Context: an optimization exercise on an open-source flow, tuned for small area, a short achievable clock period and few clock cycles. The choices shown serve that exercise and are no tape-out recipe. Where RTL was checked, it was by simulation tests only, not by an equivalence proof against the original. Not every run is shown, and edits may drop behaviour that the tests do not exercise. The RTL of runs 5 to 11 was laid out without a check of its function. Power and IR drop assume default switching activity.

==> design/flow/flow/run.sh <==
#!/bin/bash
# Standard synthesis and layout (standard.sh), with:
#  - repair_timing aimed at a short clock period: the setup margin asks every path for this
#    much slack at the design's period, so the resizer works on the paths that set the
#    period the layout achieves;
#  - sizing free to change a cell's footprint; port buffers start as buf_4;
#  - clock tree synthesis without dummy loads, with larger sink clusters.
# make's full output goes to make_finish.log here; each step's log is under orfs/logs/.
set -euo pipefail
bash standard.sh \
  SETUP_SLACK_MARGIN=14.8 \
  MATCH_CELL_FOOTPRINT=0 \
  BUFFER_PORTS_ARGS="-buffer_cell sky130_fd_sc_hd__buf_4" \
  CTS_ARGS="-sink_clustering_enable -repair_clock_nets -dont_use_dummy_load -sink_clustering_size 25 -sink_clustering_max_diameter 70" \
  finish > make_finish.log 2>&1
==> design/flow/standard.sh <==
#!/bin/bash
# synth_recipe.tcl (not shown) runs the flow's synth.tcl, then flattens the netlist and writes it again
# the make line also repeats each setting of config.mk as NAME=value (left out here)
make -C /OpenROAD-flow-scripts/flow DESIGN_CONFIG=/design/flow/config.mk WORK_HOME=/design/flow/orfs CLKGATE_MAP_FILE= SYNTH_SCRIPT=/design/flow/synth_recipe.tcl "${@:-finish}"
==> design/flow/config.mk <==
export PLATFORM = sky130hd
export DESIGN_NAME = CPU
export DESIGN_NICKNAME = CPU
export VERILOG_FILES = /design/flow/design.v
export SDC_FILE = /design/flow/constraint.sdc
export NUM_CORES = 8
export LEC_CHECK = 0
export CAP_MARGIN = 30
export CORE_MARGIN = 2
export CORE_UTILIZATION = 55
export PLACE_DENSITY = 0.7
export SETUP_SLACK_MARGIN = 0.4
export SLEW_MARGIN = 30
export SYNTH_HIERARCHICAL = 1
==> design/flow/constraint.sdc <==
create_clock -name core_clock -period 20.0 [get_ports {clk}]
set_input_delay 4.0000 -clock core_clock [delete_from_list [all_inputs] [get_ports {clk}]]
set_output_delay 4.0000 -clock core_clock [all_outputs]
set_load 0.01 [all_outputs]
==> design/flow/design.v <==
module MulTree(input [31:0] a, input [31:0] b, output [31:0] s, output [31:0] c);
  wire pp0_0, pp0_1, pp0_2, pp0_3, pp0_4, pp0_5, pp0_6, pp0_7, pp0_8, pp0_9, pp0_10, pp0_11, pp0_12, pp0_13, pp0_14, pp0_15;
  wire pp0_16, pp0_17, pp0_18, pp0_19, pp0_20, pp0_21, pp0_22, pp0_23, pp0_24, pp0_25, pp0_26, pp0_27, pp0_28, pp0_29, pp0_30, pp0_31;
  wire pp1_0, pp1_1, pp1_2, pp1_3, pp1_4, pp1_5, pp1_6, pp1_7, pp1_8, pp1_9, pp1_10, pp1_11, pp1_12, pp1_13, pp1_14, pp1_15;
  wire pp1_16, pp1_17, pp1_18, pp1_19, pp1_20, pp1_21, pp1_22, pp1_23, pp1_24, pp1_25, pp1_26, pp1_27, pp1_28, pp1_29, pp1_30, pp2_0;
  wire pp2_1, pp2_2, pp2_3, pp2_4, pp2_5, pp2_6, pp2_7, pp2_8, pp2_9, pp2_10, pp2_11, pp2_12, pp2_13, pp2_14, pp2_15, pp2_16;
  wire pp2_17, pp2_18, pp2_19, pp2_20, pp2_21, pp2_22, pp2_23, pp2_24, pp2_25, pp2_26, pp2_27, pp2_28, pp2_29, pp3_0, pp3_1, pp3_2;
  wire pp3_3, pp3_4, pp3_5, pp3_6, pp3_7, pp3_8, pp3_9, pp3_10, pp3_11, pp3_12, pp3_13, pp3_14, pp3_15, pp3_16, pp3_17, pp3_18;
  wire pp3_19, pp3_20, pp3_21, pp3_22, pp3_23, pp3_24, pp3_25, pp3_26, pp3_27, pp3_28, pp4_0, pp4_1, pp4_2, pp4_3, pp4_4, pp4_5;
  wire pp4_6, pp4_7, pp4_8, pp4_9, pp4_10, pp4_11, pp4_12, pp4_13, pp4_14, pp4_15, pp4_16, pp4_17, pp4_18, pp4_19, pp4_20, pp4_21;
  wire pp4_22, pp4_23, pp4_24, pp4_25, pp4_26, pp4_27, pp5_0, pp5_1, pp5_2, pp5_3, pp5_4, pp5_5, pp5_6, pp5_7, pp5_8, pp5_9;
  wire pp5_10, pp5_11, pp5_12, pp5_13, pp5_14, pp5_15, pp5_16, pp5_17, pp5_18, pp5_19, pp5_20, pp5_21, pp5_22, pp5_23, pp5_24, pp5_25;
  wire pp5_26, pp6_0, pp6_1, pp6_2, pp6_3, pp6_4, pp6_5, pp6_6, pp6_7, pp6_8, pp6_9, pp6_10, pp6_11, pp6_12, pp6_13, pp6_14;
  wire pp6_15, pp6_16, pp6_17, pp6_18, pp6_19, pp6_20, pp6_21, pp6_22, pp6_23, pp6_24, pp6_25, pp7_0, pp7_1, pp7_2, pp7_3, pp7_4;
  wire pp7_5, pp7_6, pp7_7, pp7_8, pp7_9, pp7_10, pp7_11, pp7_12, pp7_13, pp7_14, pp7_15, pp7_16, pp7_17, pp7_18, pp7_19, pp7_20;
  wire pp7_21, pp7_22, pp7_23, pp7_24, pp8_0, pp8_1, pp8_2, pp8_3, pp8_4, pp8_5, pp8_6, pp8_7, pp8_8, pp8_9, pp8_10, pp8_11;
  wire pp8_12, pp8_13, pp8_14, pp8_15, pp8_16, pp8_17, pp8_18, pp8_19, pp8_20, pp8_21, pp8_22, pp8_23, pp9_0, pp9_1, pp9_2, pp9_3;
  wire pp9_4, pp9_5, pp9_6, pp9_7, pp9_8, pp9_9, pp9_10, pp9_11, pp9_12, pp9_13, pp9_14, pp9_15, pp9_16, pp9_17, pp9_18, pp9_19;
  wire pp9_20, pp9_21, pp9_22, pp10_0, pp10_1, pp10_2, pp10_3, pp10_4, pp10_5, pp10_6, pp10_7, pp10_8, pp10_9, pp10_10, pp10_11, pp10_12;
  wire pp10_13, pp10_14, pp10_15, pp10_16, pp10_17, pp10_18, pp10_19, pp10_20, pp10_21, pp11_0, pp11_1, pp11_2, pp11_3, pp11_4, pp11_5, pp11_6;
  wire pp11_7, pp11_8, pp11_9, pp11_10, pp11_11, pp11_12, pp11_13, pp11_14, pp11_15, pp11_16, pp11_17, pp11_18, pp11_19, pp11_20, pp12_0, pp12_1;
  wire pp12_2, pp12_3, pp12_4, pp12_5, pp12_6, pp12_7, pp12_8, pp12_9, pp12_10, pp12_11, pp12_12, pp12_13, pp12_14, pp12_15, pp12_16, pp12_17;
  wire pp12_18, pp12_19, pp13_0, pp13_1, pp13_2, pp13_3, pp13_4, pp13_5, pp13_6, pp13_7, pp13_8, pp13_9, pp13_10, pp13_11, pp13_12, pp13_13;
  wire pp13_14, pp13_15, pp13_16, pp13_17, pp13_18, pp14_0, pp14_1, pp14_2, pp14_3, pp14_4, pp14_5, pp14_6, pp14_7, pp14_8, pp14_9, pp14_10;
  wire pp14_11, pp14_12, pp14_13, pp14_14, pp14_15, pp14_16, pp14_17, pp15_0, pp15_1, pp15_2, pp15_3, pp15_4, pp15_5, pp15_6, pp15_7, pp15_8;
  wire pp15_9, pp15_10, pp15_11, pp15_12, pp15_13, pp15_14, pp15_15, pp15_16, pp16_0, pp16_1, pp16_2, pp16_3, pp16_4, pp16_5, pp16_6, pp16_7;
  wire pp16_8, pp16_9, pp16_10, pp16_11, pp16_12, pp16_13, pp16_14, pp16_15, pp17_0, pp17_1, pp17_2, pp17_3, pp17_4, pp17_5, pp17_6, pp17_7;
  wire pp17_8, pp17_9, pp17_10, pp17_11, pp17_12, pp17_13, pp17_14, pp18_0, pp18_1, pp18_2, pp18_3, pp18_4, pp18_5, pp18_6, pp18_7, pp18_8;
  wire pp18_9, pp18_10, pp18_11, pp18_12, pp18_13, pp19_0, pp19_1, pp19_2, pp19_3, pp19_4, pp19_5, pp19_6, pp19_7, pp19_8, pp19_9, pp19_10;
  wire pp19_11, pp19_12, pp20_0, pp20_1, pp20_2, pp20_3, pp20_4, pp20_5, pp20_6, pp20_7, pp20_8, pp20_9, pp20_10, pp20_11, pp21_0, pp21_1;
  wire pp21_2, pp21_3, pp21_4, pp21_5, pp21_6, pp21_7, pp21_8, pp21_9, pp21_10, pp22_0, pp22_1, pp22_2, pp22_3, pp22_4, pp22_5, pp22_6;
  wire pp22_7, pp22_8, pp22_9, pp23_0, pp23_1, pp23_2, pp23_3, pp23_4, pp23_5, pp23_6, pp23_7, pp23_8, pp24_0, pp24_1, pp24_2, pp24_3;
  wire pp24_4, pp24_5, pp24_6, pp24_7, pp25_0, pp25_1, pp25_2, pp25_3, pp25_4, pp25_5, pp25_6, pp26_0, pp26_1, pp26_2, pp26_3, pp26_4;
  wire pp26_5, pp27_0, pp27_1, pp27_2, pp27_3, pp27_4, pp28_0, pp28_1, pp28_2, pp28_3, pp29_0, pp29_1, pp29_2, pp30_0, pp30_1, pp31_0;
  wire s0, c0, s1, c1, s2, c2, s3, c3, s4, c4, s5, c5, s6, c6, s7, c7;
  wire s8, c8, s9, c9, s10, c10, s11, c11, s12, c12, s13, c13, s14, c14, s15, c15;
  wire s16, c16, s17, c17, s18, c18, s19, c19, s20, c20, s21, c21, s22, c22, s23, c23;
  wire s24, c24, s25, c25, s26, c26, s27, c27, s28, c28, s29, c29, s30, c30, s31, c31;
  wire s32, c32, s33, c33, s34, c34, s35, c35, s36, c36, s37, c37, s38, c38, s39, c39;
  wire s40, c40, s41, c41, s42, c42, s43, c43, s44, c44, s45, c45, s46, c46, s47, c47;
  wire s48, c48, s49, c49, s50, c50, s51, c51, s52, c52, s53, c53, s54, c54, s55, c55;
  wire s56, c56, s57, c57, s58, c58, s59, c59, s60, c60, s61, c61, s62, c62, s63, c63;
  wire s64, c64, s65, c65, s66, c66, s67, c67, s68, c68, s69, c69, s70, c70, s71, c71;
  wire s72, c72, s73, c73, s74, c74, s75, c75, s76, c76, s77, c77, s78, c78, s79, c79;
  wire s80, c80, s81, c81, s82, c82, s83, c83, s84, c84, s85, c85, s86, c86, s87, c87;
  wire s88, c88, s89, c89, s90, c90, s91, c91, s92, c92, s93, c93, s94, c94, s95, c95;
  wire s96, c96, s97, c97, s98, c98, s99, c99, s100, c100, s101, c101, s102, c102, s103, c103;
  wire s104, c104, s105, c105, s106, c106, s107, c107, s108, c108, s109, c109, s110, c110, s111, c111;
  wire s112, c112, s113, c113, s114, c114, s115, c115, s116, c116, s117, c117, s118, c118, s119, c119;
  wire s120, c120, s121, c121, s122, c122, s123, c123, s124, c124, s125, c125, s126, c126, s127, c127;
  wire s128, c128, s129, c129, s130, c130, s131, c131, s132, c132, s133, c133, s134, c134, s135, c135;
  wire s136, c136, s137, c137, s138, c138, s139, c139, s140, c140, s141, c141, s142, c142, s143, c143;
  wire s144, c144, s145, c145, s146, c146, s147, c147, s148, c148, s149, c149, s150, c150, s151, c151;
  wire s152, c152, s153, c153, s154, c154, s155, c155, s156, c156, s157, c157, s158, c158, s159, c159;
  wire s160, c160, s161, c161, s162, c162, s163, c163, s164, c164, s165, c165, s166, c166, s167, c167;
  wire s168, c168, s169, c169, s170, c170, s171, c171, s172, c172, s173, c173, s174, c174, s175, c175;
  wire s176, c176, s177, c177, s178, c178, s179, c179, s180, c180, s181, c181, s182, c182, s183, c183;
  wire s184, c184, s185, c185, s186, c186, s187, c187, s188, c188, s189, c189, s190, c190, s191, c191;
  wire s192, c192, s193, c193, s194, c194, s195, c195, s196, c196, s197, c197, s198, c198, s199, c199;
  wire s200, c200, s201, c201, s202, c202, s203, c203, s204, c204, s205, c205, s206, c206, s207, c207;
  wire s208, c208, s209, c209, s210, c210, s211, c211, s212, c212, s213, c213, s214, c214, s215, c215;
  wire s216, c216, s217, c217, s218, c218, s219, c219, s220, c220, s221, c221, s222, c222, s223, c223;
  wire s224, c224, s225, c225, s226, c226, s227, c227, s228, c228, s229, c229, s230, c230, s231, c231;
  wire s232, c232, s233, c233, s234, c234, s235, c235, s236, c236, s237, c237, s238, c238, s239, c239;
  wire s240, c240, s241, c241, s242, c242, s243, c243, s244, c244, s245, c245, s246, c246, s247, c247;
  wire s248, c248, s249, c249, s250, c250, s251, c251, s252, c252, s253, c253, s254, c254, s255, c255;
  wire s256, c256, s257, c257, s258, c258, s259, c259, s260, c260, s261, c261, s262, c262, s263, c263;
  wire s264, c264, s265, c265, s266, c266, s267, c267, s268, c268, s269, c269, s270, c270, s271, c271;
  wire s272, c272, s273, c273, s274, c274, s275, c275, s276, c276, s277, c277, s278, c278, s279, c279;
  wire s280, c280, s281, c281, s282, c282, s283, c283, s284, c284, s285, c285, s286, c286, s287, c287;
  wire s288, c288, s289, c289, s290, c290, s291, c291, s292, c292, s293, c293, s294, c294, s295, c295;
  wire s296, c296, s297, c297, s298, c298, s299, c299, s300, c300, s301, c301, s302, c302, s303, c303;
  wire s304, c304, s305, c305, s306, c306, s307, c307, s308, c308, s309, c309, s310, c310, s311, c311;
  wire s312, c312, s313, c313, s314, c314, s315, c315, s316, c316, s317, c317, s318, c318, s319, c319;
  wire s320, c320, s321, c321, s322, c322, s323, c323, s324, c324, s325, c325, s326, c326, s327, c327;
  wire s328, c328, s329, c329, s330, c330, s331, c331, s332, c332, s333, c333, s334, c334, s335, c335;
  wire s336, c336, s337, c337, s338, c338, s339, c339, s340, c340, s341, c341, s342, c342, s343, c343;
  wire s344, c344, s345, c345, s346, c346, s347, c347, s348, c348, s349, c349, s350, c350, s351, c351;
  wire s352, c352, s353, c353, s354, c354, s355, c355, s356, c356, s357, c357, s358, c358, s359, c359;
  wire s360, c360, s361, c361, s362, c362, s363, c363, s364, c364, s365, c365, s366, c366, s367, c367;
  wire s368, c368, s369, c369, s370, c370, s371, c371, s372, c372, s373, c373, s374, c374, s375, c375;
  wire s376, c376, s377, c377, s378, c378, s379, c379, s380, c380, s381, c381, s382, c382, s383, c383;
  wire s384, c384, s385, c385, s386, c386, s387, c387, s388, c388, s389, c389, s390, c390, s391, c391;
  wire s392, c392, s393, c393, s394, c394, s395, c395, s396, c396, s397, c397, s398, c398, s399, c399;
  wire s400, c400, s401, c401, s402, c402, s403, c403, s404, c404, s405, c405, s406, c406, s407, c407;
  wire s408, c408, s409, c409, s410, c410, s411, c411, s412, c412, s413, c413, s414, c414, s415, c415;
  wire s416, c416, s417, c417, s418, c418, s419, c419, s420, c420, s421, c421, s422, c422, s423, c423;
  wire s424, c424, s425, c425, s426, c426, s427, c427, s428, c428, s429, c429, s430, c430, s431, c431;
  wire s432, c432, s433, c433, s434, c434, s435, c435, s436, c436, s437, c437, s438, c438, s439, c439;
  wire s440, c440, s441, c441, s442, c442, s443, c443, s444, c444, s445, c445, s446, c446, s447, c447;
  wire s448, c448, s449, c449, s450, c450, s451, c451, s452, c452, s453, c453, s454, c454, s455, c455;
  wire s456, c456, s457, c457, s458, c458, s459, c459, s460, c460, s461, c461, s462, c462, s463, c463;
  wire s464, c464;
  assign pp0_0 = a[0] & b[0];
  assign pp0_1 = a[1] & b[0];
  assign pp0_2 = a[2] & b[0];
  assign pp0_3 = a[3] & b[0];
  assign pp0_4 = a[4] & b[0];
  assign pp0_5 = a[5] & b[0];
  assign pp0_6 = a[6] & b[0];
  assign pp0_7 = a[7] & b[0];
  assign pp0_8 = a[8] & b[0];
  assign pp0_9 = a[9] & b[0];
  assign pp0_10 = a[10] & b[0];
  assign pp0_11 = a[11] & b[0];
  assign pp0_12 = a[12] & b[0];
  assign pp0_13 = a[13] & b[0];
  assign pp0_14 = a[14] & b[0];
  assign pp0_15 = a[15] & b[0];
  assign pp0_16 = a[16] & b[0];
  assign pp0_17 = a[17] & b[0];
  assign pp0_18 = a[18] & b[0];
  assign pp0_19 = a[19] & b[0];
  assign pp0_20 = a[20] & b[0];
  assign pp0_21 = a[21] & b[0];
  assign pp0_22 = a[22] & b[0];
  assign pp0_23 = a[23] & b[0];
  assign pp0_24 = a[24] & b[0];
  assign pp0_25 = a[25] & b[0];
  assign pp0_26 = a[26] & b[0];
  assign pp0_27 = a[27] & b[0];
  assign pp0_28 = a[28] & b[0];
  assign pp0_29 = a[29] & b[0];
  assign pp0_30 = a[30] & b[0];
  assign pp0_31 = a[31] & b[0];
  assign pp1_0 = a[0] & b[1];
  assign pp1_1 = a[1] & b[1];
  assign pp1_2 = a[2] & b[1];
  assign pp1_3 = a[3] & b[1];
  assign pp1_4 = a[4] & b[1];
  assign pp1_5 = a[5] & b[1];
  assign pp1_6 = a[6] & b[1];
  assign pp1_7 = a[7] & b[1];
  assign pp1_8 = a[8] & b[1];
  assign pp1_9 = a[9] & b[1];
  assign pp1_10 = a[10] & b[1];
  assign pp1_11 = a[11] & b[1];
  assign pp1_12 = a[12] & b[1];
  assign pp1_13 = a[13] & b[1];
  assign pp1_14 = a[14] & b[1];
  assign pp1_15 = a[15] & b[1];
  assign pp1_16 = a[16] & b[1];
  assign pp1_17 = a[17] & b[1];
  assign pp1_18 = a[18] & b[1];
  assign pp1_19 = a[19] & b[1];
  assign pp1_20 = a[20] & b[1];
  assign pp1_21 = a[21] & b[1];
  assign pp1_22 = a[22] & b[1];
  assign pp1_23 = a[23] & b[1];
  assign pp1_24 = a[24] & b[1];
  assign pp1_25 = a[25] & b[1];
  assign pp1_26 = a[26] & b[1];
  assign pp1_27 = a[27] & b[1];
  assign pp1_28 = a[28] & b[1];
  assign pp1_29 = a[29] & b[1];
  assign pp1_30 = a[30] & b[1];
  assign pp2_0 = a[0] & b[2];
  assign pp2_1 = a[1] & b[2];
  assign pp2_2 = a[2] & b[2];
  assign pp2_3 = a[3] & b[2];
  assign pp2_4 = a[4] & b[2];
  assign pp2_5 = a[5] & b[2];
  assign pp2_6 = a[6] & b[2];
  assign pp2_7 = a[7] & b[2];
  assign pp2_8 = a[8] & b[2];
  assign pp2_9 = a[9] & b[2];
  assign pp2_10 = a[10] & b[2];
  assign pp2_11 = a[11] & b[2];
  assign pp2_12 = a[12] & b[2];
  assign pp2_13 = a[13] & b[2];
  assign pp2_14 = a[14] & b[2];
  assign pp2_15 = a[15] & b[2];
  assign pp2_16 = a[16] & b[2];
  assign pp2_17 = a[17] & b[2];
  assign pp2_18 = a[18] & b[2];
  assign pp2_19 = a[19] & b[2];
  assign pp2_20 = a[20] & b[2];
  assign pp2_21 = a[21] & b[2];
  assign pp2_22 = a[22] & b[2];
  assign pp2_23 = a[23] & b[2];
  assign pp2_24 = a[24] & b[2];
  assign pp2_25 = a[25] & b[2];
  assign pp2_26 = a[26] & b[2];
  assign pp2_27 = a[27] & b[2];
  assign pp2_28 = a[28] & b[2];
  assign pp2_29 = a[29] & b[2];
  assign pp3_0 = a[0] & b[3];
  assign pp3_1 = a[1] & b[3];
  assign pp3_2 = a[2] & b[3];
  assign pp3_3 = a[3] & b[3];
  assign pp3_4 = a[4] & b[3];
  assign pp3_5 = a[5] & b[3];
  assign pp3_6 = a[6] & b[3];
  assign pp3_7 = a[7] & b[3];
  assign pp3_8 = a[8] & b[3];
  assign pp3_9 = a[9] & b[3];
  assign pp3_10 = a[10] & b[3];
  assign pp3_11 = a[11] & b[3];
  assign pp3_12 = a[12] & b[3];
  assign pp3_13 = a[13] & b[3];
  assign pp3_14 = a[14] & b[3];
  assign pp3_15 = a[15] & b[3];
  assign pp3_16 = a[16] & b[3];
  assign pp3_17 = a[17] & b[3];
  assign pp3_18 = a[18] & b[3];
  assign pp3_19 = a[19] & b[3];
  assign pp3_20 = a[20] & b[3];
  assign pp3_21 = a[21] & b[3];
  assign pp3_22 = a[22] & b[3];
  assign pp3_23 = a[23] & b[3];
  assign pp3_24 = a[24] & b[3];
  assign pp3_25 = a[25] & b[3];
  assign pp3_26 = a[26] & b[3];
  assign pp3_27 = a[27] & b[3];
  assign pp3_28 = a[28] & b[3];
  assign pp4_0 = a[0] & b[4];
  assign pp4_1 = a[1] & b[4];
  assign pp4_2 = a[2] & b[4];
  assign pp4_3 = a[3] & b[4];
  assign pp4_4 = a[4] & b[4];
  assign pp4_5 = a[5] & b[4];
  assign pp4_6 = a[6] & b[4];
  assign pp4_7 = a[7] & b[4];
  assign pp4_8 = a[8] & b[4];
  assign pp4_9 = a[9] & b[4];
  assign pp4_10 = a[10] & b[4];
  assign pp4_11 = a[11] & b[4];
  assign pp4_12 = a[12] & b[4];
  assign pp4_13 = a[13] & b[4];
  assign pp4_14 = a[14] & b[4];
  assign pp4_15 = a[15] & b[4];
  assign pp4_16 = a[16] & b[4];
  assign pp4_17 = a[17] & b[4];
  assign pp4_18 = a[18] & b[4];
  assign pp4_19 = a[19] & b[4];
  assign pp4_20 = a[20] & b[4];
  assign pp4_21 = a[21] & b[4];
  assign pp4_22 = a[22] & b[4];
  assign pp4_23 = a[23] & b[4];
  assign pp4_24 = a[24] & b[4];
  assign pp4_25 = a[25] & b[4];
  assign pp4_26 = a[26] & b[4];
  assign pp4_27 = a[27] & b[4];
  assign pp5_0 = a[0] & b[5];
  assign pp5_1 = a[1] & b[5];
  assign pp5_2 = a[2] & b[5];
  assign pp5_3 = a[3] & b[5];
  assign pp5_4 = a[4] & b[5];
  assign pp5_5 = a[5] & b[5];
  assign pp5_6 = a[6] & b[5];
  assign pp5_7 = a[7] & b[5];
  assign pp5_8 = a[8] & b[5];
  assign pp5_9 = a[9] & b[5];
  assign pp5_10 = a[10] & b[5];
  assign pp5_11 = a[11] & b[5];
  assign pp5_12 = a[12] & b[5];
  assign pp5_13 = a[13] & b[5];
  assign pp5_14 = a[14] & b[5];
  assign pp5_15 = a[15] & b[5];
  assign pp5_16 = a[16] & b[5];
  assign pp5_17 = a[17] & b[5];
  assign pp5_18 = a[18] & b[5];
  assign pp5_19 = a[19] & b[5];
  assign pp5_20 = a[20] & b[5];
  assign pp5_21 = a[21] & b[5];
  assign pp5_22 = a[22] & b[5];
  assign pp5_23 = a[23] & b[5];
  assign pp5_24 = a[24] & b[5];
  assign pp5_25 = a[25] & b[5];
  assign pp5_26 = a[26] & b[5];
  assign pp6_0 = a[0] & b[6];
  assign pp6_1 = a[1] & b[6];
  assign pp6_2 = a[2] & b[6];
  assign pp6_3 = a[3] & b[6];
  assign pp6_4 = a[4] & b[6];
  assign pp6_5 = a[5] & b[6];
  assign pp6_6 = a[6] & b[6];
  assign pp6_7 = a[7] & b[6];
  assign pp6_8 = a[8] & b[6];
  assign pp6_9 = a[9] & b[6];
  assign pp6_10 = a[10] & b[6];
  assign pp6_11 = a[11] & b[6];
  assign pp6_12 = a[12] & b[6];
  assign pp6_13 = a[13] & b[6];
  assign pp6_14 = a[14] & b[6];
  assign pp6_15 = a[15] & b[6];
  assign pp6_16 = a[16] & b[6];
  assign pp6_17 = a[17] & b[6];
  assign pp6_18 = a[18] & b[6];
  assign pp6_19 = a[19] & b[6];
  assign pp6_20 = a[20] & b[6];
  assign pp6_21 = a[21] & b[6];
  assign pp6_22 = a[22] & b[6];
  assign pp6_23 = a[23] & b[6];
  assign pp6_24 = a[24] & b[6];
  assign pp6_25 = a[25] & b[6];
  assign pp7_0 = a[0] & b[7];
  assign pp7_1 = a[1] & b[7];
  assign pp7_2 = a[2] & b[7];
  assign pp7_3 = a[3] & b[7];
  assign pp7_4 = a[4] & b[7];
  assign pp7_5 = a[5] & b[7];
  assign pp7_6 = a[6] & b[7];
  assign pp7_7 = a[7] & b[7];
  assign pp7_8 = a[8] & b[7];
  assign pp7_9 = a[9] & b[7];
  assign pp7_10 = a[10] & b[7];
  assign pp7_11 = a[11] & b[7];
  assign pp7_12 = a[12] & b[7];
  assign pp7_13 = a[13] & b[7];
  assign pp7_14 = a[14] & b[7];
  assign pp7_15 = a[15] & b[7];
  assign pp7_16 = a[16] & b[7];
  assign pp7_17 = a[17] & b[7];
  assign pp7_18 = a[18] & b[7];
  assign pp7_19 = a[19] & b[7];
  assign pp7_20 = a[20] & b[7];
  assign pp7_21 = a[21] & b[7];
  assign pp7_22 = a[22] & b[7];
  assign pp7_23 = a[23] & b[7];
  assign pp7_24 = a[24] & b[7];
  assign pp8_0 = a[0] & b[8];
  assign pp8_1 = a[1] & b[8];
  assign pp8_2 = a[2] & b[8];
  assign pp8_3 = a[3] & b[8];
  assign pp8_4 = a[4] & b[8];
  assign pp8_5 = a[5] & b[8];
  assign pp8_6 = a[6] & b[8];
  assign pp8_7 = a[7] & b[8];
  assign pp8_8 = a[8] & b[8];
  assign pp8_9 = a[9] & b[8];
  assign pp8_10 = a[10] & b[8];
  assign pp8_11 = a[11] & b[8];
  assign pp8_12 = a[12] & b[8];
  assign pp8_13 = a[13] & b[8];
  assign pp8_14 = a[14] & b[8];
  assign pp8_15 = a[15] & b[8];
  assign pp8_16 = a[16] & b[8];
  assign pp8_17 = a[17] & b[8];
  assign pp8_18 = a[18] & b[8];
  assign pp8_19 = a[19] & b[8];
  assign pp8_20 = a[20] & b[8];
  assign pp8_21 = a[21] & b[8];
  assign pp8_22 = a[22] & b[8];
  assign pp8_23 = a[23] & b[8];
  assign pp9_0 = a[0] & b[9];
  assign pp9_1 = a[1] & b[9];
  assign pp9_2 = a[2] & b[9];
  assign pp9_3 = a[3] & b[9];
  assign pp9_4 = a[4] & b[9];
  assign pp9_5 = a[5] & b[9];
  assign pp9_6 = a[6] & b[9];
  assign pp9_7 = a[7] & b[9];
  assign pp9_8 = a[8] & b[9];
  assign pp9_9 = a[9] & b[9];
  assign pp9_10 = a[10] & b[9];
  assign pp9_11 = a[11] & b[9];
  assign pp9_12 = a[12] & b[9];
  assign pp9_13 = a[13] & b[9];
  assign pp9_14 = a[14] & b[9];
  assign pp9_15 = a[15] & b[9];
  assign pp9_16 = a[16] & b[9];
  assign pp9_17 = a[17] & b[9];
  assign pp9_18 = a[18] & b[9];
  assign pp9_19 = a[19] & b[9];
  assign pp9_20 = a[20] & b[9];
  assign pp9_21 = a[21] & b[9];
  assign pp9_22 = a[22] & b[9];
  assign pp10_0 = a[0] & b[10];
  assign pp10_1 = a[1] & b[10];
  assign pp10_2 = a[2] & b[10];
  assign pp10_3 = a[3] & b[10];
  assign pp10_4 = a[4] & b[10];
  assign pp10_5 = a[5] & b[10];
  assign pp10_6 = a[6] & b[10];
  assign pp10_7 = a[7] & b[10];
  assign pp10_8 = a[8] & b[10];
  assign pp10_9 = a[9] & b[10];
  assign pp10_10 = a[10] & b[10];
  assign pp10_11 = a[11] & b[10];
  assign pp10_12 = a[12] & b[10];
  assign pp10_13 = a[13] & b[10];
  assign pp10_14 = a[14] & b[10];
  assign pp10_15 = a[15] & b[10];
  assign pp10_16 = a[16] & b[10];
  assign pp10_17 = a[17] & b[10];
  assign pp10_18 = a[18] & b[10];
  assign pp10_19 = a[19] & b[10];
  assign pp10_20 = a[20] & b[10];
  assign pp10_21 = a[21] & b[10];
  assign pp11_0 = a[0] & b[11];
  assign pp11_1 = a[1] & b[11];
  assign pp11_2 = a[2] & b[11];
  assign pp11_3 = a[3] & b[11];
  assign pp11_4 = a[4] & b[11];
  assign pp11_5 = a[5] & b[11];
  assign pp11_6 = a[6] & b[11];
  assign pp11_7 = a[7] & b[11];
  assign pp11_8 = a[8] & b[11];
  assign pp11_9 = a[9] & b[11];
  assign pp11_10 = a[10] & b[11];
  assign pp11_11 = a[11] & b[11];
  assign pp11_12 = a[12] & b[11];
  assign pp11_13 = a[13] & b[11];
  assign pp11_14 = a[14] & b[11];
  assign pp11_15 = a[15] & b[11];
  assign pp11_16 = a[16] & b[11];
  assign pp11_17 = a[17] & b[11];
  assign pp11_18 = a[18] & b[11];
  assign pp11_19 = a[19] & b[11];
  assign pp11_20 = a[20] & b[11];
  assign pp12_0 = a[0] & b[12];
  assign pp12_1 = a[1] & b[12];
  assign pp12_2 = a[2] & b[12];
  assign pp12_3 = a[3] & b[12];
  assign pp12_4 = a[4] & b[12];
  assign pp12_5 = a[5] & b[12];
  assign pp12_6 = a[6] & b[12];
  assign pp12_7 = a[7] & b[12];
  assign pp12_8 = a[8] & b[12];
  assign pp12_9 = a[9] & b[12];
  assign pp12_10 = a[10] & b[12];
  assign pp12_11 = a[11] & b[12];
  assign pp12_12 = a[12] & b[12];
  assign pp12_13 = a[13] & b[12];
  assign pp12_14 = a[14] & b[12];
  assign pp12_15 = a[15] & b[12];
  assign pp12_16 = a[16] & b[12];
  assign pp12_17 = a[17] & b[12];
  assign pp12_18 = a[18] & b[12];
  assign pp12_19 = a[19] & b[12];
  assign pp13_0 = a[0] & b[13];
  assign pp13_1 = a[1] & b[13];
  assign pp13_2 = a[2] & b[13];
  assign pp13_3 = a[3] & b[13];
  assign pp13_4 = a[4] & b[13];
  assign pp13_5 = a[5] & b[13];
  assign pp13_6 = a[6] & b[13];
  assign pp13_7 = a[7] & b[13];
  assign pp13_8 = a[8] & b[13];
  assign pp13_9 = a[9] & b[13];
  assign pp13_10 = a[10] & b[13];
  assign pp13_11 = a[11] & b[13];
  assign pp13_12 = a[12] & b[13];
  assign pp13_13 = a[13] & b[13];
  assign pp13_14 = a[14] & b[13];
  assign pp13_15 = a[15] & b[13];
  assign pp13_16 = a[16] & b[13];
  assign pp13_17 = a[17] & b[13];
  assign pp13_18 = a[18] & b[13];
  assign pp14_0 = a[0] & b[14];
  assign pp14_1 = a[1] & b[14];
  assign pp14_2 = a[2] & b[14];
  assign pp14_3 = a[3] & b[14];
  assign pp14_4 = a[4] & b[14];
  assign pp14_5 = a[5] & b[14];
  assign pp14_6 = a[6] & b[14];
  assign pp14_7 = a[7] & b[14];
  assign pp14_8 = a[8] & b[14];
  assign pp14_9 = a[9] & b[14];
  assign pp14_10 = a[10] & b[14];
  assign pp14_11 = a[11] & b[14];
  assign pp14_12 = a[12] & b[14];
  assign pp14_13 = a[13] & b[14];
  assign pp14_14 = a[14] & b[14];
  assign pp14_15 = a[15] & b[14];
  assign pp14_16 = a[16] & b[14];
  assign pp14_17 = a[17] & b[14];
  assign pp15_0 = a[0] & b[15];
  assign pp15_1 = a[1] & b[15];
  assign pp15_2 = a[2] & b[15];
  assign pp15_3 = a[3] & b[15];
  assign pp15_4 = a[4] & b[15];
  assign pp15_5 = a[5] & b[15];
  assign pp15_6 = a[6] & b[15];
  assign pp15_7 = a[7] & b[15];
  assign pp15_8 = a[8] & b[15];
  assign pp15_9 = a[9] & b[15];
  assign pp15_10 = a[10] & b[15];
  assign pp15_11 = a[11] & b[15];
  assign pp15_12 = a[12] & b[15];
  assign pp15_13 = a[13] & b[15];
  assign pp15_14 = a[14] & b[15];
  assign pp15_15 = a[15] & b[15];
  assign pp15_16 = a[16] & b[15];
  assign pp16_0 = a[0] & b[16];
  assign pp16_1 = a[1] & b[16];
  assign pp16_2 = a[2] & b[16];
  assign pp16_3 = a[3] & b[16];
  assign pp16_4 = a[4] & b[16];
  assign pp16_5 = a[5] & b[16];
  assign pp16_6 = a[6] & b[16];
  assign pp16_7 = a[7] & b[16];
  assign pp16_8 = a[8] & b[16];
  assign pp16_9 = a[9] & b[16];
  assign pp16_10 = a[10] & b[16];
  assign pp16_11 = a[11] & b[16];
  assign pp16_12 = a[12] & b[16];
  assign pp16_13 = a[13] & b[16];
  assign pp16_14 = a[14] & b[16];
  assign pp16_15 = a[15] & b[16];
  assign pp17_0 = a[0] & b[17];
  assign pp17_1 = a[1] & b[17];
  assign pp17_2 = a[2] & b[17];
  assign pp17_3 = a[3] & b[17];
  assign pp17_4 = a[4] & b[17];
  assign pp17_5 = a[5] & b[17];
  assign pp17_6 = a[6] & b[17];
  assign pp17_7 = a[7] & b[17];
  assign pp17_8 = a[8] & b[17];
  assign pp17_9 = a[9] & b[17];
  assign pp17_10 = a[10] & b[17];
  assign pp17_11 = a[11] & b[17];
  assign pp17_12 = a[12] & b[17];
  assign pp17_13 = a[13] & b[17];
  assign pp17_14 = a[14] & b[17];
  assign pp18_0 = a[0] & b[18];
  assign pp18_1 = a[1] & b[18];
  assign pp18_2 = a[2] & b[18];
  assign pp18_3 = a[3] & b[18];
  assign pp18_4 = a[4] & b[18];
  assign pp18_5 = a[5] & b[18];
  assign pp18_6 = a[6] & b[18];
  assign pp18_7 = a[7] & b[18];
  assign pp18_8 = a[8] & b[18];
  assign pp18_9 = a[9] & b[18];
  assign pp18_10 = a[10] & b[18];
  assign pp18_11 = a[11] & b[18];
  assign pp18_12 = a[12] & b[18];
  assign pp18_13 = a[13] & b[18];
  assign pp19_0 = a[0] & b[19];
  assign pp19_1 = a[1] & b[19];
  assign pp19_2 = a[2] & b[19];
  assign pp19_3 = a[3] & b[19];
  assign pp19_4 = a[4] & b[19];
  assign pp19_5 = a[5] & b[19];
  assign pp19_6 = a[6] & b[19];
  assign pp19_7 = a[7] & b[19];
  assign pp19_8 = a[8] & b[19];
  assign pp19_9 = a[9] & b[19];
  assign pp19_10 = a[10] & b[19];
  assign pp19_11 = a[11] & b[19];
  assign pp19_12 = a[12] & b[19];
  assign pp20_0 = a[0] & b[20];
  assign pp20_1 = a[1] & b[20];
  assign pp20_2 = a[2] & b[20];
  assign pp20_3 = a[3] & b[20];
  assign pp20_4 = a[4] & b[20];
  assign pp20_5 = a[5] & b[20];
  assign pp20_6 = a[6] & b[20];
  assign pp20_7 = a[7] & b[20];
  assign pp20_8 = a[8] & b[20];
  assign pp20_9 = a[9] & b[20];
  assign pp20_10 = a[10] & b[20];
  assign pp20_11 = a[11] & b[20];
  assign pp21_0 = a[0] & b[21];
  assign pp21_1 = a[1] & b[21];
  assign pp21_2 = a[2] & b[21];
  assign pp21_3 = a[3] & b[21];
  assign pp21_4 = a[4] & b[21];
  assign pp21_5 = a[5] & b[21];
  assign pp21_6 = a[6] & b[21];
  assign pp21_7 = a[7] & b[21];
  assign pp21_8 = a[8] & b[21];
  assign pp21_9 = a[9] & b[21];
  assign pp21_10 = a[10] & b[21];
  assign pp22_0 = a[0] & b[22];
  assign pp22_1 = a[1] & b[22];
  assign pp22_2 = a[2] & b[22];
  assign pp22_3 = a[3] & b[22];
  assign pp22_4 = a[4] & b[22];
  assign pp22_5 = a[5] & b[22];
  assign pp22_6 = a[6] & b[22];
  assign pp22_7 = a[7] & b[22];
  assign pp22_8 = a[8] & b[22];
  assign pp22_9 = a[9] & b[22];
  assign pp23_0 = a[0] & b[23];
  assign pp23_1 = a[1] & b[23];
  assign pp23_2 = a[2] & b[23];
  assign pp23_3 = a[3] & b[23];
  assign pp23_4 = a[4] & b[23];
  assign pp23_5 = a[5] & b[23];
  assign pp23_6 = a[6] & b[23];
  assign pp23_7 = a[7] & b[23];
  assign pp23_8 = a[8] & b[23];
  assign pp24_0 = a[0] & b[24];
  assign pp24_1 = a[1] & b[24];
  assign pp24_2 = a[2] & b[24];
  assign pp24_3 = a[3] & b[24];
  assign pp24_4 = a[4] & b[24];
  assign pp24_5 = a[5] & b[24];
  assign pp24_6 = a[6] & b[24];
  assign pp24_7 = a[7] & b[24];
  assign pp25_0 = a[0] & b[25];
  assign pp25_1 = a[1] & b[25];
  assign pp25_2 = a[2] & b[25];
  assign pp25_3 = a[3] & b[25];
  assign pp25_4 = a[4] & b[25];
  assign pp25_5 = a[5] & b[25];
  assign pp25_6 = a[6] & b[25];
  assign pp26_0 = a[0] & b[26];
  assign pp26_1 = a[1] & b[26];
  assign pp26_2 = a[2] & b[26];
  assign pp26_3 = a[3] & b[26];
  assign pp26_4 = a[4] & b[26];
  assign pp26_5 = a[5] & b[26];
  assign pp27_0 = a[0] & b[27];
  assign pp27_1 = a[1] & b[27];
  assign pp27_2 = a[2] & b[27];
  assign pp27_3 = a[3] & b[27];
  assign pp27_4 = a[4] & b[27];
  assign pp28_0 = a[0] & b[28];
  assign pp28_1 = a[1] & b[28];
  assign pp28_2 = a[2] & b[28];
  assign pp28_3 = a[3] & b[28];
  assign pp29_0 = a[0] & b[29];
  assign pp29_1 = a[1] & b[29];
  assign pp29_2 = a[2] & b[29];
  assign pp30_0 = a[0] & b[30];
  assign pp30_1 = a[1] & b[30];
  assign pp31_0 = a[0] & b[31];
  assign s0 = pp0_28 ^ pp1_27;
  assign c0 = pp0_28 & pp1_27;
  assign s1 = pp0_29 ^ pp1_28 ^ pp2_27;
  assign c1 = (pp0_29 & pp1_28) | (pp2_27 & (pp0_29 ^ pp1_28));
  assign s2 = pp3_26 ^ pp4_25;
  assign c2 = pp3_26 & pp4_25;
  assign s3 = pp0_30 ^ pp1_29 ^ pp2_28;
  assign c3 = (pp0_30 & pp1_29) | (pp2_28 & (pp0_30 ^ pp1_29));
  assign s4 = pp3_27 ^ pp4_26 ^ pp5_25;
  assign c4 = (pp3_27 & pp4_26) | (pp5_25 & (pp3_27 ^ pp4_26));
  assign s5 = pp6_24 ^ pp7_23;
  assign c5 = pp6_24 & pp7_23;
  assign s6 = pp0_31 ^ pp1_30 ^ pp2_29;
  assign c6 = (pp0_31 & pp1_30) | (pp2_29 & (pp0_31 ^ pp1_30));
  assign s7 = pp3_28 ^ pp4_27 ^ pp5_26;
  assign c7 = (pp3_28 & pp4_27) | (pp5_26 & (pp3_28 ^ pp4_27));
  assign s8 = pp6_25 ^ pp7_24 ^ pp8_23;
  assign c8 = (pp6_25 & pp7_24) | (pp8_23 & (pp6_25 ^ pp7_24));
  assign s9 = pp9_22 ^ pp10_21;
  assign c9 = pp9_22 & pp10_21;
  assign s10 = pp0_19 ^ pp1_18;
  assign c10 = pp0_19 & pp1_18;
  assign s11 = pp0_20 ^ pp1_19 ^ pp2_18;
  assign c11 = (pp0_20 & pp1_19) | (pp2_18 & (pp0_20 ^ pp1_19));
  assign s12 = pp3_17 ^ pp4_16;
  assign c12 = pp3_17 & pp4_16;
  assign s13 = pp0_21 ^ pp1_20 ^ pp2_19;
  assign c13 = (pp0_21 & pp1_20) | (pp2_19 & (pp0_21 ^ pp1_20));
  assign s14 = pp3_18 ^ pp4_17 ^ pp5_16;
  assign c14 = (pp3_18 & pp4_17) | (pp5_16 & (pp3_18 ^ pp4_17));
  assign s15 = pp6_15 ^ pp7_14;
  assign c15 = pp6_15 & pp7_14;
  assign s16 = pp0_22 ^ pp1_21 ^ pp2_20;
  assign c16 = (pp0_22 & pp1_21) | (pp2_20 & (pp0_22 ^ pp1_21));
  assign s17 = pp3_19 ^ pp4_18 ^ pp5_17;
  assign c17 = (pp3_19 & pp4_18) | (pp5_17 & (pp3_19 ^ pp4_18));
  assign s18 = pp6_16 ^ pp7_15 ^ pp8_14;
  assign c18 = (pp6_16 & pp7_15) | (pp8_14 & (pp6_16 ^ pp7_15));
  assign s19 = pp9_13 ^ pp10_12;
  assign c19 = pp9_13 & pp10_12;
  assign s20 = pp0_23 ^ pp1_22 ^ pp2_21;
  assign c20 = (pp0_23 & pp1_22) | (pp2_21 & (pp0_23 ^ pp1_22));
  assign s21 = pp3_20 ^ pp4_19 ^ pp5_18;
  assign c21 = (pp3_20 & pp4_19) | (pp5_18 & (pp3_20 ^ pp4_19));
  assign s22 = pp6_17 ^ pp7_16 ^ pp8_15;
  assign c22 = (pp6_17 & pp7_16) | (pp8_15 & (pp6_17 ^ pp7_16));
  assign s23 = pp9_14 ^ pp10_13 ^ pp11_12;
  assign c23 = (pp9_14 & pp10_13) | (pp11_12 & (pp9_14 ^ pp10_13));
  assign s24 = pp12_11 ^ pp13_10;
  assign c24 = pp12_11 & pp13_10;
  assign s25 = pp0_24 ^ pp1_23 ^ pp2_22;
  assign c25 = (pp0_24 & pp1_23) | (pp2_22 & (pp0_24 ^ pp1_23));
  assign s26 = pp3_21 ^ pp4_20 ^ pp5_19;
  assign c26 = (pp3_21 & pp4_20) | (pp5_19 & (pp3_21 ^ pp4_20));
  assign s27 = pp6_18 ^ pp7_17 ^ pp8_16;
  assign c27 = (pp6_18 & pp7_17) | (pp8_16 & (pp6_18 ^ pp7_17));
  assign s28 = pp9_15 ^ pp10_14 ^ pp11_13;
  assign c28 = (pp9_15 & pp10_14) | (pp11_13 & (pp9_15 ^ pp10_14));
  assign s29 = pp12_12 ^ pp13_11 ^ pp14_10;
  assign c29 = (pp12_12 & pp13_11) | (pp14_10 & (pp12_12 ^ pp13_11));
  assign s30 = pp15_9 ^ pp16_8;
  assign c30 = pp15_9 & pp16_8;
  assign s31 = pp0_25 ^ pp1_24 ^ pp2_23;
  assign c31 = (pp0_25 & pp1_24) | (pp2_23 & (pp0_25 ^ pp1_24));
  assign s32 = pp3_22 ^ pp4_21 ^ pp5_20;
  assign c32 = (pp3_22 & pp4_21) | (pp5_20 & (pp3_22 ^ pp4_21));
  assign s33 = pp6_19 ^ pp7_18 ^ pp8_17;
  assign c33 = (pp6_19 & pp7_18) | (pp8_17 & (pp6_19 ^ pp7_18));
  assign s34 = pp9_16 ^ pp10_15 ^ pp11_14;
  assign c34 = (pp9_16 & pp10_15) | (pp11_14 & (pp9_16 ^ pp10_15));
  assign s35 = pp12_13 ^ pp13_12 ^ pp14_11;
  assign c35 = (pp12_13 & pp13_12) | (pp14_11 & (pp12_13 ^ pp13_12));
  assign s36 = pp15_10 ^ pp16_9 ^ pp17_8;
  assign c36 = (pp15_10 & pp16_9) | (pp17_8 & (pp15_10 ^ pp16_9));
  assign s37 = pp18_7 ^ pp19_6;
  assign c37 = pp18_7 & pp19_6;
  assign s38 = pp0_26 ^ pp1_25 ^ pp2_24;
  assign c38 = (pp0_26 & pp1_25) | (pp2_24 & (pp0_26 ^ pp1_25));
  assign s39 = pp3_23 ^ pp4_22 ^ pp5_21;
  assign c39 = (pp3_23 & pp4_22) | (pp5_21 & (pp3_23 ^ pp4_22));
  assign s40 = pp6_20 ^ pp7_19 ^ pp8_18;
  assign c40 = (pp6_20 & pp7_19) | (pp8_18 & (pp6_20 ^ pp7_19));
  assign s41 = pp9_17 ^ pp10_16 ^ pp11_15;
  assign c41 = (pp9_17 & pp10_16) | (pp11_15 & (pp9_17 ^ pp10_16));
  assign s42 = pp12_14 ^ pp13_13 ^ pp14_12;
  assign c42 = (pp12_14 & pp13_13) | (pp14_12 & (pp12_14 ^ pp13_13));
  assign s43 = pp15_11 ^ pp16_10 ^ pp17_9;
  assign c43 = (pp15_11 & pp16_10) | (pp17_9 & (pp15_11 ^ pp16_10));
  assign s44 = pp18_8 ^ pp19_7 ^ pp20_6;
  assign c44 = (pp18_8 & pp19_7) | (pp20_6 & (pp18_8 ^ pp19_7));
  assign s45 = pp21_5 ^ pp22_4;
  assign c45 = pp21_5 & pp22_4;
  assign s46 = pp0_27 ^ pp1_26 ^ pp2_25;
  assign c46 = (pp0_27 & pp1_26) | (pp2_25 & (pp0_27 ^ pp1_26));
  assign s47 = pp3_24 ^ pp4_23 ^ pp5_22;
  assign c47 = (pp3_24 & pp4_23) | (pp5_22 & (pp3_24 ^ pp4_23));
  assign s48 = pp6_21 ^ pp7_20 ^ pp8_19;
  assign c48 = (pp6_21 & pp7_20) | (pp8_19 & (pp6_21 ^ pp7_20));
  assign s49 = pp9_18 ^ pp10_17 ^ pp11_16;
  assign c49 = (pp9_18 & pp10_17) | (pp11_16 & (pp9_18 ^ pp10_17));
  assign s50 = pp12_15 ^ pp13_14 ^ pp14_13;
  assign c50 = (pp12_15 & pp13_14) | (pp14_13 & (pp12_15 ^ pp13_14));
  assign s51 = pp15_12 ^ pp16_11 ^ pp17_10;
  assign c51 = (pp15_12 & pp16_11) | (pp17_10 & (pp15_12 ^ pp16_11));
  assign s52 = pp18_9 ^ pp19_8 ^ pp20_7;
  assign c52 = (pp18_9 & pp19_8) | (pp20_7 & (pp18_9 ^ pp19_8));
  assign s53 = pp21_6 ^ pp22_5 ^ pp23_4;
  assign c53 = (pp21_6 & pp22_5) | (pp23_4 & (pp21_6 ^ pp22_5));
  assign s54 = pp24_3 ^ pp25_2;
  assign c54 = pp24_3 & pp25_2;
  assign s55 = s0 ^ pp2_26 ^ pp3_25;
  assign c55 = (s0 & pp2_26) | (pp3_25 & (s0 ^ pp2_26));
  assign s56 = pp4_24 ^ pp5_23 ^ pp6_22;
  assign c56 = (pp4_24 & pp5_23) | (pp6_22 & (pp4_24 ^ pp5_23));
  assign s57 = pp7_21 ^ pp8_20 ^ pp9_19;
  assign c57 = (pp7_21 & pp8_20) | (pp9_19 & (pp7_21 ^ pp8_20));
  assign s58 = pp10_18 ^ pp11_17 ^ pp12_16;
  assign c58 = (pp10_18 & pp11_17) | (pp12_16 & (pp10_18 ^ pp11_17));
  assign s59 = pp13_15 ^ pp14_14 ^ pp15_13;
  assign c59 = (pp13_15 & pp14_14) | (pp15_13 & (pp13_15 ^ pp14_14));
  assign s60 = pp16_12 ^ pp17_11 ^ pp18_10;
  assign c60 = (pp16_12 & pp17_11) | (pp18_10 & (pp16_12 ^ pp17_11));
  assign s61 = pp19_9 ^ pp20_8 ^ pp21_7;
  assign c61 = (pp19_9 & pp20_8) | (pp21_7 & (pp19_9 ^ pp20_8));
  assign s62 = pp22_6 ^ pp23_5 ^ pp24_4;
  assign c62 = (pp22_6 & pp23_5) | (pp24_4 & (pp22_6 ^ pp23_5));
  assign s63 = pp25_3 ^ pp26_2 ^ pp27_1;
  assign c63 = (pp25_3 & pp26_2) | (pp27_1 & (pp25_3 ^ pp26_2));
  assign s64 = c0 ^ s1 ^ s2;
  assign c64 = (c0 & s1) | (s2 & (c0 ^ s1));
  assign s65 = pp5_24 ^ pp6_23 ^ pp7_22;
  assign c65 = (pp5_24 & pp6_23) | (pp7_22 & (pp5_24 ^ pp6_23));
  assign s66 = pp8_21 ^ pp9_20 ^ pp10_19;
  assign c66 = (pp8_21 & pp9_20) | (pp10_19 & (pp8_21 ^ pp9_20));
  assign s67 = pp11_18 ^ pp12_17 ^ pp13_16;
  assign c67 = (pp11_18 & pp12_17) | (pp13_16 & (pp11_18 ^ pp12_17));
  assign s68 = pp14_15 ^ pp15_14 ^ pp16_13;
  assign c68 = (pp14_15 & pp15_14) | (pp16_13 & (pp14_15 ^ pp15_14));
  assign s69 = pp17_12 ^ pp18_11 ^ pp19_10;
  assign c69 = (pp17_12 & pp18_11) | (pp19_10 & (pp17_12 ^ pp18_11));
  assign s70 = pp20_9 ^ pp21_8 ^ pp22_7;
  assign c70 = (pp20_9 & pp21_8) | (pp22_7 & (pp20_9 ^ pp21_8));
  assign s71 = pp23_6 ^ pp24_5 ^ pp25_4;
  assign c71 = (pp23_6 & pp24_5) | (pp25_4 & (pp23_6 ^ pp24_5));
  assign s72 = pp26_3 ^ pp27_2 ^ pp28_1;
  assign c72 = (pp26_3 & pp27_2) | (pp28_1 & (pp26_3 ^ pp27_2));
  assign s73 = c1 ^ c2 ^ s3;
  assign c73 = (c1 & c2) | (s3 & (c1 ^ c2));
  assign s74 = s4 ^ s5 ^ pp8_22;
  assign c74 = (s4 & s5) | (pp8_22 & (s4 ^ s5));
  assign s75 = pp9_21 ^ pp10_20 ^ pp11_19;
  assign c75 = (pp9_21 & pp10_20) | (pp11_19 & (pp9_21 ^ pp10_20));
  assign s76 = pp12_18 ^ pp13_17 ^ pp14_16;
  assign c76 = (pp12_18 & pp13_17) | (pp14_16 & (pp12_18 ^ pp13_17));
  assign s77 = pp15_15 ^ pp16_14 ^ pp17_13;
  assign c77 = (pp15_15 & pp16_14) | (pp17_13 & (pp15_15 ^ pp16_14));
  assign s78 = pp18_12 ^ pp19_11 ^ pp20_10;
  assign c78 = (pp18_12 & pp19_11) | (pp20_10 & (pp18_12 ^ pp19_11));
  assign s79 = pp21_9 ^ pp22_8 ^ pp23_7;
  assign c79 = (pp21_9 & pp22_8) | (pp23_7 & (pp21_9 ^ pp22_8));
  assign s80 = pp24_6 ^ pp25_5 ^ pp26_4;
  assign c80 = (pp24_6 & pp25_5) | (pp26_4 & (pp24_6 ^ pp25_5));
  assign s81 = pp27_3 ^ pp28_2 ^ pp29_1;
  assign c81 = (pp27_3 & pp28_2) | (pp29_1 & (pp27_3 ^ pp28_2));
  assign s82 = c3 ^ c4 ^ c5;
  assign c82 = (c3 & c4) | (c5 & (c3 ^ c4));
  assign s83 = s6 ^ s7 ^ s8;
  assign c83 = (s6 & s7) | (s8 & (s6 ^ s7));
  assign s84 = s9 ^ pp11_20 ^ pp12_19;
  assign c84 = (s9 & pp11_20) | (pp12_19 & (s9 ^ pp11_20));
  assign s85 = pp13_18 ^ pp14_17 ^ pp15_16;
  assign c85 = (pp13_18 & pp14_17) | (pp15_16 & (pp13_18 ^ pp14_17));
  assign s86 = pp16_15 ^ pp17_14 ^ pp18_13;
  assign c86 = (pp16_15 & pp17_14) | (pp18_13 & (pp16_15 ^ pp17_14));
  assign s87 = pp19_12 ^ pp20_11 ^ pp21_10;
  assign c87 = (pp19_12 & pp20_11) | (pp21_10 & (pp19_12 ^ pp20_11));
  assign s88 = pp22_9 ^ pp23_8 ^ pp24_7;
  assign c88 = (pp22_9 & pp23_8) | (pp24_7 & (pp22_9 ^ pp23_8));
  assign s89 = pp25_6 ^ pp26_5 ^ pp27_4;
  assign c89 = (pp25_6 & pp26_5) | (pp27_4 & (pp25_6 ^ pp26_5));
  assign s90 = pp28_3 ^ pp29_2 ^ pp30_1;
  assign c90 = (pp28_3 & pp29_2) | (pp30_1 & (pp28_3 ^ pp29_2));
  assign s91 = pp0_13 ^ pp1_12;
  assign c91 = pp0_13 & pp1_12;
  assign s92 = pp0_14 ^ pp1_13 ^ pp2_12;
  assign c92 = (pp0_14 & pp1_13) | (pp2_12 & (pp0_14 ^ pp1_13));
  assign s93 = pp3_11 ^ pp4_10;
  assign c93 = pp3_11 & pp4_10;
  assign s94 = pp0_15 ^ pp1_14 ^ pp2_13;
  assign c94 = (pp0_15 & pp1_14) | (pp2_13 & (pp0_15 ^ pp1_14));
  assign s95 = pp3_12 ^ pp4_11 ^ pp5_10;
  assign c95 = (pp3_12 & pp4_11) | (pp5_10 & (pp3_12 ^ pp4_11));
  assign s96 = pp6_9 ^ pp7_8;
  assign c96 = pp6_9 & pp7_8;
  assign s97 = pp0_16 ^ pp1_15 ^ pp2_14;
  assign c97 = (pp0_16 & pp1_15) | (pp2_14 & (pp0_16 ^ pp1_15));
  assign s98 = pp3_13 ^ pp4_12 ^ pp5_11;
  assign c98 = (pp3_13 & pp4_12) | (pp5_11 & (pp3_13 ^ pp4_12));
  assign s99 = pp6_10 ^ pp7_9 ^ pp8_8;
  assign c99 = (pp6_10 & pp7_9) | (pp8_8 & (pp6_10 ^ pp7_9));
  assign s100 = pp9_7 ^ pp10_6;
  assign c100 = pp9_7 & pp10_6;
  assign s101 = pp0_17 ^ pp1_16 ^ pp2_15;
  assign c101 = (pp0_17 & pp1_16) | (pp2_15 & (pp0_17 ^ pp1_16));
  assign s102 = pp3_14 ^ pp4_13 ^ pp5_12;
  assign c102 = (pp3_14 & pp4_13) | (pp5_12 & (pp3_14 ^ pp4_13));
  assign s103 = pp6_11 ^ pp7_10 ^ pp8_9;
  assign c103 = (pp6_11 & pp7_10) | (pp8_9 & (pp6_11 ^ pp7_10));
  assign s104 = pp9_8 ^ pp10_7 ^ pp11_6;
  assign c104 = (pp9_8 & pp10_7) | (pp11_6 & (pp9_8 ^ pp10_7));
  assign s105 = pp12_5 ^ pp13_4;
  assign c105 = pp12_5 & pp13_4;
  assign s106 = pp0_18 ^ pp1_17 ^ pp2_16;
  assign c106 = (pp0_18 & pp1_17) | (pp2_16 & (pp0_18 ^ pp1_17));
  assign s107 = pp3_15 ^ pp4_14 ^ pp5_13;
  assign c107 = (pp3_15 & pp4_14) | (pp5_13 & (pp3_15 ^ pp4_14));
  assign s108 = pp6_12 ^ pp7_11 ^ pp8_10;
  assign c108 = (pp6_12 & pp7_11) | (pp8_10 & (pp6_12 ^ pp7_11));
  assign s109 = pp9_9 ^ pp10_8 ^ pp11_7;
  assign c109 = (pp9_9 & pp10_8) | (pp11_7 & (pp9_9 ^ pp10_8));
  assign s110 = pp12_6 ^ pp13_5 ^ pp14_4;
  assign c110 = (pp12_6 & pp13_5) | (pp14_4 & (pp12_6 ^ pp13_5));
  assign s111 = pp15_3 ^ pp16_2;
  assign c111 = pp15_3 & pp16_2;
  assign s112 = s10 ^ pp2_17 ^ pp3_16;
  assign c112 = (s10 & pp2_17) | (pp3_16 & (s10 ^ pp2_17));
  assign s113 = pp4_15 ^ pp5_14 ^ pp6_13;
  assign c113 = (pp4_15 & pp5_14) | (pp6_13 & (pp4_15 ^ pp5_14));
  assign s114 = pp7_12 ^ pp8_11 ^ pp9_10;
  assign c114 = (pp7_12 & pp8_11) | (pp9_10 & (pp7_12 ^ pp8_11));
  assign s115 = pp10_9 ^ pp11_8 ^ pp12_7;
  assign c115 = (pp10_9 & pp11_8) | (pp12_7 & (pp10_9 ^ pp11_8));
  assign s116 = pp13_6 ^ pp14_5 ^ pp15_4;
  assign c116 = (pp13_6 & pp14_5) | (pp15_4 & (pp13_6 ^ pp14_5));
  assign s117 = pp16_3 ^ pp17_2 ^ pp18_1;
  assign c117 = (pp16_3 & pp17_2) | (pp18_1 & (pp16_3 ^ pp17_2));
  assign s118 = c10 ^ s11 ^ s12;
  assign c118 = (c10 & s11) | (s12 & (c10 ^ s11));
  assign s119 = pp5_15 ^ pp6_14 ^ pp7_13;
  assign c119 = (pp5_15 & pp6_14) | (pp7_13 & (pp5_15 ^ pp6_14));
  assign s120 = pp8_12 ^ pp9_11 ^ pp10_10;
  assign c120 = (pp8_12 & pp9_11) | (pp10_10 & (pp8_12 ^ pp9_11));
  assign s121 = pp11_9 ^ pp12_8 ^ pp13_7;
  assign c121 = (pp11_9 & pp12_8) | (pp13_7 & (pp11_9 ^ pp12_8));
  assign s122 = pp14_6 ^ pp15_5 ^ pp16_4;
  assign c122 = (pp14_6 & pp15_5) | (pp16_4 & (pp14_6 ^ pp15_5));
  assign s123 = pp17_3 ^ pp18_2 ^ pp19_1;
  assign c123 = (pp17_3 & pp18_2) | (pp19_1 & (pp17_3 ^ pp18_2));
  assign s124 = c11 ^ c12 ^ s13;
  assign c124 = (c11 & c12) | (s13 & (c11 ^ c12));
  assign s125 = s14 ^ s15 ^ pp8_13;
  assign c125 = (s14 & s15) | (pp8_13 & (s14 ^ s15));
  assign s126 = pp9_12 ^ pp10_11 ^ pp11_10;
  assign c126 = (pp9_12 & pp10_11) | (pp11_10 & (pp9_12 ^ pp10_11));
  assign s127 = pp12_9 ^ pp13_8 ^ pp14_7;
  assign c127 = (pp12_9 & pp13_8) | (pp14_7 & (pp12_9 ^ pp13_8));
  assign s128 = pp15_6 ^ pp16_5 ^ pp17_4;
  assign c128 = (pp15_6 & pp16_5) | (pp17_4 & (pp15_6 ^ pp16_5));
  assign s129 = pp18_3 ^ pp19_2 ^ pp20_1;
  assign c129 = (pp18_3 & pp19_2) | (pp20_1 & (pp18_3 ^ pp19_2));
  assign s130 = c13 ^ c14 ^ c15;
  assign c130 = (c13 & c14) | (c15 & (c13 ^ c14));
  assign s131 = s16 ^ s17 ^ s18;
  assign c131 = (s16 & s17) | (s18 & (s16 ^ s17));
  assign s132 = s19 ^ pp11_11 ^ pp12_10;
  assign c132 = (s19 & pp11_11) | (pp12_10 & (s19 ^ pp11_11));
  assign s133 = pp13_9 ^ pp14_8 ^ pp15_7;
  assign c133 = (pp13_9 & pp14_8) | (pp15_7 & (pp13_9 ^ pp14_8));
  assign s134 = pp16_6 ^ pp17_5 ^ pp18_4;
  assign c134 = (pp16_6 & pp17_5) | (pp18_4 & (pp16_6 ^ pp17_5));
  assign s135 = pp19_3 ^ pp20_2 ^ pp21_1;
  assign c135 = (pp19_3 & pp20_2) | (pp21_1 & (pp19_3 ^ pp20_2));
  assign s136 = c16 ^ c17 ^ c18;
  assign c136 = (c16 & c17) | (c18 & (c16 ^ c17));
  assign s137 = c19 ^ s20 ^ s21;
  assign c137 = (c19 & s20) | (s21 & (c19 ^ s20));
  assign s138 = s22 ^ s23 ^ s24;
  assign c138 = (s22 & s23) | (s24 & (s22 ^ s23));
  assign s139 = pp14_9 ^ pp15_8 ^ pp16_7;
  assign c139 = (pp14_9 & pp15_8) | (pp16_7 & (pp14_9 ^ pp15_8));
  assign s140 = pp17_6 ^ pp18_5 ^ pp19_4;
  assign c140 = (pp17_6 & pp18_5) | (pp19_4 & (pp17_6 ^ pp18_5));
  assign s141 = pp20_3 ^ pp21_2 ^ pp22_1;
  assign c141 = (pp20_3 & pp21_2) | (pp22_1 & (pp20_3 ^ pp21_2));
  assign s142 = c20 ^ c21 ^ c22;
  assign c142 = (c20 & c21) | (c22 & (c20 ^ c21));
  assign s143 = c23 ^ c24 ^ s25;
  assign c143 = (c23 & c24) | (s25 & (c23 ^ c24));
  assign s144 = s26 ^ s27 ^ s28;
  assign c144 = (s26 & s27) | (s28 & (s26 ^ s27));
  assign s145 = s29 ^ s30 ^ pp17_7;
  assign c145 = (s29 & s30) | (pp17_7 & (s29 ^ s30));
  assign s146 = pp18_6 ^ pp19_5 ^ pp20_4;
  assign c146 = (pp18_6 & pp19_5) | (pp20_4 & (pp18_6 ^ pp19_5));
  assign s147 = pp21_3 ^ pp22_2 ^ pp23_1;
  assign c147 = (pp21_3 & pp22_2) | (pp23_1 & (pp21_3 ^ pp22_2));
  assign s148 = c25 ^ c26 ^ c27;
  assign c148 = (c25 & c26) | (c27 & (c25 ^ c26));
  assign s149 = c28 ^ c29 ^ c30;
  assign c149 = (c28 & c29) | (c30 & (c28 ^ c29));
  assign s150 = s31 ^ s32 ^ s33;
  assign c150 = (s31 & s32) | (s33 & (s31 ^ s32));
  assign s151 = s34 ^ s35 ^ s36;
  assign c151 = (s34 & s35) | (s36 & (s34 ^ s35));
  assign s152 = s37 ^ pp20_5 ^ pp21_4;
  assign c152 = (s37 & pp20_5) | (pp21_4 & (s37 ^ pp20_5));
  assign s153 = pp22_3 ^ pp23_2 ^ pp24_1;
  assign c153 = (pp22_3 & pp23_2) | (pp24_1 & (pp22_3 ^ pp23_2));
  assign s154 = c31 ^ c32 ^ c33;
  assign c154 = (c31 & c32) | (c33 & (c31 ^ c32));
  assign s155 = c34 ^ c35 ^ c36;
  assign c155 = (c34 & c35) | (c36 & (c34 ^ c35));
  assign s156 = c37 ^ s38 ^ s39;
  assign c156 = (c37 & s38) | (s39 & (c37 ^ s38));
  assign s157 = s40 ^ s41 ^ s42;
  assign c157 = (s40 & s41) | (s42 & (s40 ^ s41));
  assign s158 = s43 ^ s44 ^ s45;
  assign c158 = (s43 & s44) | (s45 & (s43 ^ s44));
  assign s159 = pp23_3 ^ pp24_2 ^ pp25_1;
  assign c159 = (pp23_3 & pp24_2) | (pp25_1 & (pp23_3 ^ pp24_2));
  assign s160 = c38 ^ c39 ^ c40;
  assign c160 = (c38 & c39) | (c40 & (c38 ^ c39));
  assign s161 = c41 ^ c42 ^ c43;
  assign c161 = (c41 & c42) | (c43 & (c41 ^ c42));
  assign s162 = c44 ^ c45 ^ s46;
  assign c162 = (c44 & c45) | (s46 & (c44 ^ c45));
  assign s163 = s47 ^ s48 ^ s49;
  assign c163 = (s47 & s48) | (s49 & (s47 ^ s48));
  assign s164 = s50 ^ s51 ^ s52;
  assign c164 = (s50 & s51) | (s52 & (s50 ^ s51));
  assign s165 = s53 ^ s54 ^ pp26_1;
  assign c165 = (s53 & s54) | (pp26_1 & (s53 ^ s54));
  assign s166 = c46 ^ c47 ^ c48;
  assign c166 = (c46 & c47) | (c48 & (c46 ^ c47));
  assign s167 = c49 ^ c50 ^ c51;
  assign c167 = (c49 & c50) | (c51 & (c49 ^ c50));
  assign s168 = c52 ^ c53 ^ c54;
  assign c168 = (c52 & c53) | (c54 & (c52 ^ c53));
  assign s169 = s55 ^ s56 ^ s57;
  assign c169 = (s55 & s56) | (s57 & (s55 ^ s56));
  assign s170 = s58 ^ s59 ^ s60;
  assign c170 = (s58 & s59) | (s60 & (s58 ^ s59));
  assign s171 = s61 ^ s62 ^ s63;
  assign c171 = (s61 & s62) | (s63 & (s61 ^ s62));
  assign s172 = c55 ^ c56 ^ c57;
  assign c172 = (c55 & c56) | (c57 & (c55 ^ c56));
  assign s173 = c58 ^ c59 ^ c60;
  assign c173 = (c58 & c59) | (c60 & (c58 ^ c59));
  assign s174 = c61 ^ c62 ^ c63;
  assign c174 = (c61 & c62) | (c63 & (c61 ^ c62));
  assign s175 = s64 ^ s65 ^ s66;
  assign c175 = (s64 & s65) | (s66 & (s64 ^ s65));
  assign s176 = s67 ^ s68 ^ s69;
  assign c176 = (s67 & s68) | (s69 & (s67 ^ s68));
  assign s177 = s70 ^ s71 ^ s72;
  assign c177 = (s70 & s71) | (s72 & (s70 ^ s71));
  assign s178 = c64 ^ c65 ^ c66;
  assign c178 = (c64 & c65) | (c66 & (c64 ^ c65));
  assign s179 = c67 ^ c68 ^ c69;
  assign c179 = (c67 & c68) | (c69 & (c67 ^ c68));
  assign s180 = c70 ^ c71 ^ c72;
  assign c180 = (c70 & c71) | (c72 & (c70 ^ c71));
  assign s181 = s73 ^ s74 ^ s75;
  assign c181 = (s73 & s74) | (s75 & (s73 ^ s74));
  assign s182 = s76 ^ s77 ^ s78;
  assign c182 = (s76 & s77) | (s78 & (s76 ^ s77));
  assign s183 = s79 ^ s80 ^ s81;
  assign c183 = (s79 & s80) | (s81 & (s79 ^ s80));
  assign s184 = c73 ^ c74 ^ c75;
  assign c184 = (c73 & c74) | (c75 & (c73 ^ c74));
  assign s185 = c76 ^ c77 ^ c78;
  assign c185 = (c76 & c77) | (c78 & (c76 ^ c77));
  assign s186 = c79 ^ c80 ^ c81;
  assign c186 = (c79 & c80) | (c81 & (c79 ^ c80));
  assign s187 = s82 ^ s83 ^ s84;
  assign c187 = (s82 & s83) | (s84 & (s82 ^ s83));
  assign s188 = s85 ^ s86 ^ s87;
  assign c188 = (s85 & s86) | (s87 & (s85 ^ s86));
  assign s189 = s88 ^ s89 ^ s90;
  assign c189 = (s88 & s89) | (s90 & (s88 ^ s89));
  assign s190 = pp0_9 ^ pp1_8;
  assign c190 = pp0_9 & pp1_8;
  assign s191 = pp0_10 ^ pp1_9 ^ pp2_8;
  assign c191 = (pp0_10 & pp1_9) | (pp2_8 & (pp0_10 ^ pp1_9));
  assign s192 = pp3_7 ^ pp4_6;
  assign c192 = pp3_7 & pp4_6;
  assign s193 = pp0_11 ^ pp1_10 ^ pp2_9;
  assign c193 = (pp0_11 & pp1_10) | (pp2_9 & (pp0_11 ^ pp1_10));
  assign s194 = pp3_8 ^ pp4_7 ^ pp5_6;
  assign c194 = (pp3_8 & pp4_7) | (pp5_6 & (pp3_8 ^ pp4_7));
  assign s195 = pp6_5 ^ pp7_4;
  assign c195 = pp6_5 & pp7_4;
  assign s196 = pp0_12 ^ pp1_11 ^ pp2_10;
  assign c196 = (pp0_12 & pp1_11) | (pp2_10 & (pp0_12 ^ pp1_11));
  assign s197 = pp3_9 ^ pp4_8 ^ pp5_7;
  assign c197 = (pp3_9 & pp4_8) | (pp5_7 & (pp3_9 ^ pp4_8));
  assign s198 = pp6_6 ^ pp7_5 ^ pp8_4;
  assign c198 = (pp6_6 & pp7_5) | (pp8_4 & (pp6_6 ^ pp7_5));
  assign s199 = pp9_3 ^ pp10_2;
  assign c199 = pp9_3 & pp10_2;
  assign s200 = s91 ^ pp2_11 ^ pp3_10;
  assign c200 = (s91 & pp2_11) | (pp3_10 & (s91 ^ pp2_11));
  assign s201 = pp4_9 ^ pp5_8 ^ pp6_7;
  assign c201 = (pp4_9 & pp5_8) | (pp6_7 & (pp4_9 ^ pp5_8));
  assign s202 = pp7_6 ^ pp8_5 ^ pp9_4;
  assign c202 = (pp7_6 & pp8_5) | (pp9_4 & (pp7_6 ^ pp8_5));
  assign s203 = pp10_3 ^ pp11_2 ^ pp12_1;
  assign c203 = (pp10_3 & pp11_2) | (pp12_1 & (pp10_3 ^ pp11_2));
  assign s204 = c91 ^ s92 ^ s93;
  assign c204 = (c91 & s92) | (s93 & (c91 ^ s92));
  assign s205 = pp5_9 ^ pp6_8 ^ pp7_7;
  assign c205 = (pp5_9 & pp6_8) | (pp7_7 & (pp5_9 ^ pp6_8));
  assign s206 = pp8_6 ^ pp9_5 ^ pp10_4;
  assign c206 = (pp8_6 & pp9_5) | (pp10_4 & (pp8_6 ^ pp9_5));
  assign s207 = pp11_3 ^ pp12_2 ^ pp13_1;
  assign c207 = (pp11_3 & pp12_2) | (pp13_1 & (pp11_3 ^ pp12_2));
  assign s208 = c92 ^ c93 ^ s94;
  assign c208 = (c92 & c93) | (s94 & (c92 ^ c93));
  assign s209 = s95 ^ s96 ^ pp8_7;
  assign c209 = (s95 & s96) | (pp8_7 & (s95 ^ s96));
  assign s210 = pp9_6 ^ pp10_5 ^ pp11_4;
  assign c210 = (pp9_6 & pp10_5) | (pp11_4 & (pp9_6 ^ pp10_5));
  assign s211 = pp12_3 ^ pp13_2 ^ pp14_1;
  assign c211 = (pp12_3 & pp13_2) | (pp14_1 & (pp12_3 ^ pp13_2));
  assign s212 = c94 ^ c95 ^ c96;
  assign c212 = (c94 & c95) | (c96 & (c94 ^ c95));
  assign s213 = s97 ^ s98 ^ s99;
  assign c213 = (s97 & s98) | (s99 & (s97 ^ s98));
  assign s214 = s100 ^ pp11_5 ^ pp12_4;
  assign c214 = (s100 & pp11_5) | (pp12_4 & (s100 ^ pp11_5));
  assign s215 = pp13_3 ^ pp14_2 ^ pp15_1;
  assign c215 = (pp13_3 & pp14_2) | (pp15_1 & (pp13_3 ^ pp14_2));
  assign s216 = c97 ^ c98 ^ c99;
  assign c216 = (c97 & c98) | (c99 & (c97 ^ c98));
  assign s217 = c100 ^ s101 ^ s102;
  assign c217 = (c100 & s101) | (s102 & (c100 ^ s101));
  assign s218 = s103 ^ s104 ^ s105;
  assign c218 = (s103 & s104) | (s105 & (s103 ^ s104));
  assign s219 = pp14_3 ^ pp15_2 ^ pp16_1;
  assign c219 = (pp14_3 & pp15_2) | (pp16_1 & (pp14_3 ^ pp15_2));
  assign s220 = c101 ^ c102 ^ c103;
  assign c220 = (c101 & c102) | (c103 & (c101 ^ c102));
  assign s221 = c104 ^ c105 ^ s106;
  assign c221 = (c104 & c105) | (s106 & (c104 ^ c105));
  assign s222 = s107 ^ s108 ^ s109;
  assign c222 = (s107 & s108) | (s109 & (s107 ^ s108));
  assign s223 = s110 ^ s111 ^ pp17_1;
  assign c223 = (s110 & s111) | (pp17_1 & (s110 ^ s111));
  assign s224 = c106 ^ c107 ^ c108;
  assign c224 = (c106 & c107) | (c108 & (c106 ^ c107));
  assign s225 = c109 ^ c110 ^ c111;
  assign c225 = (c109 & c110) | (c111 & (c109 ^ c110));
  assign s226 = s112 ^ s113 ^ s114;
  assign c226 = (s112 & s113) | (s114 & (s112 ^ s113));
  assign s227 = s115 ^ s116 ^ s117;
  assign c227 = (s115 & s116) | (s117 & (s115 ^ s116));
  assign s228 = c112 ^ c113 ^ c114;
  assign c228 = (c112 & c113) | (c114 & (c112 ^ c113));
  assign s229 = c115 ^ c116 ^ c117;
  assign c229 = (c115 & c116) | (c117 & (c115 ^ c116));
  assign s230 = s118 ^ s119 ^ s120;
  assign c230 = (s118 & s119) | (s120 & (s118 ^ s119));
  assign s231 = s121 ^ s122 ^ s123;
  assign c231 = (s121 & s122) | (s123 & (s121 ^ s122));
  assign s232 = c118 ^ c119 ^ c120;
  assign c232 = (c118 & c119) | (c120 & (c118 ^ c119));
  assign s233 = c121 ^ c122 ^ c123;
  assign c233 = (c121 & c122) | (c123 & (c121 ^ c122));
  assign s234 = s124 ^ s125 ^ s126;
  assign c234 = (s124 & s125) | (s126 & (s124 ^ s125));
  assign s235 = s127 ^ s128 ^ s129;
  assign c235 = (s127 & s128) | (s129 & (s127 ^ s128));
  assign s236 = c124 ^ c125 ^ c126;
  assign c236 = (c124 & c125) | (c126 & (c124 ^ c125));
  assign s237 = c127 ^ c128 ^ c129;
  assign c237 = (c127 & c128) | (c129 & (c127 ^ c128));
  assign s238 = s130 ^ s131 ^ s132;
  assign c238 = (s130 & s131) | (s132 & (s130 ^ s131));
  assign s239 = s133 ^ s134 ^ s135;
  assign c239 = (s133 & s134) | (s135 & (s133 ^ s134));
  assign s240 = c130 ^ c131 ^ c132;
  assign c240 = (c130 & c131) | (c132 & (c130 ^ c131));
  assign s241 = c133 ^ c134 ^ c135;
  assign c241 = (c133 & c134) | (c135 & (c133 ^ c134));
  assign s242 = s136 ^ s137 ^ s138;
  assign c242 = (s136 & s137) | (s138 & (s136 ^ s137));
  assign s243 = s139 ^ s140 ^ s141;
  assign c243 = (s139 & s140) | (s141 & (s139 ^ s140));
  assign s244 = c136 ^ c137 ^ c138;
  assign c244 = (c136 & c137) | (c138 & (c136 ^ c137));
  assign s245 = c139 ^ c140 ^ c141;
  assign c245 = (c139 & c140) | (c141 & (c139 ^ c140));
  assign s246 = s142 ^ s143 ^ s144;
  assign c246 = (s142 & s143) | (s144 & (s142 ^ s143));
  assign s247 = s145 ^ s146 ^ s147;
  assign c247 = (s145 & s146) | (s147 & (s145 ^ s146));
  assign s248 = c142 ^ c143 ^ c144;
  assign c248 = (c142 & c143) | (c144 & (c142 ^ c143));
  assign s249 = c145 ^ c146 ^ c147;
  assign c249 = (c145 & c146) | (c147 & (c145 ^ c146));
  assign s250 = s148 ^ s149 ^ s150;
  assign c250 = (s148 & s149) | (s150 & (s148 ^ s149));
  assign s251 = s151 ^ s152 ^ s153;
  assign c251 = (s151 & s152) | (s153 & (s151 ^ s152));
  assign s252 = c148 ^ c149 ^ c150;
  assign c252 = (c148 & c149) | (c150 & (c148 ^ c149));
  assign s253 = c151 ^ c152 ^ c153;
  assign c253 = (c151 & c152) | (c153 & (c151 ^ c152));
  assign s254 = s154 ^ s155 ^ s156;
  assign c254 = (s154 & s155) | (s156 & (s154 ^ s155));
  assign s255 = s157 ^ s158 ^ s159;
  assign c255 = (s157 & s158) | (s159 & (s157 ^ s158));
  assign s256 = c154 ^ c155 ^ c156;
  assign c256 = (c154 & c155) | (c156 & (c154 ^ c155));
  assign s257 = c157 ^ c158 ^ c159;
  assign c257 = (c157 & c158) | (c159 & (c157 ^ c158));
  assign s258 = s160 ^ s161 ^ s162;
  assign c258 = (s160 & s161) | (s162 & (s160 ^ s161));
  assign s259 = s163 ^ s164 ^ s165;
  assign c259 = (s163 & s164) | (s165 & (s163 ^ s164));
  assign s260 = c160 ^ c161 ^ c162;
  assign c260 = (c160 & c161) | (c162 & (c160 ^ c161));
  assign s261 = c163 ^ c164 ^ c165;
  assign c261 = (c163 & c164) | (c165 & (c163 ^ c164));
  assign s262 = s166 ^ s167 ^ s168;
  assign c262 = (s166 & s167) | (s168 & (s166 ^ s167));
  assign s263 = s169 ^ s170 ^ s171;
  assign c263 = (s169 & s170) | (s171 & (s169 ^ s170));
  assign s264 = c166 ^ c167 ^ c168;
  assign c264 = (c166 & c167) | (c168 & (c166 ^ c167));
  assign s265 = c169 ^ c170 ^ c171;
  assign c265 = (c169 & c170) | (c171 & (c169 ^ c170));
  assign s266 = s172 ^ s173 ^ s174;
  assign c266 = (s172 & s173) | (s174 & (s172 ^ s173));
  assign s267 = s175 ^ s176 ^ s177;
  assign c267 = (s175 & s176) | (s177 & (s175 ^ s176));
  assign s268 = c172 ^ c173 ^ c174;
  assign c268 = (c172 & c173) | (c174 & (c172 ^ c173));
  assign s269 = c175 ^ c176 ^ c177;
  assign c269 = (c175 & c176) | (c177 & (c175 ^ c176));
  assign s270 = s178 ^ s179 ^ s180;
  assign c270 = (s178 & s179) | (s180 & (s178 ^ s179));
  assign s271 = s181 ^ s182 ^ s183;
  assign c271 = (s181 & s182) | (s183 & (s181 ^ s182));
  assign s272 = c178 ^ c179 ^ c180;
  assign c272 = (c178 & c179) | (c180 & (c178 ^ c179));
  assign s273 = c181 ^ c182 ^ c183;
  assign c273 = (c181 & c182) | (c183 & (c181 ^ c182));
  assign s274 = s184 ^ s185 ^ s186;
  assign c274 = (s184 & s185) | (s186 & (s184 ^ s185));
  assign s275 = s187 ^ s188 ^ s189;
  assign c275 = (s187 & s188) | (s189 & (s187 ^ s188));
  assign s276 = pp0_6 ^ pp1_5;
  assign c276 = pp0_6 & pp1_5;
  assign s277 = pp0_7 ^ pp1_6 ^ pp2_5;
  assign c277 = (pp0_7 & pp1_6) | (pp2_5 & (pp0_7 ^ pp1_6));
  assign s278 = pp3_4 ^ pp4_3;
  assign c278 = pp3_4 & pp4_3;
  assign s279 = pp0_8 ^ pp1_7 ^ pp2_6;
  assign c279 = (pp0_8 & pp1_7) | (pp2_6 & (pp0_8 ^ pp1_7));
  assign s280 = pp3_5 ^ pp4_4 ^ pp5_3;
  assign c280 = (pp3_5 & pp4_4) | (pp5_3 & (pp3_5 ^ pp4_4));
  assign s281 = pp6_2 ^ pp7_1;
  assign c281 = pp6_2 & pp7_1;
  assign s282 = s190 ^ pp2_7 ^ pp3_6;
  assign c282 = (s190 & pp2_7) | (pp3_6 & (s190 ^ pp2_7));
  assign s283 = pp4_5 ^ pp5_4 ^ pp6_3;
  assign c283 = (pp4_5 & pp5_4) | (pp6_3 & (pp4_5 ^ pp5_4));
  assign s284 = pp7_2 ^ pp8_1 ^ pp9_0;
  assign c284 = (pp7_2 & pp8_1) | (pp9_0 & (pp7_2 ^ pp8_1));
  assign s285 = c190 ^ s191 ^ s192;
  assign c285 = (c190 & s191) | (s192 & (c190 ^ s191));
  assign s286 = pp5_5 ^ pp6_4 ^ pp7_3;
  assign c286 = (pp5_5 & pp6_4) | (pp7_3 & (pp5_5 ^ pp6_4));
  assign s287 = pp8_2 ^ pp9_1 ^ pp10_0;
  assign c287 = (pp8_2 & pp9_1) | (pp10_0 & (pp8_2 ^ pp9_1));
  assign s288 = c191 ^ c192 ^ s193;
  assign c288 = (c191 & c192) | (s193 & (c191 ^ c192));
  assign s289 = s194 ^ s195 ^ pp8_3;
  assign c289 = (s194 & s195) | (pp8_3 & (s194 ^ s195));
  assign s290 = pp9_2 ^ pp10_1 ^ pp11_0;
  assign c290 = (pp9_2 & pp10_1) | (pp11_0 & (pp9_2 ^ pp10_1));
  assign s291 = c193 ^ c194 ^ c195;
  assign c291 = (c193 & c194) | (c195 & (c193 ^ c194));
  assign s292 = s196 ^ s197 ^ s198;
  assign c292 = (s196 & s197) | (s198 & (s196 ^ s197));
  assign s293 = s199 ^ pp11_1 ^ pp12_0;
  assign c293 = (s199 & pp11_1) | (pp12_0 & (s199 ^ pp11_1));
  assign s294 = c196 ^ c197 ^ c198;
  assign c294 = (c196 & c197) | (c198 & (c196 ^ c197));
  assign s295 = c199 ^ s200 ^ s201;
  assign c295 = (c199 & s200) | (s201 & (c199 ^ s200));
  assign s296 = s202 ^ s203 ^ pp13_0;
  assign c296 = (s202 & s203) | (pp13_0 & (s202 ^ s203));
  assign s297 = c200 ^ c201 ^ c202;
  assign c297 = (c200 & c201) | (c202 & (c200 ^ c201));
  assign s298 = c203 ^ s204 ^ s205;
  assign c298 = (c203 & s204) | (s205 & (c203 ^ s204));
  assign s299 = s206 ^ s207 ^ pp14_0;
  assign c299 = (s206 & s207) | (pp14_0 & (s206 ^ s207));
  assign s300 = c204 ^ c205 ^ c206;
  assign c300 = (c204 & c205) | (c206 & (c204 ^ c205));
  assign s301 = c207 ^ s208 ^ s209;
  assign c301 = (c207 & s208) | (s209 & (c207 ^ s208));
  assign s302 = s210 ^ s211 ^ pp15_0;
  assign c302 = (s210 & s211) | (pp15_0 & (s210 ^ s211));
  assign s303 = c208 ^ c209 ^ c210;
  assign c303 = (c208 & c209) | (c210 & (c208 ^ c209));
  assign s304 = c211 ^ s212 ^ s213;
  assign c304 = (c211 & s212) | (s213 & (c211 ^ s212));
  assign s305 = s214 ^ s215 ^ pp16_0;
  assign c305 = (s214 & s215) | (pp16_0 & (s214 ^ s215));
  assign s306 = c212 ^ c213 ^ c214;
  assign c306 = (c212 & c213) | (c214 & (c212 ^ c213));
  assign s307 = c215 ^ s216 ^ s217;
  assign c307 = (c215 & s216) | (s217 & (c215 ^ s216));
  assign s308 = s218 ^ s219 ^ pp17_0;
  assign c308 = (s218 & s219) | (pp17_0 & (s218 ^ s219));
  assign s309 = c216 ^ c217 ^ c218;
  assign c309 = (c216 & c217) | (c218 & (c216 ^ c217));
  assign s310 = c219 ^ s220 ^ s221;
  assign c310 = (c219 & s220) | (s221 & (c219 ^ s220));
  assign s311 = s222 ^ s223 ^ pp18_0;
  assign c311 = (s222 & s223) | (pp18_0 & (s222 ^ s223));
  assign s312 = c220 ^ c221 ^ c222;
  assign c312 = (c220 & c221) | (c222 & (c220 ^ c221));
  assign s313 = c223 ^ s224 ^ s225;
  assign c313 = (c223 & s224) | (s225 & (c223 ^ s224));
  assign s314 = s226 ^ s227 ^ pp19_0;
  assign c314 = (s226 & s227) | (pp19_0 & (s226 ^ s227));
  assign s315 = c224 ^ c225 ^ c226;
  assign c315 = (c224 & c225) | (c226 & (c224 ^ c225));
  assign s316 = c227 ^ s228 ^ s229;
  assign c316 = (c227 & s228) | (s229 & (c227 ^ s228));
  assign s317 = s230 ^ s231 ^ pp20_0;
  assign c317 = (s230 & s231) | (pp20_0 & (s230 ^ s231));
  assign s318 = c228 ^ c229 ^ c230;
  assign c318 = (c228 & c229) | (c230 & (c228 ^ c229));
  assign s319 = c231 ^ s232 ^ s233;
  assign c319 = (c231 & s232) | (s233 & (c231 ^ s232));
  assign s320 = s234 ^ s235 ^ pp21_0;
  assign c320 = (s234 & s235) | (pp21_0 & (s234 ^ s235));
  assign s321 = c232 ^ c233 ^ c234;
  assign c321 = (c232 & c233) | (c234 & (c232 ^ c233));
  assign s322 = c235 ^ s236 ^ s237;
  assign c322 = (c235 & s236) | (s237 & (c235 ^ s236));
  assign s323 = s238 ^ s239 ^ pp22_0;
  assign c323 = (s238 & s239) | (pp22_0 & (s238 ^ s239));
  assign s324 = c236 ^ c237 ^ c238;
  assign c324 = (c236 & c237) | (c238 & (c236 ^ c237));
  assign s325 = c239 ^ s240 ^ s241;
  assign c325 = (c239 & s240) | (s241 & (c239 ^ s240));
  assign s326 = s242 ^ s243 ^ pp23_0;
  assign c326 = (s242 & s243) | (pp23_0 & (s242 ^ s243));
  assign s327 = c240 ^ c241 ^ c242;
  assign c327 = (c240 & c241) | (c242 & (c240 ^ c241));
  assign s328 = c243 ^ s244 ^ s245;
  assign c328 = (c243 & s244) | (s245 & (c243 ^ s244));
  assign s329 = s246 ^ s247 ^ pp24_0;
  assign c329 = (s246 & s247) | (pp24_0 & (s246 ^ s247));
  assign s330 = c244 ^ c245 ^ c246;
  assign c330 = (c244 & c245) | (c246 & (c244 ^ c245));
  assign s331 = c247 ^ s248 ^ s249;
  assign c331 = (c247 & s248) | (s249 & (c247 ^ s248));
  assign s332 = s250 ^ s251 ^ pp25_0;
  assign c332 = (s250 & s251) | (pp25_0 & (s250 ^ s251));
  assign s333 = c248 ^ c249 ^ c250;
  assign c333 = (c248 & c249) | (c250 & (c248 ^ c249));
  assign s334 = c251 ^ s252 ^ s253;
  assign c334 = (c251 & s252) | (s253 & (c251 ^ s252));
  assign s335 = s254 ^ s255 ^ pp26_0;
  assign c335 = (s254 & s255) | (pp26_0 & (s254 ^ s255));
  assign s336 = c252 ^ c253 ^ c254;
  assign c336 = (c252 & c253) | (c254 & (c252 ^ c253));
  assign s337 = c255 ^ s256 ^ s257;
  assign c337 = (c255 & s256) | (s257 & (c255 ^ s256));
  assign s338 = s258 ^ s259 ^ pp27_0;
  assign c338 = (s258 & s259) | (pp27_0 & (s258 ^ s259));
  assign s339 = c256 ^ c257 ^ c258;
  assign c339 = (c256 & c257) | (c258 & (c256 ^ c257));
  assign s340 = c259 ^ s260 ^ s261;
  assign c340 = (c259 & s260) | (s261 & (c259 ^ s260));
  assign s341 = s262 ^ s263 ^ pp28_0;
  assign c341 = (s262 & s263) | (pp28_0 & (s262 ^ s263));
  assign s342 = c260 ^ c261 ^ c262;
  assign c342 = (c260 & c261) | (c262 & (c260 ^ c261));
  assign s343 = c263 ^ s264 ^ s265;
  assign c343 = (c263 & s264) | (s265 & (c263 ^ s264));
  assign s344 = s266 ^ s267 ^ pp29_0;
  assign c344 = (s266 & s267) | (pp29_0 & (s266 ^ s267));
  assign s345 = c264 ^ c265 ^ c266;
  assign c345 = (c264 & c265) | (c266 & (c264 ^ c265));
  assign s346 = c267 ^ s268 ^ s269;
  assign c346 = (c267 & s268) | (s269 & (c267 ^ s268));
  assign s347 = s270 ^ s271 ^ pp30_0;
  assign c347 = (s270 & s271) | (pp30_0 & (s270 ^ s271));
  assign s348 = c268 ^ c269 ^ c270;
  assign c348 = (c268 & c269) | (c270 & (c268 ^ c269));
  assign s349 = c271 ^ s272 ^ s273;
  assign c349 = (c271 & s272) | (s273 & (c271 ^ s272));
  assign s350 = s274 ^ s275 ^ pp31_0;
  assign c350 = (s274 & s275) | (pp31_0 & (s274 ^ s275));
  assign s351 = pp0_4 ^ pp1_3;
  assign c351 = pp0_4 & pp1_3;
  assign s352 = pp0_5 ^ pp1_4 ^ pp2_3;
  assign c352 = (pp0_5 & pp1_4) | (pp2_3 & (pp0_5 ^ pp1_4));
  assign s353 = pp3_2 ^ pp4_1;
  assign c353 = pp3_2 & pp4_1;
  assign s354 = s276 ^ pp2_4 ^ pp3_3;
  assign c354 = (s276 & pp2_4) | (pp3_3 & (s276 ^ pp2_4));
  assign s355 = pp4_2 ^ pp5_1 ^ pp6_0;
  assign c355 = (pp4_2 & pp5_1) | (pp6_0 & (pp4_2 ^ pp5_1));
  assign s356 = c276 ^ s277 ^ s278;
  assign c356 = (c276 & s277) | (s278 & (c276 ^ s277));
  assign s357 = pp5_2 ^ pp6_1 ^ pp7_0;
  assign c357 = (pp5_2 & pp6_1) | (pp7_0 & (pp5_2 ^ pp6_1));
  assign s358 = c277 ^ c278 ^ s279;
  assign c358 = (c277 & c278) | (s279 & (c277 ^ c278));
  assign s359 = s280 ^ s281 ^ pp8_0;
  assign c359 = (s280 & s281) | (pp8_0 & (s280 ^ s281));
  assign s360 = c279 ^ c280 ^ c281;
  assign c360 = (c279 & c280) | (c281 & (c279 ^ c280));
  assign s361 = s282 ^ s283 ^ s284;
  assign c361 = (s282 & s283) | (s284 & (s282 ^ s283));
  assign s362 = c282 ^ c283 ^ c284;
  assign c362 = (c282 & c283) | (c284 & (c282 ^ c283));
  assign s363 = s285 ^ s286 ^ s287;
  assign c363 = (s285 & s286) | (s287 & (s285 ^ s286));
  assign s364 = c285 ^ c286 ^ c287;
  assign c364 = (c285 & c286) | (c287 & (c285 ^ c286));
  assign s365 = s288 ^ s289 ^ s290;
  assign c365 = (s288 & s289) | (s290 & (s288 ^ s289));
  assign s366 = c288 ^ c289 ^ c290;
  assign c366 = (c288 & c289) | (c290 & (c288 ^ c289));
  assign s367 = s291 ^ s292 ^ s293;
  assign c367 = (s291 & s292) | (s293 & (s291 ^ s292));
  assign s368 = c291 ^ c292 ^ c293;
  assign c368 = (c291 & c292) | (c293 & (c291 ^ c292));
  assign s369 = s294 ^ s295 ^ s296;
  assign c369 = (s294 & s295) | (s296 & (s294 ^ s295));
  assign s370 = c294 ^ c295 ^ c296;
  assign c370 = (c294 & c295) | (c296 & (c294 ^ c295));
  assign s371 = s297 ^ s298 ^ s299;
  assign c371 = (s297 & s298) | (s299 & (s297 ^ s298));
  assign s372 = c297 ^ c298 ^ c299;
  assign c372 = (c297 & c298) | (c299 & (c297 ^ c298));
  assign s373 = s300 ^ s301 ^ s302;
  assign c373 = (s300 & s301) | (s302 & (s300 ^ s301));
  assign s374 = c300 ^ c301 ^ c302;
  assign c374 = (c300 & c301) | (c302 & (c300 ^ c301));
  assign s375 = s303 ^ s304 ^ s305;
  assign c375 = (s303 & s304) | (s305 & (s303 ^ s304));
  assign s376 = c303 ^ c304 ^ c305;
  assign c376 = (c303 & c304) | (c305 & (c303 ^ c304));
  assign s377 = s306 ^ s307 ^ s308;
  assign c377 = (s306 & s307) | (s308 & (s306 ^ s307));
  assign s378 = c306 ^ c307 ^ c308;
  assign c378 = (c306 & c307) | (c308 & (c306 ^ c307));
  assign s379 = s309 ^ s310 ^ s311;
  assign c379 = (s309 & s310) | (s311 & (s309 ^ s310));
  assign s380 = c309 ^ c310 ^ c311;
  assign c380 = (c309 & c310) | (c311 & (c309 ^ c310));
  assign s381 = s312 ^ s313 ^ s314;
  assign c381 = (s312 & s313) | (s314 & (s312 ^ s313));
  assign s382 = c312 ^ c313 ^ c314;
  assign c382 = (c312 & c313) | (c314 & (c312 ^ c313));
  assign s383 = s315 ^ s316 ^ s317;
  assign c383 = (s315 & s316) | (s317 & (s315 ^ s316));
  assign s384 = c315 ^ c316 ^ c317;
  assign c384 = (c315 & c316) | (c317 & (c315 ^ c316));
  assign s385 = s318 ^ s319 ^ s320;
  assign c385 = (s318 & s319) | (s320 & (s318 ^ s319));
  assign s386 = c318 ^ c319 ^ c320;
  assign c386 = (c318 & c319) | (c320 & (c318 ^ c319));
  assign s387 = s321 ^ s322 ^ s323;
  assign c387 = (s321 & s322) | (s323 & (s321 ^ s322));
  assign s388 = c321 ^ c322 ^ c323;
  assign c388 = (c321 & c322) | (c323 & (c321 ^ c322));
  assign s389 = s324 ^ s325 ^ s326;
  assign c389 = (s324 & s325) | (s326 & (s324 ^ s325));
  assign s390 = c324 ^ c325 ^ c326;
  assign c390 = (c324 & c325) | (c326 & (c324 ^ c325));
  assign s391 = s327 ^ s328 ^ s329;
  assign c391 = (s327 & s328) | (s329 & (s327 ^ s328));
  assign s392 = c327 ^ c328 ^ c329;
  assign c392 = (c327 & c328) | (c329 & (c327 ^ c328));
  assign s393 = s330 ^ s331 ^ s332;
  assign c393 = (s330 & s331) | (s332 & (s330 ^ s331));
  assign s394 = c330 ^ c331 ^ c332;
  assign c394 = (c330 & c331) | (c332 & (c330 ^ c331));
  assign s395 = s333 ^ s334 ^ s335;
  assign c395 = (s333 & s334) | (s335 & (s333 ^ s334));
  assign s396 = c333 ^ c334 ^ c335;
  assign c396 = (c333 & c334) | (c335 & (c333 ^ c334));
  assign s397 = s336 ^ s337 ^ s338;
  assign c397 = (s336 & s337) | (s338 & (s336 ^ s337));
  assign s398 = c336 ^ c337 ^ c338;
  assign c398 = (c336 & c337) | (c338 & (c336 ^ c337));
  assign s399 = s339 ^ s340 ^ s341;
  assign c399 = (s339 & s340) | (s341 & (s339 ^ s340));
  assign s400 = c339 ^ c340 ^ c341;
  assign c400 = (c339 & c340) | (c341 & (c339 ^ c340));
  assign s401 = s342 ^ s343 ^ s344;
  assign c401 = (s342 & s343) | (s344 & (s342 ^ s343));
  assign s402 = c342 ^ c343 ^ c344;
  assign c402 = (c342 & c343) | (c344 & (c342 ^ c343));
  assign s403 = s345 ^ s346 ^ s347;
  assign c403 = (s345 & s346) | (s347 & (s345 ^ s346));
  assign s404 = c345 ^ c346 ^ c347;
  assign c404 = (c345 & c346) | (c347 & (c345 ^ c346));
  assign s405 = s348 ^ s349 ^ s350;
  assign c405 = (s348 & s349) | (s350 & (s348 ^ s349));
  assign s406 = pp0_3 ^ pp1_2;
  assign c406 = pp0_3 & pp1_2;
  assign s407 = s351 ^ pp2_2 ^ pp3_1;
  assign c407 = (s351 & pp2_2) | (pp3_1 & (s351 ^ pp2_2));
  assign s408 = c351 ^ s352 ^ s353;
  assign c408 = (c351 & s352) | (s353 & (c351 ^ s352));
  assign s409 = c352 ^ c353 ^ s354;
  assign c409 = (c352 & c353) | (s354 & (c352 ^ c353));
  assign s410 = c354 ^ c355 ^ s356;
  assign c410 = (c354 & c355) | (s356 & (c354 ^ c355));
  assign s411 = c356 ^ c357 ^ s358;
  assign c411 = (c356 & c357) | (s358 & (c356 ^ c357));
  assign s412 = c358 ^ c359 ^ s360;
  assign c412 = (c358 & c359) | (s360 & (c358 ^ c359));
  assign s413 = c360 ^ c361 ^ s362;
  assign c413 = (c360 & c361) | (s362 & (c360 ^ c361));
  assign s414 = c362 ^ c363 ^ s364;
  assign c414 = (c362 & c363) | (s364 & (c362 ^ c363));
  assign s415 = c364 ^ c365 ^ s366;
  assign c415 = (c364 & c365) | (s366 & (c364 ^ c365));
  assign s416 = c366 ^ c367 ^ s368;
  assign c416 = (c366 & c367) | (s368 & (c366 ^ c367));
  assign s417 = c368 ^ c369 ^ s370;
  assign c417 = (c368 & c369) | (s370 & (c368 ^ c369));
  assign s418 = c370 ^ c371 ^ s372;
  assign c418 = (c370 & c371) | (s372 & (c370 ^ c371));
  assign s419 = c372 ^ c373 ^ s374;
  assign c419 = (c372 & c373) | (s374 & (c372 ^ c373));
  assign s420 = c374 ^ c375 ^ s376;
  assign c420 = (c374 & c375) | (s376 & (c374 ^ c375));
  assign s421 = c376 ^ c377 ^ s378;
  assign c421 = (c376 & c377) | (s378 & (c376 ^ c377));
  assign s422 = c378 ^ c379 ^ s380;
  assign c422 = (c378 & c379) | (s380 & (c378 ^ c379));
  assign s423 = c380 ^ c381 ^ s382;
  assign c423 = (c380 & c381) | (s382 & (c380 ^ c381));
  assign s424 = c382 ^ c383 ^ s384;
  assign c424 = (c382 & c383) | (s384 & (c382 ^ c383));
  assign s425 = c384 ^ c385 ^ s386;
  assign c425 = (c384 & c385) | (s386 & (c384 ^ c385));
  assign s426 = c386 ^ c387 ^ s388;
  assign c426 = (c386 & c387) | (s388 & (c386 ^ c387));
  assign s427 = c388 ^ c389 ^ s390;
  assign c427 = (c388 & c389) | (s390 & (c388 ^ c389));
  assign s428 = c390 ^ c391 ^ s392;
  assign c428 = (c390 & c391) | (s392 & (c390 ^ c391));
  assign s429 = c392 ^ c393 ^ s394;
  assign c429 = (c392 & c393) | (s394 & (c392 ^ c393));
  assign s430 = c394 ^ c395 ^ s396;
  assign c430 = (c394 & c395) | (s396 & (c394 ^ c395));
  assign s431 = c396 ^ c397 ^ s398;
  assign c431 = (c396 & c397) | (s398 & (c396 ^ c397));
  assign s432 = c398 ^ c399 ^ s400;
  assign c432 = (c398 & c399) | (s400 & (c398 ^ c399));
  assign s433 = c400 ^ c401 ^ s402;
  assign c433 = (c400 & c401) | (s402 & (c400 ^ c401));
  assign s434 = c402 ^ c403 ^ s404;
  assign c434 = (c402 & c403) | (s404 & (c402 ^ c403));
  assign s435 = pp0_2 ^ pp1_1;
  assign c435 = pp0_2 & pp1_1;
  assign s436 = s406 ^ pp2_1 ^ pp3_0;
  assign c436 = (s406 & pp2_1) | (pp3_0 & (s406 ^ pp2_1));
  assign s437 = c406 ^ s407 ^ pp4_0;
  assign c437 = (c406 & s407) | (pp4_0 & (c406 ^ s407));
  assign s438 = c407 ^ s408 ^ pp5_0;
  assign c438 = (c407 & s408) | (pp5_0 & (c407 ^ s408));
  assign s439 = c408 ^ s409 ^ s355;
  assign c439 = (c408 & s409) | (s355 & (c408 ^ s409));
  assign s440 = c409 ^ s410 ^ s357;
  assign c440 = (c409 & s410) | (s357 & (c409 ^ s410));
  assign s441 = c410 ^ s411 ^ s359;
  assign c441 = (c410 & s411) | (s359 & (c410 ^ s411));
  assign s442 = c411 ^ s412 ^ s361;
  assign c442 = (c411 & s412) | (s361 & (c411 ^ s412));
  assign s443 = c412 ^ s413 ^ s363;
  assign c443 = (c412 & s413) | (s363 & (c412 ^ s413));
  assign s444 = c413 ^ s414 ^ s365;
  assign c444 = (c413 & s414) | (s365 & (c413 ^ s414));
  assign s445 = c414 ^ s415 ^ s367;
  assign c445 = (c414 & s415) | (s367 & (c414 ^ s415));
  assign s446 = c415 ^ s416 ^ s369;
  assign c446 = (c415 & s416) | (s369 & (c415 ^ s416));
  assign s447 = c416 ^ s417 ^ s371;
  assign c447 = (c416 & s417) | (s371 & (c416 ^ s417));
  assign s448 = c417 ^ s418 ^ s373;
  assign c448 = (c417 & s418) | (s373 & (c417 ^ s418));
  assign s449 = c418 ^ s419 ^ s375;
  assign c449 = (c418 & s419) | (s375 & (c418 ^ s419));
  assign s450 = c419 ^ s420 ^ s377;
  assign c450 = (c419 & s420) | (s377 & (c419 ^ s420));
  assign s451 = c420 ^ s421 ^ s379;
  assign c451 = (c420 & s421) | (s379 & (c420 ^ s421));
  assign s452 = c421 ^ s422 ^ s381;
  assign c452 = (c421 & s422) | (s381 & (c421 ^ s422));
  assign s453 = c422 ^ s423 ^ s383;
  assign c453 = (c422 & s423) | (s383 & (c422 ^ s423));
  assign s454 = c423 ^ s424 ^ s385;
  assign c454 = (c423 & s424) | (s385 & (c423 ^ s424));
  assign s455 = c424 ^ s425 ^ s387;
  assign c455 = (c424 & s425) | (s387 & (c424 ^ s425));
  assign s456 = c425 ^ s426 ^ s389;
  assign c456 = (c425 & s426) | (s389 & (c425 ^ s426));
  assign s457 = c426 ^ s427 ^ s391;
  assign c457 = (c426 & s427) | (s391 & (c426 ^ s427));
  assign s458 = c427 ^ s428 ^ s393;
  assign c458 = (c427 & s428) | (s393 & (c427 ^ s428));
  assign s459 = c428 ^ s429 ^ s395;
  assign c459 = (c428 & s429) | (s395 & (c428 ^ s429));
  assign s460 = c429 ^ s430 ^ s397;
  assign c460 = (c429 & s430) | (s397 & (c429 ^ s430));
  assign s461 = c430 ^ s431 ^ s399;
  assign c461 = (c430 & s431) | (s399 & (c430 ^ s431));
  assign s462 = c431 ^ s432 ^ s401;
  assign c462 = (c431 & s432) | (s401 & (c431 ^ s432));
  assign s463 = c432 ^ s433 ^ s403;
  assign c463 = (c432 & s433) | (s403 & (c432 ^ s433));
  assign s464 = c433 ^ s434 ^ s405;
  assign c464 = (c433 & s434) | (s405 & (c433 ^ s434));
  assign s[0] = pp0_0;
  assign c[0] = 1'b0;
  assign s[1] = pp0_1;
  assign c[1] = pp1_0;
  assign s[2] = s435;
  assign c[2] = pp2_0;
  assign s[3] = c435;
  assign c[3] = s436;
  assign s[4] = c436;
  assign c[4] = s437;
  assign s[5] = c437;
  assign c[5] = s438;
  assign s[6] = c438;
  assign c[6] = s439;
  assign s[7] = c439;
  assign c[7] = s440;
  assign s[8] = c440;
  assign c[8] = s441;
  assign s[9] = c441;
  assign c[9] = s442;
  assign s[10] = c442;
  assign c[10] = s443;
  assign s[11] = c443;
  assign c[11] = s444;
  assign s[12] = c444;
  assign c[12] = s445;
  assign s[13] = c445;
  assign c[13] = s446;
  assign s[14] = c446;
  assign c[14] = s447;
  assign s[15] = c447;
  assign c[15] = s448;
  assign s[16] = c448;
  assign c[16] = s449;
  assign s[17] = c449;
  assign c[17] = s450;
  assign s[18] = c450;
  assign c[18] = s451;
  assign s[19] = c451;
  assign c[19] = s452;
  assign s[20] = c452;
  assign c[20] = s453;
  assign s[21] = c453;
  assign c[21] = s454;
  assign s[22] = c454;
  assign c[22] = s455;
  assign s[23] = c455;
  assign c[23] = s456;
  assign s[24] = c456;
  assign c[24] = s457;
  assign s[25] = c457;
  assign c[25] = s458;
  assign s[26] = c458;
  assign c[26] = s459;
  assign s[27] = c459;
  assign c[27] = s460;
  assign s[28] = c460;
  assign c[28] = s461;
  assign s[29] = c461;
  assign c[29] = s462;
  assign s[30] = c462;
  assign c[30] = s463;
  assign s[31] = c463;
  assign c[31] = s464;
endmodule
module ALU(
	input  [31:0] opa,
	input  [31:0] opb,
	input         sub,
	input  [7:0]  sel,
	input         left,
	input         sra,
	output [31:0] out,
	output [31:0] sum_out       
);
	wire [33:0] sum_x = {1'b0, opa, 1'b1} + {1'b0, opb ^ {32{sub}}, sub};
	wire [32:0] sum = sum_x[33:1];
	wire lt  = (opa[31] ^ opb[31]) ? opa[31] : sum[31];
	wire ltu = ~sum[32];
	wire [4:0] sa = opa[9:5];
	wire [31:0] r1 = opa[0] ? {opb[0], opb[31:1]} : opb;
	wire [31:0] r2 = opa[1] ? {r1[1:0], r1[31:2]} : r1;
	wire [31:0] r3 = opa[2] ? {r2[3:0], r2[31:4]} : r2;
	wire [31:0] r4 = opa[3] ? {r3[7:0], r3[31:8]} : r3;
	wire [31:0] rot = opa[4] ? {r4[15:0], r4[31:16]} : r4;
	wire fill = sra & opb[31];
	wire [31:0] keep;
	genvar g;
	generate for (g = 0; g < 32; g = g + 1) begin : th
		assign keep[g] = left ? (sa <= g) : (sa <= 31 - g);
	end endgenerate
	wire [31:0] sh_out = (rot & keep) | ({32{fill}} & ~keep);
	assign sum_out = sum[31:0];
	assign out = ({32{sel[0]}} & sum[31:0]) |
	             {31'd0, sel[1] & lt} |
	             {31'd0, sel[2] & ltu} |
	             ({32{sel[3]}} & (opa & opb)) |
	             ({32{sel[4]}} & (opa | opb)) |
	             ({32{sel[5]}} & (opa ^ opb)) |
	             ({32{sel[6]}} & ~(opa | opb)) |
	             ({32{sel[7]}} & sh_out);
endmodule
module AddImm #(parameter W = 32) (
	input  [W-1:0]  a,
	input  [15:0]   imm,
	output [W-1:0]  s
);
	assign s = a + {{(W-16){imm[15]}}, imm};
endmodule
module BrCmp(
	input  [31:0] e_sum,
	input  [31:0] rs_early,
	input  [31:0] rt_early,
	input         rs_e,
	input         rt_e,
	input  [1:0]  bt,
	output        taken
);
	wire [31:0] k = rs_e ? rt_early : rs_early;      
	wire eq_rr = rs_early == rt_early;
	wire eq_e  = e_sum == k;
	wire le_r = rs_early[31] | (rs_early == 32'd0);
	wire le_e = e_sum[31] | (e_sum == 32'd0);
	wire eq = (rs_e | rt_e) ? ((rs_e & rt_e) | eq_e) : eq_rr;
	wire le = rs_e ? le_e : le_r;
	assign taken = bt[1] ? (bt[0] ^ le) : (bt[0] ^ eq);
endmodule
module RegRead(
	input  [7:0]        lo,
	input  [3:0]        hi,
	input  [32*31-1:0]  rf,      
	input  [31:1]       rfv,
	output [31:0]       q
);
	wire [32*32-1:0] r = {rf, 32'd0};
	wire [31:0] v = {rfv, 1'b0};
	reg [31:0] grp;
	reg [31:0] acc;
	integer a, b;
	always @(*) begin
		acc = {23'd0, hi[3] & lo[5] & ~rfv[29], 8'd0};
		for (a = 0; a < 4; a = a + 1) begin
			grp = 32'd0;
			for (b = 0; b < 8; b = b + 1)
				grp = grp | ({32{lo[b] & v[8*a+b]}} & r[32*(8*a+b) +: 32]);
			acc = acc | ({32{hi[a]}} & grp);
		end
	end
	assign q = acc;
endmodule
module LMux #(parameter W = 32) (
	input          s,
	input  [W-1:0] a,
	input  [W-1:0] b,
	output [W-1:0] y
);
	assign y = s ? a : b;
endmodule
module CPU(clk,reset,imem_addr,imem_rdata,dmem_addr,dmem_we,dmem_wdata,dmem_rdata);
	input clk,reset;
	output [31:0] imem_addr;
	input  [31:0] imem_rdata;
	output [31:0] dmem_addr;
	output dmem_we;
	output [31:0] dmem_wdata;
	input  [31:0] dmem_rdata;
	reg [31:2] fpc;         
	reg        f2v;         
	reg [31:0] sk;          
	reg        skv;
	reg [31:0] ir;          
	reg        irv;
	reg [31:2] ipc4;        
	reg        jdone;       
	reg [7:0]  rs_lo, rt_lo;  
	reg [3:0]  rs_hi, rt_hi;  
	reg [31:0] opa, opb;    
	reg [4:0]  e_dst;       
	reg        e_ld, e_mul;
	reg        e_sub;       
	reg [7:0]  e_sel;
	reg        e_left, e_sra;
	reg [31:0] m_res;       
	reg [31:0] m_s, m_c;    
	reg [4:0]  m_dst;
	reg        m_ld, m_mul;
	reg [31:0] daddr, dwdata;
	reg        dwe;
	reg [31:0] rf [1:31];
	reg [31:1] rfv;         
	assign imem_addr  = {fpc, 2'b00};
	assign dmem_addr  = daddr;
	assign dmem_we    = dwe;
	assign dmem_wdata = dwdata;
	wire [5:0] op = ir[31:26];
	wire [4:0] rs = ir[25:21];
	wire [4:0] rt = ir[20:16];
	wire [4:0] rd = ir[15:11];
	wire [5:0] fn = ir[5:0];
	wire [15:0] imm = ir[15:0];
	wire c_mem   = op[5];                                   
	wire c_sw    = op[5] & op[3];
	wire c_lw    = op[5] & ~op[3];
	wire c_mul   = ~op[5] & op[4];                           
	wire c_imm   = ~op[5] & ~op[4] & op[3];                  
	wire c_br    = ~op[5] & ~op[4] & ~op[3] & op[2];         
	wire c_j     = ~op[5] & ~op[4] & ~op[3] & ~op[2] & op[1];  
	wire c_r     = op == 6'd0;
	wire c_jr    = c_r & ~fn[5] & fn[3];                     
	wire c_shift = c_r & ~fn[5] & ~fn[3];
	wire c_alur  = c_r & fn[5];                              
	wire c_lui   = c_imm & op[2] & op[1];                    
	wire c_link  = (c_j & op[0]) | (c_jr & fn[0]);            
	wire [4:0] dst = (c_r | c_mul) ? ((c_jr & ~fn[0]) ? 5'd0 : rd) :
	                 (c_imm | c_lw) ? rt :
	                 (c_j & op[0]) ? 5'd31 : 5'd0;
	wire use_rs  = ~c_j & ~c_lui;
	wire use_rt  = c_r | c_mul | c_br | c_sw;
	wire c_bj    = c_br | c_jr;      
	wire [3:0] afn = c_alur ? fn[3:0] : {1'b0, op[2:0]};
	wire a_arith = c_alur | c_imm;                   
	wire d_sub  = c_alur & (fn[3:1] == 3'b001 | fn[3:1] == 3'b101) |
	              c_imm & (op[2:1] == 2'b01);         
	wire d_slt  = a_arith & (c_alur ? fn[3:0] == 4'ha : op[2:0] == 3'h2);
	wire d_sltu = a_arith & (c_alur ? fn[3:0] == 4'hb : op[2:0] == 3'h3);
	wire d_and  = a_arith & (c_alur ? fn[3:0] == 4'h4 : op[2:0] == 3'h4);
	wire d_or   = c_alur & (fn[3:0] == 4'h5);
	wire d_xor  = c_alur & (fn[3:0] == 4'h6);
	wire d_nor  = c_alur & (fn[3:0] == 4'h7);
	wire d_shl  = c_shift;
	wire d_sum  = ~(d_slt | d_sltu | d_and | d_or | d_xor | d_nor | d_shl);
	wire [32*31-1:0] rf_flat;
	genvar q;
	generate for (q = 1; q < 32; q = q + 1) begin : rff
		assign rf_flat[32*q-1 -: 32] = rf[q];
	end endgenerate
	wire [31:0] rs_rf, rt_rf;
	RegRead read_rs(.lo(rs_lo), .hi(rs_hi), .rf(rf_flat), .rfv(rfv), .q(rs_rf));
	RegRead read_rt(.lo(rt_lo), .hi(rt_hi), .rf(rf_flat), .rfv(rfv), .q(rt_rf));
	wire [31:0] m_prod = m_s + m_c;
	wire [31:0] m_alu = m_mul ? m_prod : m_res;
	wire [31:0] m_out;
	LMux #(32) m_out_mux(.s(m_ld), .a(dmem_rdata), .b(m_alu), .y(m_out));
	wire [31:0] e_out;
	wire rs_e = (rs != 5'd0) & (rs == e_dst);
	wire rt_e = (rt != 5'd0) & (rt == e_dst);
	wire rs_m = (rs != 5'd0) & (rs == m_dst);
	wire rt_m = (rt != 5'd0) & (rt == m_dst);
	wire e_late = e_ld | e_mul;
	wire m_late = m_ld | m_mul;
	wire [31:0] rs_early = rs_m ? m_res : rs_rf;                 
	wire [31:0] rt_early = rt_m ? m_res : rt_rf;
	wire [31:0] rs_mid = rs_e ? e_out : rs_early;                
	wire rs_ld = ~rs_e & rs_m & m_ld;
	wire rt_ld = ~rt_e & rt_m & m_ld;
	wire [31:0] rs_nold = rs_m ? m_alu : rs_rf;
	wire [31:0] rt_nold = rt_m ? m_alu : rt_rf;
	wire stall = irv & ((use_rs & rs_e & (e_late | c_mem)) |
	                    (c_br & (rs_e | rt_e) & ~e_sel[0]) |
	                    (use_rt & rt_e & e_late) |
	                    ((c_mem | c_bj) & rs_m & m_late) |
	                    (c_br & rt_m & m_late));
	wire br_taken;
	BrCmp brcmp(.e_sum(e_sum), .rs_early(rs_early), .rt_early(rt_early), .rs_e(rs_e), .rt_e(rt_e),
	            .bt(op[1:0]), .taken(br_taken));
	wire [31:2] br_tgt = ipc4 + {{14{imm[15]}}, imm};
	wire [31:0] agu_sum;
	AddImm #(32) agu(.a(rs_early), .imm(imm), .s(agu_sum));
	wire [31:0] e_sum;
	ALU alu(.opa(opa), .opb(opb), .sub(e_sub), .sel(e_sel), .left(e_left), .sra(e_sra), .out(e_out),
	        .sum_out(e_sum));
	wire [31:0] mt_s, mt_c;
	MulTree mul_tree(.a(opa), .b(opb), .s(mt_s), .c(mt_c));
	wire d_free  = ~irv | ~stall;                  
	wire d_go    = irv & ~stall;                    
	wire d_gobr  = d_go & c_br;
	wire d_jump  = d_go & (c_jr | (c_j & ~jdone));  
	wire [31:2] d_jtgt = c_jr ? rs_mid[31:2] : {ipc4[31:28], ir[25:0]};
	wire aw_j    = ~(imem_rdata[31] | imem_rdata[30] | imem_rdata[29] | imem_rdata[28]) & imem_rdata[27];
	wire f2ok    = f2v & d_free & ~skv;              
	wire f2j     = f2ok & aw_j;
	wire hold    = ~d_free & (skv | f2v);
	wire [31:2] fpc_rest = reset ? 30'd0 : d_jump ? d_jtgt : hold ? fpc : fpc + 30'd1;
	wire [31:2] fpc_nb, fpc_next;
	LMux #(30) fpc_j_mux(.s(f2j & ~d_jump), .a({fpc[31:28], imem_rdata[25:0]}), .b(fpc_rest), .y(fpc_nb));
	wire nb_redir = d_jump | f2j | hold;            
	wire br_redir = d_gobr & br_taken;
	LMux #(30) fpc_br_mux(.s(br_redir), .a(br_tgt), .b(fpc_nb), .y(fpc_next));
	always @(posedge clk) fpc <= fpc_next;
	always @(posedge clk or posedge reset) begin
		if (reset) begin
			f2v <= 1'b0;          
			skv <= 1'b0;          
			irv <= 1'b0;
		end else begin
			f2v <= ~(br_redir | nb_redir);
			if (br_redir | d_jump) begin
				irv <= 1'b0;
				skv <= 1'b0;
			end else if (d_free) begin
				irv <= skv | f2v;
				skv <= 1'b0;
			end else if (f2v & ~skv) begin
				skv <= 1'b1;
			end
		end
	end
	wire [31:0] ir_next = skv ? sk : imem_rdata;
	always @(posedge clk) begin
		if (d_free) begin
			ir    <= ir_next;
			ipc4  <= fpc;
			jdone <= f2j;
			rs_lo <= 8'd1 << ir_next[23:21];
			rs_hi <= 4'd1 << ir_next[25:24];
			rt_lo <= 8'd1 << ir_next[18:16];
			rt_hi <= 4'd1 << ir_next[20:19];
		end
		if (~d_free & ~skv) sk <= imem_rdata;
	end
	wire a_const = c_link | c_shift | c_lui;
	wire b_const = c_link | c_imm;
	wire [4:0] rot_amt = fn[1] ? ir[10:6] : 5'd0 - ir[10:6];
	wire [31:0] a_fix = c_link ? {ipc4, 2'b00} : c_shift ? {22'd0, ir[10:6], rot_amt} : 32'd0;
	wire [31:0] b_fix = c_link ? 32'd0 : c_lui ? {imm, 16'd0} :
	                    (op[2:0] == 3'h4) ? {16'd0, imm} : {{16{imm[15]}}, imm};
	wire [31:0] opa_e, opa_next, opb_e, opb_next, dwdata_e, dwdata_next;
	assign opa_e = (~a_const & rs_e) ? e_out : a_const ? a_fix : rs_nold;
	LMux #(32) opa_l_mux(.s(~a_const & rs_ld), .a(dmem_rdata), .b(opa_e), .y(opa_next));
	assign opb_e = (~b_const & rt_e) ? e_out : b_const ? b_fix : rt_nold;
	LMux #(32) opb_l_mux(.s(~b_const & rt_ld), .a(dmem_rdata), .b(opb_e), .y(opb_next));
	assign dwdata_e = rt_e ? e_out : rt_nold;
	LMux #(32) dwd_l_mux(.s(rt_ld), .a(dmem_rdata), .b(dwdata_e), .y(dwdata_next));
	always @(posedge clk or posedge reset) begin
		if (reset) begin
			e_dst <= 5'd0;
			e_ld  <= 1'b0;
			e_mul <= 1'b0;
		end else begin
			e_dst <= d_go ? dst : 5'd0;
			e_ld  <= d_go & c_lw;
			e_mul <= d_go & c_mul;
		end
	end
	always @(posedge clk) dwe <= ~reset & d_go & c_sw;
	always @(posedge clk) begin
		e_sub  <= d_sub;
		e_sel  <= {d_shl, d_nor, d_xor, d_or, d_and, d_sltu, d_slt, d_sum};
		e_left <= ~fn[1];
		e_sra  <= fn[0];
		opa    <= opa_next;
		opb    <= opb_next;
		daddr  <= agu_sum;
		dwdata <= dwdata_next;
	end
	always @(posedge clk or posedge reset) begin
		if (reset) begin
			m_dst <= 5'd0;
			m_ld  <= 1'b0;
			m_mul <= 1'b0;
		end else begin
			m_dst <= e_dst;
			m_ld  <= e_ld;
			m_mul <= e_mul;
		end
	end
	always @(posedge clk) begin
		m_res <= e_out;
		m_s   <= mt_s;
		m_c   <= mt_c;
	end
	always @(posedge clk or posedge reset) begin
		if (reset) rfv <= 31'd0;
		else if (m_dst != 5'd0) rfv[m_dst] <= 1'b1;
	end
	always @(posedge clk) begin
		if (m_dst != 5'd0) rf[m_dst] <= m_out;
	end
endmodule
==> results.toml, run 1 <==
[status]
outcome = "timing/DRC/antenna clean"

[route]
post-route-drc-count = 0
vias_per_cell = 7.37
post_drt_wl_per_cell_um = 38.2
ant_nets = 0
routed_wl_um = 379000
dr.pass1.iters = 9
drt_iter0_markers = 12486
vias = 73048

[synth]
avgSynthCellArea_sq_um = 11.3
synthCells = 7851
synth-seq-area-share_pct = 44.9
async_flop_share_pct = 3.37
ys_seq_elements = 1425
synth_edf_count = 1111
synth_cell_type_count = 116
synth_warnings = 8
synth_area_sq_um = 88900
ys.flop_type = "edfxtp_1"

[pwr]
power_density_nw_per_um2 = 122
seqPwrFrac_pct = 37.1
swShare_pct = 44.1
power.internal_w = 0.00657
irDropWorstVdd_mv = 0.108
netSwitchingPower_w = 0.00518
comb_power_share_pct = 47.1
clkPwrFrac_pct = 15.8
leakagePower_nw = 33.0

[critical_path]
start_kind = "flip-flop"
crit_family = "adder cells"
endpoint_kind = "flip-flop"
crit_top_cell = "fa_1"
required_ns = 20.56
critPathMaxStageDelay_ns = 0.85
crit_fanout = 12
crit_arrival_ns = 5.90
path_cells = "and2_1 -> ha_1 -> fa_1 -> inv_1 -> fa_1 -> fa_2 -> fa_1 -> fa_1 -> xnor2_2 -> xnor2_1 -> xnor2_1 -> xnor2_1 -> xnor2_2 -> xnor3_1"
critical_path_buf_inv_count = 1
crit_path_top_delay_cell = "dfxtp_1"
worst-setup-path-type = "reg -> reg"

[floorplanning]
start_util_pct = 55.4
die_height_um = 406
die_w_um = 406
rows = 147
die_area_sq_um = 165000
core_area_sq_um = 161000
io_pins = 163

[timing]
worst_slew_pin_slew_ns = 1.22
fin_crit_ns = 5.33
rsz0062_at_grt = "true"
totalNegativeSetupSlack_ns = 0
slew_viol_final = 0
final_hold_viol_count = 0
finalCritPeriodShare_pct = 26.7
maxSlewHeadroom_pct = 18.8
fmax_mhz = 188
fin_skew_ns = 0.141
setup_violations = 0

[global_route]
grt_pass1_wl_um = 525000
antenna_found_initial = 26
grt_pass1_vias = 70004
grt_overflow_total = 0
grt_max_degree = 66

[clocking]
tritoncts = "done"
clk_pin_slew_ns = 0.07
cts_made_buffers = 98
ctsRootBufferMaster = "clkbuf_16"
clockBufferDepth = 3
cts.sinks = 1425
clk_latency_ns = 0.84
cts_max_level = 3
ctsHoldBuffers = 0

[placement]
io_buffers = 160
post-dp-hpwl_um = 252000
dp.cells = 9736
place_congestion = 1.07

[final_layout]
layoutNonFillerInstCount = 9913
area_growth_pct = 7.88
nFillCells = 12895
drive_gt1_share_pct = 14.8
final_nets = 8441

[hold_path]
hold_class = "reg -> reg"

[flow_run]
drv_cap = 0
Testbench counts for the RTL of run 1, summed over its fixed seeds: cycles 109,373.
-- run 1: what timing repair did --
| item | 4_1_cts | 5_1_grt |
|---|---|---|
| gates resized for setup | 210 | 176 |
| setup endpoints to repair | 91 | 113 |
| pin swaps | 8 | 13 |
| gates cloned | 5 | 1 |
| setup buffers | 36 | 17 |
-- run 1: routing by layer --
| layer | vias to the layer above | routed length, um | global-route usage [%] |
|---|---|---|---|
| li1 | 28983 | - | - |
| met1 | 35775 | 128000 | 55.0 |
| met2 | 6574 | 160000 | 66.5 |
| met3 | 1676 | 55800 | 16.3 |
| met4 | 40 | 34200 | 31.9 |
| met5 | - | 356 | 0.387 |
-- run 1: power groups by stage --
stage / Combinational [W] / Clock, W / Sequential [W]
finish: 0.00553 / 0.00186 / 0.00436
global route: 0.00568 / 0.00195 / 0.00437
CTS: 0.00521 / 0.00185 / 0.00433
detailed placement: 0.00502 / 0 / 0.00439
global placement: 0.00499 / 0 / 0.00438
floorplan: 0.00301 / 0 / 0.00427
-- run 1: worst paths after layout --
path / from / endpoint / slack (ns) / cells past startpoint
worst min-delay path: e_mul$_DFF_PP0_ / m_mul$_DFF_PP0_ / 0.41 / 0
max in group asynchronous: reset / m_ld$_DFF_PP0_ / 15.75 / 3
min in group asynchronous: reset / rfv[4]$_DFFE_PP0P_ / 3.61 / 3
worst min register to register: e_mul$_DFF_PP0_ / m_mul$_DFF_PP0_ / 0.41 / 0
worst max-delay path: opa[23]$_DFF_P_ / m_c[31]$_DFF_P_ / 14.67 / 14
worst max register to register: opa[23]$_DFF_P_ / m_c[31]$_DFF_P_ / 14.67 / 14
-- run 1: synthesized netlist by cell type (71+ instances only) --
cell,count,area (sq um)
a211oi_1,77,578
a21o_1,80,601
a21oi_1,226,1130
a22oi_1,948,7120
a31oi_1,92,576
a41oi_1,198,1730
and2_1,329,2060
buf_2,92,460
buf_4,80,601
clkbuf_1,403,1510
dfxtp_1,266,5330
edfxtp_1,1111,33400
fa_1,409,8190
ha_1,230,2880
inv_1,446,1670
mux2_4,180,2700
mux2i_1,116,1160
nand2_1,755,2830
nor2_1,279,1050
nor3_1,74,370
o21ai_0,173,866
or4_1,71,533
xnor2_1,199,1740
xor2_1,110,963
-- run 1: Yosys stat by module (local to each module, per instance), excerpt --
| module | flip-flops and latches | times used | cell area [sq um] |
|---|---|---|---|
| BrCmp | 0 | 1 | 1230 |
| ALU | 0 | 1 | 7110 |
| RegRead | 0 | 2 | 5780 |
| CPU | 1425 | 1 | 50300 |
| MulTree | 0 | 1 | 13600 |
-- run 1: through the flow --
step           area, sq um  util [%]  hold slack, ns  total power [W]  setup WS (ns)
6_report             95900      59.7           0.409           0.0117          14.67
5_1_grt              95900      59.7           0.425           0.0120          14.60
4_1_cts              94900      59.1           0.406           0.0114          14.71
3_3_place_gp         91400      56.9           0.394          0.00937          13.89
2_1_floorplan        89000         -           0.376          0.00728          14.60
3_5_place_dp         91500      57.0           0.396          0.00941          14.04
-- run 1: cell type report --
type                    count  area, sq um  area share [%]
diodes                     19         47.5          0.0496
clock buffers              98         2450            2.56
inverters                 454         1710            1.78
multi-input cells        5331        45200            47.1
flip-flops and latches   1425        40100            41.8
well taps                2160         2700            2.82
repair buffers            426         3750            3.91
-- run 1: sequential cells by signal, summed over array words and instances (netlist names), 4 cells and up --
signal,flops
rs_hi,4
m_c,32
m_dst,5
ipc4,30
rfv,31
sk,32
e_sel,8
dwdata,32
m_s,32
e_dst,5
rt_lo,8
ir,32
fpc,30
rt_hi,4
opa,32
rf,992
m_res,32
rs_lo,8
daddr,32
opb,32
-- run 1: kinds of logic (layout without fill, tap and decap cells) --
logic type / after synthesis / count (layout) / share of synthesized area [%]
AOI/OAI and AO/OA: 2184 / 2184 / 18.0
xor gates and xnor gates: 312 / 312 / 3.11
adders and majority gates: 639 / 639 / 12.4
buffers and inverters: 1097 / 978 / 5.59
DFF: 1425 / 1425 / 44.9
muxes: 403 / 403 / 6.24
other: 2 / 22 / 0.00845
and+or+nand+nor: 1789 / 1790 / 9.72
-- run 1: cell usage in the layout (no fill, tap or decap), types with 177 or more instances in the layout --
cell / n
a21oi_1: 223
a22oi_1: 938
and2_1: 325
buf_4: 320
dfxtp_1: 177
edfxtp_1: 1111
fa_1: 405
ha_1: 228
inv_1: 442
mux2_4: 180
nand2_1: 738
nor2_1: 249
xnor2_1: 194
==> run_1/final_congestion.png <==
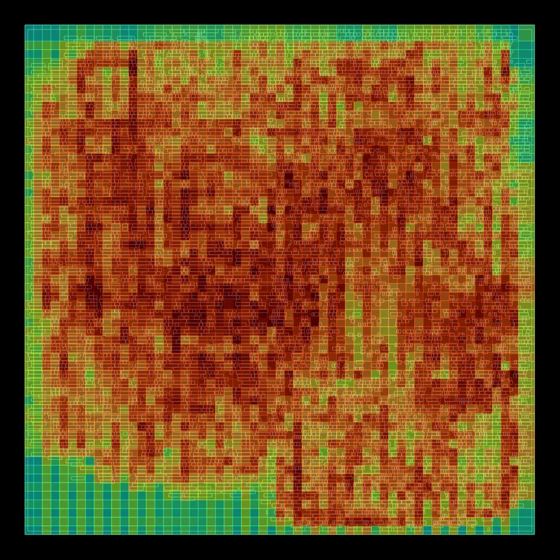
GR peak layer: met2
Util after Layout: 59.7%
M1 GR Usage: 55.0%
GRT Overall Usage: 45.2%
met2 usage: 66.5%

==> run_1/metal_stack.png <==
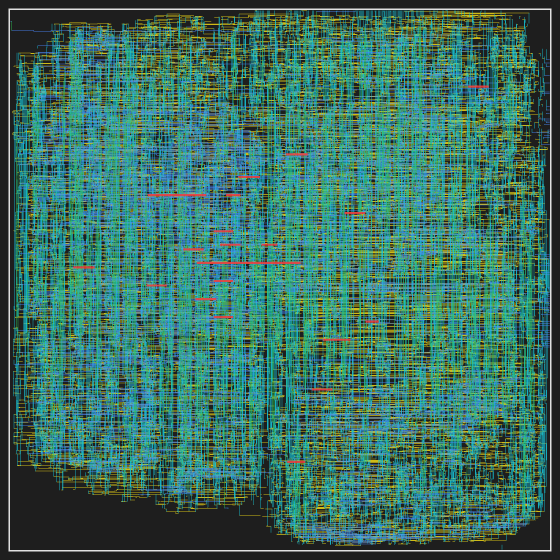
| colour | layer | wire length |
|---|---|---|
| yellow | met1 | 128 mm |
| red | met5 | 357 um |
| blue | met3 | 55.8 mm |
| cyan | met2 | 160 mm |
| green | met4 | 34.2 mm |

==> run_1/pdn.png <==
Bar = 100 um. Pins as bars on the die edge. Tap cells in grey.
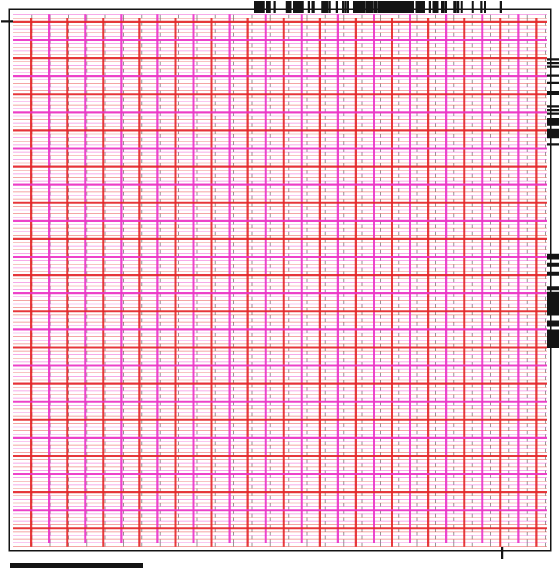
| colour | net |
|---|---|
| magenta | VDD |
| red | VSS |
met1 rails: 148
met5 straps: 29
rows: 147

==> run_1/registers.png <==
Bar = 100 um. Other sequential cells in the stronger grey, the rest of the logic in the fainter grey.
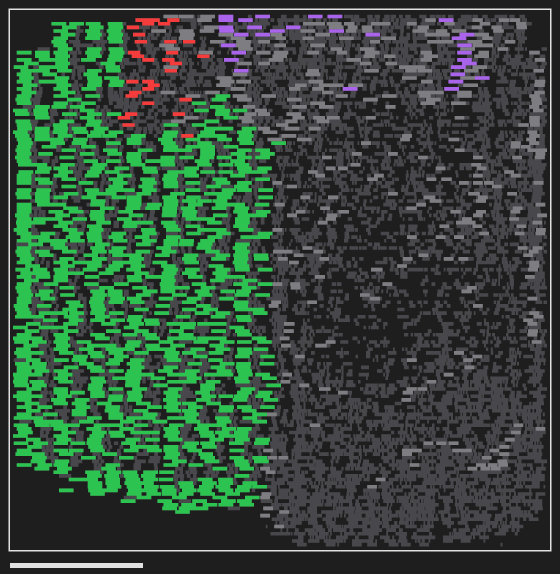
| colour | name in the netlist | placed flops |
|---|---|---|
| green | rf | 992 |
| red | rfv | 31 |
| purple | sk | 32 |

==> run_1/port_nets.png <==
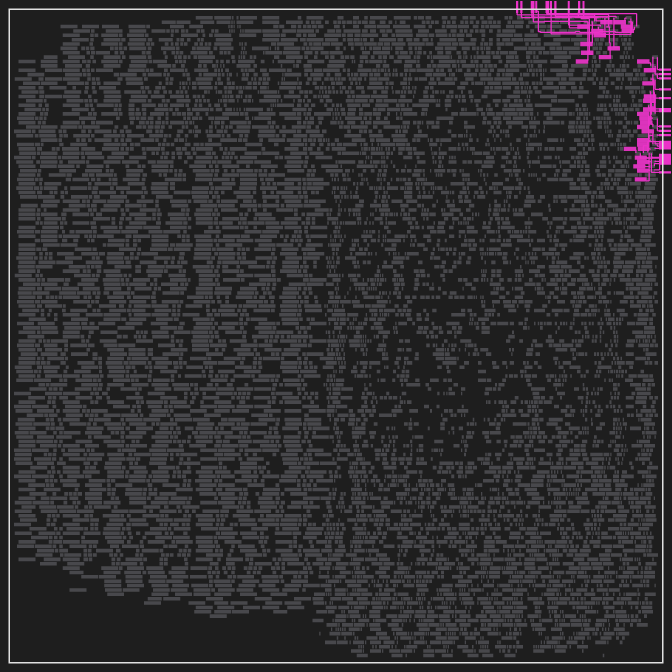

==> run 1 -> run 2 <==
--- a/design/flow/flow/run.sh
+++ b/design/flow/flow/run.sh
@@ -5,8 +5,10 @@
 #    period the layout achieves;
 #  - sizing free to change a cell's footprint; port buffers start as buf_4;
-#  - clock tree synthesis without dummy loads, with larger sink clusters.
+#  - clock tree synthesis without dummy loads, with larger sink clusters;
+#  - the repair after global routing on pessimistic wire parasitics (flow/grt_rc.tcl).
 # make's full output goes to make_finish.log here; each step's log is under orfs/logs/.
 set -euo pipefail
 bash standard.sh \
+  PRE_GLOBAL_ROUTE_TCL="$PWD/flow/grt_rc.tcl" \
   SETUP_SLACK_MARGIN=14.8 \
   MATCH_CELL_FOOTPRINT=0 \
==> design/flow/flow/grt_rc.tcl (new file) <==
# Sourced before global routing (PRE_GLOBAL_ROUTE_TCL): the repair after global routing sees
# wires 25% more resistive and capacitive than the platform's estimate, since the routed and
# extracted wires come out slower than that estimate.
set s 1.25
foreach {layer c r} {
  li1  1.499e-04   7.176e-02
  met1 1.72375E-04 8.929e-04
  met2 1.36233E-04 8.929e-04
  met3 2.14962E-04 1.567e-04
  met4 1.48128E-04 1.567e-04
  met5 1.54087E-04 1.781e-05
} {
  set_layer_rc -layer $layer -capacitance [expr {$c * $s}] -resistance [expr {$r * $s}]
}
set_wire_rc -signal -layer met1
set_wire_rc -clock -layer met3
==> run_2/port_nets.png <==
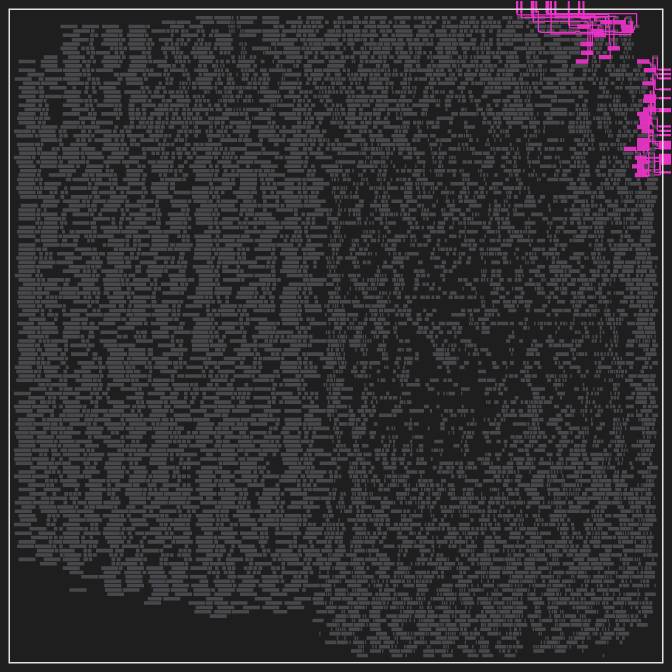
| colour | port | bits | direction | edge | end cells | wire |
|---|---|---|---|---|---|---|
| magenta | dmem_addr | 32 | output | 20 right, 12 top | 32 | 1040 um |

==> run_2/registers.png <==
Bar = 100 um. Other sequential cells in the stronger grey, the rest of the logic in the fainter grey.
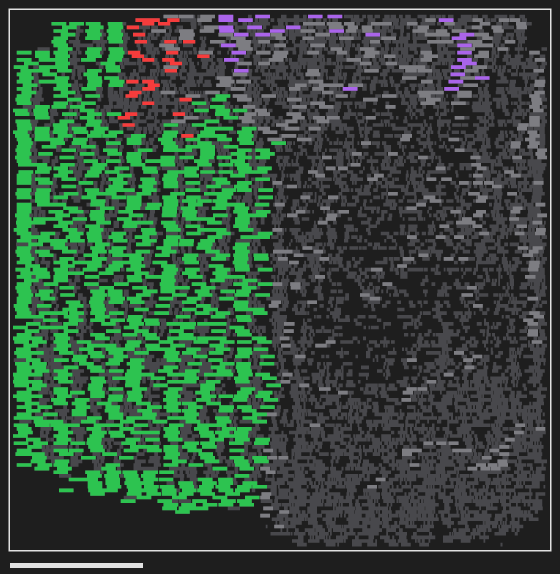
Util after Layout: 60.8%
Seq group: 0.00438 W
flip-flop and latch area: 40100 sq um
sequential cell area share: 41.1%

==> run 2 against run 1 <==
  * Total power is 1.3% higher
  * Combinational power grew 2%
  * Wire length rose by 0.95%
  * Clock power hardly changed
  * Clock-buffer cell count stayed put
  * Sequential power about the same
  * Sequential share of layout area is 0.67 points lower
  * Synthesized cell count is the same
  * Non-clock buffer count grew 16
  * First-iteration DRC count rose by 0.10%
  * Clock skew is essentially flat
  * Critical path depth is 1 higher
  * Largest power group unchanged
  * Highest routed layer unchanged
==> results.toml, run 2 <==
[critical_path]
r2r-start = "opb[2]$_DFF_P_"
crit_fanout = 5
endpoint_kind = "flip-flop"
crit_arrival_ns = 5.88
start_kind = "flip-flop"
rrSetupSlack_ns = 14.69
r2r_cells = 15
required_ns = 20.57
worst-setup-path-type = "reg -> reg"
r2r_end = "m_c[31]$_DFF_P_"
critPathLaunch = "opb[2]$_DFF_P_"
crit_path_end = "m_c[31]$_DFF_P_"

[hold_path]
hold_class = "reg -> reg"

[synth]
synthDominantCellAreaShare_pct = 37.5
ys_seq_elements = 1425
yosysMostFrequentCell = "edfxtp_1"
synth_area_leaders = "edfxtp_1 (38%), fa_1 (9.2%), a22oi_1 (8.0%), dfxtp_1 (6.0%), ha_1 (3.2%)"
synth_cell_type_count = 116
synth-seq-area-share_pct = 44.9
synthTopCellsByCount = "edfxtp_1 (1111), a22oi_1 (948), nand2_1 (755)"
async_flop_share_pct = 3.37
avgSynthCellArea_sq_um = 11.3
ys.flop_type = "edfxtp_1"
synth_area_sq_um = 88900
synth_edf_count = 1111
synth_warnings = 8
synthCells = 7851
synth_top_cell_by_area = "edfxtp_1"

[floorplanning]
rows = 147
die_area_sq_um = 165000
start_util_pct = 55.4
die_height_um = 406
io_pins = 163
die_w_um = 406
core_area_sq_um = 161000

[pwr]
swShare_pct = 44.1
comb_power_share_pct = 47.6
clkPwrFrac_pct = 15.6
seqPwrFrac_pct = 36.8
power.internal_w = 0.00665
netSwitchingPower_w = 0.00525
power_density_nw_per_um2 = 122
irDropWorstVdd_mv = 0.109
leakagePower_nw = 33.3

[global_route]
grt_overflow_total = 0
antenna_found_initial = 29
track_usage_pct = 45.2
grt_max_degree = 66
grt_pass1_vias = 69889
grt_pass1_wl_um = 525000

[timing]
whs_ns = 0.411
fmax_mhz = 188
finalCritPeriodShare_pct = 26.5
rsz0062_at_grt = "true"
layout_setup_ws_ns = 14.69
final_hold_viol_count = 0
fin_skew_ns = 0.141
fin_crit_ns = 5.31
maxSlewHeadroom_pct = 31.9
worst_slew_pin_slew_ns = 1.02
totalNegativeSetupSlack_ns = 0
setup_violations = 0
slew_viol_final = 0

[clocking]
cts_max_level = 3
clk_pin_slew_ns = 0.06
cts.sinks = 1425
ctsRootBufferMaster = "clkbuf_16"
clockBufferDepth = 3
tritoncts = "done"
ctsHoldBuffers = 0
clk_latency_ns = 0.84
cts_made_buffers = 98

[final_layout]
area_growth_pct = 9.77
mostFrequentLayoutCells = "edfxtp_1 (1111), a22oi_1 (906), nand2_1 (724)"
top_register = "rf"
final_common_cell = "edfxtp_1"
drive_gt1_share_pct = 17.5
final_nets = 8459
largest_register_ffs = 992

[route]
dr.pass1.iters = 11
routed_wl_um = 382000
post-route-drc-count = 0
ant_nets = 0
vias = 73582
drt_iter0_markers = 12499
vias_per_cell = 7.41
post_drt_wl_per_cell_um = 38.5

[placement]
place_congestion = 1.07
io_buffers = 160
post-dp-hpwl_um = 252000
pre_cts_slack_ns = 14.04

[flow_run]
drv_cap = 0

[status]
outcome = "timing/DRC/antenna clean"
==> run_2/final_congestion.png <==
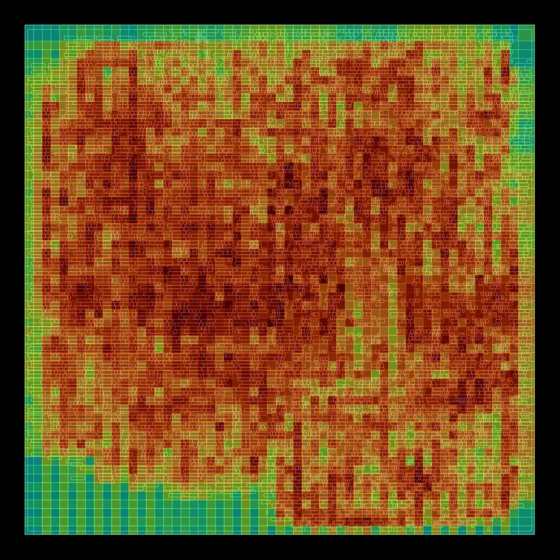
grt met3 use: 16.3%
M1 GR Usage: 55.0%

==> run 2: how the worst min path moves through the flow <==
stage / from / endpoint / slack [ns] / cells past startpoint
global placement: e_mul$_DFF_PP0_ / m_mul$_DFF_PP0_ / 0.39 / 0
floorplan: e_mul$_DFF_PP0_ / m_mul$_DFF_PP0_ / 0.38 / 0
CTS: e_mul$_DFF_PP0_ / m_mul$_DFF_PP0_ / 0.41 / 0
detailed placement: e_mul$_DFF_PP0_ / m_mul$_DFF_PP0_ / 0.40 / 0
global route: e_mul$_DFF_PP0_ / m_mul$_DFF_PP0_ / 0.44 / 0
finish: e_mul$_DFF_PP0_ / m_mul$_DFF_PP0_ / 0.41 / 0
==> run 2: logic make-up (layout without fill, tap and decap cells) <==
family          count (synthesis)  count (layout)  share of synthesized area [%]
buf+inv                      1097             994                           5.59
xor+xnor                      312             312                           3.11
other cells                     2              27                        0.00845
mux                           403             403                           6.24
simple gates                 1789            1792                           9.72
compound gates               2184            2184                           18.0
fa+ha+maj                     639             639                           12.4
flops                        1425            1425                           44.9
==> run 2: power groups by stage <==
stage	sequential [W]	combinational, W	clock (W)
after floorplan	0.00427	0.00301	0
after global placement	0.00438	0.00499	0
after detailed placement	0.00439	0.00502	0
after CTS	0.00433	0.00521	0.00185
after global routing	0.00445	0.00639	0.00208
final	0.00438	0.00566	0.00186
==> run 2: per-module statistics from Yosys, one instance, submodules excluded, excerpt <==
module   flip-flops and latches  copies in the design  cells inside  cell area [sq um]
BrCmp                         0                     1           150               1230
MulTree                       0                     1          1469              13600
RegRead                       0                     2           812               5780
CPU                        1425                     1          3156              50300
ALU                           0                     1           967               7110
==> run 2: area by class of cell <==
type	count	area (sq um)
Sequential cell	1425	40100
Multi-Input combinational cell	5333	46400
Clock buffer	98	2450
Antenna cell	24	60.1
Fill cell	12711	63000
Timing Repair Buffer	442	4170
Inverter	454	1710
Tap cell	2160	2700
==> run 2: worst max-delay path, cell delays in order, from the launching register on <==
cell     delay, ns
dfxtp_4       0.41
and2_4        0.17
fa_1          0.56
inv_2         0.04
fa_1          0.55
fa_1          0.46
fa_1          0.57
fa_2          0.48
fa_2          0.36
fa_2          0.40
xnor2_2       0.15
xnor2_1       0.17
xnor2_1       0.11
xnor2_1       0.26
xnor2_2       0.15
xnor3_1       0.27
==> run 2: per-layer routing <==
metal	wire (um)	global-route usage (%)	up-vias
li1	-	-	29038
met2	162000	66.4	6788
met4	34800	32.3	38
met5	320	0.357	-
met3	56000	16.3	1700
met1	129000	55.0	36018
==> run 2: per-stage QoR <==
step | utilization [%] | instance area (sq um) | instances | total power (W)
after floorplan | - | 89000 | 7852 | 0.00728
after global placement | 56.9 | 91400 | 9734 | 0.00937
after detailed placement | 57.0 | 91500 | 9736 | 0.00941
after CTS | 59.1 | 94900 | 9875 | 0.0114
after global routing | 60.8 | 97500 | 9914 | 0.0129
final | 60.8 | 97600 | 9936 | 0.0119
==> run 2: repair_timing <==
item / in CTS / in global routing
pin swaps: 8 / 45
cloned: 5 / 5
setup buffers: 36 / 29
gates resized for setup: 210 / 443
endpoints found under the setup margin: 91 / 190
endpoints found under the hold margin: 0 / 0
==> run_2/metal_stack.png <==
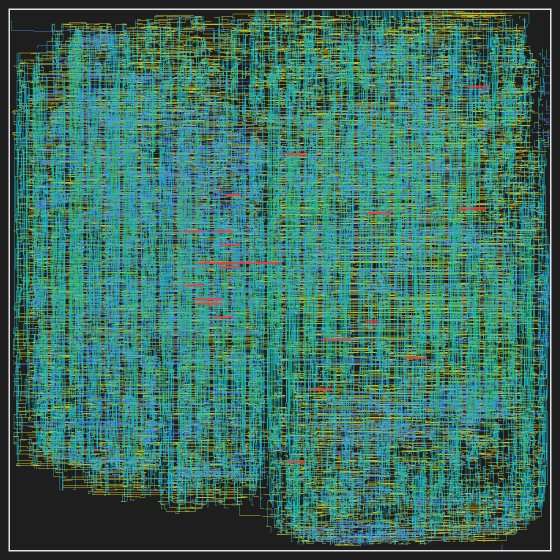

==> run 2 -> run 3 <==
--- a/design/flow/design.v
+++ b/design/flow/design.v
@@ -1661,18 +1661,26 @@
 module BrCmp(
 	input  [31:0] e_sum,
-	input  [31:0] rs_early,
-	input  [31:0] rt_early,
+	input  [31:0] m_res,
+	input  [31:0] rs_rf,
+	input  [31:0] rt_rf,
 	input         rs_e,
 	input         rt_e,
+	input         rs_m,
+	input         rt_m,
 	input  [1:0]  bt,
 	output        taken
 );
-	wire [31:0] k = rs_e ? rt_early : rs_early;      
-	wire eq_rr = rs_early == rt_early;
-	wire eq_e  = e_sum == k;
-	wire le_r = rs_early[31] | (rs_early == 32'd0);
-	wire le_e = e_sum[31] | (e_sum == 32'd0);
-	wire eq = (rs_e | rt_e) ? ((rs_e & rt_e) | eq_e) : eq_rr;
-	wire le = rs_e ? le_e : le_r;
+	wire rs_b = rs_e | rs_m;                         
+	wire rt_b = rt_e | rt_m;
+	wire [31:0] rs_x = rs_e ? e_sum : m_res;         
+	wire [31:0] rt_y = rt_e ? e_sum : m_res;
+	wire eq_ff = rs_rf == rt_rf;
+	wire eq_bf = rs_x == rt_rf;
+	wire eq_fb = rs_rf == rt_y;
+	wire eq_bb = (rs_e == rt_e) | (e_sum == m_res);  
+	wire eq = rs_b ? (rt_b ? eq_bb : eq_bf) : (rt_b ? eq_fb : eq_ff);
+	wire le_f = rs_rf[31] | (rs_rf == 32'd0);
+	wire le_b = rs_x[31] | (rs_x == 32'd0);
+	wire le = rs_b ? le_b : le_f;
 	assign taken = bt[1] ? (bt[0] ^ le) : (bt[0] ^ eq);
 endmodule
@@ -1813,6 +1821,6 @@
 	                    (c_br & rt_m & m_late));
 	wire br_taken;
-	BrCmp brcmp(.e_sum(e_sum), .rs_early(rs_early), .rt_early(rt_early), .rs_e(rs_e), .rt_e(rt_e),
-	            .bt(op[1:0]), .taken(br_taken));
+	BrCmp brcmp(.e_sum(e_sum), .m_res(m_res), .rs_rf(rs_rf), .rt_rf(rt_rf), .rs_e(rs_e), .rt_e(rt_e),
+	            .rs_m(rs_m), .rt_m(rt_m), .bt(op[1:0]), .taken(br_taken));
 	wire [31:2] br_tgt = ipc4 + {{14{imm[15]}}, imm};
 	wire [31:0] agu_sum;
@@ -1858,4 +1866,11 @@
 	end
 	wire [31:0] ir_next = skv ? sk : imem_rdata;
+	wire [9:0] sel_src = d_free ? {ir_next[25:21], ir_next[20:16]} : {ir[25:21], ir[20:16]};
+	always @(posedge clk) begin
+		rs_lo <= 8'd1 << sel_src[7:5];
+		rs_hi <= 4'd1 << sel_src[9:8];
+		rt_lo <= 8'd1 << sel_src[2:0];
+		rt_hi <= 4'd1 << sel_src[4:3];
+	end
 	always @(posedge clk) begin
 		if (d_free) begin
@@ -1863,8 +1878,4 @@
 			ipc4  <= fpc;
 			jdone <= f2j;
-			rs_lo <= 8'd1 << ir_next[23:21];
-			rs_hi <= 4'd1 << ir_next[25:24];
-			rt_lo <= 8'd1 << ir_next[18:16];
-			rt_hi <= 4'd1 << ir_next[20:19];
 		end
 		if (~d_free & ~skv) sk <= imem_rdata;
==> run_3/metal_stack.png <==
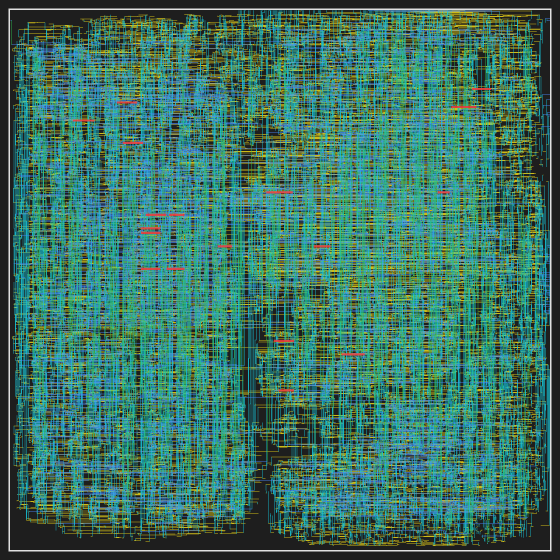
| colour | layer | wire length |
|---|---|---|
| yellow | met1 | 134 mm |
| cyan | met2 | 167 mm |
| blue | met3 | 54.7 mm |
| green | met4 | 36.1 mm |
| red | met5 | 233 um |

==> run_3/port_nets.png <==
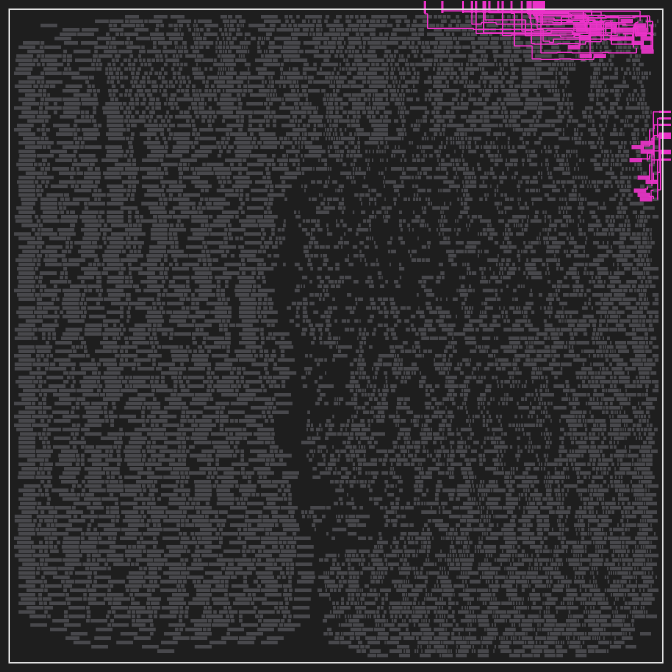
| colour | port | bits | direction | edge | end cells | wire |
|---|---|---|---|---|---|---|
| magenta | dmem_addr | 32 | output | 23 top, 9 right | 32 | 2420 um |

==> run_3/pdn.png <==
Bar = 100 um. Pins as bars on the die edge. Tap cells in grey.
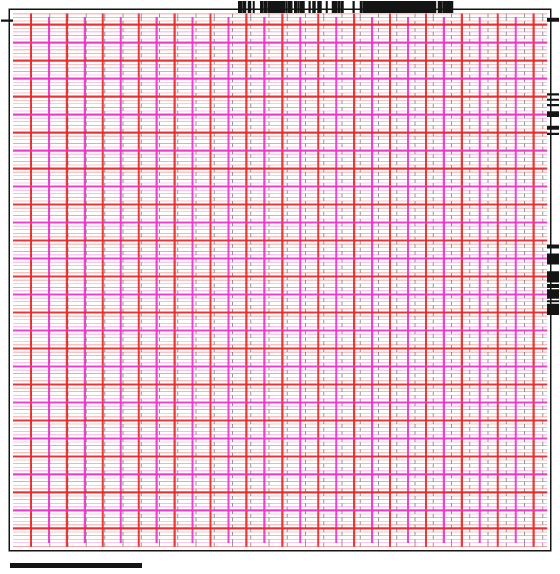
Die W: 408 um
peak supply drop: 0.106 mV

==> run 3 against run 2 <==
  * Register-to-register slack improved by 0.09 ns
  * Global-route usage up 0.60 points
  * Via count rose by 0.66%
  * Still clean on timing, DRC and antenna
  * Critical endpoint is now imem_addr[10]
  * Hold slack hardly changed
  * Die area grew 1.0%
  * First-iteration DRC count up 6.4%
  * Combinational power is 17% higher
  * Final area rose by 0.97%
==> results.toml, run 3 <==
[synth]
synthDominantCellAreaShare_pct = 36.3
synthCells = 7985
synth_top_cell_by_area = "edfxtp_1"
synth_area_leaders = "edfxtp_1 (36%), fa_1 (9.1%), a22oi_1 (7.9%), dfxtp_1 (6.5%), ha_1 (3.2%)"
avgSynthCellArea_sq_um = 11.3
ys_seq_elements = 1425
synthTopCellsByCount = "edfxtp_1 (1087), a22oi_1 (946), nand2_1 (678)"
ys.flop_type = "edfxtp_1"
async_flop_share_pct = 3.37
yosysMostFrequentCell = "edfxtp_1"
synth_area_sq_um = 89800
synth_warnings = 8
synth_cell_type_count = 121
synth-seq-area-share_pct = 44.1
synth_edf_count = 1087

[final_layout]
nFillCells = 13066
regArea_sq_um = 39900
layoutNonFillerInstCount = 10105
postLayoutCellArea_sq_um = 98500
drive_gt1_share_pct = 17.1
largest_register_ffs = 992
final_common_cell = "edfxtp_1"
multi_input_comb_area_sq_um = 47300
area_growth_pct = 9.68
top_register = "rf"
mostFrequentLayoutCells = "edfxtp_1 (1087), a22oi_1 (936), nand2_1 (669)"
final_nets = 8612

[timing]
final_hold_viol_count = 0
whs_ns = 0.411
rsz0062_at_grt = "true"
finalCritPeriodShare_pct = 26.3
layout_setup_ws_ns = 14.74
fmax_mhz = 190
setup_violations = 0
worst_slew_pin_slew_ns = 1.02
totalNegativeSetupSlack_ns = 0
fin_crit_ns = 5.26
maxSlewHeadroom_pct = 31.4
slew_viol_final = 0
fin_skew_ns = 0.112

[critical_path]
crit_arrival_ns = 1.26
worst-setup-path-type = "reg -> out"
critical_path_buf_inv_count = 1
endpoint_kind = "primary output"
required_ns = 16.00
critPathMaxStageDelay_ns = 0.41
crit_family = "flip-flops"
crit_fanout = 5
start_kind = "flip-flop"
crit_path_top_delay_cell = "dfxtp_4"
path_cells = "buf_6"

[pwr]
leakagePower_nw = 33.4
power_density_nw_per_um2 = 133

[floorplanning]
die_area_sq_um = 167000
rows = 148
core_area_sq_um = 163000
start_util_pct = 55.3
io_pins = 163

[clocking]
tritoncts = "done"
cts_made_buffers = 97
cts.sinks = 1425
cts_max_level = 3
clk_latency_ns = 0.82
clk_pin_slew_ns = 0.07
ctsRootBufferMaster = "clkbuf_16"
ctsHoldBuffers = 0
clockBufferDepth = 3

[global_route]
grt_overflow_total = 0
antenna_found_initial = 42
track_usage_pct = 45.8
grt_pass1_wl_um = 540000
grt_pass1_vias = 70086
grt_max_degree = 72

[route]
routed_wl_um = 393000
post_drt_wl_per_cell_um = 38.9
ant_nets = 0
vias_per_cell = 7.33
drt_iter0_markers = 13294
vias = 74071
post-route-drc-count = 0
dr.pass1.iters = 7

[placement]
io_buffers = 160
pre_cts_slack_ns = 13.45
post-dp-hpwl_um = 267000
place_area_sq_um = 92500
place_congestion = 1.11
dp.cells = 9889

[status]
outcome = "timing/DRC/antenna clean"

[flow_run]
drv_cap = 0

[hold_path]
hold_class = "reg -> reg"
Testbench counts for the RTL of run 3, summed over its fixed seeds: cycles 109,373.
-- run 3: changes by cell type after synthesis, moves of 13 or more --
cell	previous run	this run
a21boi_0	22	7
a31oi_1	92	105
dfxtp_1	266	290
edfxtp_1	1111	1087
mux2i_1	116	153
nand2_1	755	678
nand2b_1	23	47
nor2_1	279	304
o21ai_0	173	209
xnor2_1	199	220
-- run 3: kinds of logic (layout without fill, tap and decap cells) --
logic type | Yosys count | after routing | synth area share (%)
AOI/OAI and AO/OA | 2230 | 2230 | 18.1
muxes | 451 | 451 | 6.72
adders and majority gates | 639 | 639 | 12.3
buffers and inverters | 1110 | 1029 | 5.58
other | 2 | 28 | 0.00836
xor gates and xnor gates | 334 | 334 | 3.27
and+or+nand+nor | 1794 | 1794 | 9.84
DFF | 1425 | 1425 | 44.1
-- run 3: area by class of cell --
class                           instances  share of cell area [%]
Clock buffer                           97                    2.46
Antenna cell                           25                  0.0635
Multi-Input combinational cell       5451                    48.0
Tap cell                             2175                    2.76
Timing Repair Buffer                  474                    4.49
Inverter                              458                    1.75
Sequential cell                      1425                    40.5
-- run 3: Yosys stat by module (local to each module, per instance), excerpt --
module   cells inside  copies in the design  flops+latches
BrCmp             334                     1              0
MulTree          1469                     1              0
RegRead           812                     2              0
CPU              3106                     1           1425
ALU               967                     1              0
-- run 3: repair_timing --
item                                    4_1_cts  5_1_grt
buffers inserted                             59       20
cloned                                        7        6
gates resized for setup                     281      295
pin swaps                                    22       51
endpoints found under the setup margin      113      160
-- run 3: through the flow --
stage / util (%) / power [W]
final: 60.6 / 0.0131
after floorplan: - / 0.00787
after CTS: 59.3 / 0.0125
after detailed placement: 56.9 / 0.0104
after global placement: 56.9 / 0.0104
after global routing: 60.6 / 0.0142
-- run 3: final timing paths --
check | slack [ns] | to | start | cells past startpoint
setup / recovery | 14.74 | imem_addr[10] | fpc[10]$_DFF_P_ | 1
hold / removal | 0.41 | m_ld$_DFF_PP0_ | e_ld$_DFF_PP0_ | 0
setup reg to reg | 14.78 | m_c[31]$_DFF_P_ | opb[2]$_DFF_P_ | 16
hold reg to reg | 0.41 | m_ld$_DFF_PP0_ | e_ld$_DFF_PP0_ | 0
max in group asynchronous | 15.84 | m_ld$_DFF_PP0_ | reset | 3
min in group asynchronous | 3.62 | e_dst[2]$_DFF_PP0_ | reset | 3
-- run 3: routing by layer --
| metal | routed length [um] | GRT usage [%] | vias up |
|---|---|---|---|
| met1 | 134000 | 57.7 | 36443 |
| met4 | 36100 | 33.7 | 36 |
| met3 | 54700 | 13.6 | 1484 |
| met5 | 232 | 0 | - |
| li1 | - | - | 29621 |
| met2 | 167000 | 66.9 | 6487 |
-- run 3: where the power goes --
part / internal (W) / leakage [nW] / switching (W) / total [W]
combinational: 0.00215 / 19.1 / 0.00446 / 0.00661
clock: 0.000852 / 1.20 / 0.00100 / 0.00185
sequential: 0.00407 / 13.1 / 0.000551 / 0.00462
==> run_3/final_congestion.png <==
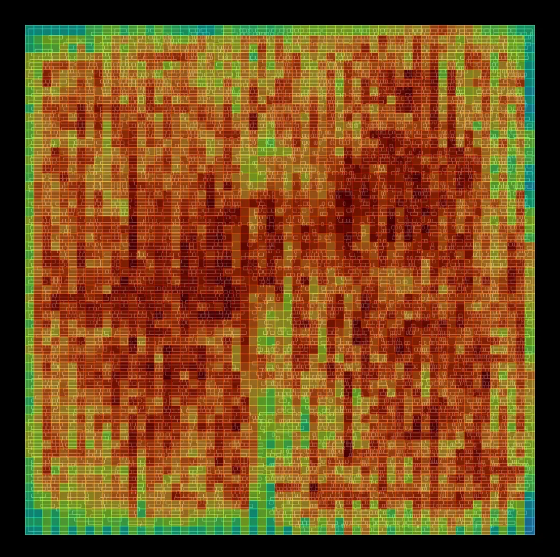

==> run 3 -> run 4 <==
--- a/design/flow/flow/run.sh
+++ b/design/flow/flow/run.sh
@@ -5,10 +5,8 @@
 #    period the layout achieves;
 #  - sizing free to change a cell's footprint; port buffers start as buf_4;
-#  - clock tree synthesis without dummy loads, with larger sink clusters;
-#  - the repair after global routing on pessimistic wire parasitics (flow/grt_rc.tcl).
+#  - clock tree synthesis without dummy loads, with larger sink clusters.
 # make's full output goes to make_finish.log here; each step's log is under orfs/logs/.
 set -euo pipefail
 bash standard.sh \
-  PRE_GLOBAL_ROUTE_TCL="$PWD/flow/grt_rc.tcl" \
   SETUP_SLACK_MARGIN=14.8 \
   MATCH_CELL_FOOTPRINT=0 \
removed: design/flow/flow/grt_rc.tcl
==> run_4/final_congestion.png <==
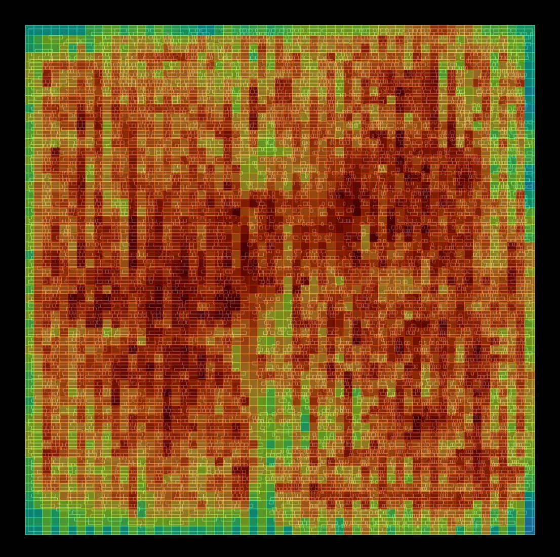
Util after Layout: 59.8%
met2 usage: 66.8%

==> run_4/metal_stack.png <==
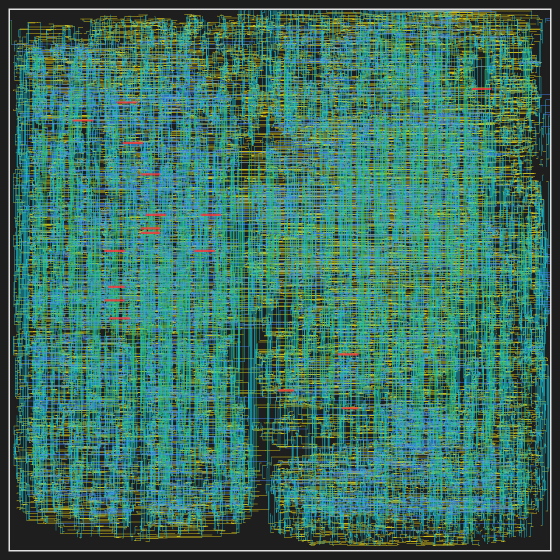
| colour | layer | wire length |
|---|---|---|
| green | met4 | 35.9 mm |
| cyan | met2 | 167 mm |
| blue | met3 | 53.7 mm |
| yellow | met1 | 135 mm |
| red | met5 | 222 um |

==> run 4 against run 3 <==
  * Global-route usage barely moved
  * Still clean on timing, DRC and antenna
  * Total power fell by 1.0%
  * Synthesized area did not move
  * Largest power group unchanged
==> results.toml, run 4 <==
[clocking]
clockBufferDepth = 3
cts.sinks = 1425
cts_max_level = 3
ctsRootBufferMaster = "clkbuf_16"
clk_pin_slew_ns = 0.08
clk_latency_ns = 0.82
cts_made_buffers = 97
tritoncts = "done"

[critical_path]
rrSetupSlack_ns = 14.55
crit_path_top_delay_cell = "a41oi_1"
critical_path_buf_inv_count = 3
required_ns = 20.62
crit_fanout = 32
crit_family = "simple AND/OR/NAND/NOR gates"
worst-setup-path-type = "reg -> reg"
start_kind = "flip-flop"
critPathMaxStageDelay_ns = 0.99
path_cells = "and2_1 -> buf_4 -> a22oi_1 -> a41oi_1 -> or4_1 -> mux2i_1 -> o21ai_0 -> xnor2_1 -> nand4_1 -> nor4_2 -> a311oi_1 -> nand3_1 -> nand2_2 -> nor2_4 -> buf_12 -> clkbuf_16 -> mux2_4"
endpoint_kind = "flip-flop"
crit_arrival_ns = 6.07

[pwr]
netSwitchingPower_w = 0.00595
p_total_w = 0.0130
irDropWorstVdd_mv = 0.104
swShare_pct = 45.9
leakagePower_nw = 33.3
comb_power_share_pct = 50.1
power_density_nw_per_um2 = 133
seqPwrFrac_pct = 35.6
power.internal_w = 0.00700
clkPwrFrac_pct = 14.3

[status]
outcome = "timing/DRC/antenna clean"

[synth]
synth_edf_count = 1087
yosysMostFrequentCell = "edfxtp_1"
synth_top_cell_by_area = "edfxtp_1"
synth-seq-area-share_pct = 44.1
synth_area_leaders = "edfxtp_1 (36%), fa_1 (9.1%), a22oi_1 (7.9%), dfxtp_1 (6.5%), ha_1 (3.2%)"
synth_area_sq_um = 89800
synth_cell_type_count = 121
synthCells = 7985
ys_seq_elements = 1425
ys.flop_type = "edfxtp_1"
async_flop_share_pct = 3.37
avgSynthCellArea_sq_um = 11.3
synth_warnings = 8
synthDominantCellAreaShare_pct = 36.3
synthTopCellsByCount = "edfxtp_1 (1087), a22oi_1 (946), nand2_1 (678)"

[placement]
post-dp-hpwl_um = 267000
pre_cts_slack_ns = 13.45
place_area_sq_um = 92500
io_buffers = 160
dp.cells = 9889
place_congestion = 1.11

[final_layout]
postLayoutCellArea_sq_um = 97300
area_growth_pct = 8.28
final_nets = 8609
top_register = "rf"
nFillCells = 13226
final_common_cell = "edfxtp_1"
mostFrequentLayoutCells = "edfxtp_1 (1087), a22oi_1 (946), nand2_1 (672)"
drive_gt1_share_pct = 15.1
largest_register_ffs = 992
layoutNonFillerInstCount = 10103

[floorplanning]
die_w_um = 408
core_area_sq_um = 163000
io_pins = 163
die_height_um = 408
start_util_pct = 55.3
die_area_sq_um = 167000
rows = 148

[timing]
rsz0062_at_grt = "true"
worst_slew_pin_slew_ns = 1.17
fin_skew_ns = 0.106
layout_setup_ws_ns = 14.55
finalCritPeriodShare_pct = 27.2
final_hold_viol_count = 0
slew_viol_final = 0
setup_violations = 0
maxSlewHeadroom_pct = 20.6
totalNegativeSetupSlack_ns = 0
fmax_mhz = 184
fin_crit_ns = 5.45

[route]
post_drt_wl_per_cell_um = 38.8
ant_nets = 0
vias_per_cell = 7.34
vias = 74197
post-route-drc-count = 0
drt_iter0_markers = 12723
routed_wl_um = 392000
dr.pass1.iters = 13

[global_route]
track_usage_pct = 45.8
grt_max_degree = 72
grt_overflow_total = 0
antenna_found_initial = 46
grt_busiest_layer = "met2"
globalRouteMet3Util_pct = 13.6
grt_pass1_vias = 70125
grt_pass1_wl_um = 540000
grtUsageMet1_pct = 57.6

[hold_path]
hold_class = "reg -> reg"

[flow_run]
drv_cap = 0
==> run_4/registers.png <==
Bar = 100 um. Other sequential cells in the stronger grey, the rest of the logic in the fainter grey.
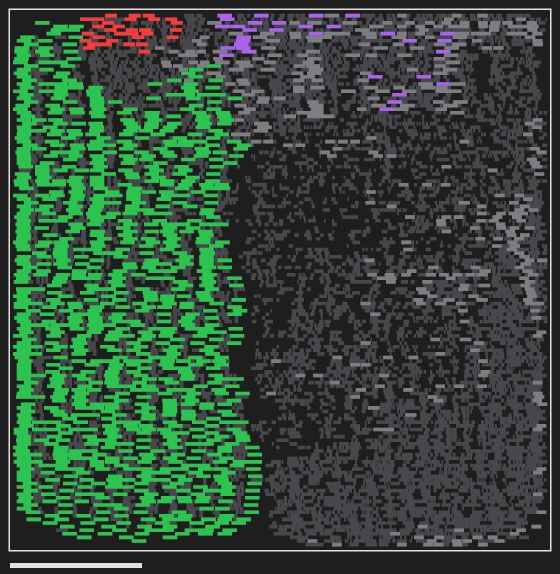
Seq group: 0.00461 W
flip-flop and latch area: 39900 sq um
sequential cell area share: 41.0%

-- run 4: cell counts after synthesis --
No cell type changed its count.
-- run 4: worst reg2reg max path: cells and delay by family, from the launching register on --
| family | cells | cell delay (ns) |
|---|---|---|
| AO/OA/AOI/OAI | 4 | 1.63 |
| XOR/XNOR | 1 | 0.15 |
| buffers and inverters | 3 | 0.82 |
| flip-flops | 1 | 0.50 |
| multiplexers | 2 | 0.44 |
| AND/OR/NAND/NOR | 7 | 1.72 |
-- run 4: cells by family (layout without fill, tap and decap cells) --
group | count (synthesis) | count (layout) | share of synthesized area (%)
AOI/OAI and AO/OA | 2230 | 2230 | 18.1
and+or+nand+nor | 1794 | 1794 | 9.84
DFF | 1425 | 1425 | 44.1
buffers and inverters | 1110 | 1026 | 5.58
adders and majority gates | 639 | 639 | 12.3
muxes | 451 | 451 | 6.72
xor gates and xnor gates | 334 | 334 | 3.27
other | 2 | 29 | 0.00836
-- run 4: power by group through the flow --
stage | sequential, W | combinational, W | clock (W)
after CTS | 0.00456 | 0.00608 | 0.00185
after global placement | 0.00459 | 0.00579 | 0
after detailed placement | 0.00461 | 0.00584 | 0
after floorplan | 0.00440 | 0.00347 | 0
after global routing | 0.00462 | 0.00663 | 0.00194
final | 0.00461 | 0.00649 | 0.00185
-- run 4: final timing paths --
path                                     start            endpoint  cells past startpoint
max in group asynchronous                reset      m_ld$_DFF_PP0_                      3
setup / recovery           rt_lo[5]$_SDFF_PN0_     fpc[12]$_DFF_P_                     17
setup reg to reg           rt_lo[5]$_SDFF_PN0_     fpc[12]$_DFF_P_                     17
min in group asynchronous                reset  e_dst[3]$_DFF_PP0_                      3
hold reg to reg                 e_ld$_DFF_PP0_      m_ld$_DFF_PP0_                      0
hold / removal                  e_ld$_DFF_PP0_      m_ld$_DFF_PP0_                      0
-- run 4: final cells by class --
class	count	area, sq um	share of cell area, %
Sequential cell	1425	39900	41.0
Antenna cell	26	65.1	0.0669
Inverter	458	1730	1.78
Tap cell	2175	2720	2.80
Clock buffer	97	2430	2.50
Multi-Input combinational cell	5451	46300	47.5
Timing Repair Buffer	471	4220	4.34
-- run 4: timing repair --
item | CTS | global route
endpoints found under the setup margin | 113 | 138
setup buffers | 59 | 20
hold buffers | 0 | 0
gates cloned | 7 | 4
pin swaps | 22 | 32
gates resized for setup | 281 | 109
-- run 4: Yosys stat by module, one instance, submodules excluded, a selection --
module	times used	cell area (sq um)	flip-flops and latches	cells inside
CPU	1	50000	1425	3106
MulTree	1	13500	0	1469
ALU	1	7110	0	967
RegRead	2	5780	0	812
BrCmp	1	2480	0	334
-- run 4: through the flow --
stage	hold WS [ns]	util [%]
floorplan	0.367	-
global placement	0.387	56.9
detailed placement	0.391	56.9
CTS	0.404	59.3
global route	0.411	59.8
finish	0.408	59.8
-- run 4: per-layer routing --
layer	share of wire (%)	up-vias	routed length (um)
met2	43	6451	167000
met4	9.2	34	35900
met1	34	36668	135000
met3	14	1463	53700
met5	0.056	-	221
li1	-	29581	-
==> run_4/port_nets.png <==
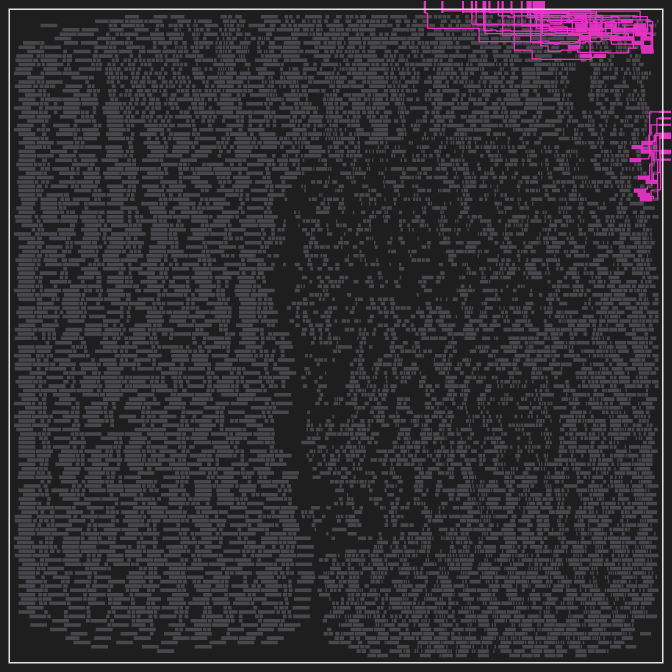

==> run 5: too many edits to list; what changed since run 4 <==
design/flow/design.v: 1941 -> 1952 lines; modules unchanged: 4
  MulTree: edited, 1616 -> 1616 lines
  BrCmp: edited, 26 -> 18 lines
  JSel: new, 10 lines
  BrSel: new, 9 lines
  CPU: edited, 224 -> 224 lines
==> module BrCmp as of run 5 <==
module BrCmp(
	input  [31:0] e_sum,
	input  [31:0] rs_early,
	input  [31:0] rt_early,
	input         rs_e,
	input         rt_e,
	input  [1:0]  bt,
	output        taken
);
	wire [31:0] k = rs_e ? rt_early : rs_early;      
	wire eq_rr = rs_early == rt_early;
	wire eq_e  = e_sum == k;
	wire le_r = rs_early[31] | (rs_early == 32'd0);
	wire le_e = e_sum[31] | (e_sum == 32'd0);
	wire eq = (rs_e | rt_e) ? ((rs_e & rt_e) | eq_e) : eq_rr;
	wire le = rs_e ? le_e : le_r;
	assign taken = bt[1] ? (bt[0] ^ le) : (bt[0] ^ eq);
endmodule
==> module CPU as of run 5 <==
module CPU(clk,reset,imem_addr,imem_rdata,dmem_addr,dmem_we,dmem_wdata,dmem_rdata);
	input clk,reset;
	output [31:0] imem_addr;
	input  [31:0] imem_rdata;
	output [31:0] dmem_addr;
	output dmem_we;
	output [31:0] dmem_wdata;
	input  [31:0] dmem_rdata;
	reg [31:2] fpc;         
	reg        f2v;         
	reg [31:0] sk;          
	reg        skv;
	reg [31:0] ir;          
	reg        irv;
	reg [31:2] ipc4;        
	reg        jdone;       
	reg [7:0]  rs_lo, rt_lo;  
	reg [3:0]  rs_hi, rt_hi;  
	reg [31:0] opa, opb;    
	reg [4:0]  e_dst;       
	reg        e_ld, e_mul;
	reg        e_sub;       
	reg [7:0]  e_sel;
	reg        e_left, e_sra;
	reg [31:0] m_res;       
	reg [31:0] m_s, m_c;    
	reg [4:0]  m_dst;
	reg        m_ld, m_mul;
	reg [31:0] daddr, dwdata;
	reg        dwe;
	reg [31:0] rf [1:31];
	reg [31:1] rfv;         
	assign imem_addr  = {fpc, 2'b00};
	assign dmem_addr  = daddr;
	assign dmem_we    = dwe;
	assign dmem_wdata = dwdata;
	wire [5:0] op = ir[31:26];
	wire [4:0] rs = ir[25:21];
	wire [4:0] rt = ir[20:16];
	wire [4:0] rd = ir[15:11];
	wire [5:0] fn = ir[5:0];
	wire [15:0] imm = ir[15:0];
	wire c_mem   = op[5];                                   
	wire c_sw    = op[5] & op[3];
	wire c_lw    = op[5] & ~op[3];
	wire c_mul   = ~op[5] & op[4];                           
	wire c_imm   = ~op[5] & ~op[4] & op[3];                  
	wire c_br    = ~op[5] & ~op[4] & ~op[3] & op[2];         
	wire c_j     = ~op[5] & ~op[4] & ~op[3] & ~op[2] & op[1];  
	wire c_r     = op == 6'd0;
	wire c_jr    = c_r & ~fn[5] & fn[3];                     
	wire c_shift = c_r & ~fn[5] & ~fn[3];
	wire c_alur  = c_r & fn[5];                              
	wire c_lui   = c_imm & op[2] & op[1];                    
	wire c_link  = (c_j & op[0]) | (c_jr & fn[0]);            
	wire [4:0] dst = (c_r | c_mul) ? ((c_jr & ~fn[0]) ? 5'd0 : rd) :
	                 (c_imm | c_lw) ? rt :
	                 (c_j & op[0]) ? 5'd31 : 5'd0;
	wire use_rs  = ~c_j & ~c_lui;
	wire use_rt  = c_r | c_mul | c_br | c_sw;
	wire c_bj    = c_br | c_jr;      
	wire [3:0] afn = c_alur ? fn[3:0] : {1'b0, op[2:0]};
	wire a_arith = c_alur | c_imm;                   
	wire d_sub  = c_alur & (fn[3:1] == 3'b001 | fn[3:1] == 3'b101) |
	              c_imm & (op[2:1] == 2'b01);         
	wire d_slt  = a_arith & (c_alur ? fn[3:0] == 4'ha : op[2:0] == 3'h2);
	wire d_sltu = a_arith & (c_alur ? fn[3:0] == 4'hb : op[2:0] == 3'h3);
	wire d_and  = a_arith & (c_alur ? fn[3:0] == 4'h4 : op[2:0] == 3'h4);
	wire d_or   = c_alur & (fn[3:0] == 4'h5);
	wire d_xor  = c_alur & (fn[3:0] == 4'h6);
	wire d_nor  = c_alur & (fn[3:0] == 4'h7);
	wire d_shl  = c_shift;
	wire d_sum  = ~(d_slt | d_sltu | d_and | d_or | d_xor | d_nor | d_shl);
	wire [32*31-1:0] rf_flat;
	genvar q;
	generate for (q = 1; q < 32; q = q + 1) begin : rff
		assign rf_flat[32*q-1 -: 32] = rf[q];
	end endgenerate
	wire [31:0] rs_rf, rt_rf;
	RegRead read_rs(.lo(rs_lo), .hi(rs_hi), .rf(rf_flat), .rfv(rfv), .q(rs_rf));
	RegRead read_rt(.lo(rt_lo), .hi(rt_hi), .rf(rf_flat), .rfv(rfv), .q(rt_rf));
	wire [31:0] m_prod = m_s + m_c;
	wire [31:0] m_alu = m_mul ? m_prod : m_res;
	wire [31:0] m_out;
	LMux #(32) m_out_mux(.s(m_ld), .a(dmem_rdata), .b(m_alu), .y(m_out));
	wire [31:0] e_out;
	wire rs_e = (rs != 5'd0) & (rs == e_dst);
	wire rt_e = (rt != 5'd0) & (rt == e_dst);
	wire rs_m = (rs != 5'd0) & (rs == m_dst);
	wire rt_m = (rt != 5'd0) & (rt == m_dst);
	wire e_late = e_ld | e_mul;
	wire m_late = m_ld | m_mul;
	wire [31:0] rs_early = rs_m ? m_res : rs_rf;                 
	wire [31:0] rt_early = rt_m ? m_res : rt_rf;
	wire [31:0] rs_mid = rs_e ? e_out : rs_early;                
	wire rs_ld = ~rs_e & rs_m & m_ld;
	wire rt_ld = ~rt_e & rt_m & m_ld;
	wire [31:0] rs_nold = rs_m ? m_alu : rs_rf;
	wire [31:0] rt_nold = rt_m ? m_alu : rt_rf;
	wire stall = irv & ((use_rs & rs_e & (e_late | c_mem)) |
	                    (c_br & (rs_e | rt_e) & ~e_sel[0]) |
	                    (use_rt & rt_e & e_late) |
	                    ((c_mem | c_bj) & rs_m & m_late) |
	                    (c_br & rt_m & m_late));
	wire br_taken;
	BrCmp brcmp(.e_sum(e_sum), .rs_early(rs_early), .rt_early(rt_early), .rs_e(rs_e), .rt_e(rt_e),
	            .bt(op[1:0]), .taken(br_taken));
	wire [31:2] br_tgt = ipc4 + {{14{imm[15]}}, imm};
	wire [31:0] agu_sum;
	AddImm #(32) agu(.a(rs_early), .imm(imm), .s(agu_sum));
	wire [31:0] e_sum;
	ALU alu(.opa(opa), .opb(opb), .sub(e_sub), .sel(e_sel), .left(e_left), .sra(e_sra), .out(e_out),
	        .sum_out(e_sum));
	wire [31:0] mt_s, mt_c;
	MulTree mul_tree(.a(opa), .b(opb), .s(mt_s), .c(mt_c));
	wire d_free  = ~irv | ~stall;                  
	wire d_go    = irv & ~stall;                    
	wire d_gobr  = d_go & c_br;
	wire d_jump  = d_go & (c_jr | (c_j & ~jdone));  
	wire [31:2] d_jtgt = c_jr ? rs_mid[31:2] : {ipc4[31:28], ir[25:0]};
	wire aw_j    = ~(imem_rdata[31] | imem_rdata[30] | imem_rdata[29] | imem_rdata[28]) & imem_rdata[27];
	wire f2ok    = f2v & d_free & ~skv;              
	wire f2j     = f2ok & aw_j;
	wire hold    = ~d_free & (skv | f2v);
	wire [31:2] fpc_rest = reset ? 30'd0 : d_jump ? d_jtgt : hold ? fpc : fpc + 30'd1;
	wire [31:2] fpc_nb, fpc_next;
	wire f2j_ok = f2ok & ~d_jump;
	JSel #(15) fpc_j_lo(.op(imem_rdata[31:27]), .ok(f2j_ok), .a(imem_rdata[14:0]), .b(fpc_rest[16:2]), .y(fpc_nb[16:2]));
	JSel #(15) fpc_j_hi(.op(imem_rdata[31:27]), .ok(f2j_ok), .a({fpc[31:28], imem_rdata[25:15]}), .b(fpc_rest[31:17]), .y(fpc_nb[31:17]));
	wire nb_redir = d_jump | f2j | hold;            
	wire br_redir = d_gobr & br_taken;
	BrSel #(15) fpc_br_lo(.taken(br_taken), .go(d_gobr), .a(br_tgt[16:2]), .b(fpc_nb[16:2]), .y(fpc_next[16:2]));
	BrSel #(15) fpc_br_hi(.taken(br_taken), .go(d_gobr), .a(br_tgt[31:17]), .b(fpc_nb[31:17]), .y(fpc_next[31:17]));
	always @(posedge clk) fpc <= fpc_next;
	always @(posedge clk or posedge reset) begin
		if (reset) begin
			f2v <= 1'b0;          
			skv <= 1'b0;          
			irv <= 1'b0;
		end else begin
			f2v <= ~(br_redir | nb_redir);
			if (br_redir | d_jump) begin
				irv <= 1'b0;
				skv <= 1'b0;
			end else if (d_free) begin
				irv <= skv | f2v;
				skv <= 1'b0;
			end else if (f2v & ~skv) begin
				skv <= 1'b1;
			end
		end
	end
	wire [31:0] ir_next = skv ? sk : imem_rdata;
	always @(posedge clk) begin
		if (d_free) begin
			ir    <= ir_next;
			ipc4  <= fpc;
			jdone <= f2j;
			rs_lo <= 8'd1 << ir_next[23:21];
			rs_hi <= 4'd1 << ir_next[25:24];
			rt_lo <= 8'd1 << ir_next[18:16];
			rt_hi <= 4'd1 << ir_next[20:19];
		end
		if (~d_free & ~skv) sk <= imem_rdata;
	end
	wire a_const = c_link | c_shift | c_lui;
	wire b_const = c_link | c_imm;
	wire [4:0] rot_amt = fn[1] ? ir[10:6] : 5'd0 - ir[10:6];
	wire [31:0] a_fix = c_link ? {ipc4, 2'b00} : c_shift ? {22'd0, ir[10:6], rot_amt} : 32'd0;
	wire [31:0] b_fix = c_link ? 32'd0 : c_lui ? {imm, 16'd0} :
	                    (op[2:0] == 3'h4) ? {16'd0, imm} : {{16{imm[15]}}, imm};
	wire [31:0] opa_e, opa_next, opb_e, opb_next, dwdata_e, dwdata_next;
	assign opa_e = (~a_const & rs_e) ? e_out : a_const ? a_fix : rs_nold;
	LMux #(32) opa_l_mux(.s(~a_const & rs_ld), .a(dmem_rdata), .b(opa_e), .y(opa_next));
	assign opb_e = (~b_const & rt_e) ? e_out : b_const ? b_fix : rt_nold;
	LMux #(32) opb_l_mux(.s(~b_const & rt_ld), .a(dmem_rdata), .b(opb_e), .y(opb_next));
	assign dwdata_e = rt_e ? e_out : rt_nold;
	LMux #(32) dwd_l_mux(.s(rt_ld), .a(dmem_rdata), .b(dwdata_e), .y(dwdata_next));
	always @(posedge clk or posedge reset) begin
		if (reset) begin
			e_dst <= 5'd0;
			e_ld  <= 1'b0;
			e_mul <= 1'b0;
		end else begin
			e_dst <= d_go ? dst : 5'd0;
			e_ld  <= d_go & c_lw;
			e_mul <= d_go & c_mul;
		end
	end
	always @(posedge clk) dwe <= ~reset & d_go & c_sw;
	always @(posedge clk) begin
		e_sub  <= d_sub;
		e_sel  <= {d_shl, d_nor, d_xor, d_or, d_and, d_sltu, d_slt, d_sum};
		e_left <= ~fn[1];
		e_sra  <= fn[0];
		opa    <= opa_next;
		opb    <= opb_next;
		daddr  <= agu_sum;
		dwdata <= dwdata_next;
	end
	always @(posedge clk or posedge reset) begin
		if (reset) begin
			m_dst <= 5'd0;
			m_ld  <= 1'b0;
			m_mul <= 1'b0;
		end else begin
			m_dst <= e_dst;
			m_ld  <= e_ld;
			m_mul <= e_mul;
		end
	end
	always @(posedge clk) begin
		m_res <= e_out;
		m_s   <= mt_s;
		m_c   <= mt_c;
	end
	always @(posedge clk or posedge reset) begin
		if (reset) rfv <= 31'd0;
		else if (m_dst != 5'd0) rfv[m_dst] <= 1'b1;
	end
	always @(posedge clk) begin
		if (m_dst != 5'd0) rf[m_dst] <= m_out;
	end
endmodule
==> module JSel as of run 5 <==
module JSel #(parameter W = 15) (
	input  [4:0]   op,
	input          ok,
	input  [W-1:0] a,
	input  [W-1:0] b,
	output [W-1:0] y
);
	wire s = ok & ~(op[4] | op[3] | op[2] | op[1]) & op[0];
	assign y = s ? a : b;
endmodule
==> module BrSel as of run 5 <==
module BrSel #(parameter W = 15) (
	input          taken,
	input          go,
	input  [W-1:0] a,
	input  [W-1:0] b,
	output [W-1:0] y
);
	assign y = (taken & go) ? a : b;
endmodule
--- a/design/flow/flow/run.sh
+++ b/design/flow/flow/run.sh
@@ -5,8 +5,10 @@
 #    period the layout achieves;
 #  - sizing free to change a cell's footprint; port buffers start as buf_4;
-#  - clock tree synthesis without dummy loads, with larger sink clusters.
+#  - clock tree synthesis without dummy loads, with larger sink clusters;
+#  - the repair after global routing on pessimistic wire parasitics (flow/grt_rc.tcl).
 # make's full output goes to make_finish.log here; each step's log is under orfs/logs/.
 set -euo pipefail
 bash standard.sh \
+  PRE_GLOBAL_ROUTE_TCL="$PWD/flow/grt_rc.tcl" \
   SETUP_SLACK_MARGIN=14.8 \
   MATCH_CELL_FOOTPRINT=0 \
==> design/flow/flow/grt_rc.tcl (new file) <==
# Sourced before global routing (PRE_GLOBAL_ROUTE_TCL): the repair after global routing sees
# wires 25% more resistive and capacitive than the platform's estimate, since the routed and
# extracted wires come out slower than that estimate.
set s 1.25
foreach {layer c r} {
  li1  1.499e-04   7.176e-02
  met1 1.72375E-04 8.929e-04
  met2 1.36233E-04 8.929e-04
  met3 2.14962E-04 1.567e-04
  met4 1.48128E-04 1.567e-04
  met5 1.54087E-04 1.781e-05
} {
  set_layer_rc -layer $layer -capacitance [expr {$c * $s}] -resistance [expr {$r * $s}]
}
set_wire_rc -signal -layer met1
set_wire_rc -clock -layer met3
==> run_5/port_nets.png <==
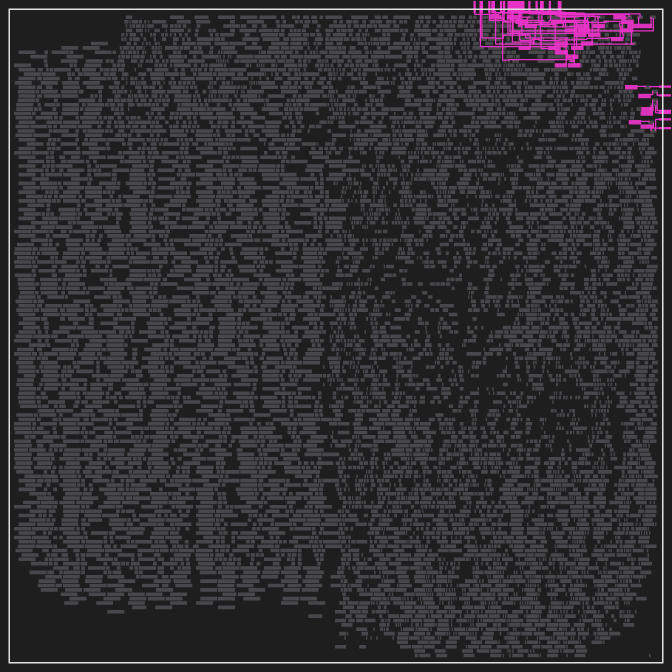
| colour | port | bits | direction | edge | end cells | wire |
|---|---|---|---|---|---|---|
| magenta | dmem_addr | 32 | output | 26 top, 6 right | 32 | 1730 um |

==> run_5/pdn.png <==
Bar = 100 um. Pins as bars on the die edge. Tap cells in grey.
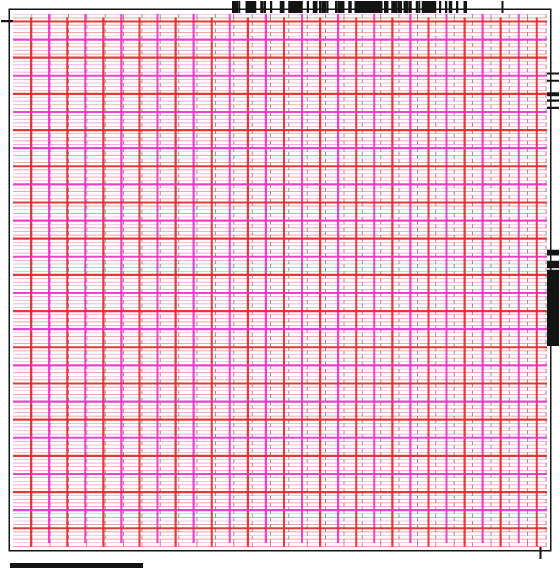
| colour | net |
|---|---|
| red | VSS |
| magenta | VDD |
met1 rails: 148
met4 straps: 29
tap cells: 2160

==> run 5 against run 4 <==
  * Non-clock buffer count increased by 80
  * Via count about the same
  * Sequential share of layout area decreased by 0.55 points
  * Flip-flop and latch count unchanged
  * Largest power group unchanged
==> results.toml, run 5 <==
[status]
outcome = "timing/DRC/antenna clean"

[clocking]
ctsHoldBuffers = 0
clockBufferDepth = 3
clk_pin_slew_ns = 0.08
ctsRootBufferMaster = "clkbuf_16"
cts_made_buffers = 97
clk_latency_ns = 0.84
tritoncts = "done"
cts_max_level = 3
cts.sinks = 1425

[timing]
fin_crit_ns = 5.28
slew_viol_final = 0
fmax_mhz = 190
whs_ns = 0.402
setup_violations = 0
fin_skew_ns = 0.133
worst_slew_pin_slew_ns = 1.13
rsz0062_at_grt = "true"
layout_setup_ws_ns = 14.72
totalNegativeSetupSlack_ns = 0
final_hold_viol_count = 0

[final_layout]
area_growth_pct = 12.1
nFillCells = 12627
top_register = "rf"
postLayoutCellArea_sq_um = 99500
final_common_cell = "edfxtp_1"
mostFrequentLayoutCells = "edfxtp_1 (1111), a22oi_1 (899), nand2_1 (743)"
largest_register_ffs = 992

[pwr]
power_density_nw_per_um2 = 111
irDropWorstVdd_mv = 0.110
leakagePower_nw = 33.3

[synth]
synth_warnings = 8
synth_top_family_by_area = "compound AO/OA/AOI/OAI gates"
synthDominantCellAreaShare_pct = 37.6
ys.flop_type = "edfxtp_1"
synth_mux_area_share_pct = 6.14
async_flop_share_pct = 3.37
synth_cell_type_count = 117
synth_top_cell_by_area = "edfxtp_1"
synth-seq-area-share_pct = 44.9
synthCells = 7812
synth_area_sq_um = 88800
synth-compound-area-share_pct = 18.1
synth_area_leaders = "edfxtp_1 (38%), fa_1 (9.2%), a22oi_1 (7.9%), dfxtp_1 (6.0%), nand2_1 (3.3%)"
synthAdderAreaFrac_pct = 12.5
synthXorXnorAreaFrac_pct = 3.04
synthTopCellsByCount = "edfxtp_1 (1111), a22oi_1 (940), nand2_1 (777)"
ys_seq_elements = 1425
avgSynthCellArea_sq_um = 11.4
synth-simple-area-share_pct = 9.99

[route]
ant_nets = 0
drt_iter0_markers = 13637
routed_wl_um = 385000
post_drt_wl_per_cell_um = 38.5
dr.pass1.iters = 11
vias = 74228
post-route-drc-count = 0

[global_route]
track_usage_pct = 45.1
grt_pass1_wl_um = 524000
grt_max_degree = 65
grt_pass1_vias = 69112
grt_overflow_total = 0
antenna_found_initial = 25

[critical_path]
endpoint_kind = "primary output"
critical_path_buf_inv_count = 1
required_ns = 16.00
start_kind = "flip-flop"
critPathMaxStageDelay_ns = 0.36
r2r_end = "m_c[31]$_DFF_P_"
crit_family = "flip-flops"
crit_path_top_delay_cell = "dfxtp_4"
path_cells = "buf_6"
crit_arrival_ns = 1.28
worst-setup-path-type = "reg -> out"
r2r-start = "opa[12]$_DFF_P_"
r2r_cells = 16
rrSetupSlack_ns = 14.83

[floorplanning]
rows = 147
core_area_sq_um = 160000
start_util_pct = 55.3
die_height_um = 406
die_w_um = 406

[placement]
io_buffers = 160
dp.cells = 9699
place_area_sq_um = 91400

[hold_path]
hold_depth = 0
hold_class = "reg -> reg"

[flow_run]
drv_cap = 0
==> run_5/registers.png <==
Bar = 100 um. Other sequential cells in the stronger grey, the rest of the logic in the fainter grey.
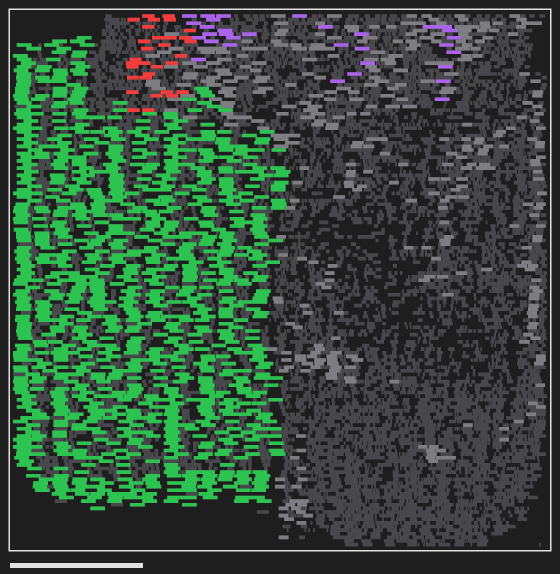
| colour | name in the netlist | placed flops |
|---|---|---|
| green | rf | 992 |
| purple | sk | 32 |
| red | rfv | 31 |

run 5: cell types whose count changed after synthesis, moves of 21 or more:
cell	delta
and2_1	-36
dfxtp_1	-24
edfxtp_1	+24
inv_1	-67
mux2i_1	-39
nand2_1	+99
o21ai_0	-30
o21bai_1	+21
run 5: cell type report:
cell class	instances	area [sq um]	area share [%]
antenna	11	27.5	0.0277
clock buffer	97	2430	2.44
inverter	390	1470	1.48
multi-input combinational	5368	46800	47.0
sequential	1425	40200	40.4
tap	2160	2700	2.72
timing repair buffer	551	5840	5.86
run 5: power breakdown:
| group | internal, W | switching (W) | total [W] |
|---|---|---|---|
| Combinational | 0.00159 | 0.00317 | 0.00476 |
| Clock | 0.000851 | 0.000995 | 0.00185 |
| Sequential | 0.00395 | 0.000456 | 0.00441 |
run 5: worst register-to-register path: stages, from the launching register on:
cell     delay [ns]
dfxtp_4        0.36
buf_12         0.16
and2_1         0.19
fa_1           0.54
inv_1          0.06
fa_2           0.45
fa_1           0.58
fa_2           0.48
fa_2           0.35
fa_1           0.48
fa_2           0.38
xor2_2         0.17
xnor2_2        0.16
xnor2_2        0.16
xnor2_2        0.16
xnor2_2        0.18
xnor3_1        0.24
run 5: Yosys stat by module, one instance, submodules excluded, a selection:
module   flops+latches  cells inside
CPU               1425          3183
MulTree              0          1399
BrCmp                0           150
ALU                  0           967
RegRead              0           812
run 5: repair_timing:
action                     CTS  global route
setup endpoints to repair  102           215
gates cloned                14            15
gates resized for setup    303           589
buffers inserted            76            87
pin swaps                   14            82
run 5: through the flow:
step / util [%] / total power [W]
3_3_place_gp: 57.0 / 0.00828
2_1_floorplan: - / 0.00662
3_5_place_dp: 57.0 / 0.00833
6_report: 62.1 / 0.0110
5_1_grt: 62.0 / 0.0119
4_1_cts: 59.6 / 0.0104
run 5: layer usage:
layer | routed length [um] | up-vias | part of all wire (%) | GRT usage, %
li1 | - | 29314 | - | -
met1 | 129000 | 36413 | 34 | 55.5
met2 | 163000 | 6674 | 42 | 66.8
met3 | 58700 | 1797 | 15 | 17.3
met4 | 34600 | 30 | 9.0 | 28.0
met5 | 197 | - | 0.051 | 0
run 5: cell families after synthesis:
kind of cell,count (synthesis)
multiplexers,401
adder cells (fa/ha/maj),641
AND/OR/NAND/NOR,1822
buffers and inverters,1024
XOR/XNOR,306
AO/OA/AOI/OAI,2191
flip-flops,1425
other,2
run 5: how the worst max path moves through the flow:
stage	startpoint	to	slack (ns)	depth (start not counted)
after floorplan	reset	fpc[18]$_DFF_P_	14.13	5
after global placement	e_sub$_DFF_P_	fpc[18]$_DFF_P_	14.16	19
after detailed placement	opa[2]$_DFF_P_	m_c[31]$_DFF_P_	14.13	15
after CTS	fpc[25]$_DFF_P_	imem_addr[25]	14.73	1
after global routing	opa[12]$_DFF_P_	m_c[31]$_DFF_P_	14.60	16
final	fpc[25]$_DFF_P_	imem_addr[25]	14.72	1
==> run_5/final_congestion.png <==
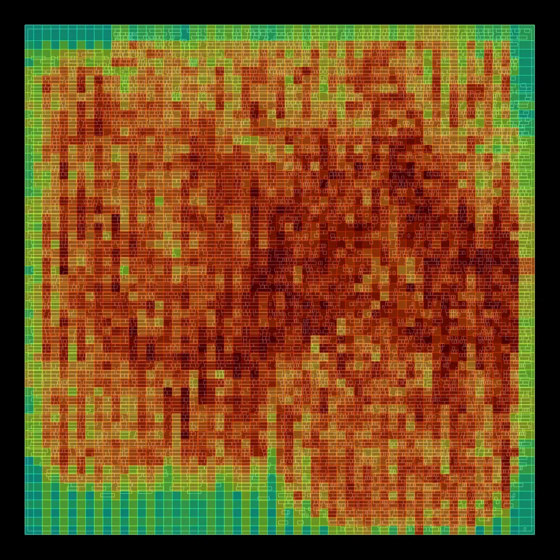

==> run 5 -> run 6 <==
--- a/design/flow/flow/run.sh
+++ b/design/flow/flow/run.sh
@@ -7,4 +7,6 @@
 #  - clock tree synthesis without dummy loads, with larger sink clusters;
 #  - the repair after global routing on pessimistic wire parasitics (flow/grt_rc.tcl).
+#  - repair_timing works on the worst 5% of the failing endpoints only (TNS_END_PERCENT),
+#    which keeps it from sizing up paths that do not set the period.
 # make's full output goes to make_finish.log here; each step's log is under orfs/logs/.
 set -euo pipefail
@@ -12,4 +14,5 @@
   PRE_GLOBAL_ROUTE_TCL="$PWD/flow/grt_rc.tcl" \
   SETUP_SLACK_MARGIN=14.8 \
+  TNS_END_PERCENT=5 \
   MATCH_CELL_FOOTPRINT=0 \
   BUFFER_PORTS_ARGS="-buffer_cell sky130_fd_sc_hd__buf_4" \
==> run_6/final_congestion.png <==
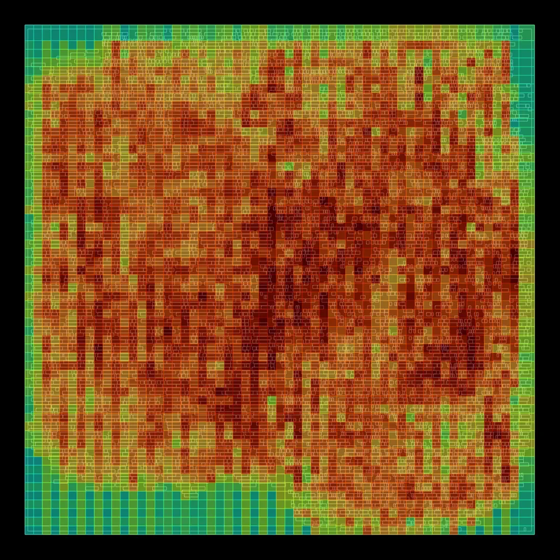
Util after Layout: 61.0%
M1 GR Usage: 54.8%

==> run_6/pdn.png <==
Bar = 100 um. Pins as bars on the die edge. Tap cells in grey.
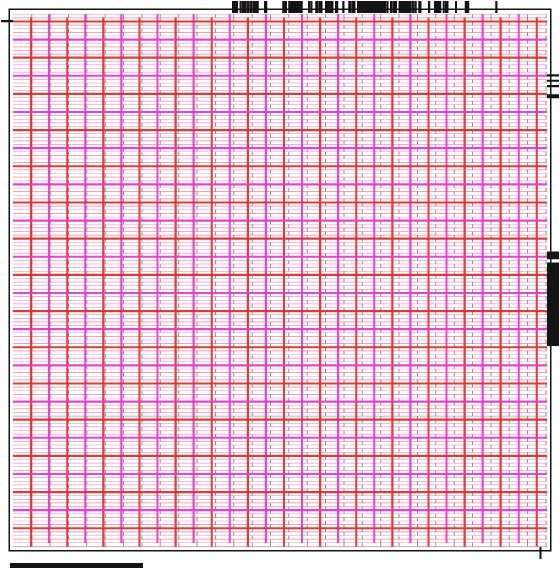
| colour | net |
|---|---|
| red | VSS |
| magenta | VDD |
met1 rails: 148
rows: 147
signal pins: 163
met4 straps: 29

==> run 6 against run 5 <==
  * Clock power is essentially flat
  * Hold slack worse by 0.0021 ns
  * Clock-buffer cell count grew 1
  * Worst setup slack worse by 0.057 ns
  * Die area unchanged
  * Wire length shrank 3.3%
  * Sequential share of layout area increased by 0.52 points
  * Combinational power decreased by 6.9%
  * Final area shrank 1.7%
  * Clock skew increased by 0.021 ns
  * Critical endpoint is now m_c[31]$_DFF_P_
  * Largest cell class unchanged
==> results.toml, run 6 <==
[final_layout]
largest_register_ffs = 992
final_nets = 8425
top_register = "rf"
final_common_cell = "edfxtp_1"
mostFrequentLayoutCells = "edfxtp_1 (1111), a22oi_1 (873), nand2_1 (740)"
area_growth_pct = 10.2

[timing]
worst_slew_pin_slew_ns = 1.03
whs_ns = 0.400
fmax_mhz = 188
finalCritPeriodShare_pct = 26.7
totalNegativeSetupSlack_ns = 0
rsz0062_at_grt = "true"
layout_setup_ws_ns = 14.67
slew_viol_final = 0
final_hold_viol_count = 0
fin_skew_ns = 0.154
setup_violations = 0
fin_crit_ns = 5.33
maxSlewHeadroom_pct = 31.1

[clocking]
cts_max_level = 3
ctsRootBufferMaster = "clkbuf_16"
clockBufferDepth = 3
cts_made_buffers = 98
cts.sinks = 1425
tritoncts = "done"
clk_latency_ns = 0.83
clk_pin_slew_ns = 0.06

[synth]
synth-compound-area-share_pct = 18.1
synth_top_family_by_area = "compound AO/OA/AOI/OAI gates"
avgSynthCellArea_sq_um = 11.4
synth-seq-area-share_pct = 44.9
synth_top_cell_by_area = "edfxtp_1"
synthTopCellsByCount = "edfxtp_1 (1111), a22oi_1 (940), nand2_1 (777)"
yosysMostFrequentCell = "edfxtp_1"
synthXorXnorAreaFrac_pct = 3.04
ys.flop_type = "edfxtp_1"
synth_area_sq_um = 88800
async_flop_share_pct = 3.37
synth_mux_area_share_pct = 6.14
ys_seq_elements = 1425
synth_area_leaders = "edfxtp_1 (38%), fa_1 (9.2%), a22oi_1 (7.9%), dfxtp_1 (6.0%), nand2_1 (3.3%)"
synthDominantCellAreaShare_pct = 37.6
synth_warnings = 8
synthAdderAreaFrac_pct = 12.5
synth_cell_type_count = 117
synth-simple-area-share_pct = 9.99
synth_edf_count = 1111
synthCells = 7812

[status]
outcome = "timing/DRC/antenna clean"

[critical_path]
rrSetupSlack_ns = 14.67
r2r_end = "m_c[31]$_DFF_P_"
critPathMaxStageDelay_ns = 0.64
critical_path_buf_inv_count = 2
crit_top_cell = "fa_2"
path_cells = "buf_12 -> and2_4 -> fa_1 -> inv_1 -> fa_2 -> fa_2 -> fa_1 -> fa_2 -> fa_1 -> fa_2 -> xor2_2 -> xnor2_1 -> xnor2_1 -> xnor2_1 -> xnor2_2 -> xnor3_1"
crit_fanout = 44
worst-setup-path-type = "reg -> reg"
start_kind = "flip-flop"
r2r_cells = 16
required_ns = 20.58
crit_path_top_delay_cell = "fa_2"
crit_arrival_ns = 5.91
r2r-start = "opa[6]$_DFF_P_"
crit_family = "adder cells"
endpoint_kind = "flip-flop"

[floorplanning]
die_w_um = 406
rows = 147
die_height_um = 406
io_pins = 163
core_area_sq_um = 160000
start_util_pct = 55.3

[global_route]
grt_pass1_wl_um = 513000
grt_max_degree = 65
grt_pass1_vias = 68735
antenna_found_initial = 28
grt_overflow_total = 0
track_usage_pct = 44.0

[hold_path]
hold_depth = 0
hold_end = "m_ld$_DFF_PP0_"
hold_class = "reg -> reg"

[pwr]
power_density_nw_per_um2 = 109
swShare_pct = 41.7
netSwitchingPower_w = 0.00444
seqPwrFrac_pct = 41.1
power.internal_w = 0.00621
irDropWorstVdd_mv = 0.0942
leakagePower_nw = 32.4
comb_power_share_pct = 41.6
clkPwrFrac_pct = 17.3

[placement]
place_congestion = 1.05
io_buffers = 160

[route]
post-route-drc-count = 0
vias = 72729
post_drt_wl_per_cell_um = 37.6
drt_iter0_markers = 13101
ant_nets = 0
dr.pass1.iters = 10
routed_wl_um = 372000

[flow_run]
drv_cap = 0
==> run_6/registers.png <==
Bar = 100 um. Other sequential cells in the stronger grey, the rest of the logic in the fainter grey.
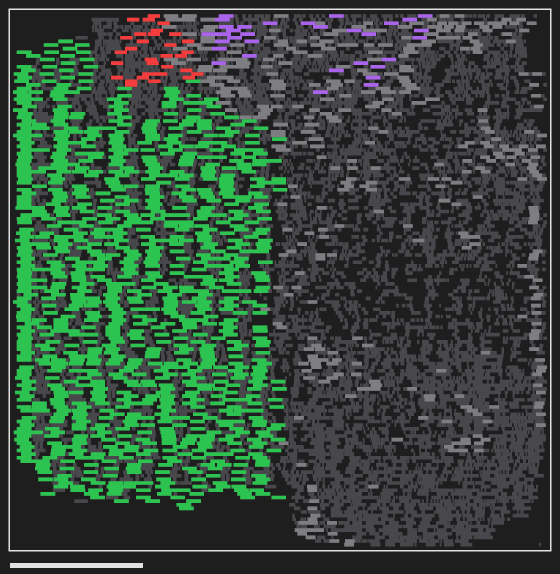
| colour | name in the netlist | placed flops |
|---|---|---|
| purple | sk | 32 |
| red | rfv | 31 |
| green | rf | 992 |

## run 6: layer usage
| metal | up-vias | share of wire (%) | track usage, % |
|---|---|---|---|
| met3 | 1601 | 15 | 16.1 |
| met2 | 6257 | 42 | 64.5 |
| met5 | - | 0.071 | 0 |
| met4 | 30 | 8.7 | 28.3 |
| li1 | 29083 | - | - |
| met1 | 35758 | 34 | 54.8 |
## run 6: kinds of logic after synthesis
family	Yosys count
fa+ha+maj	641
flops	1425
xor+xnor	306
other cells	2
mux	401
simple gates	1822
buf+inv	1024
compound gates	2191
## run 6: timing repair
item                                    in CTS  in global routing
hold buffers                                 0                  0
gates resized for setup                    224                470
cloned                                       8                 11
endpoints found under the setup margin     102                170
setup buffers                               19                 46
pin swaps                                   18                111
## run 6: how the worst max path moves through the flow
stage / start / endpoint / slack [ns] / depth (start not counted)
6_report: opa[6]$_DFF_P_ / m_c[31]$_DFF_P_ / 14.67 / 16
5_1_grt: opb[4]$_DFF_P_ / m_c[31]$_DFF_P_ / 14.44 / 17
4_1_cts: fpc[25]$_DFF_P_ / imem_addr[25] / 14.69 / 1
3_5_place_dp: opa[4]$_DFF_P_ / m_c[31]$_DFF_P_ / 13.91 / 16
3_3_place_gp: opa[4]$_DFF_P_ / m_c[31]$_DFF_P_ / 13.81 / 16
2_1_floorplan: reset / fpc[18]$_DFF_P_ / 14.13 / 5
## run 6: final cells by class
class / count / area, sq um
repair buffers: 433 / 4140
flip-flops and latches: 1425 / 40100
clock buffers: 98 / 2450
well taps: 2160 / 2700
fillers: 12812 / 62500
inverters: 390 / 1470
diodes: 22 / 55.1
multi-input cells: 5370 / 47000
## run 6: power groups by stage
stage	Sequential (W)	Combinational (W)	Clock, W
6_report	0.00438	0.00443	0.00185
5_1_grt	0.00446	0.00499	0.00208
4_1_cts	0.00435	0.00401	0.00184
3_5_place_dp	0.00440	0.00387	0
3_3_place_gp	0.00438	0.00383	0
2_1_floorplan	0.00422	0.00239	0
## run 6: Yosys stat by module, one instance, submodules excluded, excerpt
module | cell area, sq um | cells inside
CPU | 50500 | 3183
MulTree | 13200 | 1399
ALU | 7110 | 967
RegRead | 5780 | 812
BrCmp | 1230 | 150
## run 6: through the flow
stage	total power, W	cells	area (sq um)	utilization [%]
2_1_floorplan	0.00661	7813	88800	-
3_3_place_gp	0.00822	9687	91200	56.9
3_5_place_dp	0.00827	9687	91200	56.9
4_1_cts	0.0102	9812	94700	59.0
5_1_grt	0.0115	9880	97800	61.0
6_report	0.0107	9898	97900	61.0
==> run_6/metal_stack.png <==
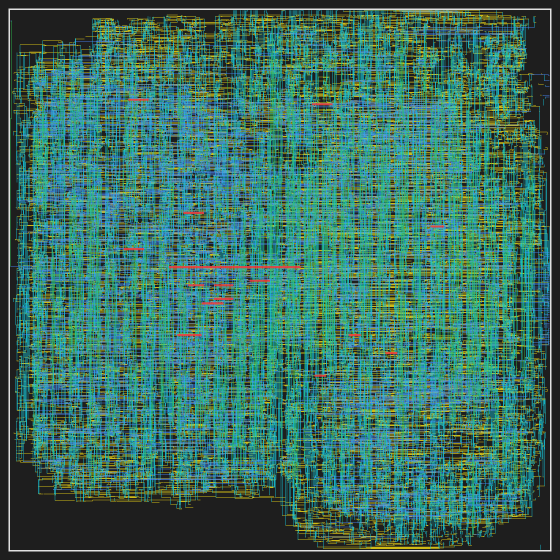

==> run 6 -> run 7 <==
--- a/design/flow/design.v
+++ b/design/flow/design.v
@@ -1811,5 +1811,5 @@
 	wire [31:0] m_alu = m_mul ? m_prod : m_res;
 	wire [31:0] m_out;
-	LMux #(32) m_out_mux(.s(m_ld), .a(dmem_rdata), .b(m_alu), .y(m_out));
+	assign m_out = m_ld ? dmem_rdata : m_alu;
 	wire [31:0] e_out;
 	wire rs_e = (rs != 5'd0) & (rs == e_dst);
@@ -1900,9 +1900,9 @@
 	wire [31:0] opa_e, opa_next, opb_e, opb_next, dwdata_e, dwdata_next;
 	assign opa_e = (~a_const & rs_e) ? e_out : a_const ? a_fix : rs_nold;
-	LMux #(32) opa_l_mux(.s(~a_const & rs_ld), .a(dmem_rdata), .b(opa_e), .y(opa_next));
+	assign opa_next = (~a_const & rs_ld) ? dmem_rdata : opa_e;
 	assign opb_e = (~b_const & rt_e) ? e_out : b_const ? b_fix : rt_nold;
-	LMux #(32) opb_l_mux(.s(~b_const & rt_ld), .a(dmem_rdata), .b(opb_e), .y(opb_next));
+	assign opb_next = (~b_const & rt_ld) ? dmem_rdata : opb_e;
 	assign dwdata_e = rt_e ? e_out : rt_nold;
-	LMux #(32) dwd_l_mux(.s(rt_ld), .a(dmem_rdata), .b(dwdata_e), .y(dwdata_next));
+	assign dwdata_next = rt_ld ? dmem_rdata : dwdata_e;
 	always @(posedge clk or posedge reset) begin
 		if (reset) begin
--- a/design/flow/flow/run.sh
+++ b/design/flow/flow/run.sh
@@ -7,6 +7,4 @@
 #  - clock tree synthesis without dummy loads, with larger sink clusters;
 #  - the repair after global routing on pessimistic wire parasitics (flow/grt_rc.tcl).
-#  - repair_timing works on the worst 5% of the failing endpoints only (TNS_END_PERCENT),
-#    which keeps it from sizing up paths that do not set the period.
 # make's full output goes to make_finish.log here; each step's log is under orfs/logs/.
 set -euo pipefail
@@ -14,5 +12,4 @@
   PRE_GLOBAL_ROUTE_TCL="$PWD/flow/grt_rc.tcl" \
   SETUP_SLACK_MARGIN=14.8 \
-  TNS_END_PERCENT=5 \
   MATCH_CELL_FOOTPRINT=0 \
   BUFFER_PORTS_ARGS="-buffer_cell sky130_fd_sc_hd__buf_4" \
==> run_7/metal_stack.png <==
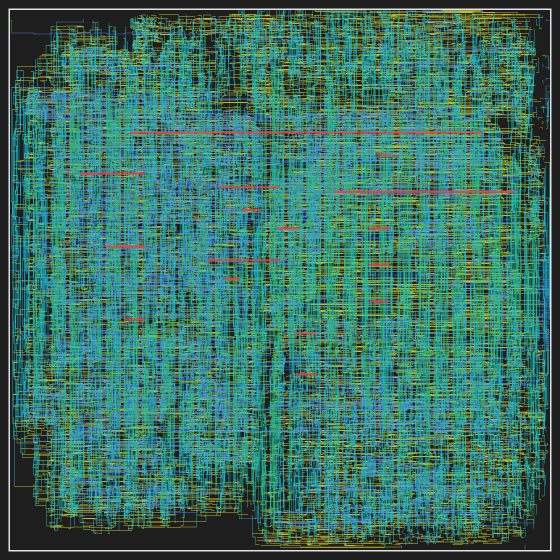
Routed WL per cell: 39.7 um
GRT Overall Usage: 46.3%
DR vias: 74050

==> run_7/port_nets.png <==
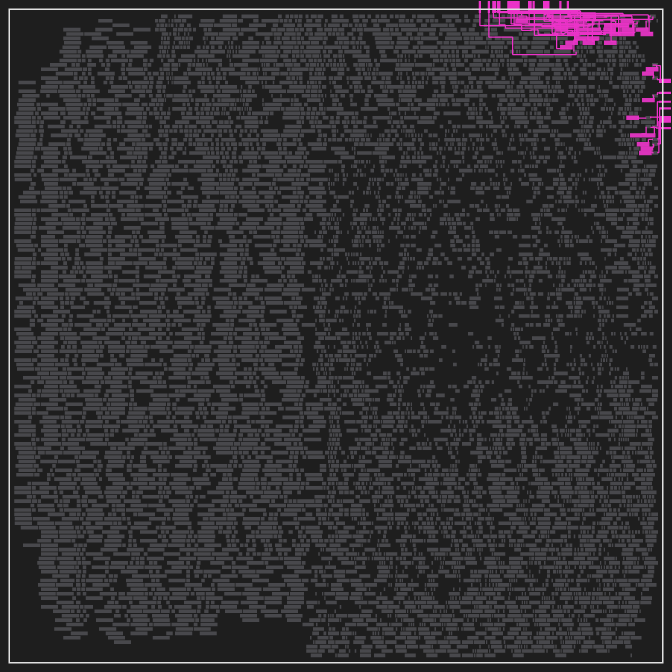
| colour | port | bits | direction | edge | end cells | wire |
|---|---|---|---|---|---|---|
| magenta | dmem_addr | 32 | output | 23 top, 9 right | 32 | 1720 um |

==> run 7 against run 6 <==
  * Still clean
  * Non-clock buffer count rose by 45
  * Via count grew 1.8%
  * Wire length rose by 5.0%
  * Clock skew is 0.0081 ns higher
  * Critical path type is now reg -> out
  * Clock power increased by 5%
  * Sequential share of layout area rose by 0.50 points
  * Synthesized area shrank 1.7%
  * Die area fell by 1.6%
==> results.toml, run 7 <==
[status]
outcome = "timing/DRC/antenna clean"

[floorplanning]
die_w_um = 402
start_util_pct = 55.3
rows = 146
core_area_sq_um = 158000
die_height_um = 402
io_pins = 163
die_area_sq_um = 162000

[synth]
avgSynthCellArea_sq_um = 11.2
synth_top_cell_by_area = "edfxtp_1"
synth_area_leaders = "edfxtp_1 (38%), fa_1 (9.4%), a22oi_1 (8.0%), dfxtp_1 (6.1%), nand2_1 (3.4%)"
synthCells = 7805
synth_area_sq_um = 87300
ys_seq_elements = 1425
synth_cell_type_count = 115
synth_edf_count = 1111
async_flop_share_pct = 3.37
synth_warnings = 8
yosysMostFrequentCell = "edfxtp_1"
synth-seq-area-share_pct = 45.7
synthTopCellsByCount = "edfxtp_1 (1111), a22oi_1 (933), nand2_1 (793)"
ys.flop_type = "edfxtp_1"
synthDominantCellAreaShare_pct = 38.2

[global_route]
grt_pass1_wl_um = 531000
antenna_found_initial = 46
grt_max_degree = 63
grt_pass1_vias = 70396
grt_overflow_total = 0

[clocking]
cts_max_level = 3
ctsRootBufferMaster = "clkbuf_16"
clk_latency_ns = 0.84
clk_pin_slew_ns = 0.07
cts_made_buffers = 105
ctsHoldBuffers = 0
tritoncts = "done"
cts.sinks = 1425
clockBufferDepth = 3

[timing]
fin_skew_ns = 0.162
finalCritPeriodShare_pct = 26.8
final_hold_viol_count = 0
rsz0062_at_grt = "true"
fmax_mhz = 186
fin_crit_ns = 5.36
totalNegativeSetupSlack_ns = 0
setup_violations = 0
slew_viol_final = 0
worst_slew_pin_slew_ns = 1.11
maxSlewHeadroom_pct = 26.0

[critical_path]
worst-setup-path-type = "reg -> out"
critPathMaxStageDelay_ns = 0.41
required_ns = 16.00
critical_path_buf_inv_count = 1
crit_fanout = 1
start_kind = "flip-flop"
crit_family = "flip-flops"
crit_path_top_delay_cell = "dfxtp_4"
crit_arrival_ns = 1.36
path_cells = "buf_6"
rrSetupSlack_ns = 14.70
endpoint_kind = "primary output"

[final_layout]
regArea_sq_um = 40200
mostFrequentLayoutCells = "edfxtp_1 (1111), a22oi_1 (896), nand2_1 (761)"
final_common_cell = "edfxtp_1"
multi_input_comb_area_sq_um = 45300
nFillCells = 12374
layoutNonFillerInstCount = 9862
final_nets = 8469
area_growth_pct = 11.2
top_register = "rf"
largest_register_ffs = 992
drive_gt1_share_pct = 17.3

[pwr]
seqPwrFrac_pct = 38.8
netSwitchingPower_w = 0.00513
leakagePower_nw = 32.5
clkPwrFrac_pct = 16.5
irDropWorstVdd_mv = 0.0995
comb_power_share_pct = 44.8
swShare_pct = 43.6
power.internal_w = 0.00664
power_density_nw_per_um2 = 121

[placement]
post-dp-hpwl_um = 258000
dp.cells = 9622
place_congestion = 1.07
io_buffers = 160

[route]
drt_iter0_markers = 13690
routed_wl_um = 391000
vias_per_cell = 7.51
dr.pass1.iters = 9
ant_nets = 0
post-route-drc-count = 0

[flow_run]
drv_cap = 0

[hold_path]
hold_class = "reg -> reg"
==> run_7/final_congestion.png <==
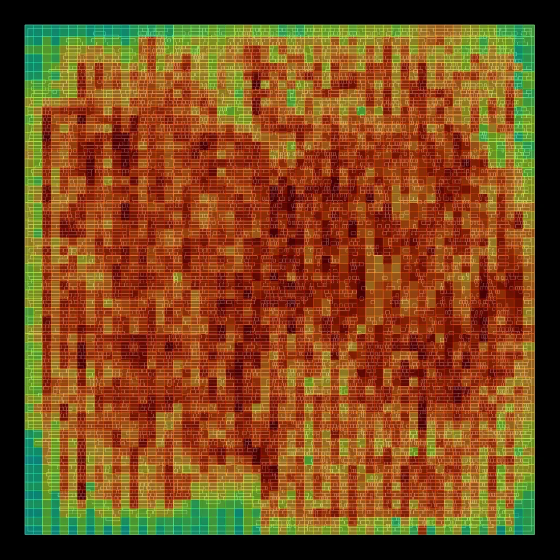
M1 GR Usage: 55.0%
grt met3 use: 17.7%
met2 usage: 68.7%

-- run 7: cell count changes in the layout (fill, tap and decap cells not counted), moves of 27 or more --
| cell | delta |
|---|---|
| mux2_4 | -123 |
| buf_6 | +79 |
| dfxtp_1 | -72 |
| dfxtp_2 | +49 |
| nor2_1 | +37 |
| a31oi_1 | +35 |
| a22oi_2 | -30 |
| o21bai_1 | -30 |
| buf_4 | -27 |
-- run 7: kinds of logic (layout without fill, tap and decap cells) --
| kind of cell | Yosys count | count (layout) | share of synthesized area (%) |
|---|---|---|---|
| mux | 289 | 289 | 4.28 |
| compound gates | 2238 | 2238 | 18.7 |
| xor+xnor | 313 | 313 | 3.16 |
| other cells | 2 | 33 | 0.00860 |
| simple gates | 1877 | 1882 | 10.4 |
| fa+ha+maj | 641 | 641 | 12.7 |
| buf+inv | 1020 | 969 | 5.06 |
| flops | 1425 | 1425 | 45.7 |
-- run 7: power groups by stage --
| stage | Sequential [W] | Combinational (W) | Clock, W |
|---|---|---|---|
| 2_1_floorplan | 0.00434 | 0.00275 | 0 |
| 3_3_place_gp | 0.00456 | 0.00453 | 0 |
| 3_5_place_dp | 0.00457 | 0.00458 | 0 |
| 4_1_cts | 0.00451 | 0.00476 | 0.00193 |
| 5_1_grt | 0.00465 | 0.00597 | 0.00216 |
| 6_report | 0.00457 | 0.00527 | 0.00194 |
-- run 7: final timing paths --
check,start,to,cells past startpoint
max,dwdata[30]$_DFF_P_,dmem_wdata[30],1
min,e_ld$_DFF_PP0_,m_ld$_DFF_PP0_,0
max reg2reg,opa[9]$_DFF_P_,m_c[31]$_DFF_P_,17
min reg2reg,e_ld$_DFF_PP0_,m_ld$_DFF_PP0_,0
max in group asynchronous,reset,m_dst[0]$_DFF_PP0_,3
min in group asynchronous,reset,rfv[9]$_DFFE_PP0P_,3
-- run 7: per-layer routing --
metal	GRT usage (%)	wire, um
met5	1.43	691
met4	33.8	38500
met3	17.7	58800
met2	68.7	166000
met1	55.0	127000
-- run 7: Yosys stat by module (local to each module, per instance), a selection --
module	area, sq um	cells
CPU	51200	3320
MulTree	13200	1399
ALU	7110	967
RegRead	5780	812
BrCmp	1230	150
-- run 7: final cells by class --
class	count	area share, %
clock buffers	105	2.71
multi-input cells	5366	46.7
flip-flops and latches	1425	41.5
well taps	2072	2.67
diodes	30	0.0774
inverters	386	1.50
repair buffers	478	4.87
-- run 7: repair_timing --
action                                  CTS  global route
gates cloned                              1            16
pin swaps                                 8            89
setup buffers                            34            52
endpoints found under the setup margin  134           265
gates resized for setup                 288           439
-- run 7: per-stage QoR --
stage / setup WS [ns] / hold slack, ns / cell area (sq um) / utilization, % / total power, W
6_report: 14.64 / 0.392 / 97000 / 61.4 / 0.0118
5_1_grt: 14.44 / 0.414 / 97000 / 61.4 / 0.0128
4_1_cts: 14.52 / 0.390 / 94000 / 59.5 / 0.0112
3_5_place_dp: 14.11 / 0.382 / 90300 / 57.1 / 0.00914
3_3_place_gp: 13.94 / 0.380 / 90200 / 57.1 / 0.00909
2_1_floorplan: 14.39 / 0.370 / 87500 / - / 0.00709
==> run_7/pdn.png <==
Bar = 100 um. Pins as bars on the die edge. Tap cells in grey.
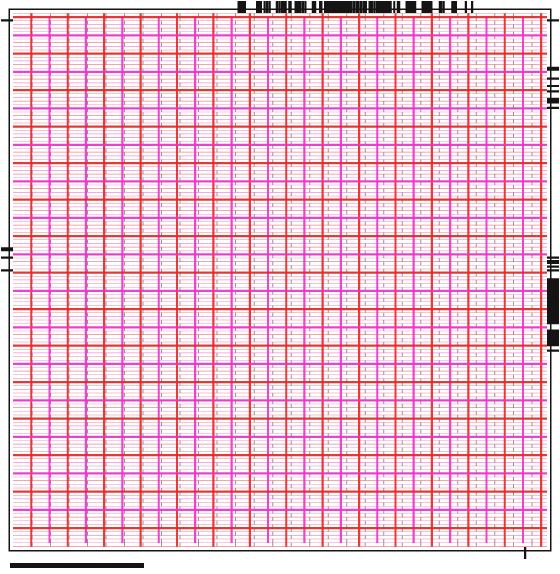

==> run 7 -> run 8 <==
--- a/design/flow/design.v
+++ b/design/flow/design.v
@@ -1851,18 +1851,18 @@
 	wire f2j     = f2ok & aw_j;
 	wire hold    = ~d_free & (skv | f2v);
-	wire [31:2] fpc_rest = reset ? 30'd0 : d_jump ? d_jtgt : hold ? fpc : fpc + 30'd1;
+	wire [31:2] fpc_rest = reset ? 30'd1 : d_jump ? d_jtgt : hold ? fpc : fpc + 30'd1;
 	wire [31:2] fpc_nb, fpc_next;
-	wire f2j_ok = f2ok & ~d_jump;
+	wire f2j_ok = f2ok & ~d_jump & ~reset;
 	JSel #(15) fpc_j_lo(.op(imem_rdata[31:27]), .ok(f2j_ok), .a(imem_rdata[14:0]), .b(fpc_rest[16:2]), .y(fpc_nb[16:2]));
 	JSel #(15) fpc_j_hi(.op(imem_rdata[31:27]), .ok(f2j_ok), .a({fpc[31:28], imem_rdata[25:15]}), .b(fpc_rest[31:17]), .y(fpc_nb[31:17]));
 	wire nb_redir = d_jump | f2j | hold;            
 	wire br_redir = d_gobr & br_taken;
-	BrSel #(15) fpc_br_lo(.taken(br_taken), .go(d_gobr), .a(br_tgt[16:2]), .b(fpc_nb[16:2]), .y(fpc_next[16:2]));
-	BrSel #(15) fpc_br_hi(.taken(br_taken), .go(d_gobr), .a(br_tgt[31:17]), .b(fpc_nb[31:17]), .y(fpc_next[31:17]));
+	BrSel #(15) fpc_br_lo(.taken(br_taken), .go(d_gobr & ~reset), .a(br_tgt[16:2]), .b(fpc_nb[16:2]), .y(fpc_next[16:2]));
+	BrSel #(15) fpc_br_hi(.taken(br_taken), .go(d_gobr & ~reset), .a(br_tgt[31:17]), .b(fpc_nb[31:17]), .y(fpc_next[31:17]));
 	always @(posedge clk) fpc <= fpc_next;
 	always @(posedge clk or posedge reset) begin
 		if (reset) begin
-			f2v <= 1'b0;          
-			skv <= 1'b0;          
+			f2v <= 1'b1;
+			skv <= 1'b0;
 			irv <= 1'b0;
 		end else begin
--- a/design/flow/flow/run.sh
+++ b/design/flow/flow/run.sh
@@ -7,8 +7,11 @@
 #  - clock tree synthesis without dummy loads, with larger sink clusters;
 #  - the repair after global routing on pessimistic wire parasitics (flow/grt_rc.tcl).
+#  - the flops that drive output ports go next to their port buffers after global
+#    placement (flow/out_flops.tcl).
 # make's full output goes to make_finish.log here; each step's log is under orfs/logs/.
 set -euo pipefail
 bash standard.sh \
   PRE_GLOBAL_ROUTE_TCL="$PWD/flow/grt_rc.tcl" \
+  POST_GLOBAL_PLACE_TCL="$PWD/flow/out_flops.tcl" \
   SETUP_SLACK_MARGIN=14.8 \
   MATCH_CELL_FOOTPRINT=0 \
==> design/flow/flow/out_flops.tcl (new file) <==
# Sourced after global placement (POST_GLOBAL_PLACE_TCL). Each output port is driven by a
# port buffer placed near its pin; the flop that drives that buffer is moved next to it, so
# the path from the flop to the pin is short. Detailed placement then legalizes.
set block [ord::get_db_block]
set moved 0
foreach bterm [$block getBTerms] {
  if {[$bterm getIoType] ne "OUTPUT"} { continue }
  set net [$bterm getNet]
  if {$net eq "NULL"} { continue }
  set buf ""
  foreach iterm [$net getITerms] {
    if {[$iterm isOutputSignal]} { set buf [$iterm getInst] }
  }
  if {$buf eq ""} { continue }
  set flop ""
  foreach iterm [$buf getITerms] {
    if {![$iterm isInputSignal]} { continue }
    set in_net [$iterm getNet]
    if {$in_net eq "NULL"} { continue }
    foreach it2 [$in_net getITerms] {
      if {[$it2 isOutputSignal]} {
        set m [[$it2 getInst] getMaster]
        if {[string match "sky130_fd_sc_hd__df*" [$m getName]]} { set flop [$it2 getInst] }
      }
    }
  }
  if {$flop eq ""} { continue }
  set loc [$buf getLocation]
  $flop setLocation [lindex $loc 0] [lindex $loc 1]
  incr moved
}
puts "out_flops.tcl: moved $moved flops next to their output buffers"
==> run_8/pdn.png <==
Bar = 100 um. Pins as bars on the die edge. Tap cells in grey.
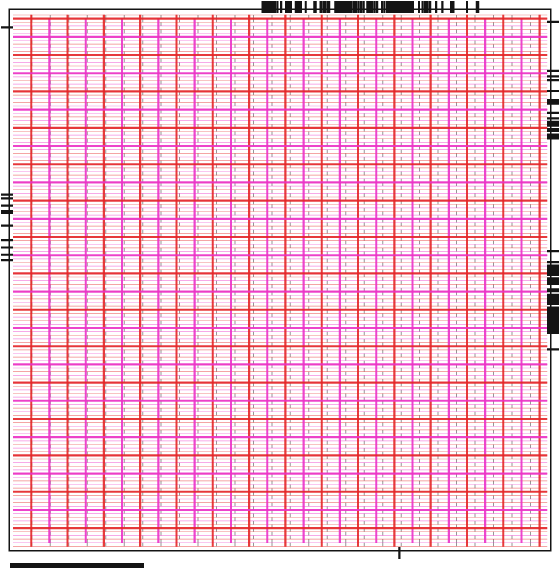
peak supply drop: 0.0965 mV
Placeable Area: 159000 sq um
die height: 404 um
Die W: 404 um

==> run_8/port_nets.png <==
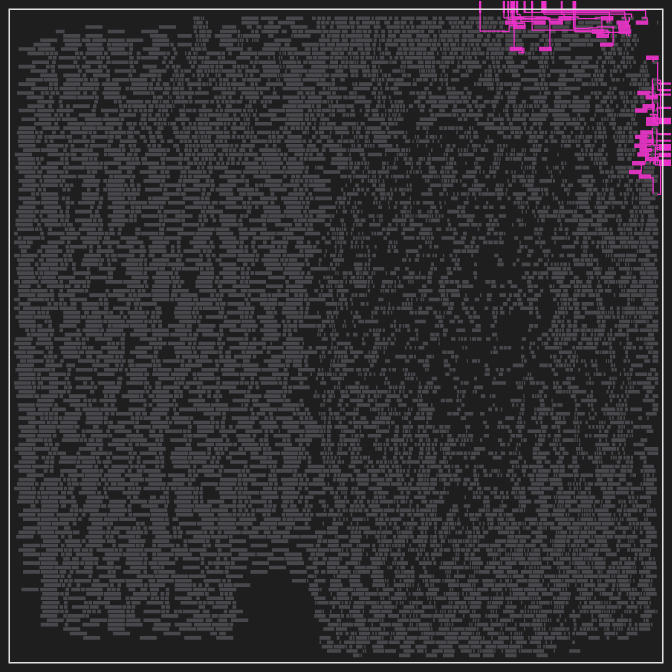
| colour | port | bits | direction | edge | end cells | wire |
|---|---|---|---|---|---|---|
| magenta | dmem_addr | 32 | output | 17 right, 15 top | 32 | 1040 um |

==> run 8 against run 7 <==
  * First-iteration DRC count increased by 2.5%
  * Synthesized area up 0.59%
  * Hold slack better by 0.023 ns
  * Die area rose by 0.58%
  * Final cell count grew 0.96%
  * Total power is 0.33% higher
==> results.toml, run 8 <==
[pwr]
leakagePower_nw = 32.8
power_density_nw_per_um2 = 120
p_total_w = 0.0118

[critical_path]
required_ns = 16.00
crit_family = "flip-flops"
endpoint_kind = "primary output"
critPathLaunch = "fpc[5]$_DFF_P_"
critical_path_buf_inv_count = 1
start_kind = "flip-flop"
crit_arrival_ns = 1.30
crit_path_top_delay_cell = "dfxtp_4"
crit_fanout = 2
r2r-start = "opb[1]$_DFF_P_"
critPathMaxStageDelay_ns = 0.37
path_cells = "buf_6"
worst-setup-path-type = "reg -> out"
rrSetupSlack_ns = 14.84

[floorplanning]
rows = 146
die_area_sq_um = 163000
start_util_pct = 55.4
io_pins = 163

[timing]
finalCritPeriodShare_pct = 26.5
fin_crit_ns = 5.30
slew_viol_final = 0
fmax_mhz = 189
rsz0062_at_grt = "true"
final_hold_viol_count = 0
totalNegativeSetupSlack_ns = 0
maxSlewHeadroom_pct = 22.3
fin_skew_ns = 0.129
setup_violations = 0
worst_slew_pin_slew_ns = 1.16

[global_route]
grt_pass1_vias = 71953
antenna_found_initial = 48
globalRouteMet3Util_pct = 19.5
grt_pass1_wl_um = 548000
track_usage_pct = 47.9
grt_max_degree = 60
grt_busiest_layer = "met2"
grt_overflow_total = 0

[synth]
yosysMostFrequentCell = "edfxtp_1"
ys_seq_elements = 1425
synth_warnings = 8
synth-seq-area-share_pct = 45.4
ys.flop_type = "edfxtp_1"
synth_cell_type_count = 124
avgSynthCellArea_sq_um = 11.1
synth_area_leaders = "edfxtp_1 (38%), fa_1 (9.3%), a22oi_1 (8.0%), dfxtp_1 (6.1%), nand2_1 (3.5%)"
synthCells = 7883
synth_top_cell_by_area = "edfxtp_1"
synth_edf_count = 1111
synthTopCellsByCount = "edfxtp_1 (1111), a22oi_1 (939), nand2_1 (821)"
async_flop_share_pct = 3.37
synthDominantCellAreaShare_pct = 38.0
synth_area_sq_um = 87800

[clocking]
clk_pin_slew_ns = 0.10
clockBufferDepth = 3
ctsRootBufferMaster = "clkbuf_16"
cts.sinks = 1425
ctsHoldBuffers = 0
tritoncts = "done"
cts_made_buffers = 102
cts_max_level = 3
clk_latency_ns = 0.84

[final_layout]
final_nets = 8561
area_growth_pct = 11.9
largest_register_ffs = 992
final_common_cell = "edfxtp_1"
top_register = "rf"
drive_gt1_share_pct = 17.9
nFillCells = 12526
mostFrequentLayoutCells = "edfxtp_1 (1111), a22oi_1 (884), nand2_1 (781)"

[route]
ant_nets = 0
dr.pass1.iters = 10
drt_iter0_markers = 14032
post-route-drc-count = 0
vias_per_cell = 7.65
routed_wl_um = 405000
vias = 76195
post_drt_wl_per_cell_um = 40.7

[placement]
post-dp-hpwl_um = 259000
io_buffers = 160

[hold_path]
hp-start = "e_ld$_DFF_PP0_"
hold_class = "reg -> reg"

[status]
outcome = "timing/DRC/antenna clean"

[flow_run]
drv_cap = 0
==> run_8/final_congestion.png <==
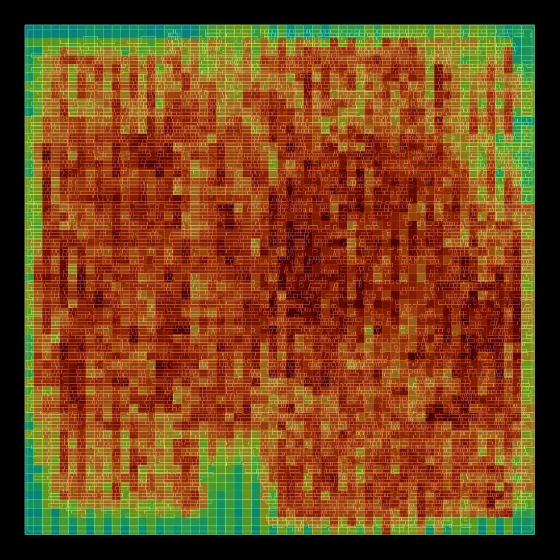
M1 GR Usage: 57.2%
met2 usage: 69.7%

run 8: changes by cell type in the layout (fill, tap and decap cells not counted), sizes merged, moves of 9 or more:
cell and delta:
nand2 +28, o21bai +22, buf +17, xnor2 -16, o21a +12, o311a +10, a211oi -9, a221oi +9
nand3 +9
run 8: kinds of logic after synthesis:
kind of cell	synth area share, %
buffers and inverters	5.05
other	0.00855
muxes	4.22
DFF	45.4
and+or+nand+nor	10.5
xor gates and xnor gates	3.04
adders and majority gates	12.6
AOI/OAI and AO/OA	19.1
run 8: path summary, 6_finish.rpt:
check                      cells past startpoint                  to
setup / recovery                               1        imem_addr[5]
hold / removal                                 0      m_ld$_DFF_PP0_
setup reg to reg                              16     m_c[31]$_DFF_P_
hold reg to reg                                0      m_ld$_DFF_PP0_
max in group asynchronous                      3  m_dst[0]$_DFF_PP0_
min in group asynchronous                      3  e_dst[1]$_DFF_PP0_
run 8: power by group:
part           internal (W)  switching, W  total (W)
registers           0.00400      0.000551    0.00456
logic               0.00171       0.00364    0.00535
clock network      0.000893       0.00102    0.00192
total               0.00661       0.00521     0.0118
run 8: stage by stage:
| step | instances | area [sq um] | hold WS [ns] | worst slack [ns] | util (%) |
|---|---|---|---|---|---|
| floorplan | 7884 | 88100 | 0.367 | 14.43 | - |
| global placement | 9668 | 90500 | 0.382 | 13.93 | 57.1 |
| detailed placement | 9670 | 90600 | 0.386 | 13.97 | 57.1 |
| CTS | 9865 | 95200 | 0.404 | 14.70 | 60.1 |
| global route | 9930 | 98200 | 0.430 | 14.61 | 61.9 |
| finish | 9957 | 98300 | 0.415 | 14.70 | 62.0 |
run 8: layer usage:
layer / up-vias / share of wire, %
met1: 37098 / 32
met4: 34 / 9.9
li1: 29529 / -
met5: - / 0.083
met3: 2080 / 16
met2: 7454 / 42
run 8: cell type report:
type                    count  area [sq um]  share of cell area, %
diodes                     33          82.6                 0.0840
multi-input cells        5437         46000                   46.8
clock buffers             102          2550                   2.60
repair buffers            504          5330                   5.42
inverters                 384          1460                   1.48
flip-flops and latches   1425         40300                   41.0
well taps                2072          2590                   2.64
run 8: timing repair:
action | 4_1_cts | 5_1_grt
resized for setup | 369 | 458
endpoints found under the setup margin | 129 | 228
pin swaps | 13 | 49
cloned | 17 | 9
setup buffers | 76 | 42
run 8: modules after synthesis (local to each module, per instance), excerpt:
module	times used	flip-flops and latches	cell area, sq um	cells inside
RegRead	2	0	5780	812
ALU	1	0	7110	967
BrCmp	1	0	1230	150
CPU	1	1425	51700	3398
MulTree	1	0	13200	1399
==> run_8/metal_stack.png <==
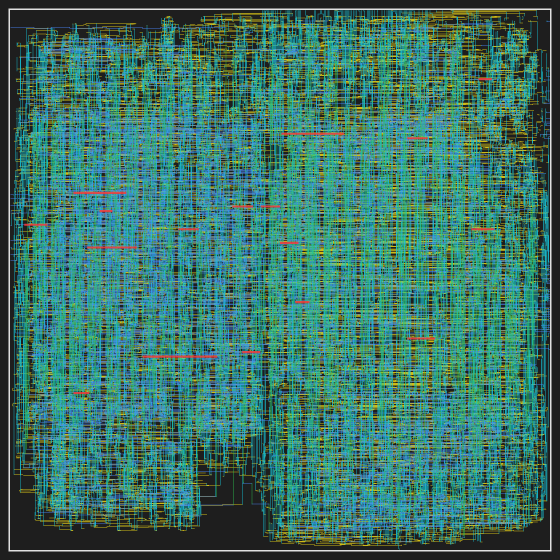

## Run 9: large edit since run 8, in outline
design/flow/design.v: 1952 -> 1921 lines; modules unchanged: 7
  MulTree: edited, 1616 -> 1584 lines
  CPU: edited, 224 -> 225 lines
--- a/design/flow/flow/run.sh
+++ b/design/flow/flow/run.sh
@@ -7,11 +7,8 @@
 #  - clock tree synthesis without dummy loads, with larger sink clusters;
 #  - the repair after global routing on pessimistic wire parasitics (flow/grt_rc.tcl).
-#  - the flops that drive output ports go next to their port buffers after global
-#    placement (flow/out_flops.tcl).
 # make's full output goes to make_finish.log here; each step's log is under orfs/logs/.
 set -euo pipefail
 bash standard.sh \
   PRE_GLOBAL_ROUTE_TCL="$PWD/flow/grt_rc.tcl" \
-  POST_GLOBAL_PLACE_TCL="$PWD/flow/out_flops.tcl" \
   SETUP_SLACK_MARGIN=14.8 \
   MATCH_CELL_FOOTPRINT=0 \
removed: design/flow/flow/out_flops.tcl
==> run_9/metal_stack.png <==
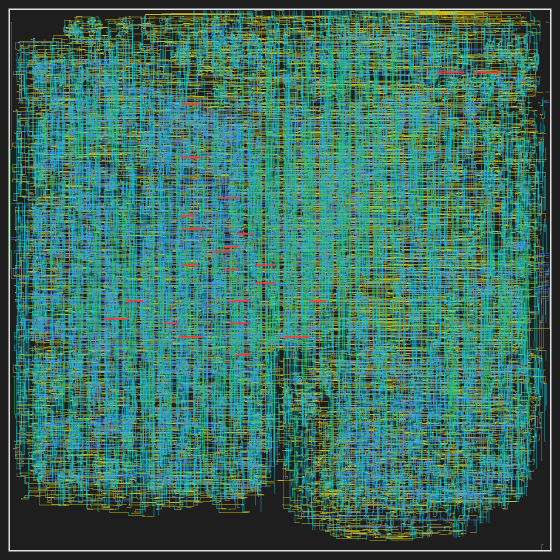
Routed WL: 387000 um
Routed WL per cell: 38.2 um
DR vias: 74378

==> run_9/port_nets.png <==
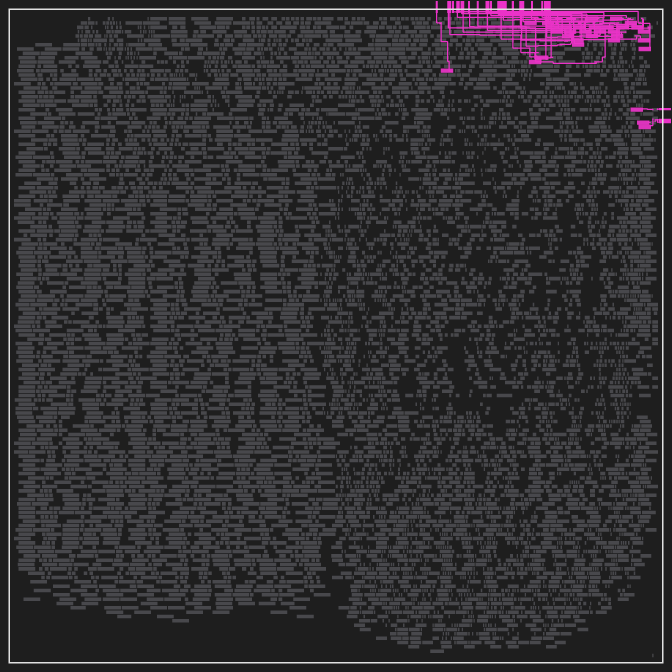
| colour | port | bits | direction | edge | end cells | wire |
|---|---|---|---|---|---|---|
| magenta | dmem_addr | 32 | output | 29 top, 3 right | 32 | 2420 um |

==> run_9/pdn.png <==
Bar = 100 um. Pins as bars on the die edge. Tap cells in grey.
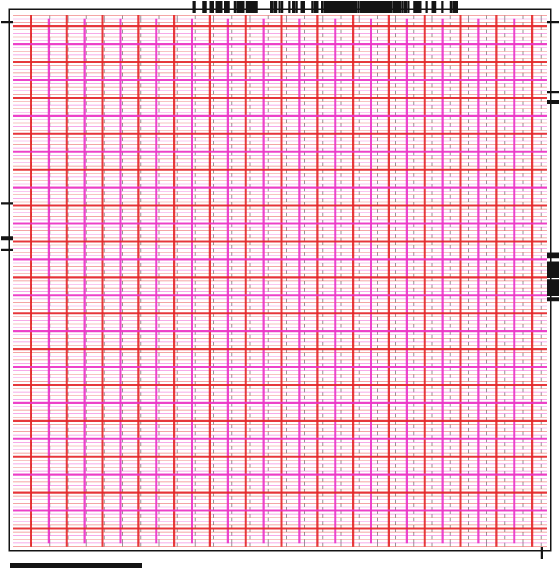
Placeable Area: 163000 sq um
peak supply drop: 0.112 mV
Die W: 409 um
die height: 409 um

==> run 9 against run 8 <==
  * Critical endpoint is now imem_addr[4]
  * Total power up 7.2%
  * Synthesized cell count up 2.0%
  * Die area up 2.9%
  * Clock-buffer cell count down 2
  * Core utilization down 0.76 points
  * Final cell count up 1.6%
  * Largest cell class unchanged
  * Via count down 2.4%
  * Fmax up 0.20%
  * Flip-flop and latch count up 32
==> results.toml, run 9 <==
[final_layout]
final_common_cell = "edfxtp_1"
area_growth_pct = 10.4
final_nets = 8631
largest_register_ffs = 992
regArea_sq_um = 40800
top_register = "rf"
multi_input_comb_area_sq_um = 47400
drive_gt1_share_pct = 18.1

[pwr]
power_density_nw_per_um2 = 127
netSwitchingPower_w = 0.00566
leakagePower_nw = 34.9
power.internal_w = 0.00701
seqPwrFrac_pct = 35.8
clkPwrFrac_pct = 15.0
swShare_pct = 44.7
p_total_w = 0.0127

[status]
outcome = "timing/DRC/antenna clean"

[critical_path]
critPathMaxStageDelay_ns = 0.42
rrSetupSlack_ns = 14.93
critPathLaunch = "fpc[4]$_DFF_P_"
path_depth = 1
crit_family = "flip-flops"
critical_path_buf_inv_count = 1
start_kind = "flip-flop"
r2r_end = "fpc[23]$_DFF_P_"
path_cells = "buf_6"
crit_path_end = "imem_addr[4]"
crit_arrival_ns = 1.29
endpoint_kind = "primary output"
r2r-start = "rs_lo[1]$_SDFFCE_PP0N_"
worst-setup-path-type = "reg -> out"
crit_fanout = 7
crit_path_top_delay_cell = "dfxtp_4"

[global_route]
grt_pass1_vias = 69387
grt_max_degree = 74
track_usage_pct = 44.4
grt_pass1_wl_um = 529000
antenna_found_initial = 47

[clocking]
cts_max_level = 3
ctsRootBufferMaster = "clkbuf_16"
clk_latency_ns = 0.84
tritoncts = "done"
cts_made_buffers = 100
cts.sinks = 1457
clockBufferDepth = 3

[synth]
async_flop_share_pct = 3.29
avgSynthCellArea_sq_um = 11.2
synth_top_cell_by_area = "edfxtp_1"
synthCells = 8041
synth_area_sq_um = 90400
synthTopCellsByCount = "edfxtp_1 (1111), a22oi_1 (927), nand2_1 (782)"
synth-seq-area-share_pct = 44.8
ys_seq_elements = 1457
synth_warnings = 8
synth_cell_type_count = 125
synth_edf_count = 1111
synthDominantCellAreaShare_pct = 36.9
synth_area_leaders = "edfxtp_1 (37%), fa_1 (9.1%), a22oi_1 (7.7%), dfxtp_1 (6.6%), nand2_1 (3.2%)"
yosysMostFrequentCell = "edfxtp_1"

[hold_path]
hold_class = "reg -> reg"
hp-start = "e_mul$_DFF_PP0_"

[route]
vias_per_cell = 7.35
drt_iter0_markers = 13684

[timing]
maxSlewHeadroom_pct = 22.5
layout_setup_ws_ns = 14.71
finalCritPeriodShare_pct = 26.5
totalNegativeSetupSlack_ns = 0
worst_slew_pin_slew_ns = 1.16
fin_crit_ns = 5.29
setup_violations = 0

[floorplanning]
start_util_pct = 55.5
die_area_sq_um = 168000
io_pins = 163

[placement]
post-dp-hpwl_um = 257000
io_buffers = 160
pre_cts_slack_ns = 14.01
-- run 9: changes by cell type after synthesis, moves of 32 or more --
cell and change:
buf_4 +34, dfxtp_1 +32, inv_1 +149, mux2_4 +121
nand2_1 -39, nor2_1 -40
-- run 9: stage by stage --
step           util, %  hold WS [ns]  instance area [sq um]  std cells
2_1_floorplan        -         0.367                  90400       8044
4_1_cts           59.0         0.383                  96100      10036
5_1_grt           61.2         0.399                  99700      10100
6_report          61.2         0.381                  99800      10116
3_5_place_dp      56.9         0.402                  92700       9905
3_3_place_gp      56.8         0.393                  92600       9903
-- run 9: cell type report --
type	instances	share of cell area (%)
multi-input combinational	5383	47.5
sequential	1457	40.9
timing repair buffer	450	4.31
tap	2175	2.73
clock buffer	100	2.51
inverter	533	2.02
antenna	18	0.0452
-- run 9: timing repair --
action / CTS / global route
endpoints found under the setup margin: 115 / 428
gates cloned: 1 / 8
resized for setup: 229 / 545
pin swaps: 1 / 88
setup buffers: 30 / 52
hold buffers: 0 / 0
endpoints found under the hold margin: 0 / 0
-- run 9: worst min-delay path by stage --
stage	end	depth (start not counted)
finish	m_mul$_DFF_PP0_	0
floorplan	m_ld$_DFF_PP0_	0
CTS	m_mul$_DFF_PP0_	0
global route	m_mul$_DFF_PP0_	0
detailed placement	m_ld$_DFF_PP0_	0
global placement	m_ld$_DFF_PP0_	0
-- run 9: cell families (layout without fill, tap and decap cells) --
family | after synthesis | count (layout) | share of synthesized area [%]
muxes | 440 | 440 | 6.47
adders and majority gates | 640 | 640 | 12.3
other | 2 | 23 | 0.00831
xor gates and xnor gates | 298 | 298 | 2.92
AOI/OAI and AO/OA | 2166 | 2166 | 17.6
buffers and inverters | 1206 | 1083 | 6.05
and+or+nand+nor | 1832 | 1834 | 9.85
DFF | 1457 | 1457 | 44.8
-- run 9: Yosys stat by module (local to each module, per instance), a selection --
module	flops+latches	area [sq um]	cells
ALU	0	7440	984
BrCmp	0	1230	150
CPU	1457	51600	3257
MulTree	0	13400	1537
RegRead	0	5780	812
-- run 9: power by group through the flow --
stage	Combinational [W]	Clock (W)	Sequential, W
after floorplan	0.00328	0	0.00440
after global placement	0.00537	0	0.00453
after detailed placement	0.00541	0	0.00454
after CTS	0.00557	0.00189	0.00449
after global routing	0.00700	0.00213	0.00461
final	0.00623	0.00190	0.00453
-- run 9: layer usage --
| metal | GRT usage, % | wire length (um) | vias to the layer above |
|---|---|---|---|
| met3 | 16.1 | 58600 | 1628 |
| li1 | - | - | 29492 |
| met5 | 0 | 302 | - |
| met1 | 56.4 | 133000 | 36558 |
| met4 | 27.5 | 33200 | 46 |
| met2 | 64.5 | 161000 | 6654 |
==> run_9/registers.png <==
Bar = 100 um. Other sequential cells in the stronger grey, the rest of the logic in the fainter grey.
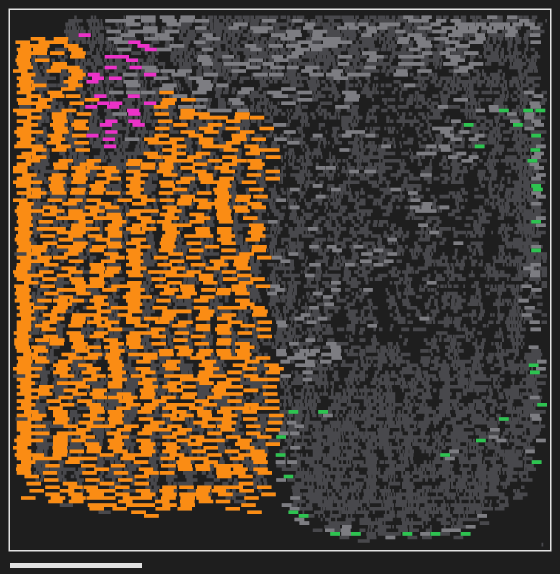

==> run 9 -> run 10 <==
--- a/design/flow/flow/run.sh
+++ b/design/flow/flow/run.sh
@@ -11,5 +11,5 @@
 bash standard.sh \
   PRE_GLOBAL_ROUTE_TCL="$PWD/flow/grt_rc.tcl" \
-  SETUP_SLACK_MARGIN=14.8 \
+  SETUP_SLACK_MARGIN=14.72 \
   MATCH_CELL_FOOTPRINT=0 \
   BUFFER_PORTS_ARGS="-buffer_cell sky130_fd_sc_hd__buf_4" \
==> run_10/registers.png <==
Bar = 100 um. Other sequential cells in the stronger grey, the rest of the logic in the fainter grey.
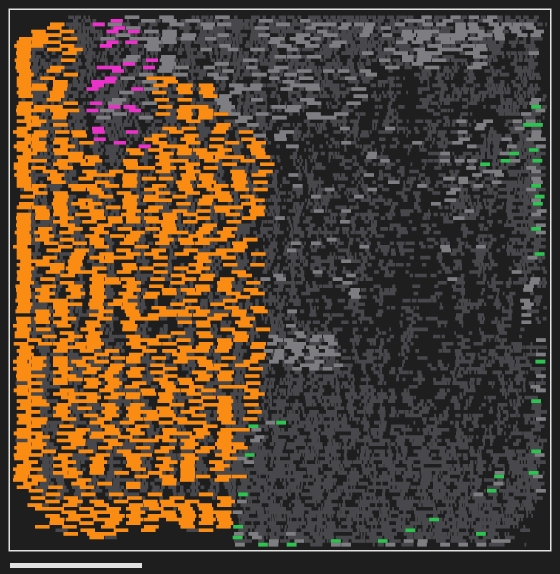
Seq group: 0.00450 W
Util after Layout: 61.1%
sequential cell area share: 40.9%
flip-flop and latch area: 40700 sq um

==> run_10/metal_stack.png <==
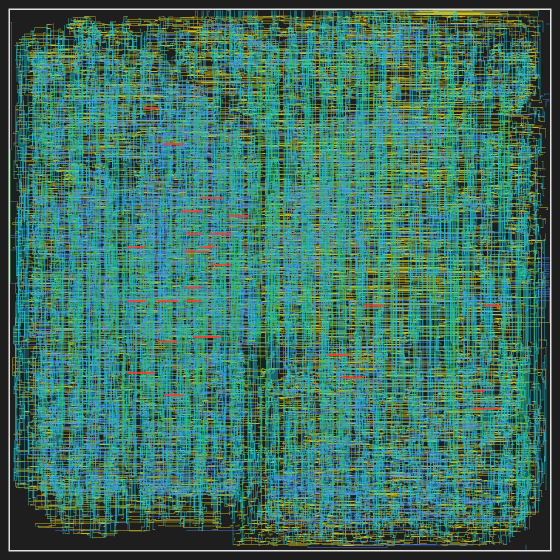
Routed WL: 399000 um
Routed WL per cell: 39.4 um
DR vias: 74206
GRT Overall Usage: 46.0%

==> run_10/final_congestion.png <==
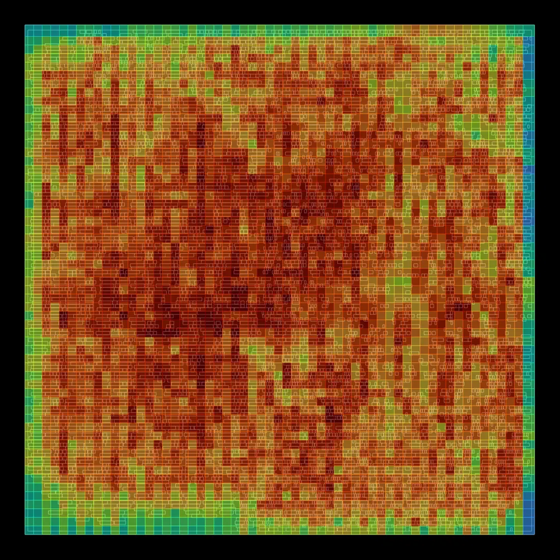
M1 GR Usage: 57.6%
met2 usage: 67.5%
grt met3 use: 15.6%

==> run 10 against run 9 <==
  * Hold slack gained 0.036 ns
  * Flip-flop and latch count is the same
  * Core utilization shrank 0.096 points
  * Clock skew grew 0.023 ns
  * First-iteration DRC count shrank 2.9%
  * Synthesized area is the same
  * Total power grew 0.41%
  * Via count shrank 0.23%
  * Die area is the same
  * Global-route usage grew 1.6 points
  * Critical path type unchanged
==> results.toml, run 10 <==
[pwr]
clkPwrFrac_pct = 14.8
power_density_nw_per_um2 = 128
netSwitchingPower_w = 0.00573
seqPwrFrac_pct = 35.4
leakagePower_nw = 34.9
comb_power_share_pct = 49.8
swShare_pct = 45.0
power.internal_w = 0.00699
irDropWorstVdd_mv = 0.101

[floorplanning]
die_height_um = 409
die_area_sq_um = 168000
start_util_pct = 55.5
rows = 148
io_pins = 163
die_w_um = 409
core_area_sq_um = 163000

[synth]
ys_seq_elements = 1457
synth-simple-area-share_pct = 9.85
synth-compound-area-share_pct = 17.6
synth_edf_count = 1111
synthXorXnorAreaFrac_pct = 2.92
synth_top_family_by_area = "compound AO/OA/AOI/OAI gates"
synth_mux_area_share_pct = 6.47
yosysMostFrequentCell = "edfxtp_1"
ys.flop_type = "edfxtp_1"
synth_warnings = 8
synthAdderAreaFrac_pct = 12.3
synthCells = 8041
synthTopCellsByCount = "edfxtp_1 (1111), a22oi_1 (927), nand2_1 (782)"
synth_cell_type_count = 125
async_flop_share_pct = 3.29
synth-seq-area-share_pct = 44.8
synthDominantCellAreaShare_pct = 36.9
avgSynthCellArea_sq_um = 11.2
synth_area_sq_um = 90400
synth_top_cell_by_area = "edfxtp_1"
synth_area_leaders = "edfxtp_1 (37%), fa_1 (9.1%), a22oi_1 (7.7%), dfxtp_1 (6.6%), nand2_1 (3.2%)"

[critical_path]
required_ns = 16.00
worst-setup-path-type = "reg -> out"
r2r_cells = 17
r2r_end = "fpc[10]$_DFF_P_"
path_depth = 1
endpoint_kind = "primary output"
critPathLaunch = "fpc[28]$_DFF_P_"
crit_path_top_delay_cell = "dfxtp_4"
start_kind = "flip-flop"
crit_fanout = 2
rrSetupSlack_ns = 14.93
r2r-start = "rs_lo[4]$_SDFFCE_PN0N_"
crit_path_end = "imem_addr[28]"
critical_path_buf_inv_count = 1
path_cells = "buf_6"
critPathMaxStageDelay_ns = 0.35
crit_arrival_ns = 1.27
crit_family = "flip-flops"

[route]
dr.pass1.iters = 10
vias_per_cell = 7.32
post-route-drc-count = 0
ant_nets = 0
drt_iter0_markers = 13284

[timing]
whs_ns = 0.418
fmax_mhz = 190
rsz0062_at_grt = "true"
final_hold_viol_count = 0
slew_viol_final = 0
worst_slew_pin_slew_ns = 1.41
layout_setup_ws_ns = 14.73
finalCritPeriodShare_pct = 26.3
maxSlewHeadroom_pct = 5.93
totalNegativeSetupSlack_ns = 0
setup_violations = 0
fin_skew_ns = 0.142
fin_crit_ns = 5.27

[clocking]
clockBufferDepth = 3
cts_made_buffers = 99
cts_max_level = 3
cts.sinks = 1457
ctsHoldBuffers = 0
ctsRootBufferMaster = "clkbuf_16"
tritoncts = "done"
clk_pin_slew_ns = 0.07
clk_latency_ns = 0.83

[final_layout]
mostFrequentLayoutCells = "edfxtp_1 (1111), a22oi_1 (878), nand2_1 (758)"
drive_gt1_share_pct = 17.6
area_growth_pct = 10.2
postLayoutCellArea_sq_um = 99600
largest_register_ffs = 992
final_common_cell = "edfxtp_1"
top_register = "rf"
final_nets = 8644

[placement]
place_area_sq_um = 92900
post-dp-hpwl_um = 269000
place_congestion = 1.06
pre_cts_slack_ns = 13.98
io_buffers = 160

[global_route]
grt_pass1_vias = 70099
grt_pass1_wl_um = 544000
antenna_found_initial = 46
grt_overflow_total = 0
grt_max_degree = 74

[status]
outcome = "timing/DRC/antenna clean"

[flow_run]
drv_cap = 0

[hold_path]
hold_class = "reg -> reg"
[run 10: changes by cell type in the layout (fill, tap and decap cells not counted), moves of 8 or more]
| cell | before | now |
|---|---|---|
| a22oi_1 | 863 | 878 |
| buf_4 | 281 | 307 |
| a41oi_2 | 57 | 49 |
| buf_6 | 138 | 115 |
| a22oi_2 | 64 | 49 |
| dfxtp_1 | 180 | 198 |
| dfxtp_2 | 79 | 64 |
[run 10: power groups by stage]
stage                     Clock [W]  Combinational, W  Sequential, W
after global routing        0.00212           0.00713        0.00458
after floorplan                   0           0.00328        0.00440
after CTS                   0.00189           0.00568        0.00445
after detailed placement          0           0.00557        0.00451
final                       0.00188           0.00634        0.00450
after global placement            0           0.00553        0.00450
[run 10: repair_timing]
action                     CTS  global route
buffers inserted            28            44
setup endpoints to repair   74           240
resized for setup          109           581
pin swaps                    3            68
cloned                       0            13
[run 10: cell type report]
| type | count | area [sq um] |
|---|---|---|
| clock buffers | 99 | 2480 |
| flip-flops and latches | 1457 | 40700 |
| repair buffers | 464 | 4450 |
| fillers | 12903 | 63400 |
| well taps | 2175 | 2720 |
| multi-input cells | 5383 | 47100 |
| diodes | 23 | 57.6 |
| inverters | 533 | 2010 |
[run 10: worst min-delay path by stage]
stage | start | endpoint | slack, ns | depth (start not counted)
after floorplan | e_ld$_DFF_PP0_ | m_ld$_DFF_PP0_ | 0.37 | 0
after global placement | e_mul$_DFF_PP0_ | m_mul$_DFF_PP0_ | 0.39 | 0
after detailed placement | e_mul$_DFF_PP0_ | m_mul$_DFF_PP0_ | 0.39 | 0
after CTS | e_mul$_DFF_PP0_ | m_mul$_DFF_PP0_ | 0.42 | 0
after global routing | e_mul$_DFF_PP0_ | m_mul$_DFF_PP0_ | 0.45 | 0
final | e_mul$_DFF_PP0_ | m_mul$_DFF_PP0_ | 0.42 | 0
[run 10: metrics by stage]
| step | util (%) | power, W | instances |
|---|---|---|---|
| 5_1_grt | 61.1 | 0.0138 | 10112 |
| 2_1_floorplan | - | 0.00768 | 8044 |
| 6_report | 61.1 | 0.0127 | 10134 |
| 3_3_place_gp | 56.9 | 0.0100 | 9923 |
| 4_1_cts | 58.8 | 0.0120 | 10051 |
| 3_5_place_dp | 57.0 | 0.0101 | 9924 |
[run 10: cell families after synthesis]
family / count (synthesis)
adder cells (fa/ha/maj): 640
other: 2
AND/OR/NAND/NOR: 1832
multiplexers: 440
AO/OA/AOI/OAI: 2166
XOR/XNOR: 298
flip-flops: 1457
buffers and inverters: 1206
[run 10: modules after synthesis (local to each module, per instance), a selection]
module	times used	cells inside	flops+latches	cell area, sq um
ALU	1	984	0	7440
CPU	1	3257	1457	51600
RegRead	2	812	0	5780
BrCmp	1	150	0	1230
MulTree	1	1537	0	13400
[run 10: routing by layer]
layer	part of all wire (%)	vias up	track usage, %
met5	0.085	-	0
met4	8.9	50	30.7
met3	14	1600	15.6
met2	42	6520	67.5
met1	34	36511	57.6
li1	-	29525	-
==> run_10/port_nets.png <==
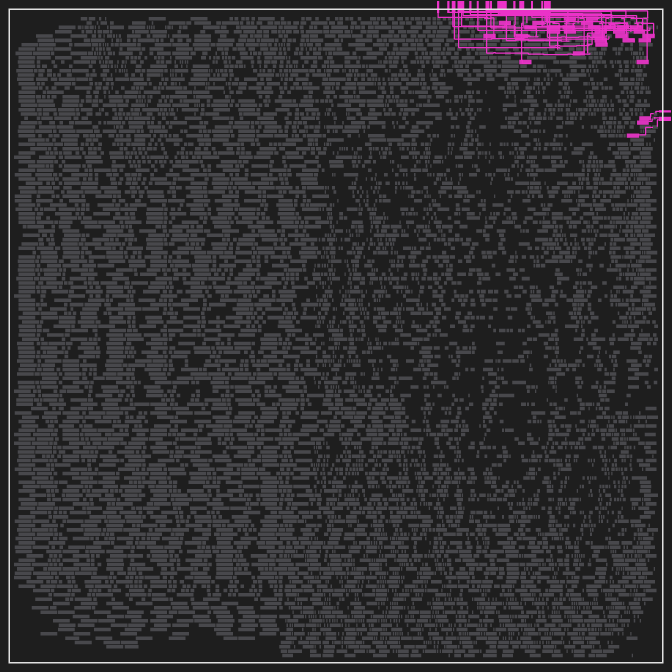

==> run 10 -> run 11 <==
--- a/design/flow/design.v
+++ b/design/flow/design.v
@@ -1779,5 +1779,5 @@
 	wire [31:0] m_alu = m_mul ? m_prod : m_res;
 	wire [31:0] m_out;
-	LMux #(32) m_out_mux(.s(m_ld), .a(dmem_rdata), .b(m_alu), .y(m_out));
+	assign m_out = m_ld ? dmem_rdata : m_alu;
 	wire [31:0] e_out;
 	wire rs_e = (rs != 5'd0) & (rs == e_dst);
@@ -1868,9 +1868,9 @@
 	wire [31:0] opa_e, opa_next, opb_e, opb_next, dwdata_e, dwdata_next;
 	assign opa_e = (~a_const & rs_e) ? e_out : a_const ? a_fix : rs_nold;
-	LMux #(32) opa_l_mux(.s(~a_const & rs_ld), .a(dmem_rdata), .b(opa_e), .y(opa_next));
+	assign opa_next = (~a_const & rs_ld) ? dmem_rdata : opa_e;
 	assign opb_e = (~b_const & rt_e) ? e_out : b_const ? b_fix : rt_nold;
-	LMux #(32) opb_l_mux(.s(~b_const & rt_ld), .a(dmem_rdata), .b(opb_e), .y(opb_next));
+	assign opb_next = (~b_const & rt_ld) ? dmem_rdata : opb_e;
 	assign dwdata_e = rt_e ? e_out : rt_nold;
-	LMux #(32) dwd_l_mux(.s(rt_ld), .a(dmem_rdata), .b(dwdata_e), .y(dwdata_next));
+	assign dwdata_next = rt_ld ? dmem_rdata : dwdata_e;
 	always @(posedge clk or posedge reset) begin
 		if (reset) begin
--- a/design/flow/flow/run.sh
+++ b/design/flow/flow/run.sh
@@ -11,5 +11,5 @@
 bash standard.sh \
   PRE_GLOBAL_ROUTE_TCL="$PWD/flow/grt_rc.tcl" \
-  SETUP_SLACK_MARGIN=14.72 \
+  SETUP_SLACK_MARGIN=14.8 \
   MATCH_CELL_FOOTPRINT=0 \
   BUFFER_PORTS_ARGS="-buffer_cell sky130_fd_sc_hd__buf_4" \
==> run_11/port_nets.png <==
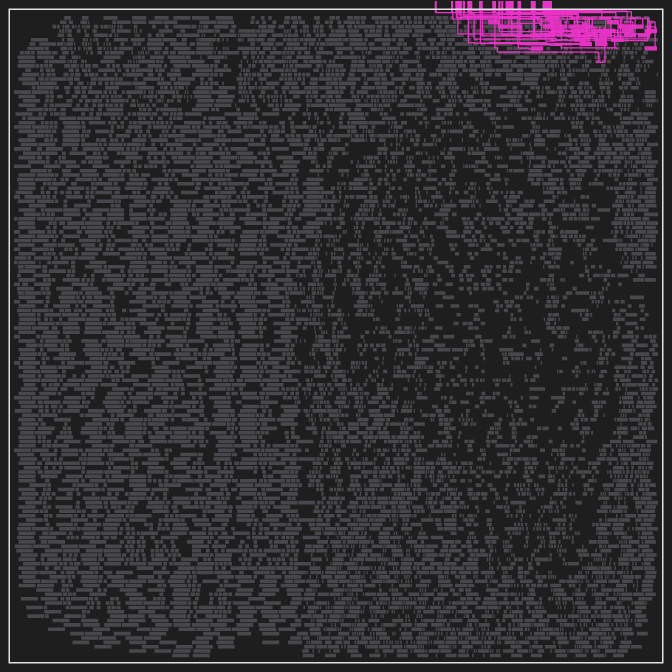
| colour | port | bits | direction | edge | end cells | wire |
|---|---|---|---|---|---|---|
| magenta | dmem_addr | 32 | output | top | 32 | 2540 um |

==> run_11/final_congestion.png <==
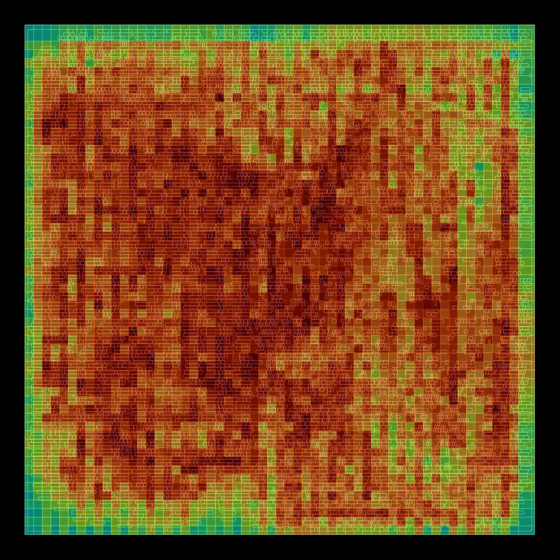
met2 usage: 70.9%
Util after Layout: 60.8%
grt met3 use: 19.1%
GRT Overall Usage: 48.5%

==> run_11/pdn.png <==
Bar = 100 um. Pins as bars on the die edge. Tap cells in grey.
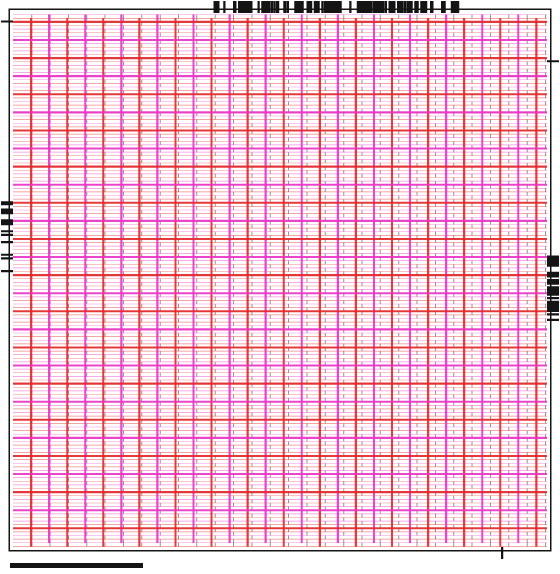
| colour | net |
|---|---|
| red | VSS |
| magenta | VDD |
rows: 147
met1 rails: 148
met4 straps: 29
signal pins: 163

==> run 11 against run 10 <==
  * Wire length rose by 2.6%
  * Worst setup slack lost 0.12 ns
  * Fmax fell by 2.1%
  * Flip-flop and latch count unchanged
  * Register-to-register slack got worse by 0.07 ns
  * Clock power barely moved
  * Highest routed layer unchanged
==> results.toml, run 11 <==
[route]
dr.pass1.iters = 13
vias = 76712
post_drt_wl_per_cell_um = 40.4
vias_per_cell = 7.57
ant_nets = 0
drt_iter0_markers = 14449
routed_wl_um = 409000
post-route-drc-count = 0

[synth]
synth_area_sq_um = 88900
synthDominantCellAreaShare_pct = 37.5
synth_warnings = 8
synthCells = 8013
avgSynthCellArea_sq_um = 11.1
yosysMostFrequentCell = "edfxtp_1"
synth_edf_count = 1111
synthTopCellsByCount = "edfxtp_1 (1111), a22oi_1 (924), nand2_1 (805)"
synth_top_cell_by_area = "edfxtp_1"
synth-seq-area-share_pct = 45.6
synth_area_leaders = "edfxtp_1 (38%), fa_1 (9.3%), a22oi_1 (7.8%), dfxtp_1 (6.7%), nand2_1 (3.4%)"
ys.flop_type = "edfxtp_1"
synth_cell_type_count = 129
ys_seq_elements = 1457
async_flop_share_pct = 3.29

[final_layout]
mostFrequentLayoutCells = "edfxtp_1 (1111), a22oi_1 (912), nand2_1 (772)"
largest_register_ffs = 992
nFillCells = 12938
drive_gt1_share_pct = 15.5
final_common_cell = "edfxtp_1"
postLayoutCellArea_sq_um = 97700
layoutNonFillerInstCount = 10127
final_nets = 8654
top_register = "rf"
area_growth_pct = 9.83

[global_route]
antenna_found_initial = 43
grt_overflow_total = 0
grt_pass1_vias = 73279
grt_pass1_wl_um = 557000
grt_max_degree = 62

[critical_path]
critPathMaxStageDelay_ns = 0.42
path_depth = 1
rrSetupSlack_ns = 14.86
crit_fanout = 1
critical_path_buf_inv_count = 1
r2r_cells = 17
required_ns = 16.00
crit_path_top_delay_cell = "dfxtp_4"
crit_family = "flip-flops"
r2r-start = "rt_lo[6]$_SDFFCE_PN0N_"
endpoint_kind = "primary output"
worst-setup-path-type = "reg -> out"
start_kind = "flip-flop"
r2r_end = "fpc[10]$_DFF_P_"
crit_arrival_ns = 1.38
crit_path_end = "dmem_wdata[23]"
path_cells = "buf_6"
critPathLaunch = "dwdata[23]$_DFF_P_"

[timing]
fmax_mhz = 186
fin_crit_ns = 5.38
maxSlewHeadroom_pct = 30.0
worst_slew_pin_slew_ns = 1.05
final_hold_viol_count = 0
fin_skew_ns = 0.130
rsz0062_at_grt = "true"
slew_viol_final = 0
setup_violations = 0
totalNegativeSetupSlack_ns = 0
finalCritPeriodShare_pct = 26.9

[floorplanning]
core_area_sq_um = 161000
die_height_um = 406
die_w_um = 406
die_area_sq_um = 165000
start_util_pct = 55.4
io_pins = 163
rows = 147

[clocking]
clockBufferDepth = 3
clk_latency_ns = 0.85
tritoncts = "done"
cts.sinks = 1457
ctsRootBufferMaster = "clkbuf_16"
cts_max_level = 3
clk_pin_slew_ns = 0.07
cts_made_buffers = 100

[placement]
place_area_sq_um = 92000
io_buffers = 160
place_congestion = 1.06
post-dp-hpwl_um = 269000
dp.cells = 9935

[status]
outcome = "timing/DRC/antenna clean"

[pwr]
power_density_nw_per_um2 = 131
leakagePower_nw = 34.6
irDropWorstVdd_mv = 0.103

[hold_path]
hold_class = "reg -> reg"

[flow_run]
drv_cap = 0
## run 11: cell count changes after synthesis, sizes merged, moves of 14 or more
cell,change
a222oi,+14
nor2,+49
o21ai,+15
mux2,-115
inv,-16
a21oi,+21
nand2,+24
## run 11: cells by family after synthesis
logic type	after synthesis	synth area share, %
adder cells (fa/ha/maj)	640	12.5
multiplexers	321	4.56
other	2	0.00845
AO/OA/AOI/OAI	2226	18.4
flip-flops	1457	45.6
XOR/XNOR	303	3.03
buffers and inverters	1177	5.76
AND/OR/NAND/NOR	1887	10.2
## run 11: routing by layer
layer  up-vias  global-route usage [%]  wire (um)
li1      29543                       -          -
met1     37290                    57.7     135000
met2      7479                    70.9     172000
met3      2360                    19.1      62200
met4        40                    36.1      40500
met5         -                       0        284
## run 11: repair_timing
item / 4_1_cts / 5_1_grt
hold buffers: 0 / 0
gates resized for setup: 316 / 313
gates cloned: 1 / 12
pin swaps: 4 / 23
endpoints found under the setup margin: 199 / 236
setup buffers: 32 / 24
## run 11: power breakdown
part           internal [W]  switching [W]  total (W)
clock              0.000877        0.00104    0.00191
combinational       0.00191        0.00439    0.00629
sequential          0.00416       0.000419    0.00458
total               0.00694        0.00584     0.0128
## run 11: worst min-delay path by stage
| stage | start | to | cells after the start |
|---|---|---|---|
| 5_1_grt | e_ld$_DFF_PP0_ | m_ld$_DFF_PP0_ | 0 |
| 4_1_cts | e_ld$_DFF_PP0_ | m_ld$_DFF_PP0_ | 0 |
| 3_3_place_gp | e_mul$_DFF_PP0_ | m_mul$_DFF_PP0_ | 0 |
| 3_5_place_dp | e_mul$_DFF_PP0_ | m_mul$_DFF_PP0_ | 0 |
| 6_report | e_ld$_DFF_PP0_ | m_ld$_DFF_PP0_ | 0 |
| 2_1_floorplan | e_mul$_DFF_PP0_ | m_mul$_DFF_PP0_ | 0 |
## run 11: area by class of cell
| type | instances | area (sq um) | share of cell area (%) |
|---|---|---|---|
| multi-input cells | 5384 | 44900 | 46.0 |
| flip-flops and latches | 1457 | 40800 | 41.8 |
| repair buffers | 487 | 4720 | 4.83 |
| well taps | 2160 | 2700 | 2.77 |
| clock buffers | 100 | 2500 | 2.56 |
| inverters | 518 | 1950 | 2.00 |
| diodes | 21 | 52.6 | 0.0538 |
## run 11: per-module statistics from Yosys, one instance, submodules excluded, excerpt
| module | flip-flops and latches | copies in the design | cells |
|---|---|---|---|
| ALU | 0 | 1 | 984 |
| MulTree | 0 | 1 | 1537 |
| CPU | 1457 | 1 | 3373 |
| BrCmp | 0 | 1 | 150 |
| RegRead | 0 | 2 | 812 |
## run 11: per-stage QoR
step	total power [W]	setup WS, ns	hold slack [ns]
2_1_floorplan	0.00762	14.71	0.354
3_3_place_gp	0.0101	13.85	0.358
3_5_place_dp	0.0101	13.90	0.372
4_1_cts	0.0122	14.64	0.383
5_1_grt	0.0139	14.52	0.401
6_report	0.0128	14.62	0.385

-- re-timing with driven ports --
The flow's constraints put no driver on any port. The routed layouts listed below were extracted and timed again, unchanged, in two steps.
Step 1: set_driving_cell puts a clkbuf_16 on clk and a buf_2 on each other input, an assumption about the parent block.
Step 2 times the ports against the registers' clock, not the clock port: input delays grow and output delays shrink by t, the midpoint of the rising clock arrivals with the driver on.
Slacks: ideal ports / drivers / drivers and shift; pairs: ideal ports / drivers.
run	shift t [ns]	setup WS [ns]	worst slew at a driven data input, ns
run 1	0.860	14.668 / 14.657 / 14.173	0.15
run 2	0.860	14.692 / 14.659 / 14.178	0.17
run 3	0.861	14.736 / 14.640 / 14.048	0.18
run 4	0.864	14.551 / 14.551 / 14.049	0.16
run 5	0.866	14.725 / 14.636 / 14.141	0.10
run 6	0.835	14.668 / 14.613 / 14.161	0.12
run 7	0.856	14.637 / 14.542 / 14.331	0.15
run 8	0.862	14.695 / 14.608 / 14.084	0.23
run 9	0.859	14.706 / 14.622 / 14.359	0.26
run 10	0.841	14.731 / 14.644 / 14.364	0.22
run 11	0.883	14.615 / 14.518 / 14.159	0.19
After both steps every run listed still meets setup and hold. The setup slack of run 3, which loses most, moves by -0.096 ns with the drivers and by -0.688 ns with both steps.
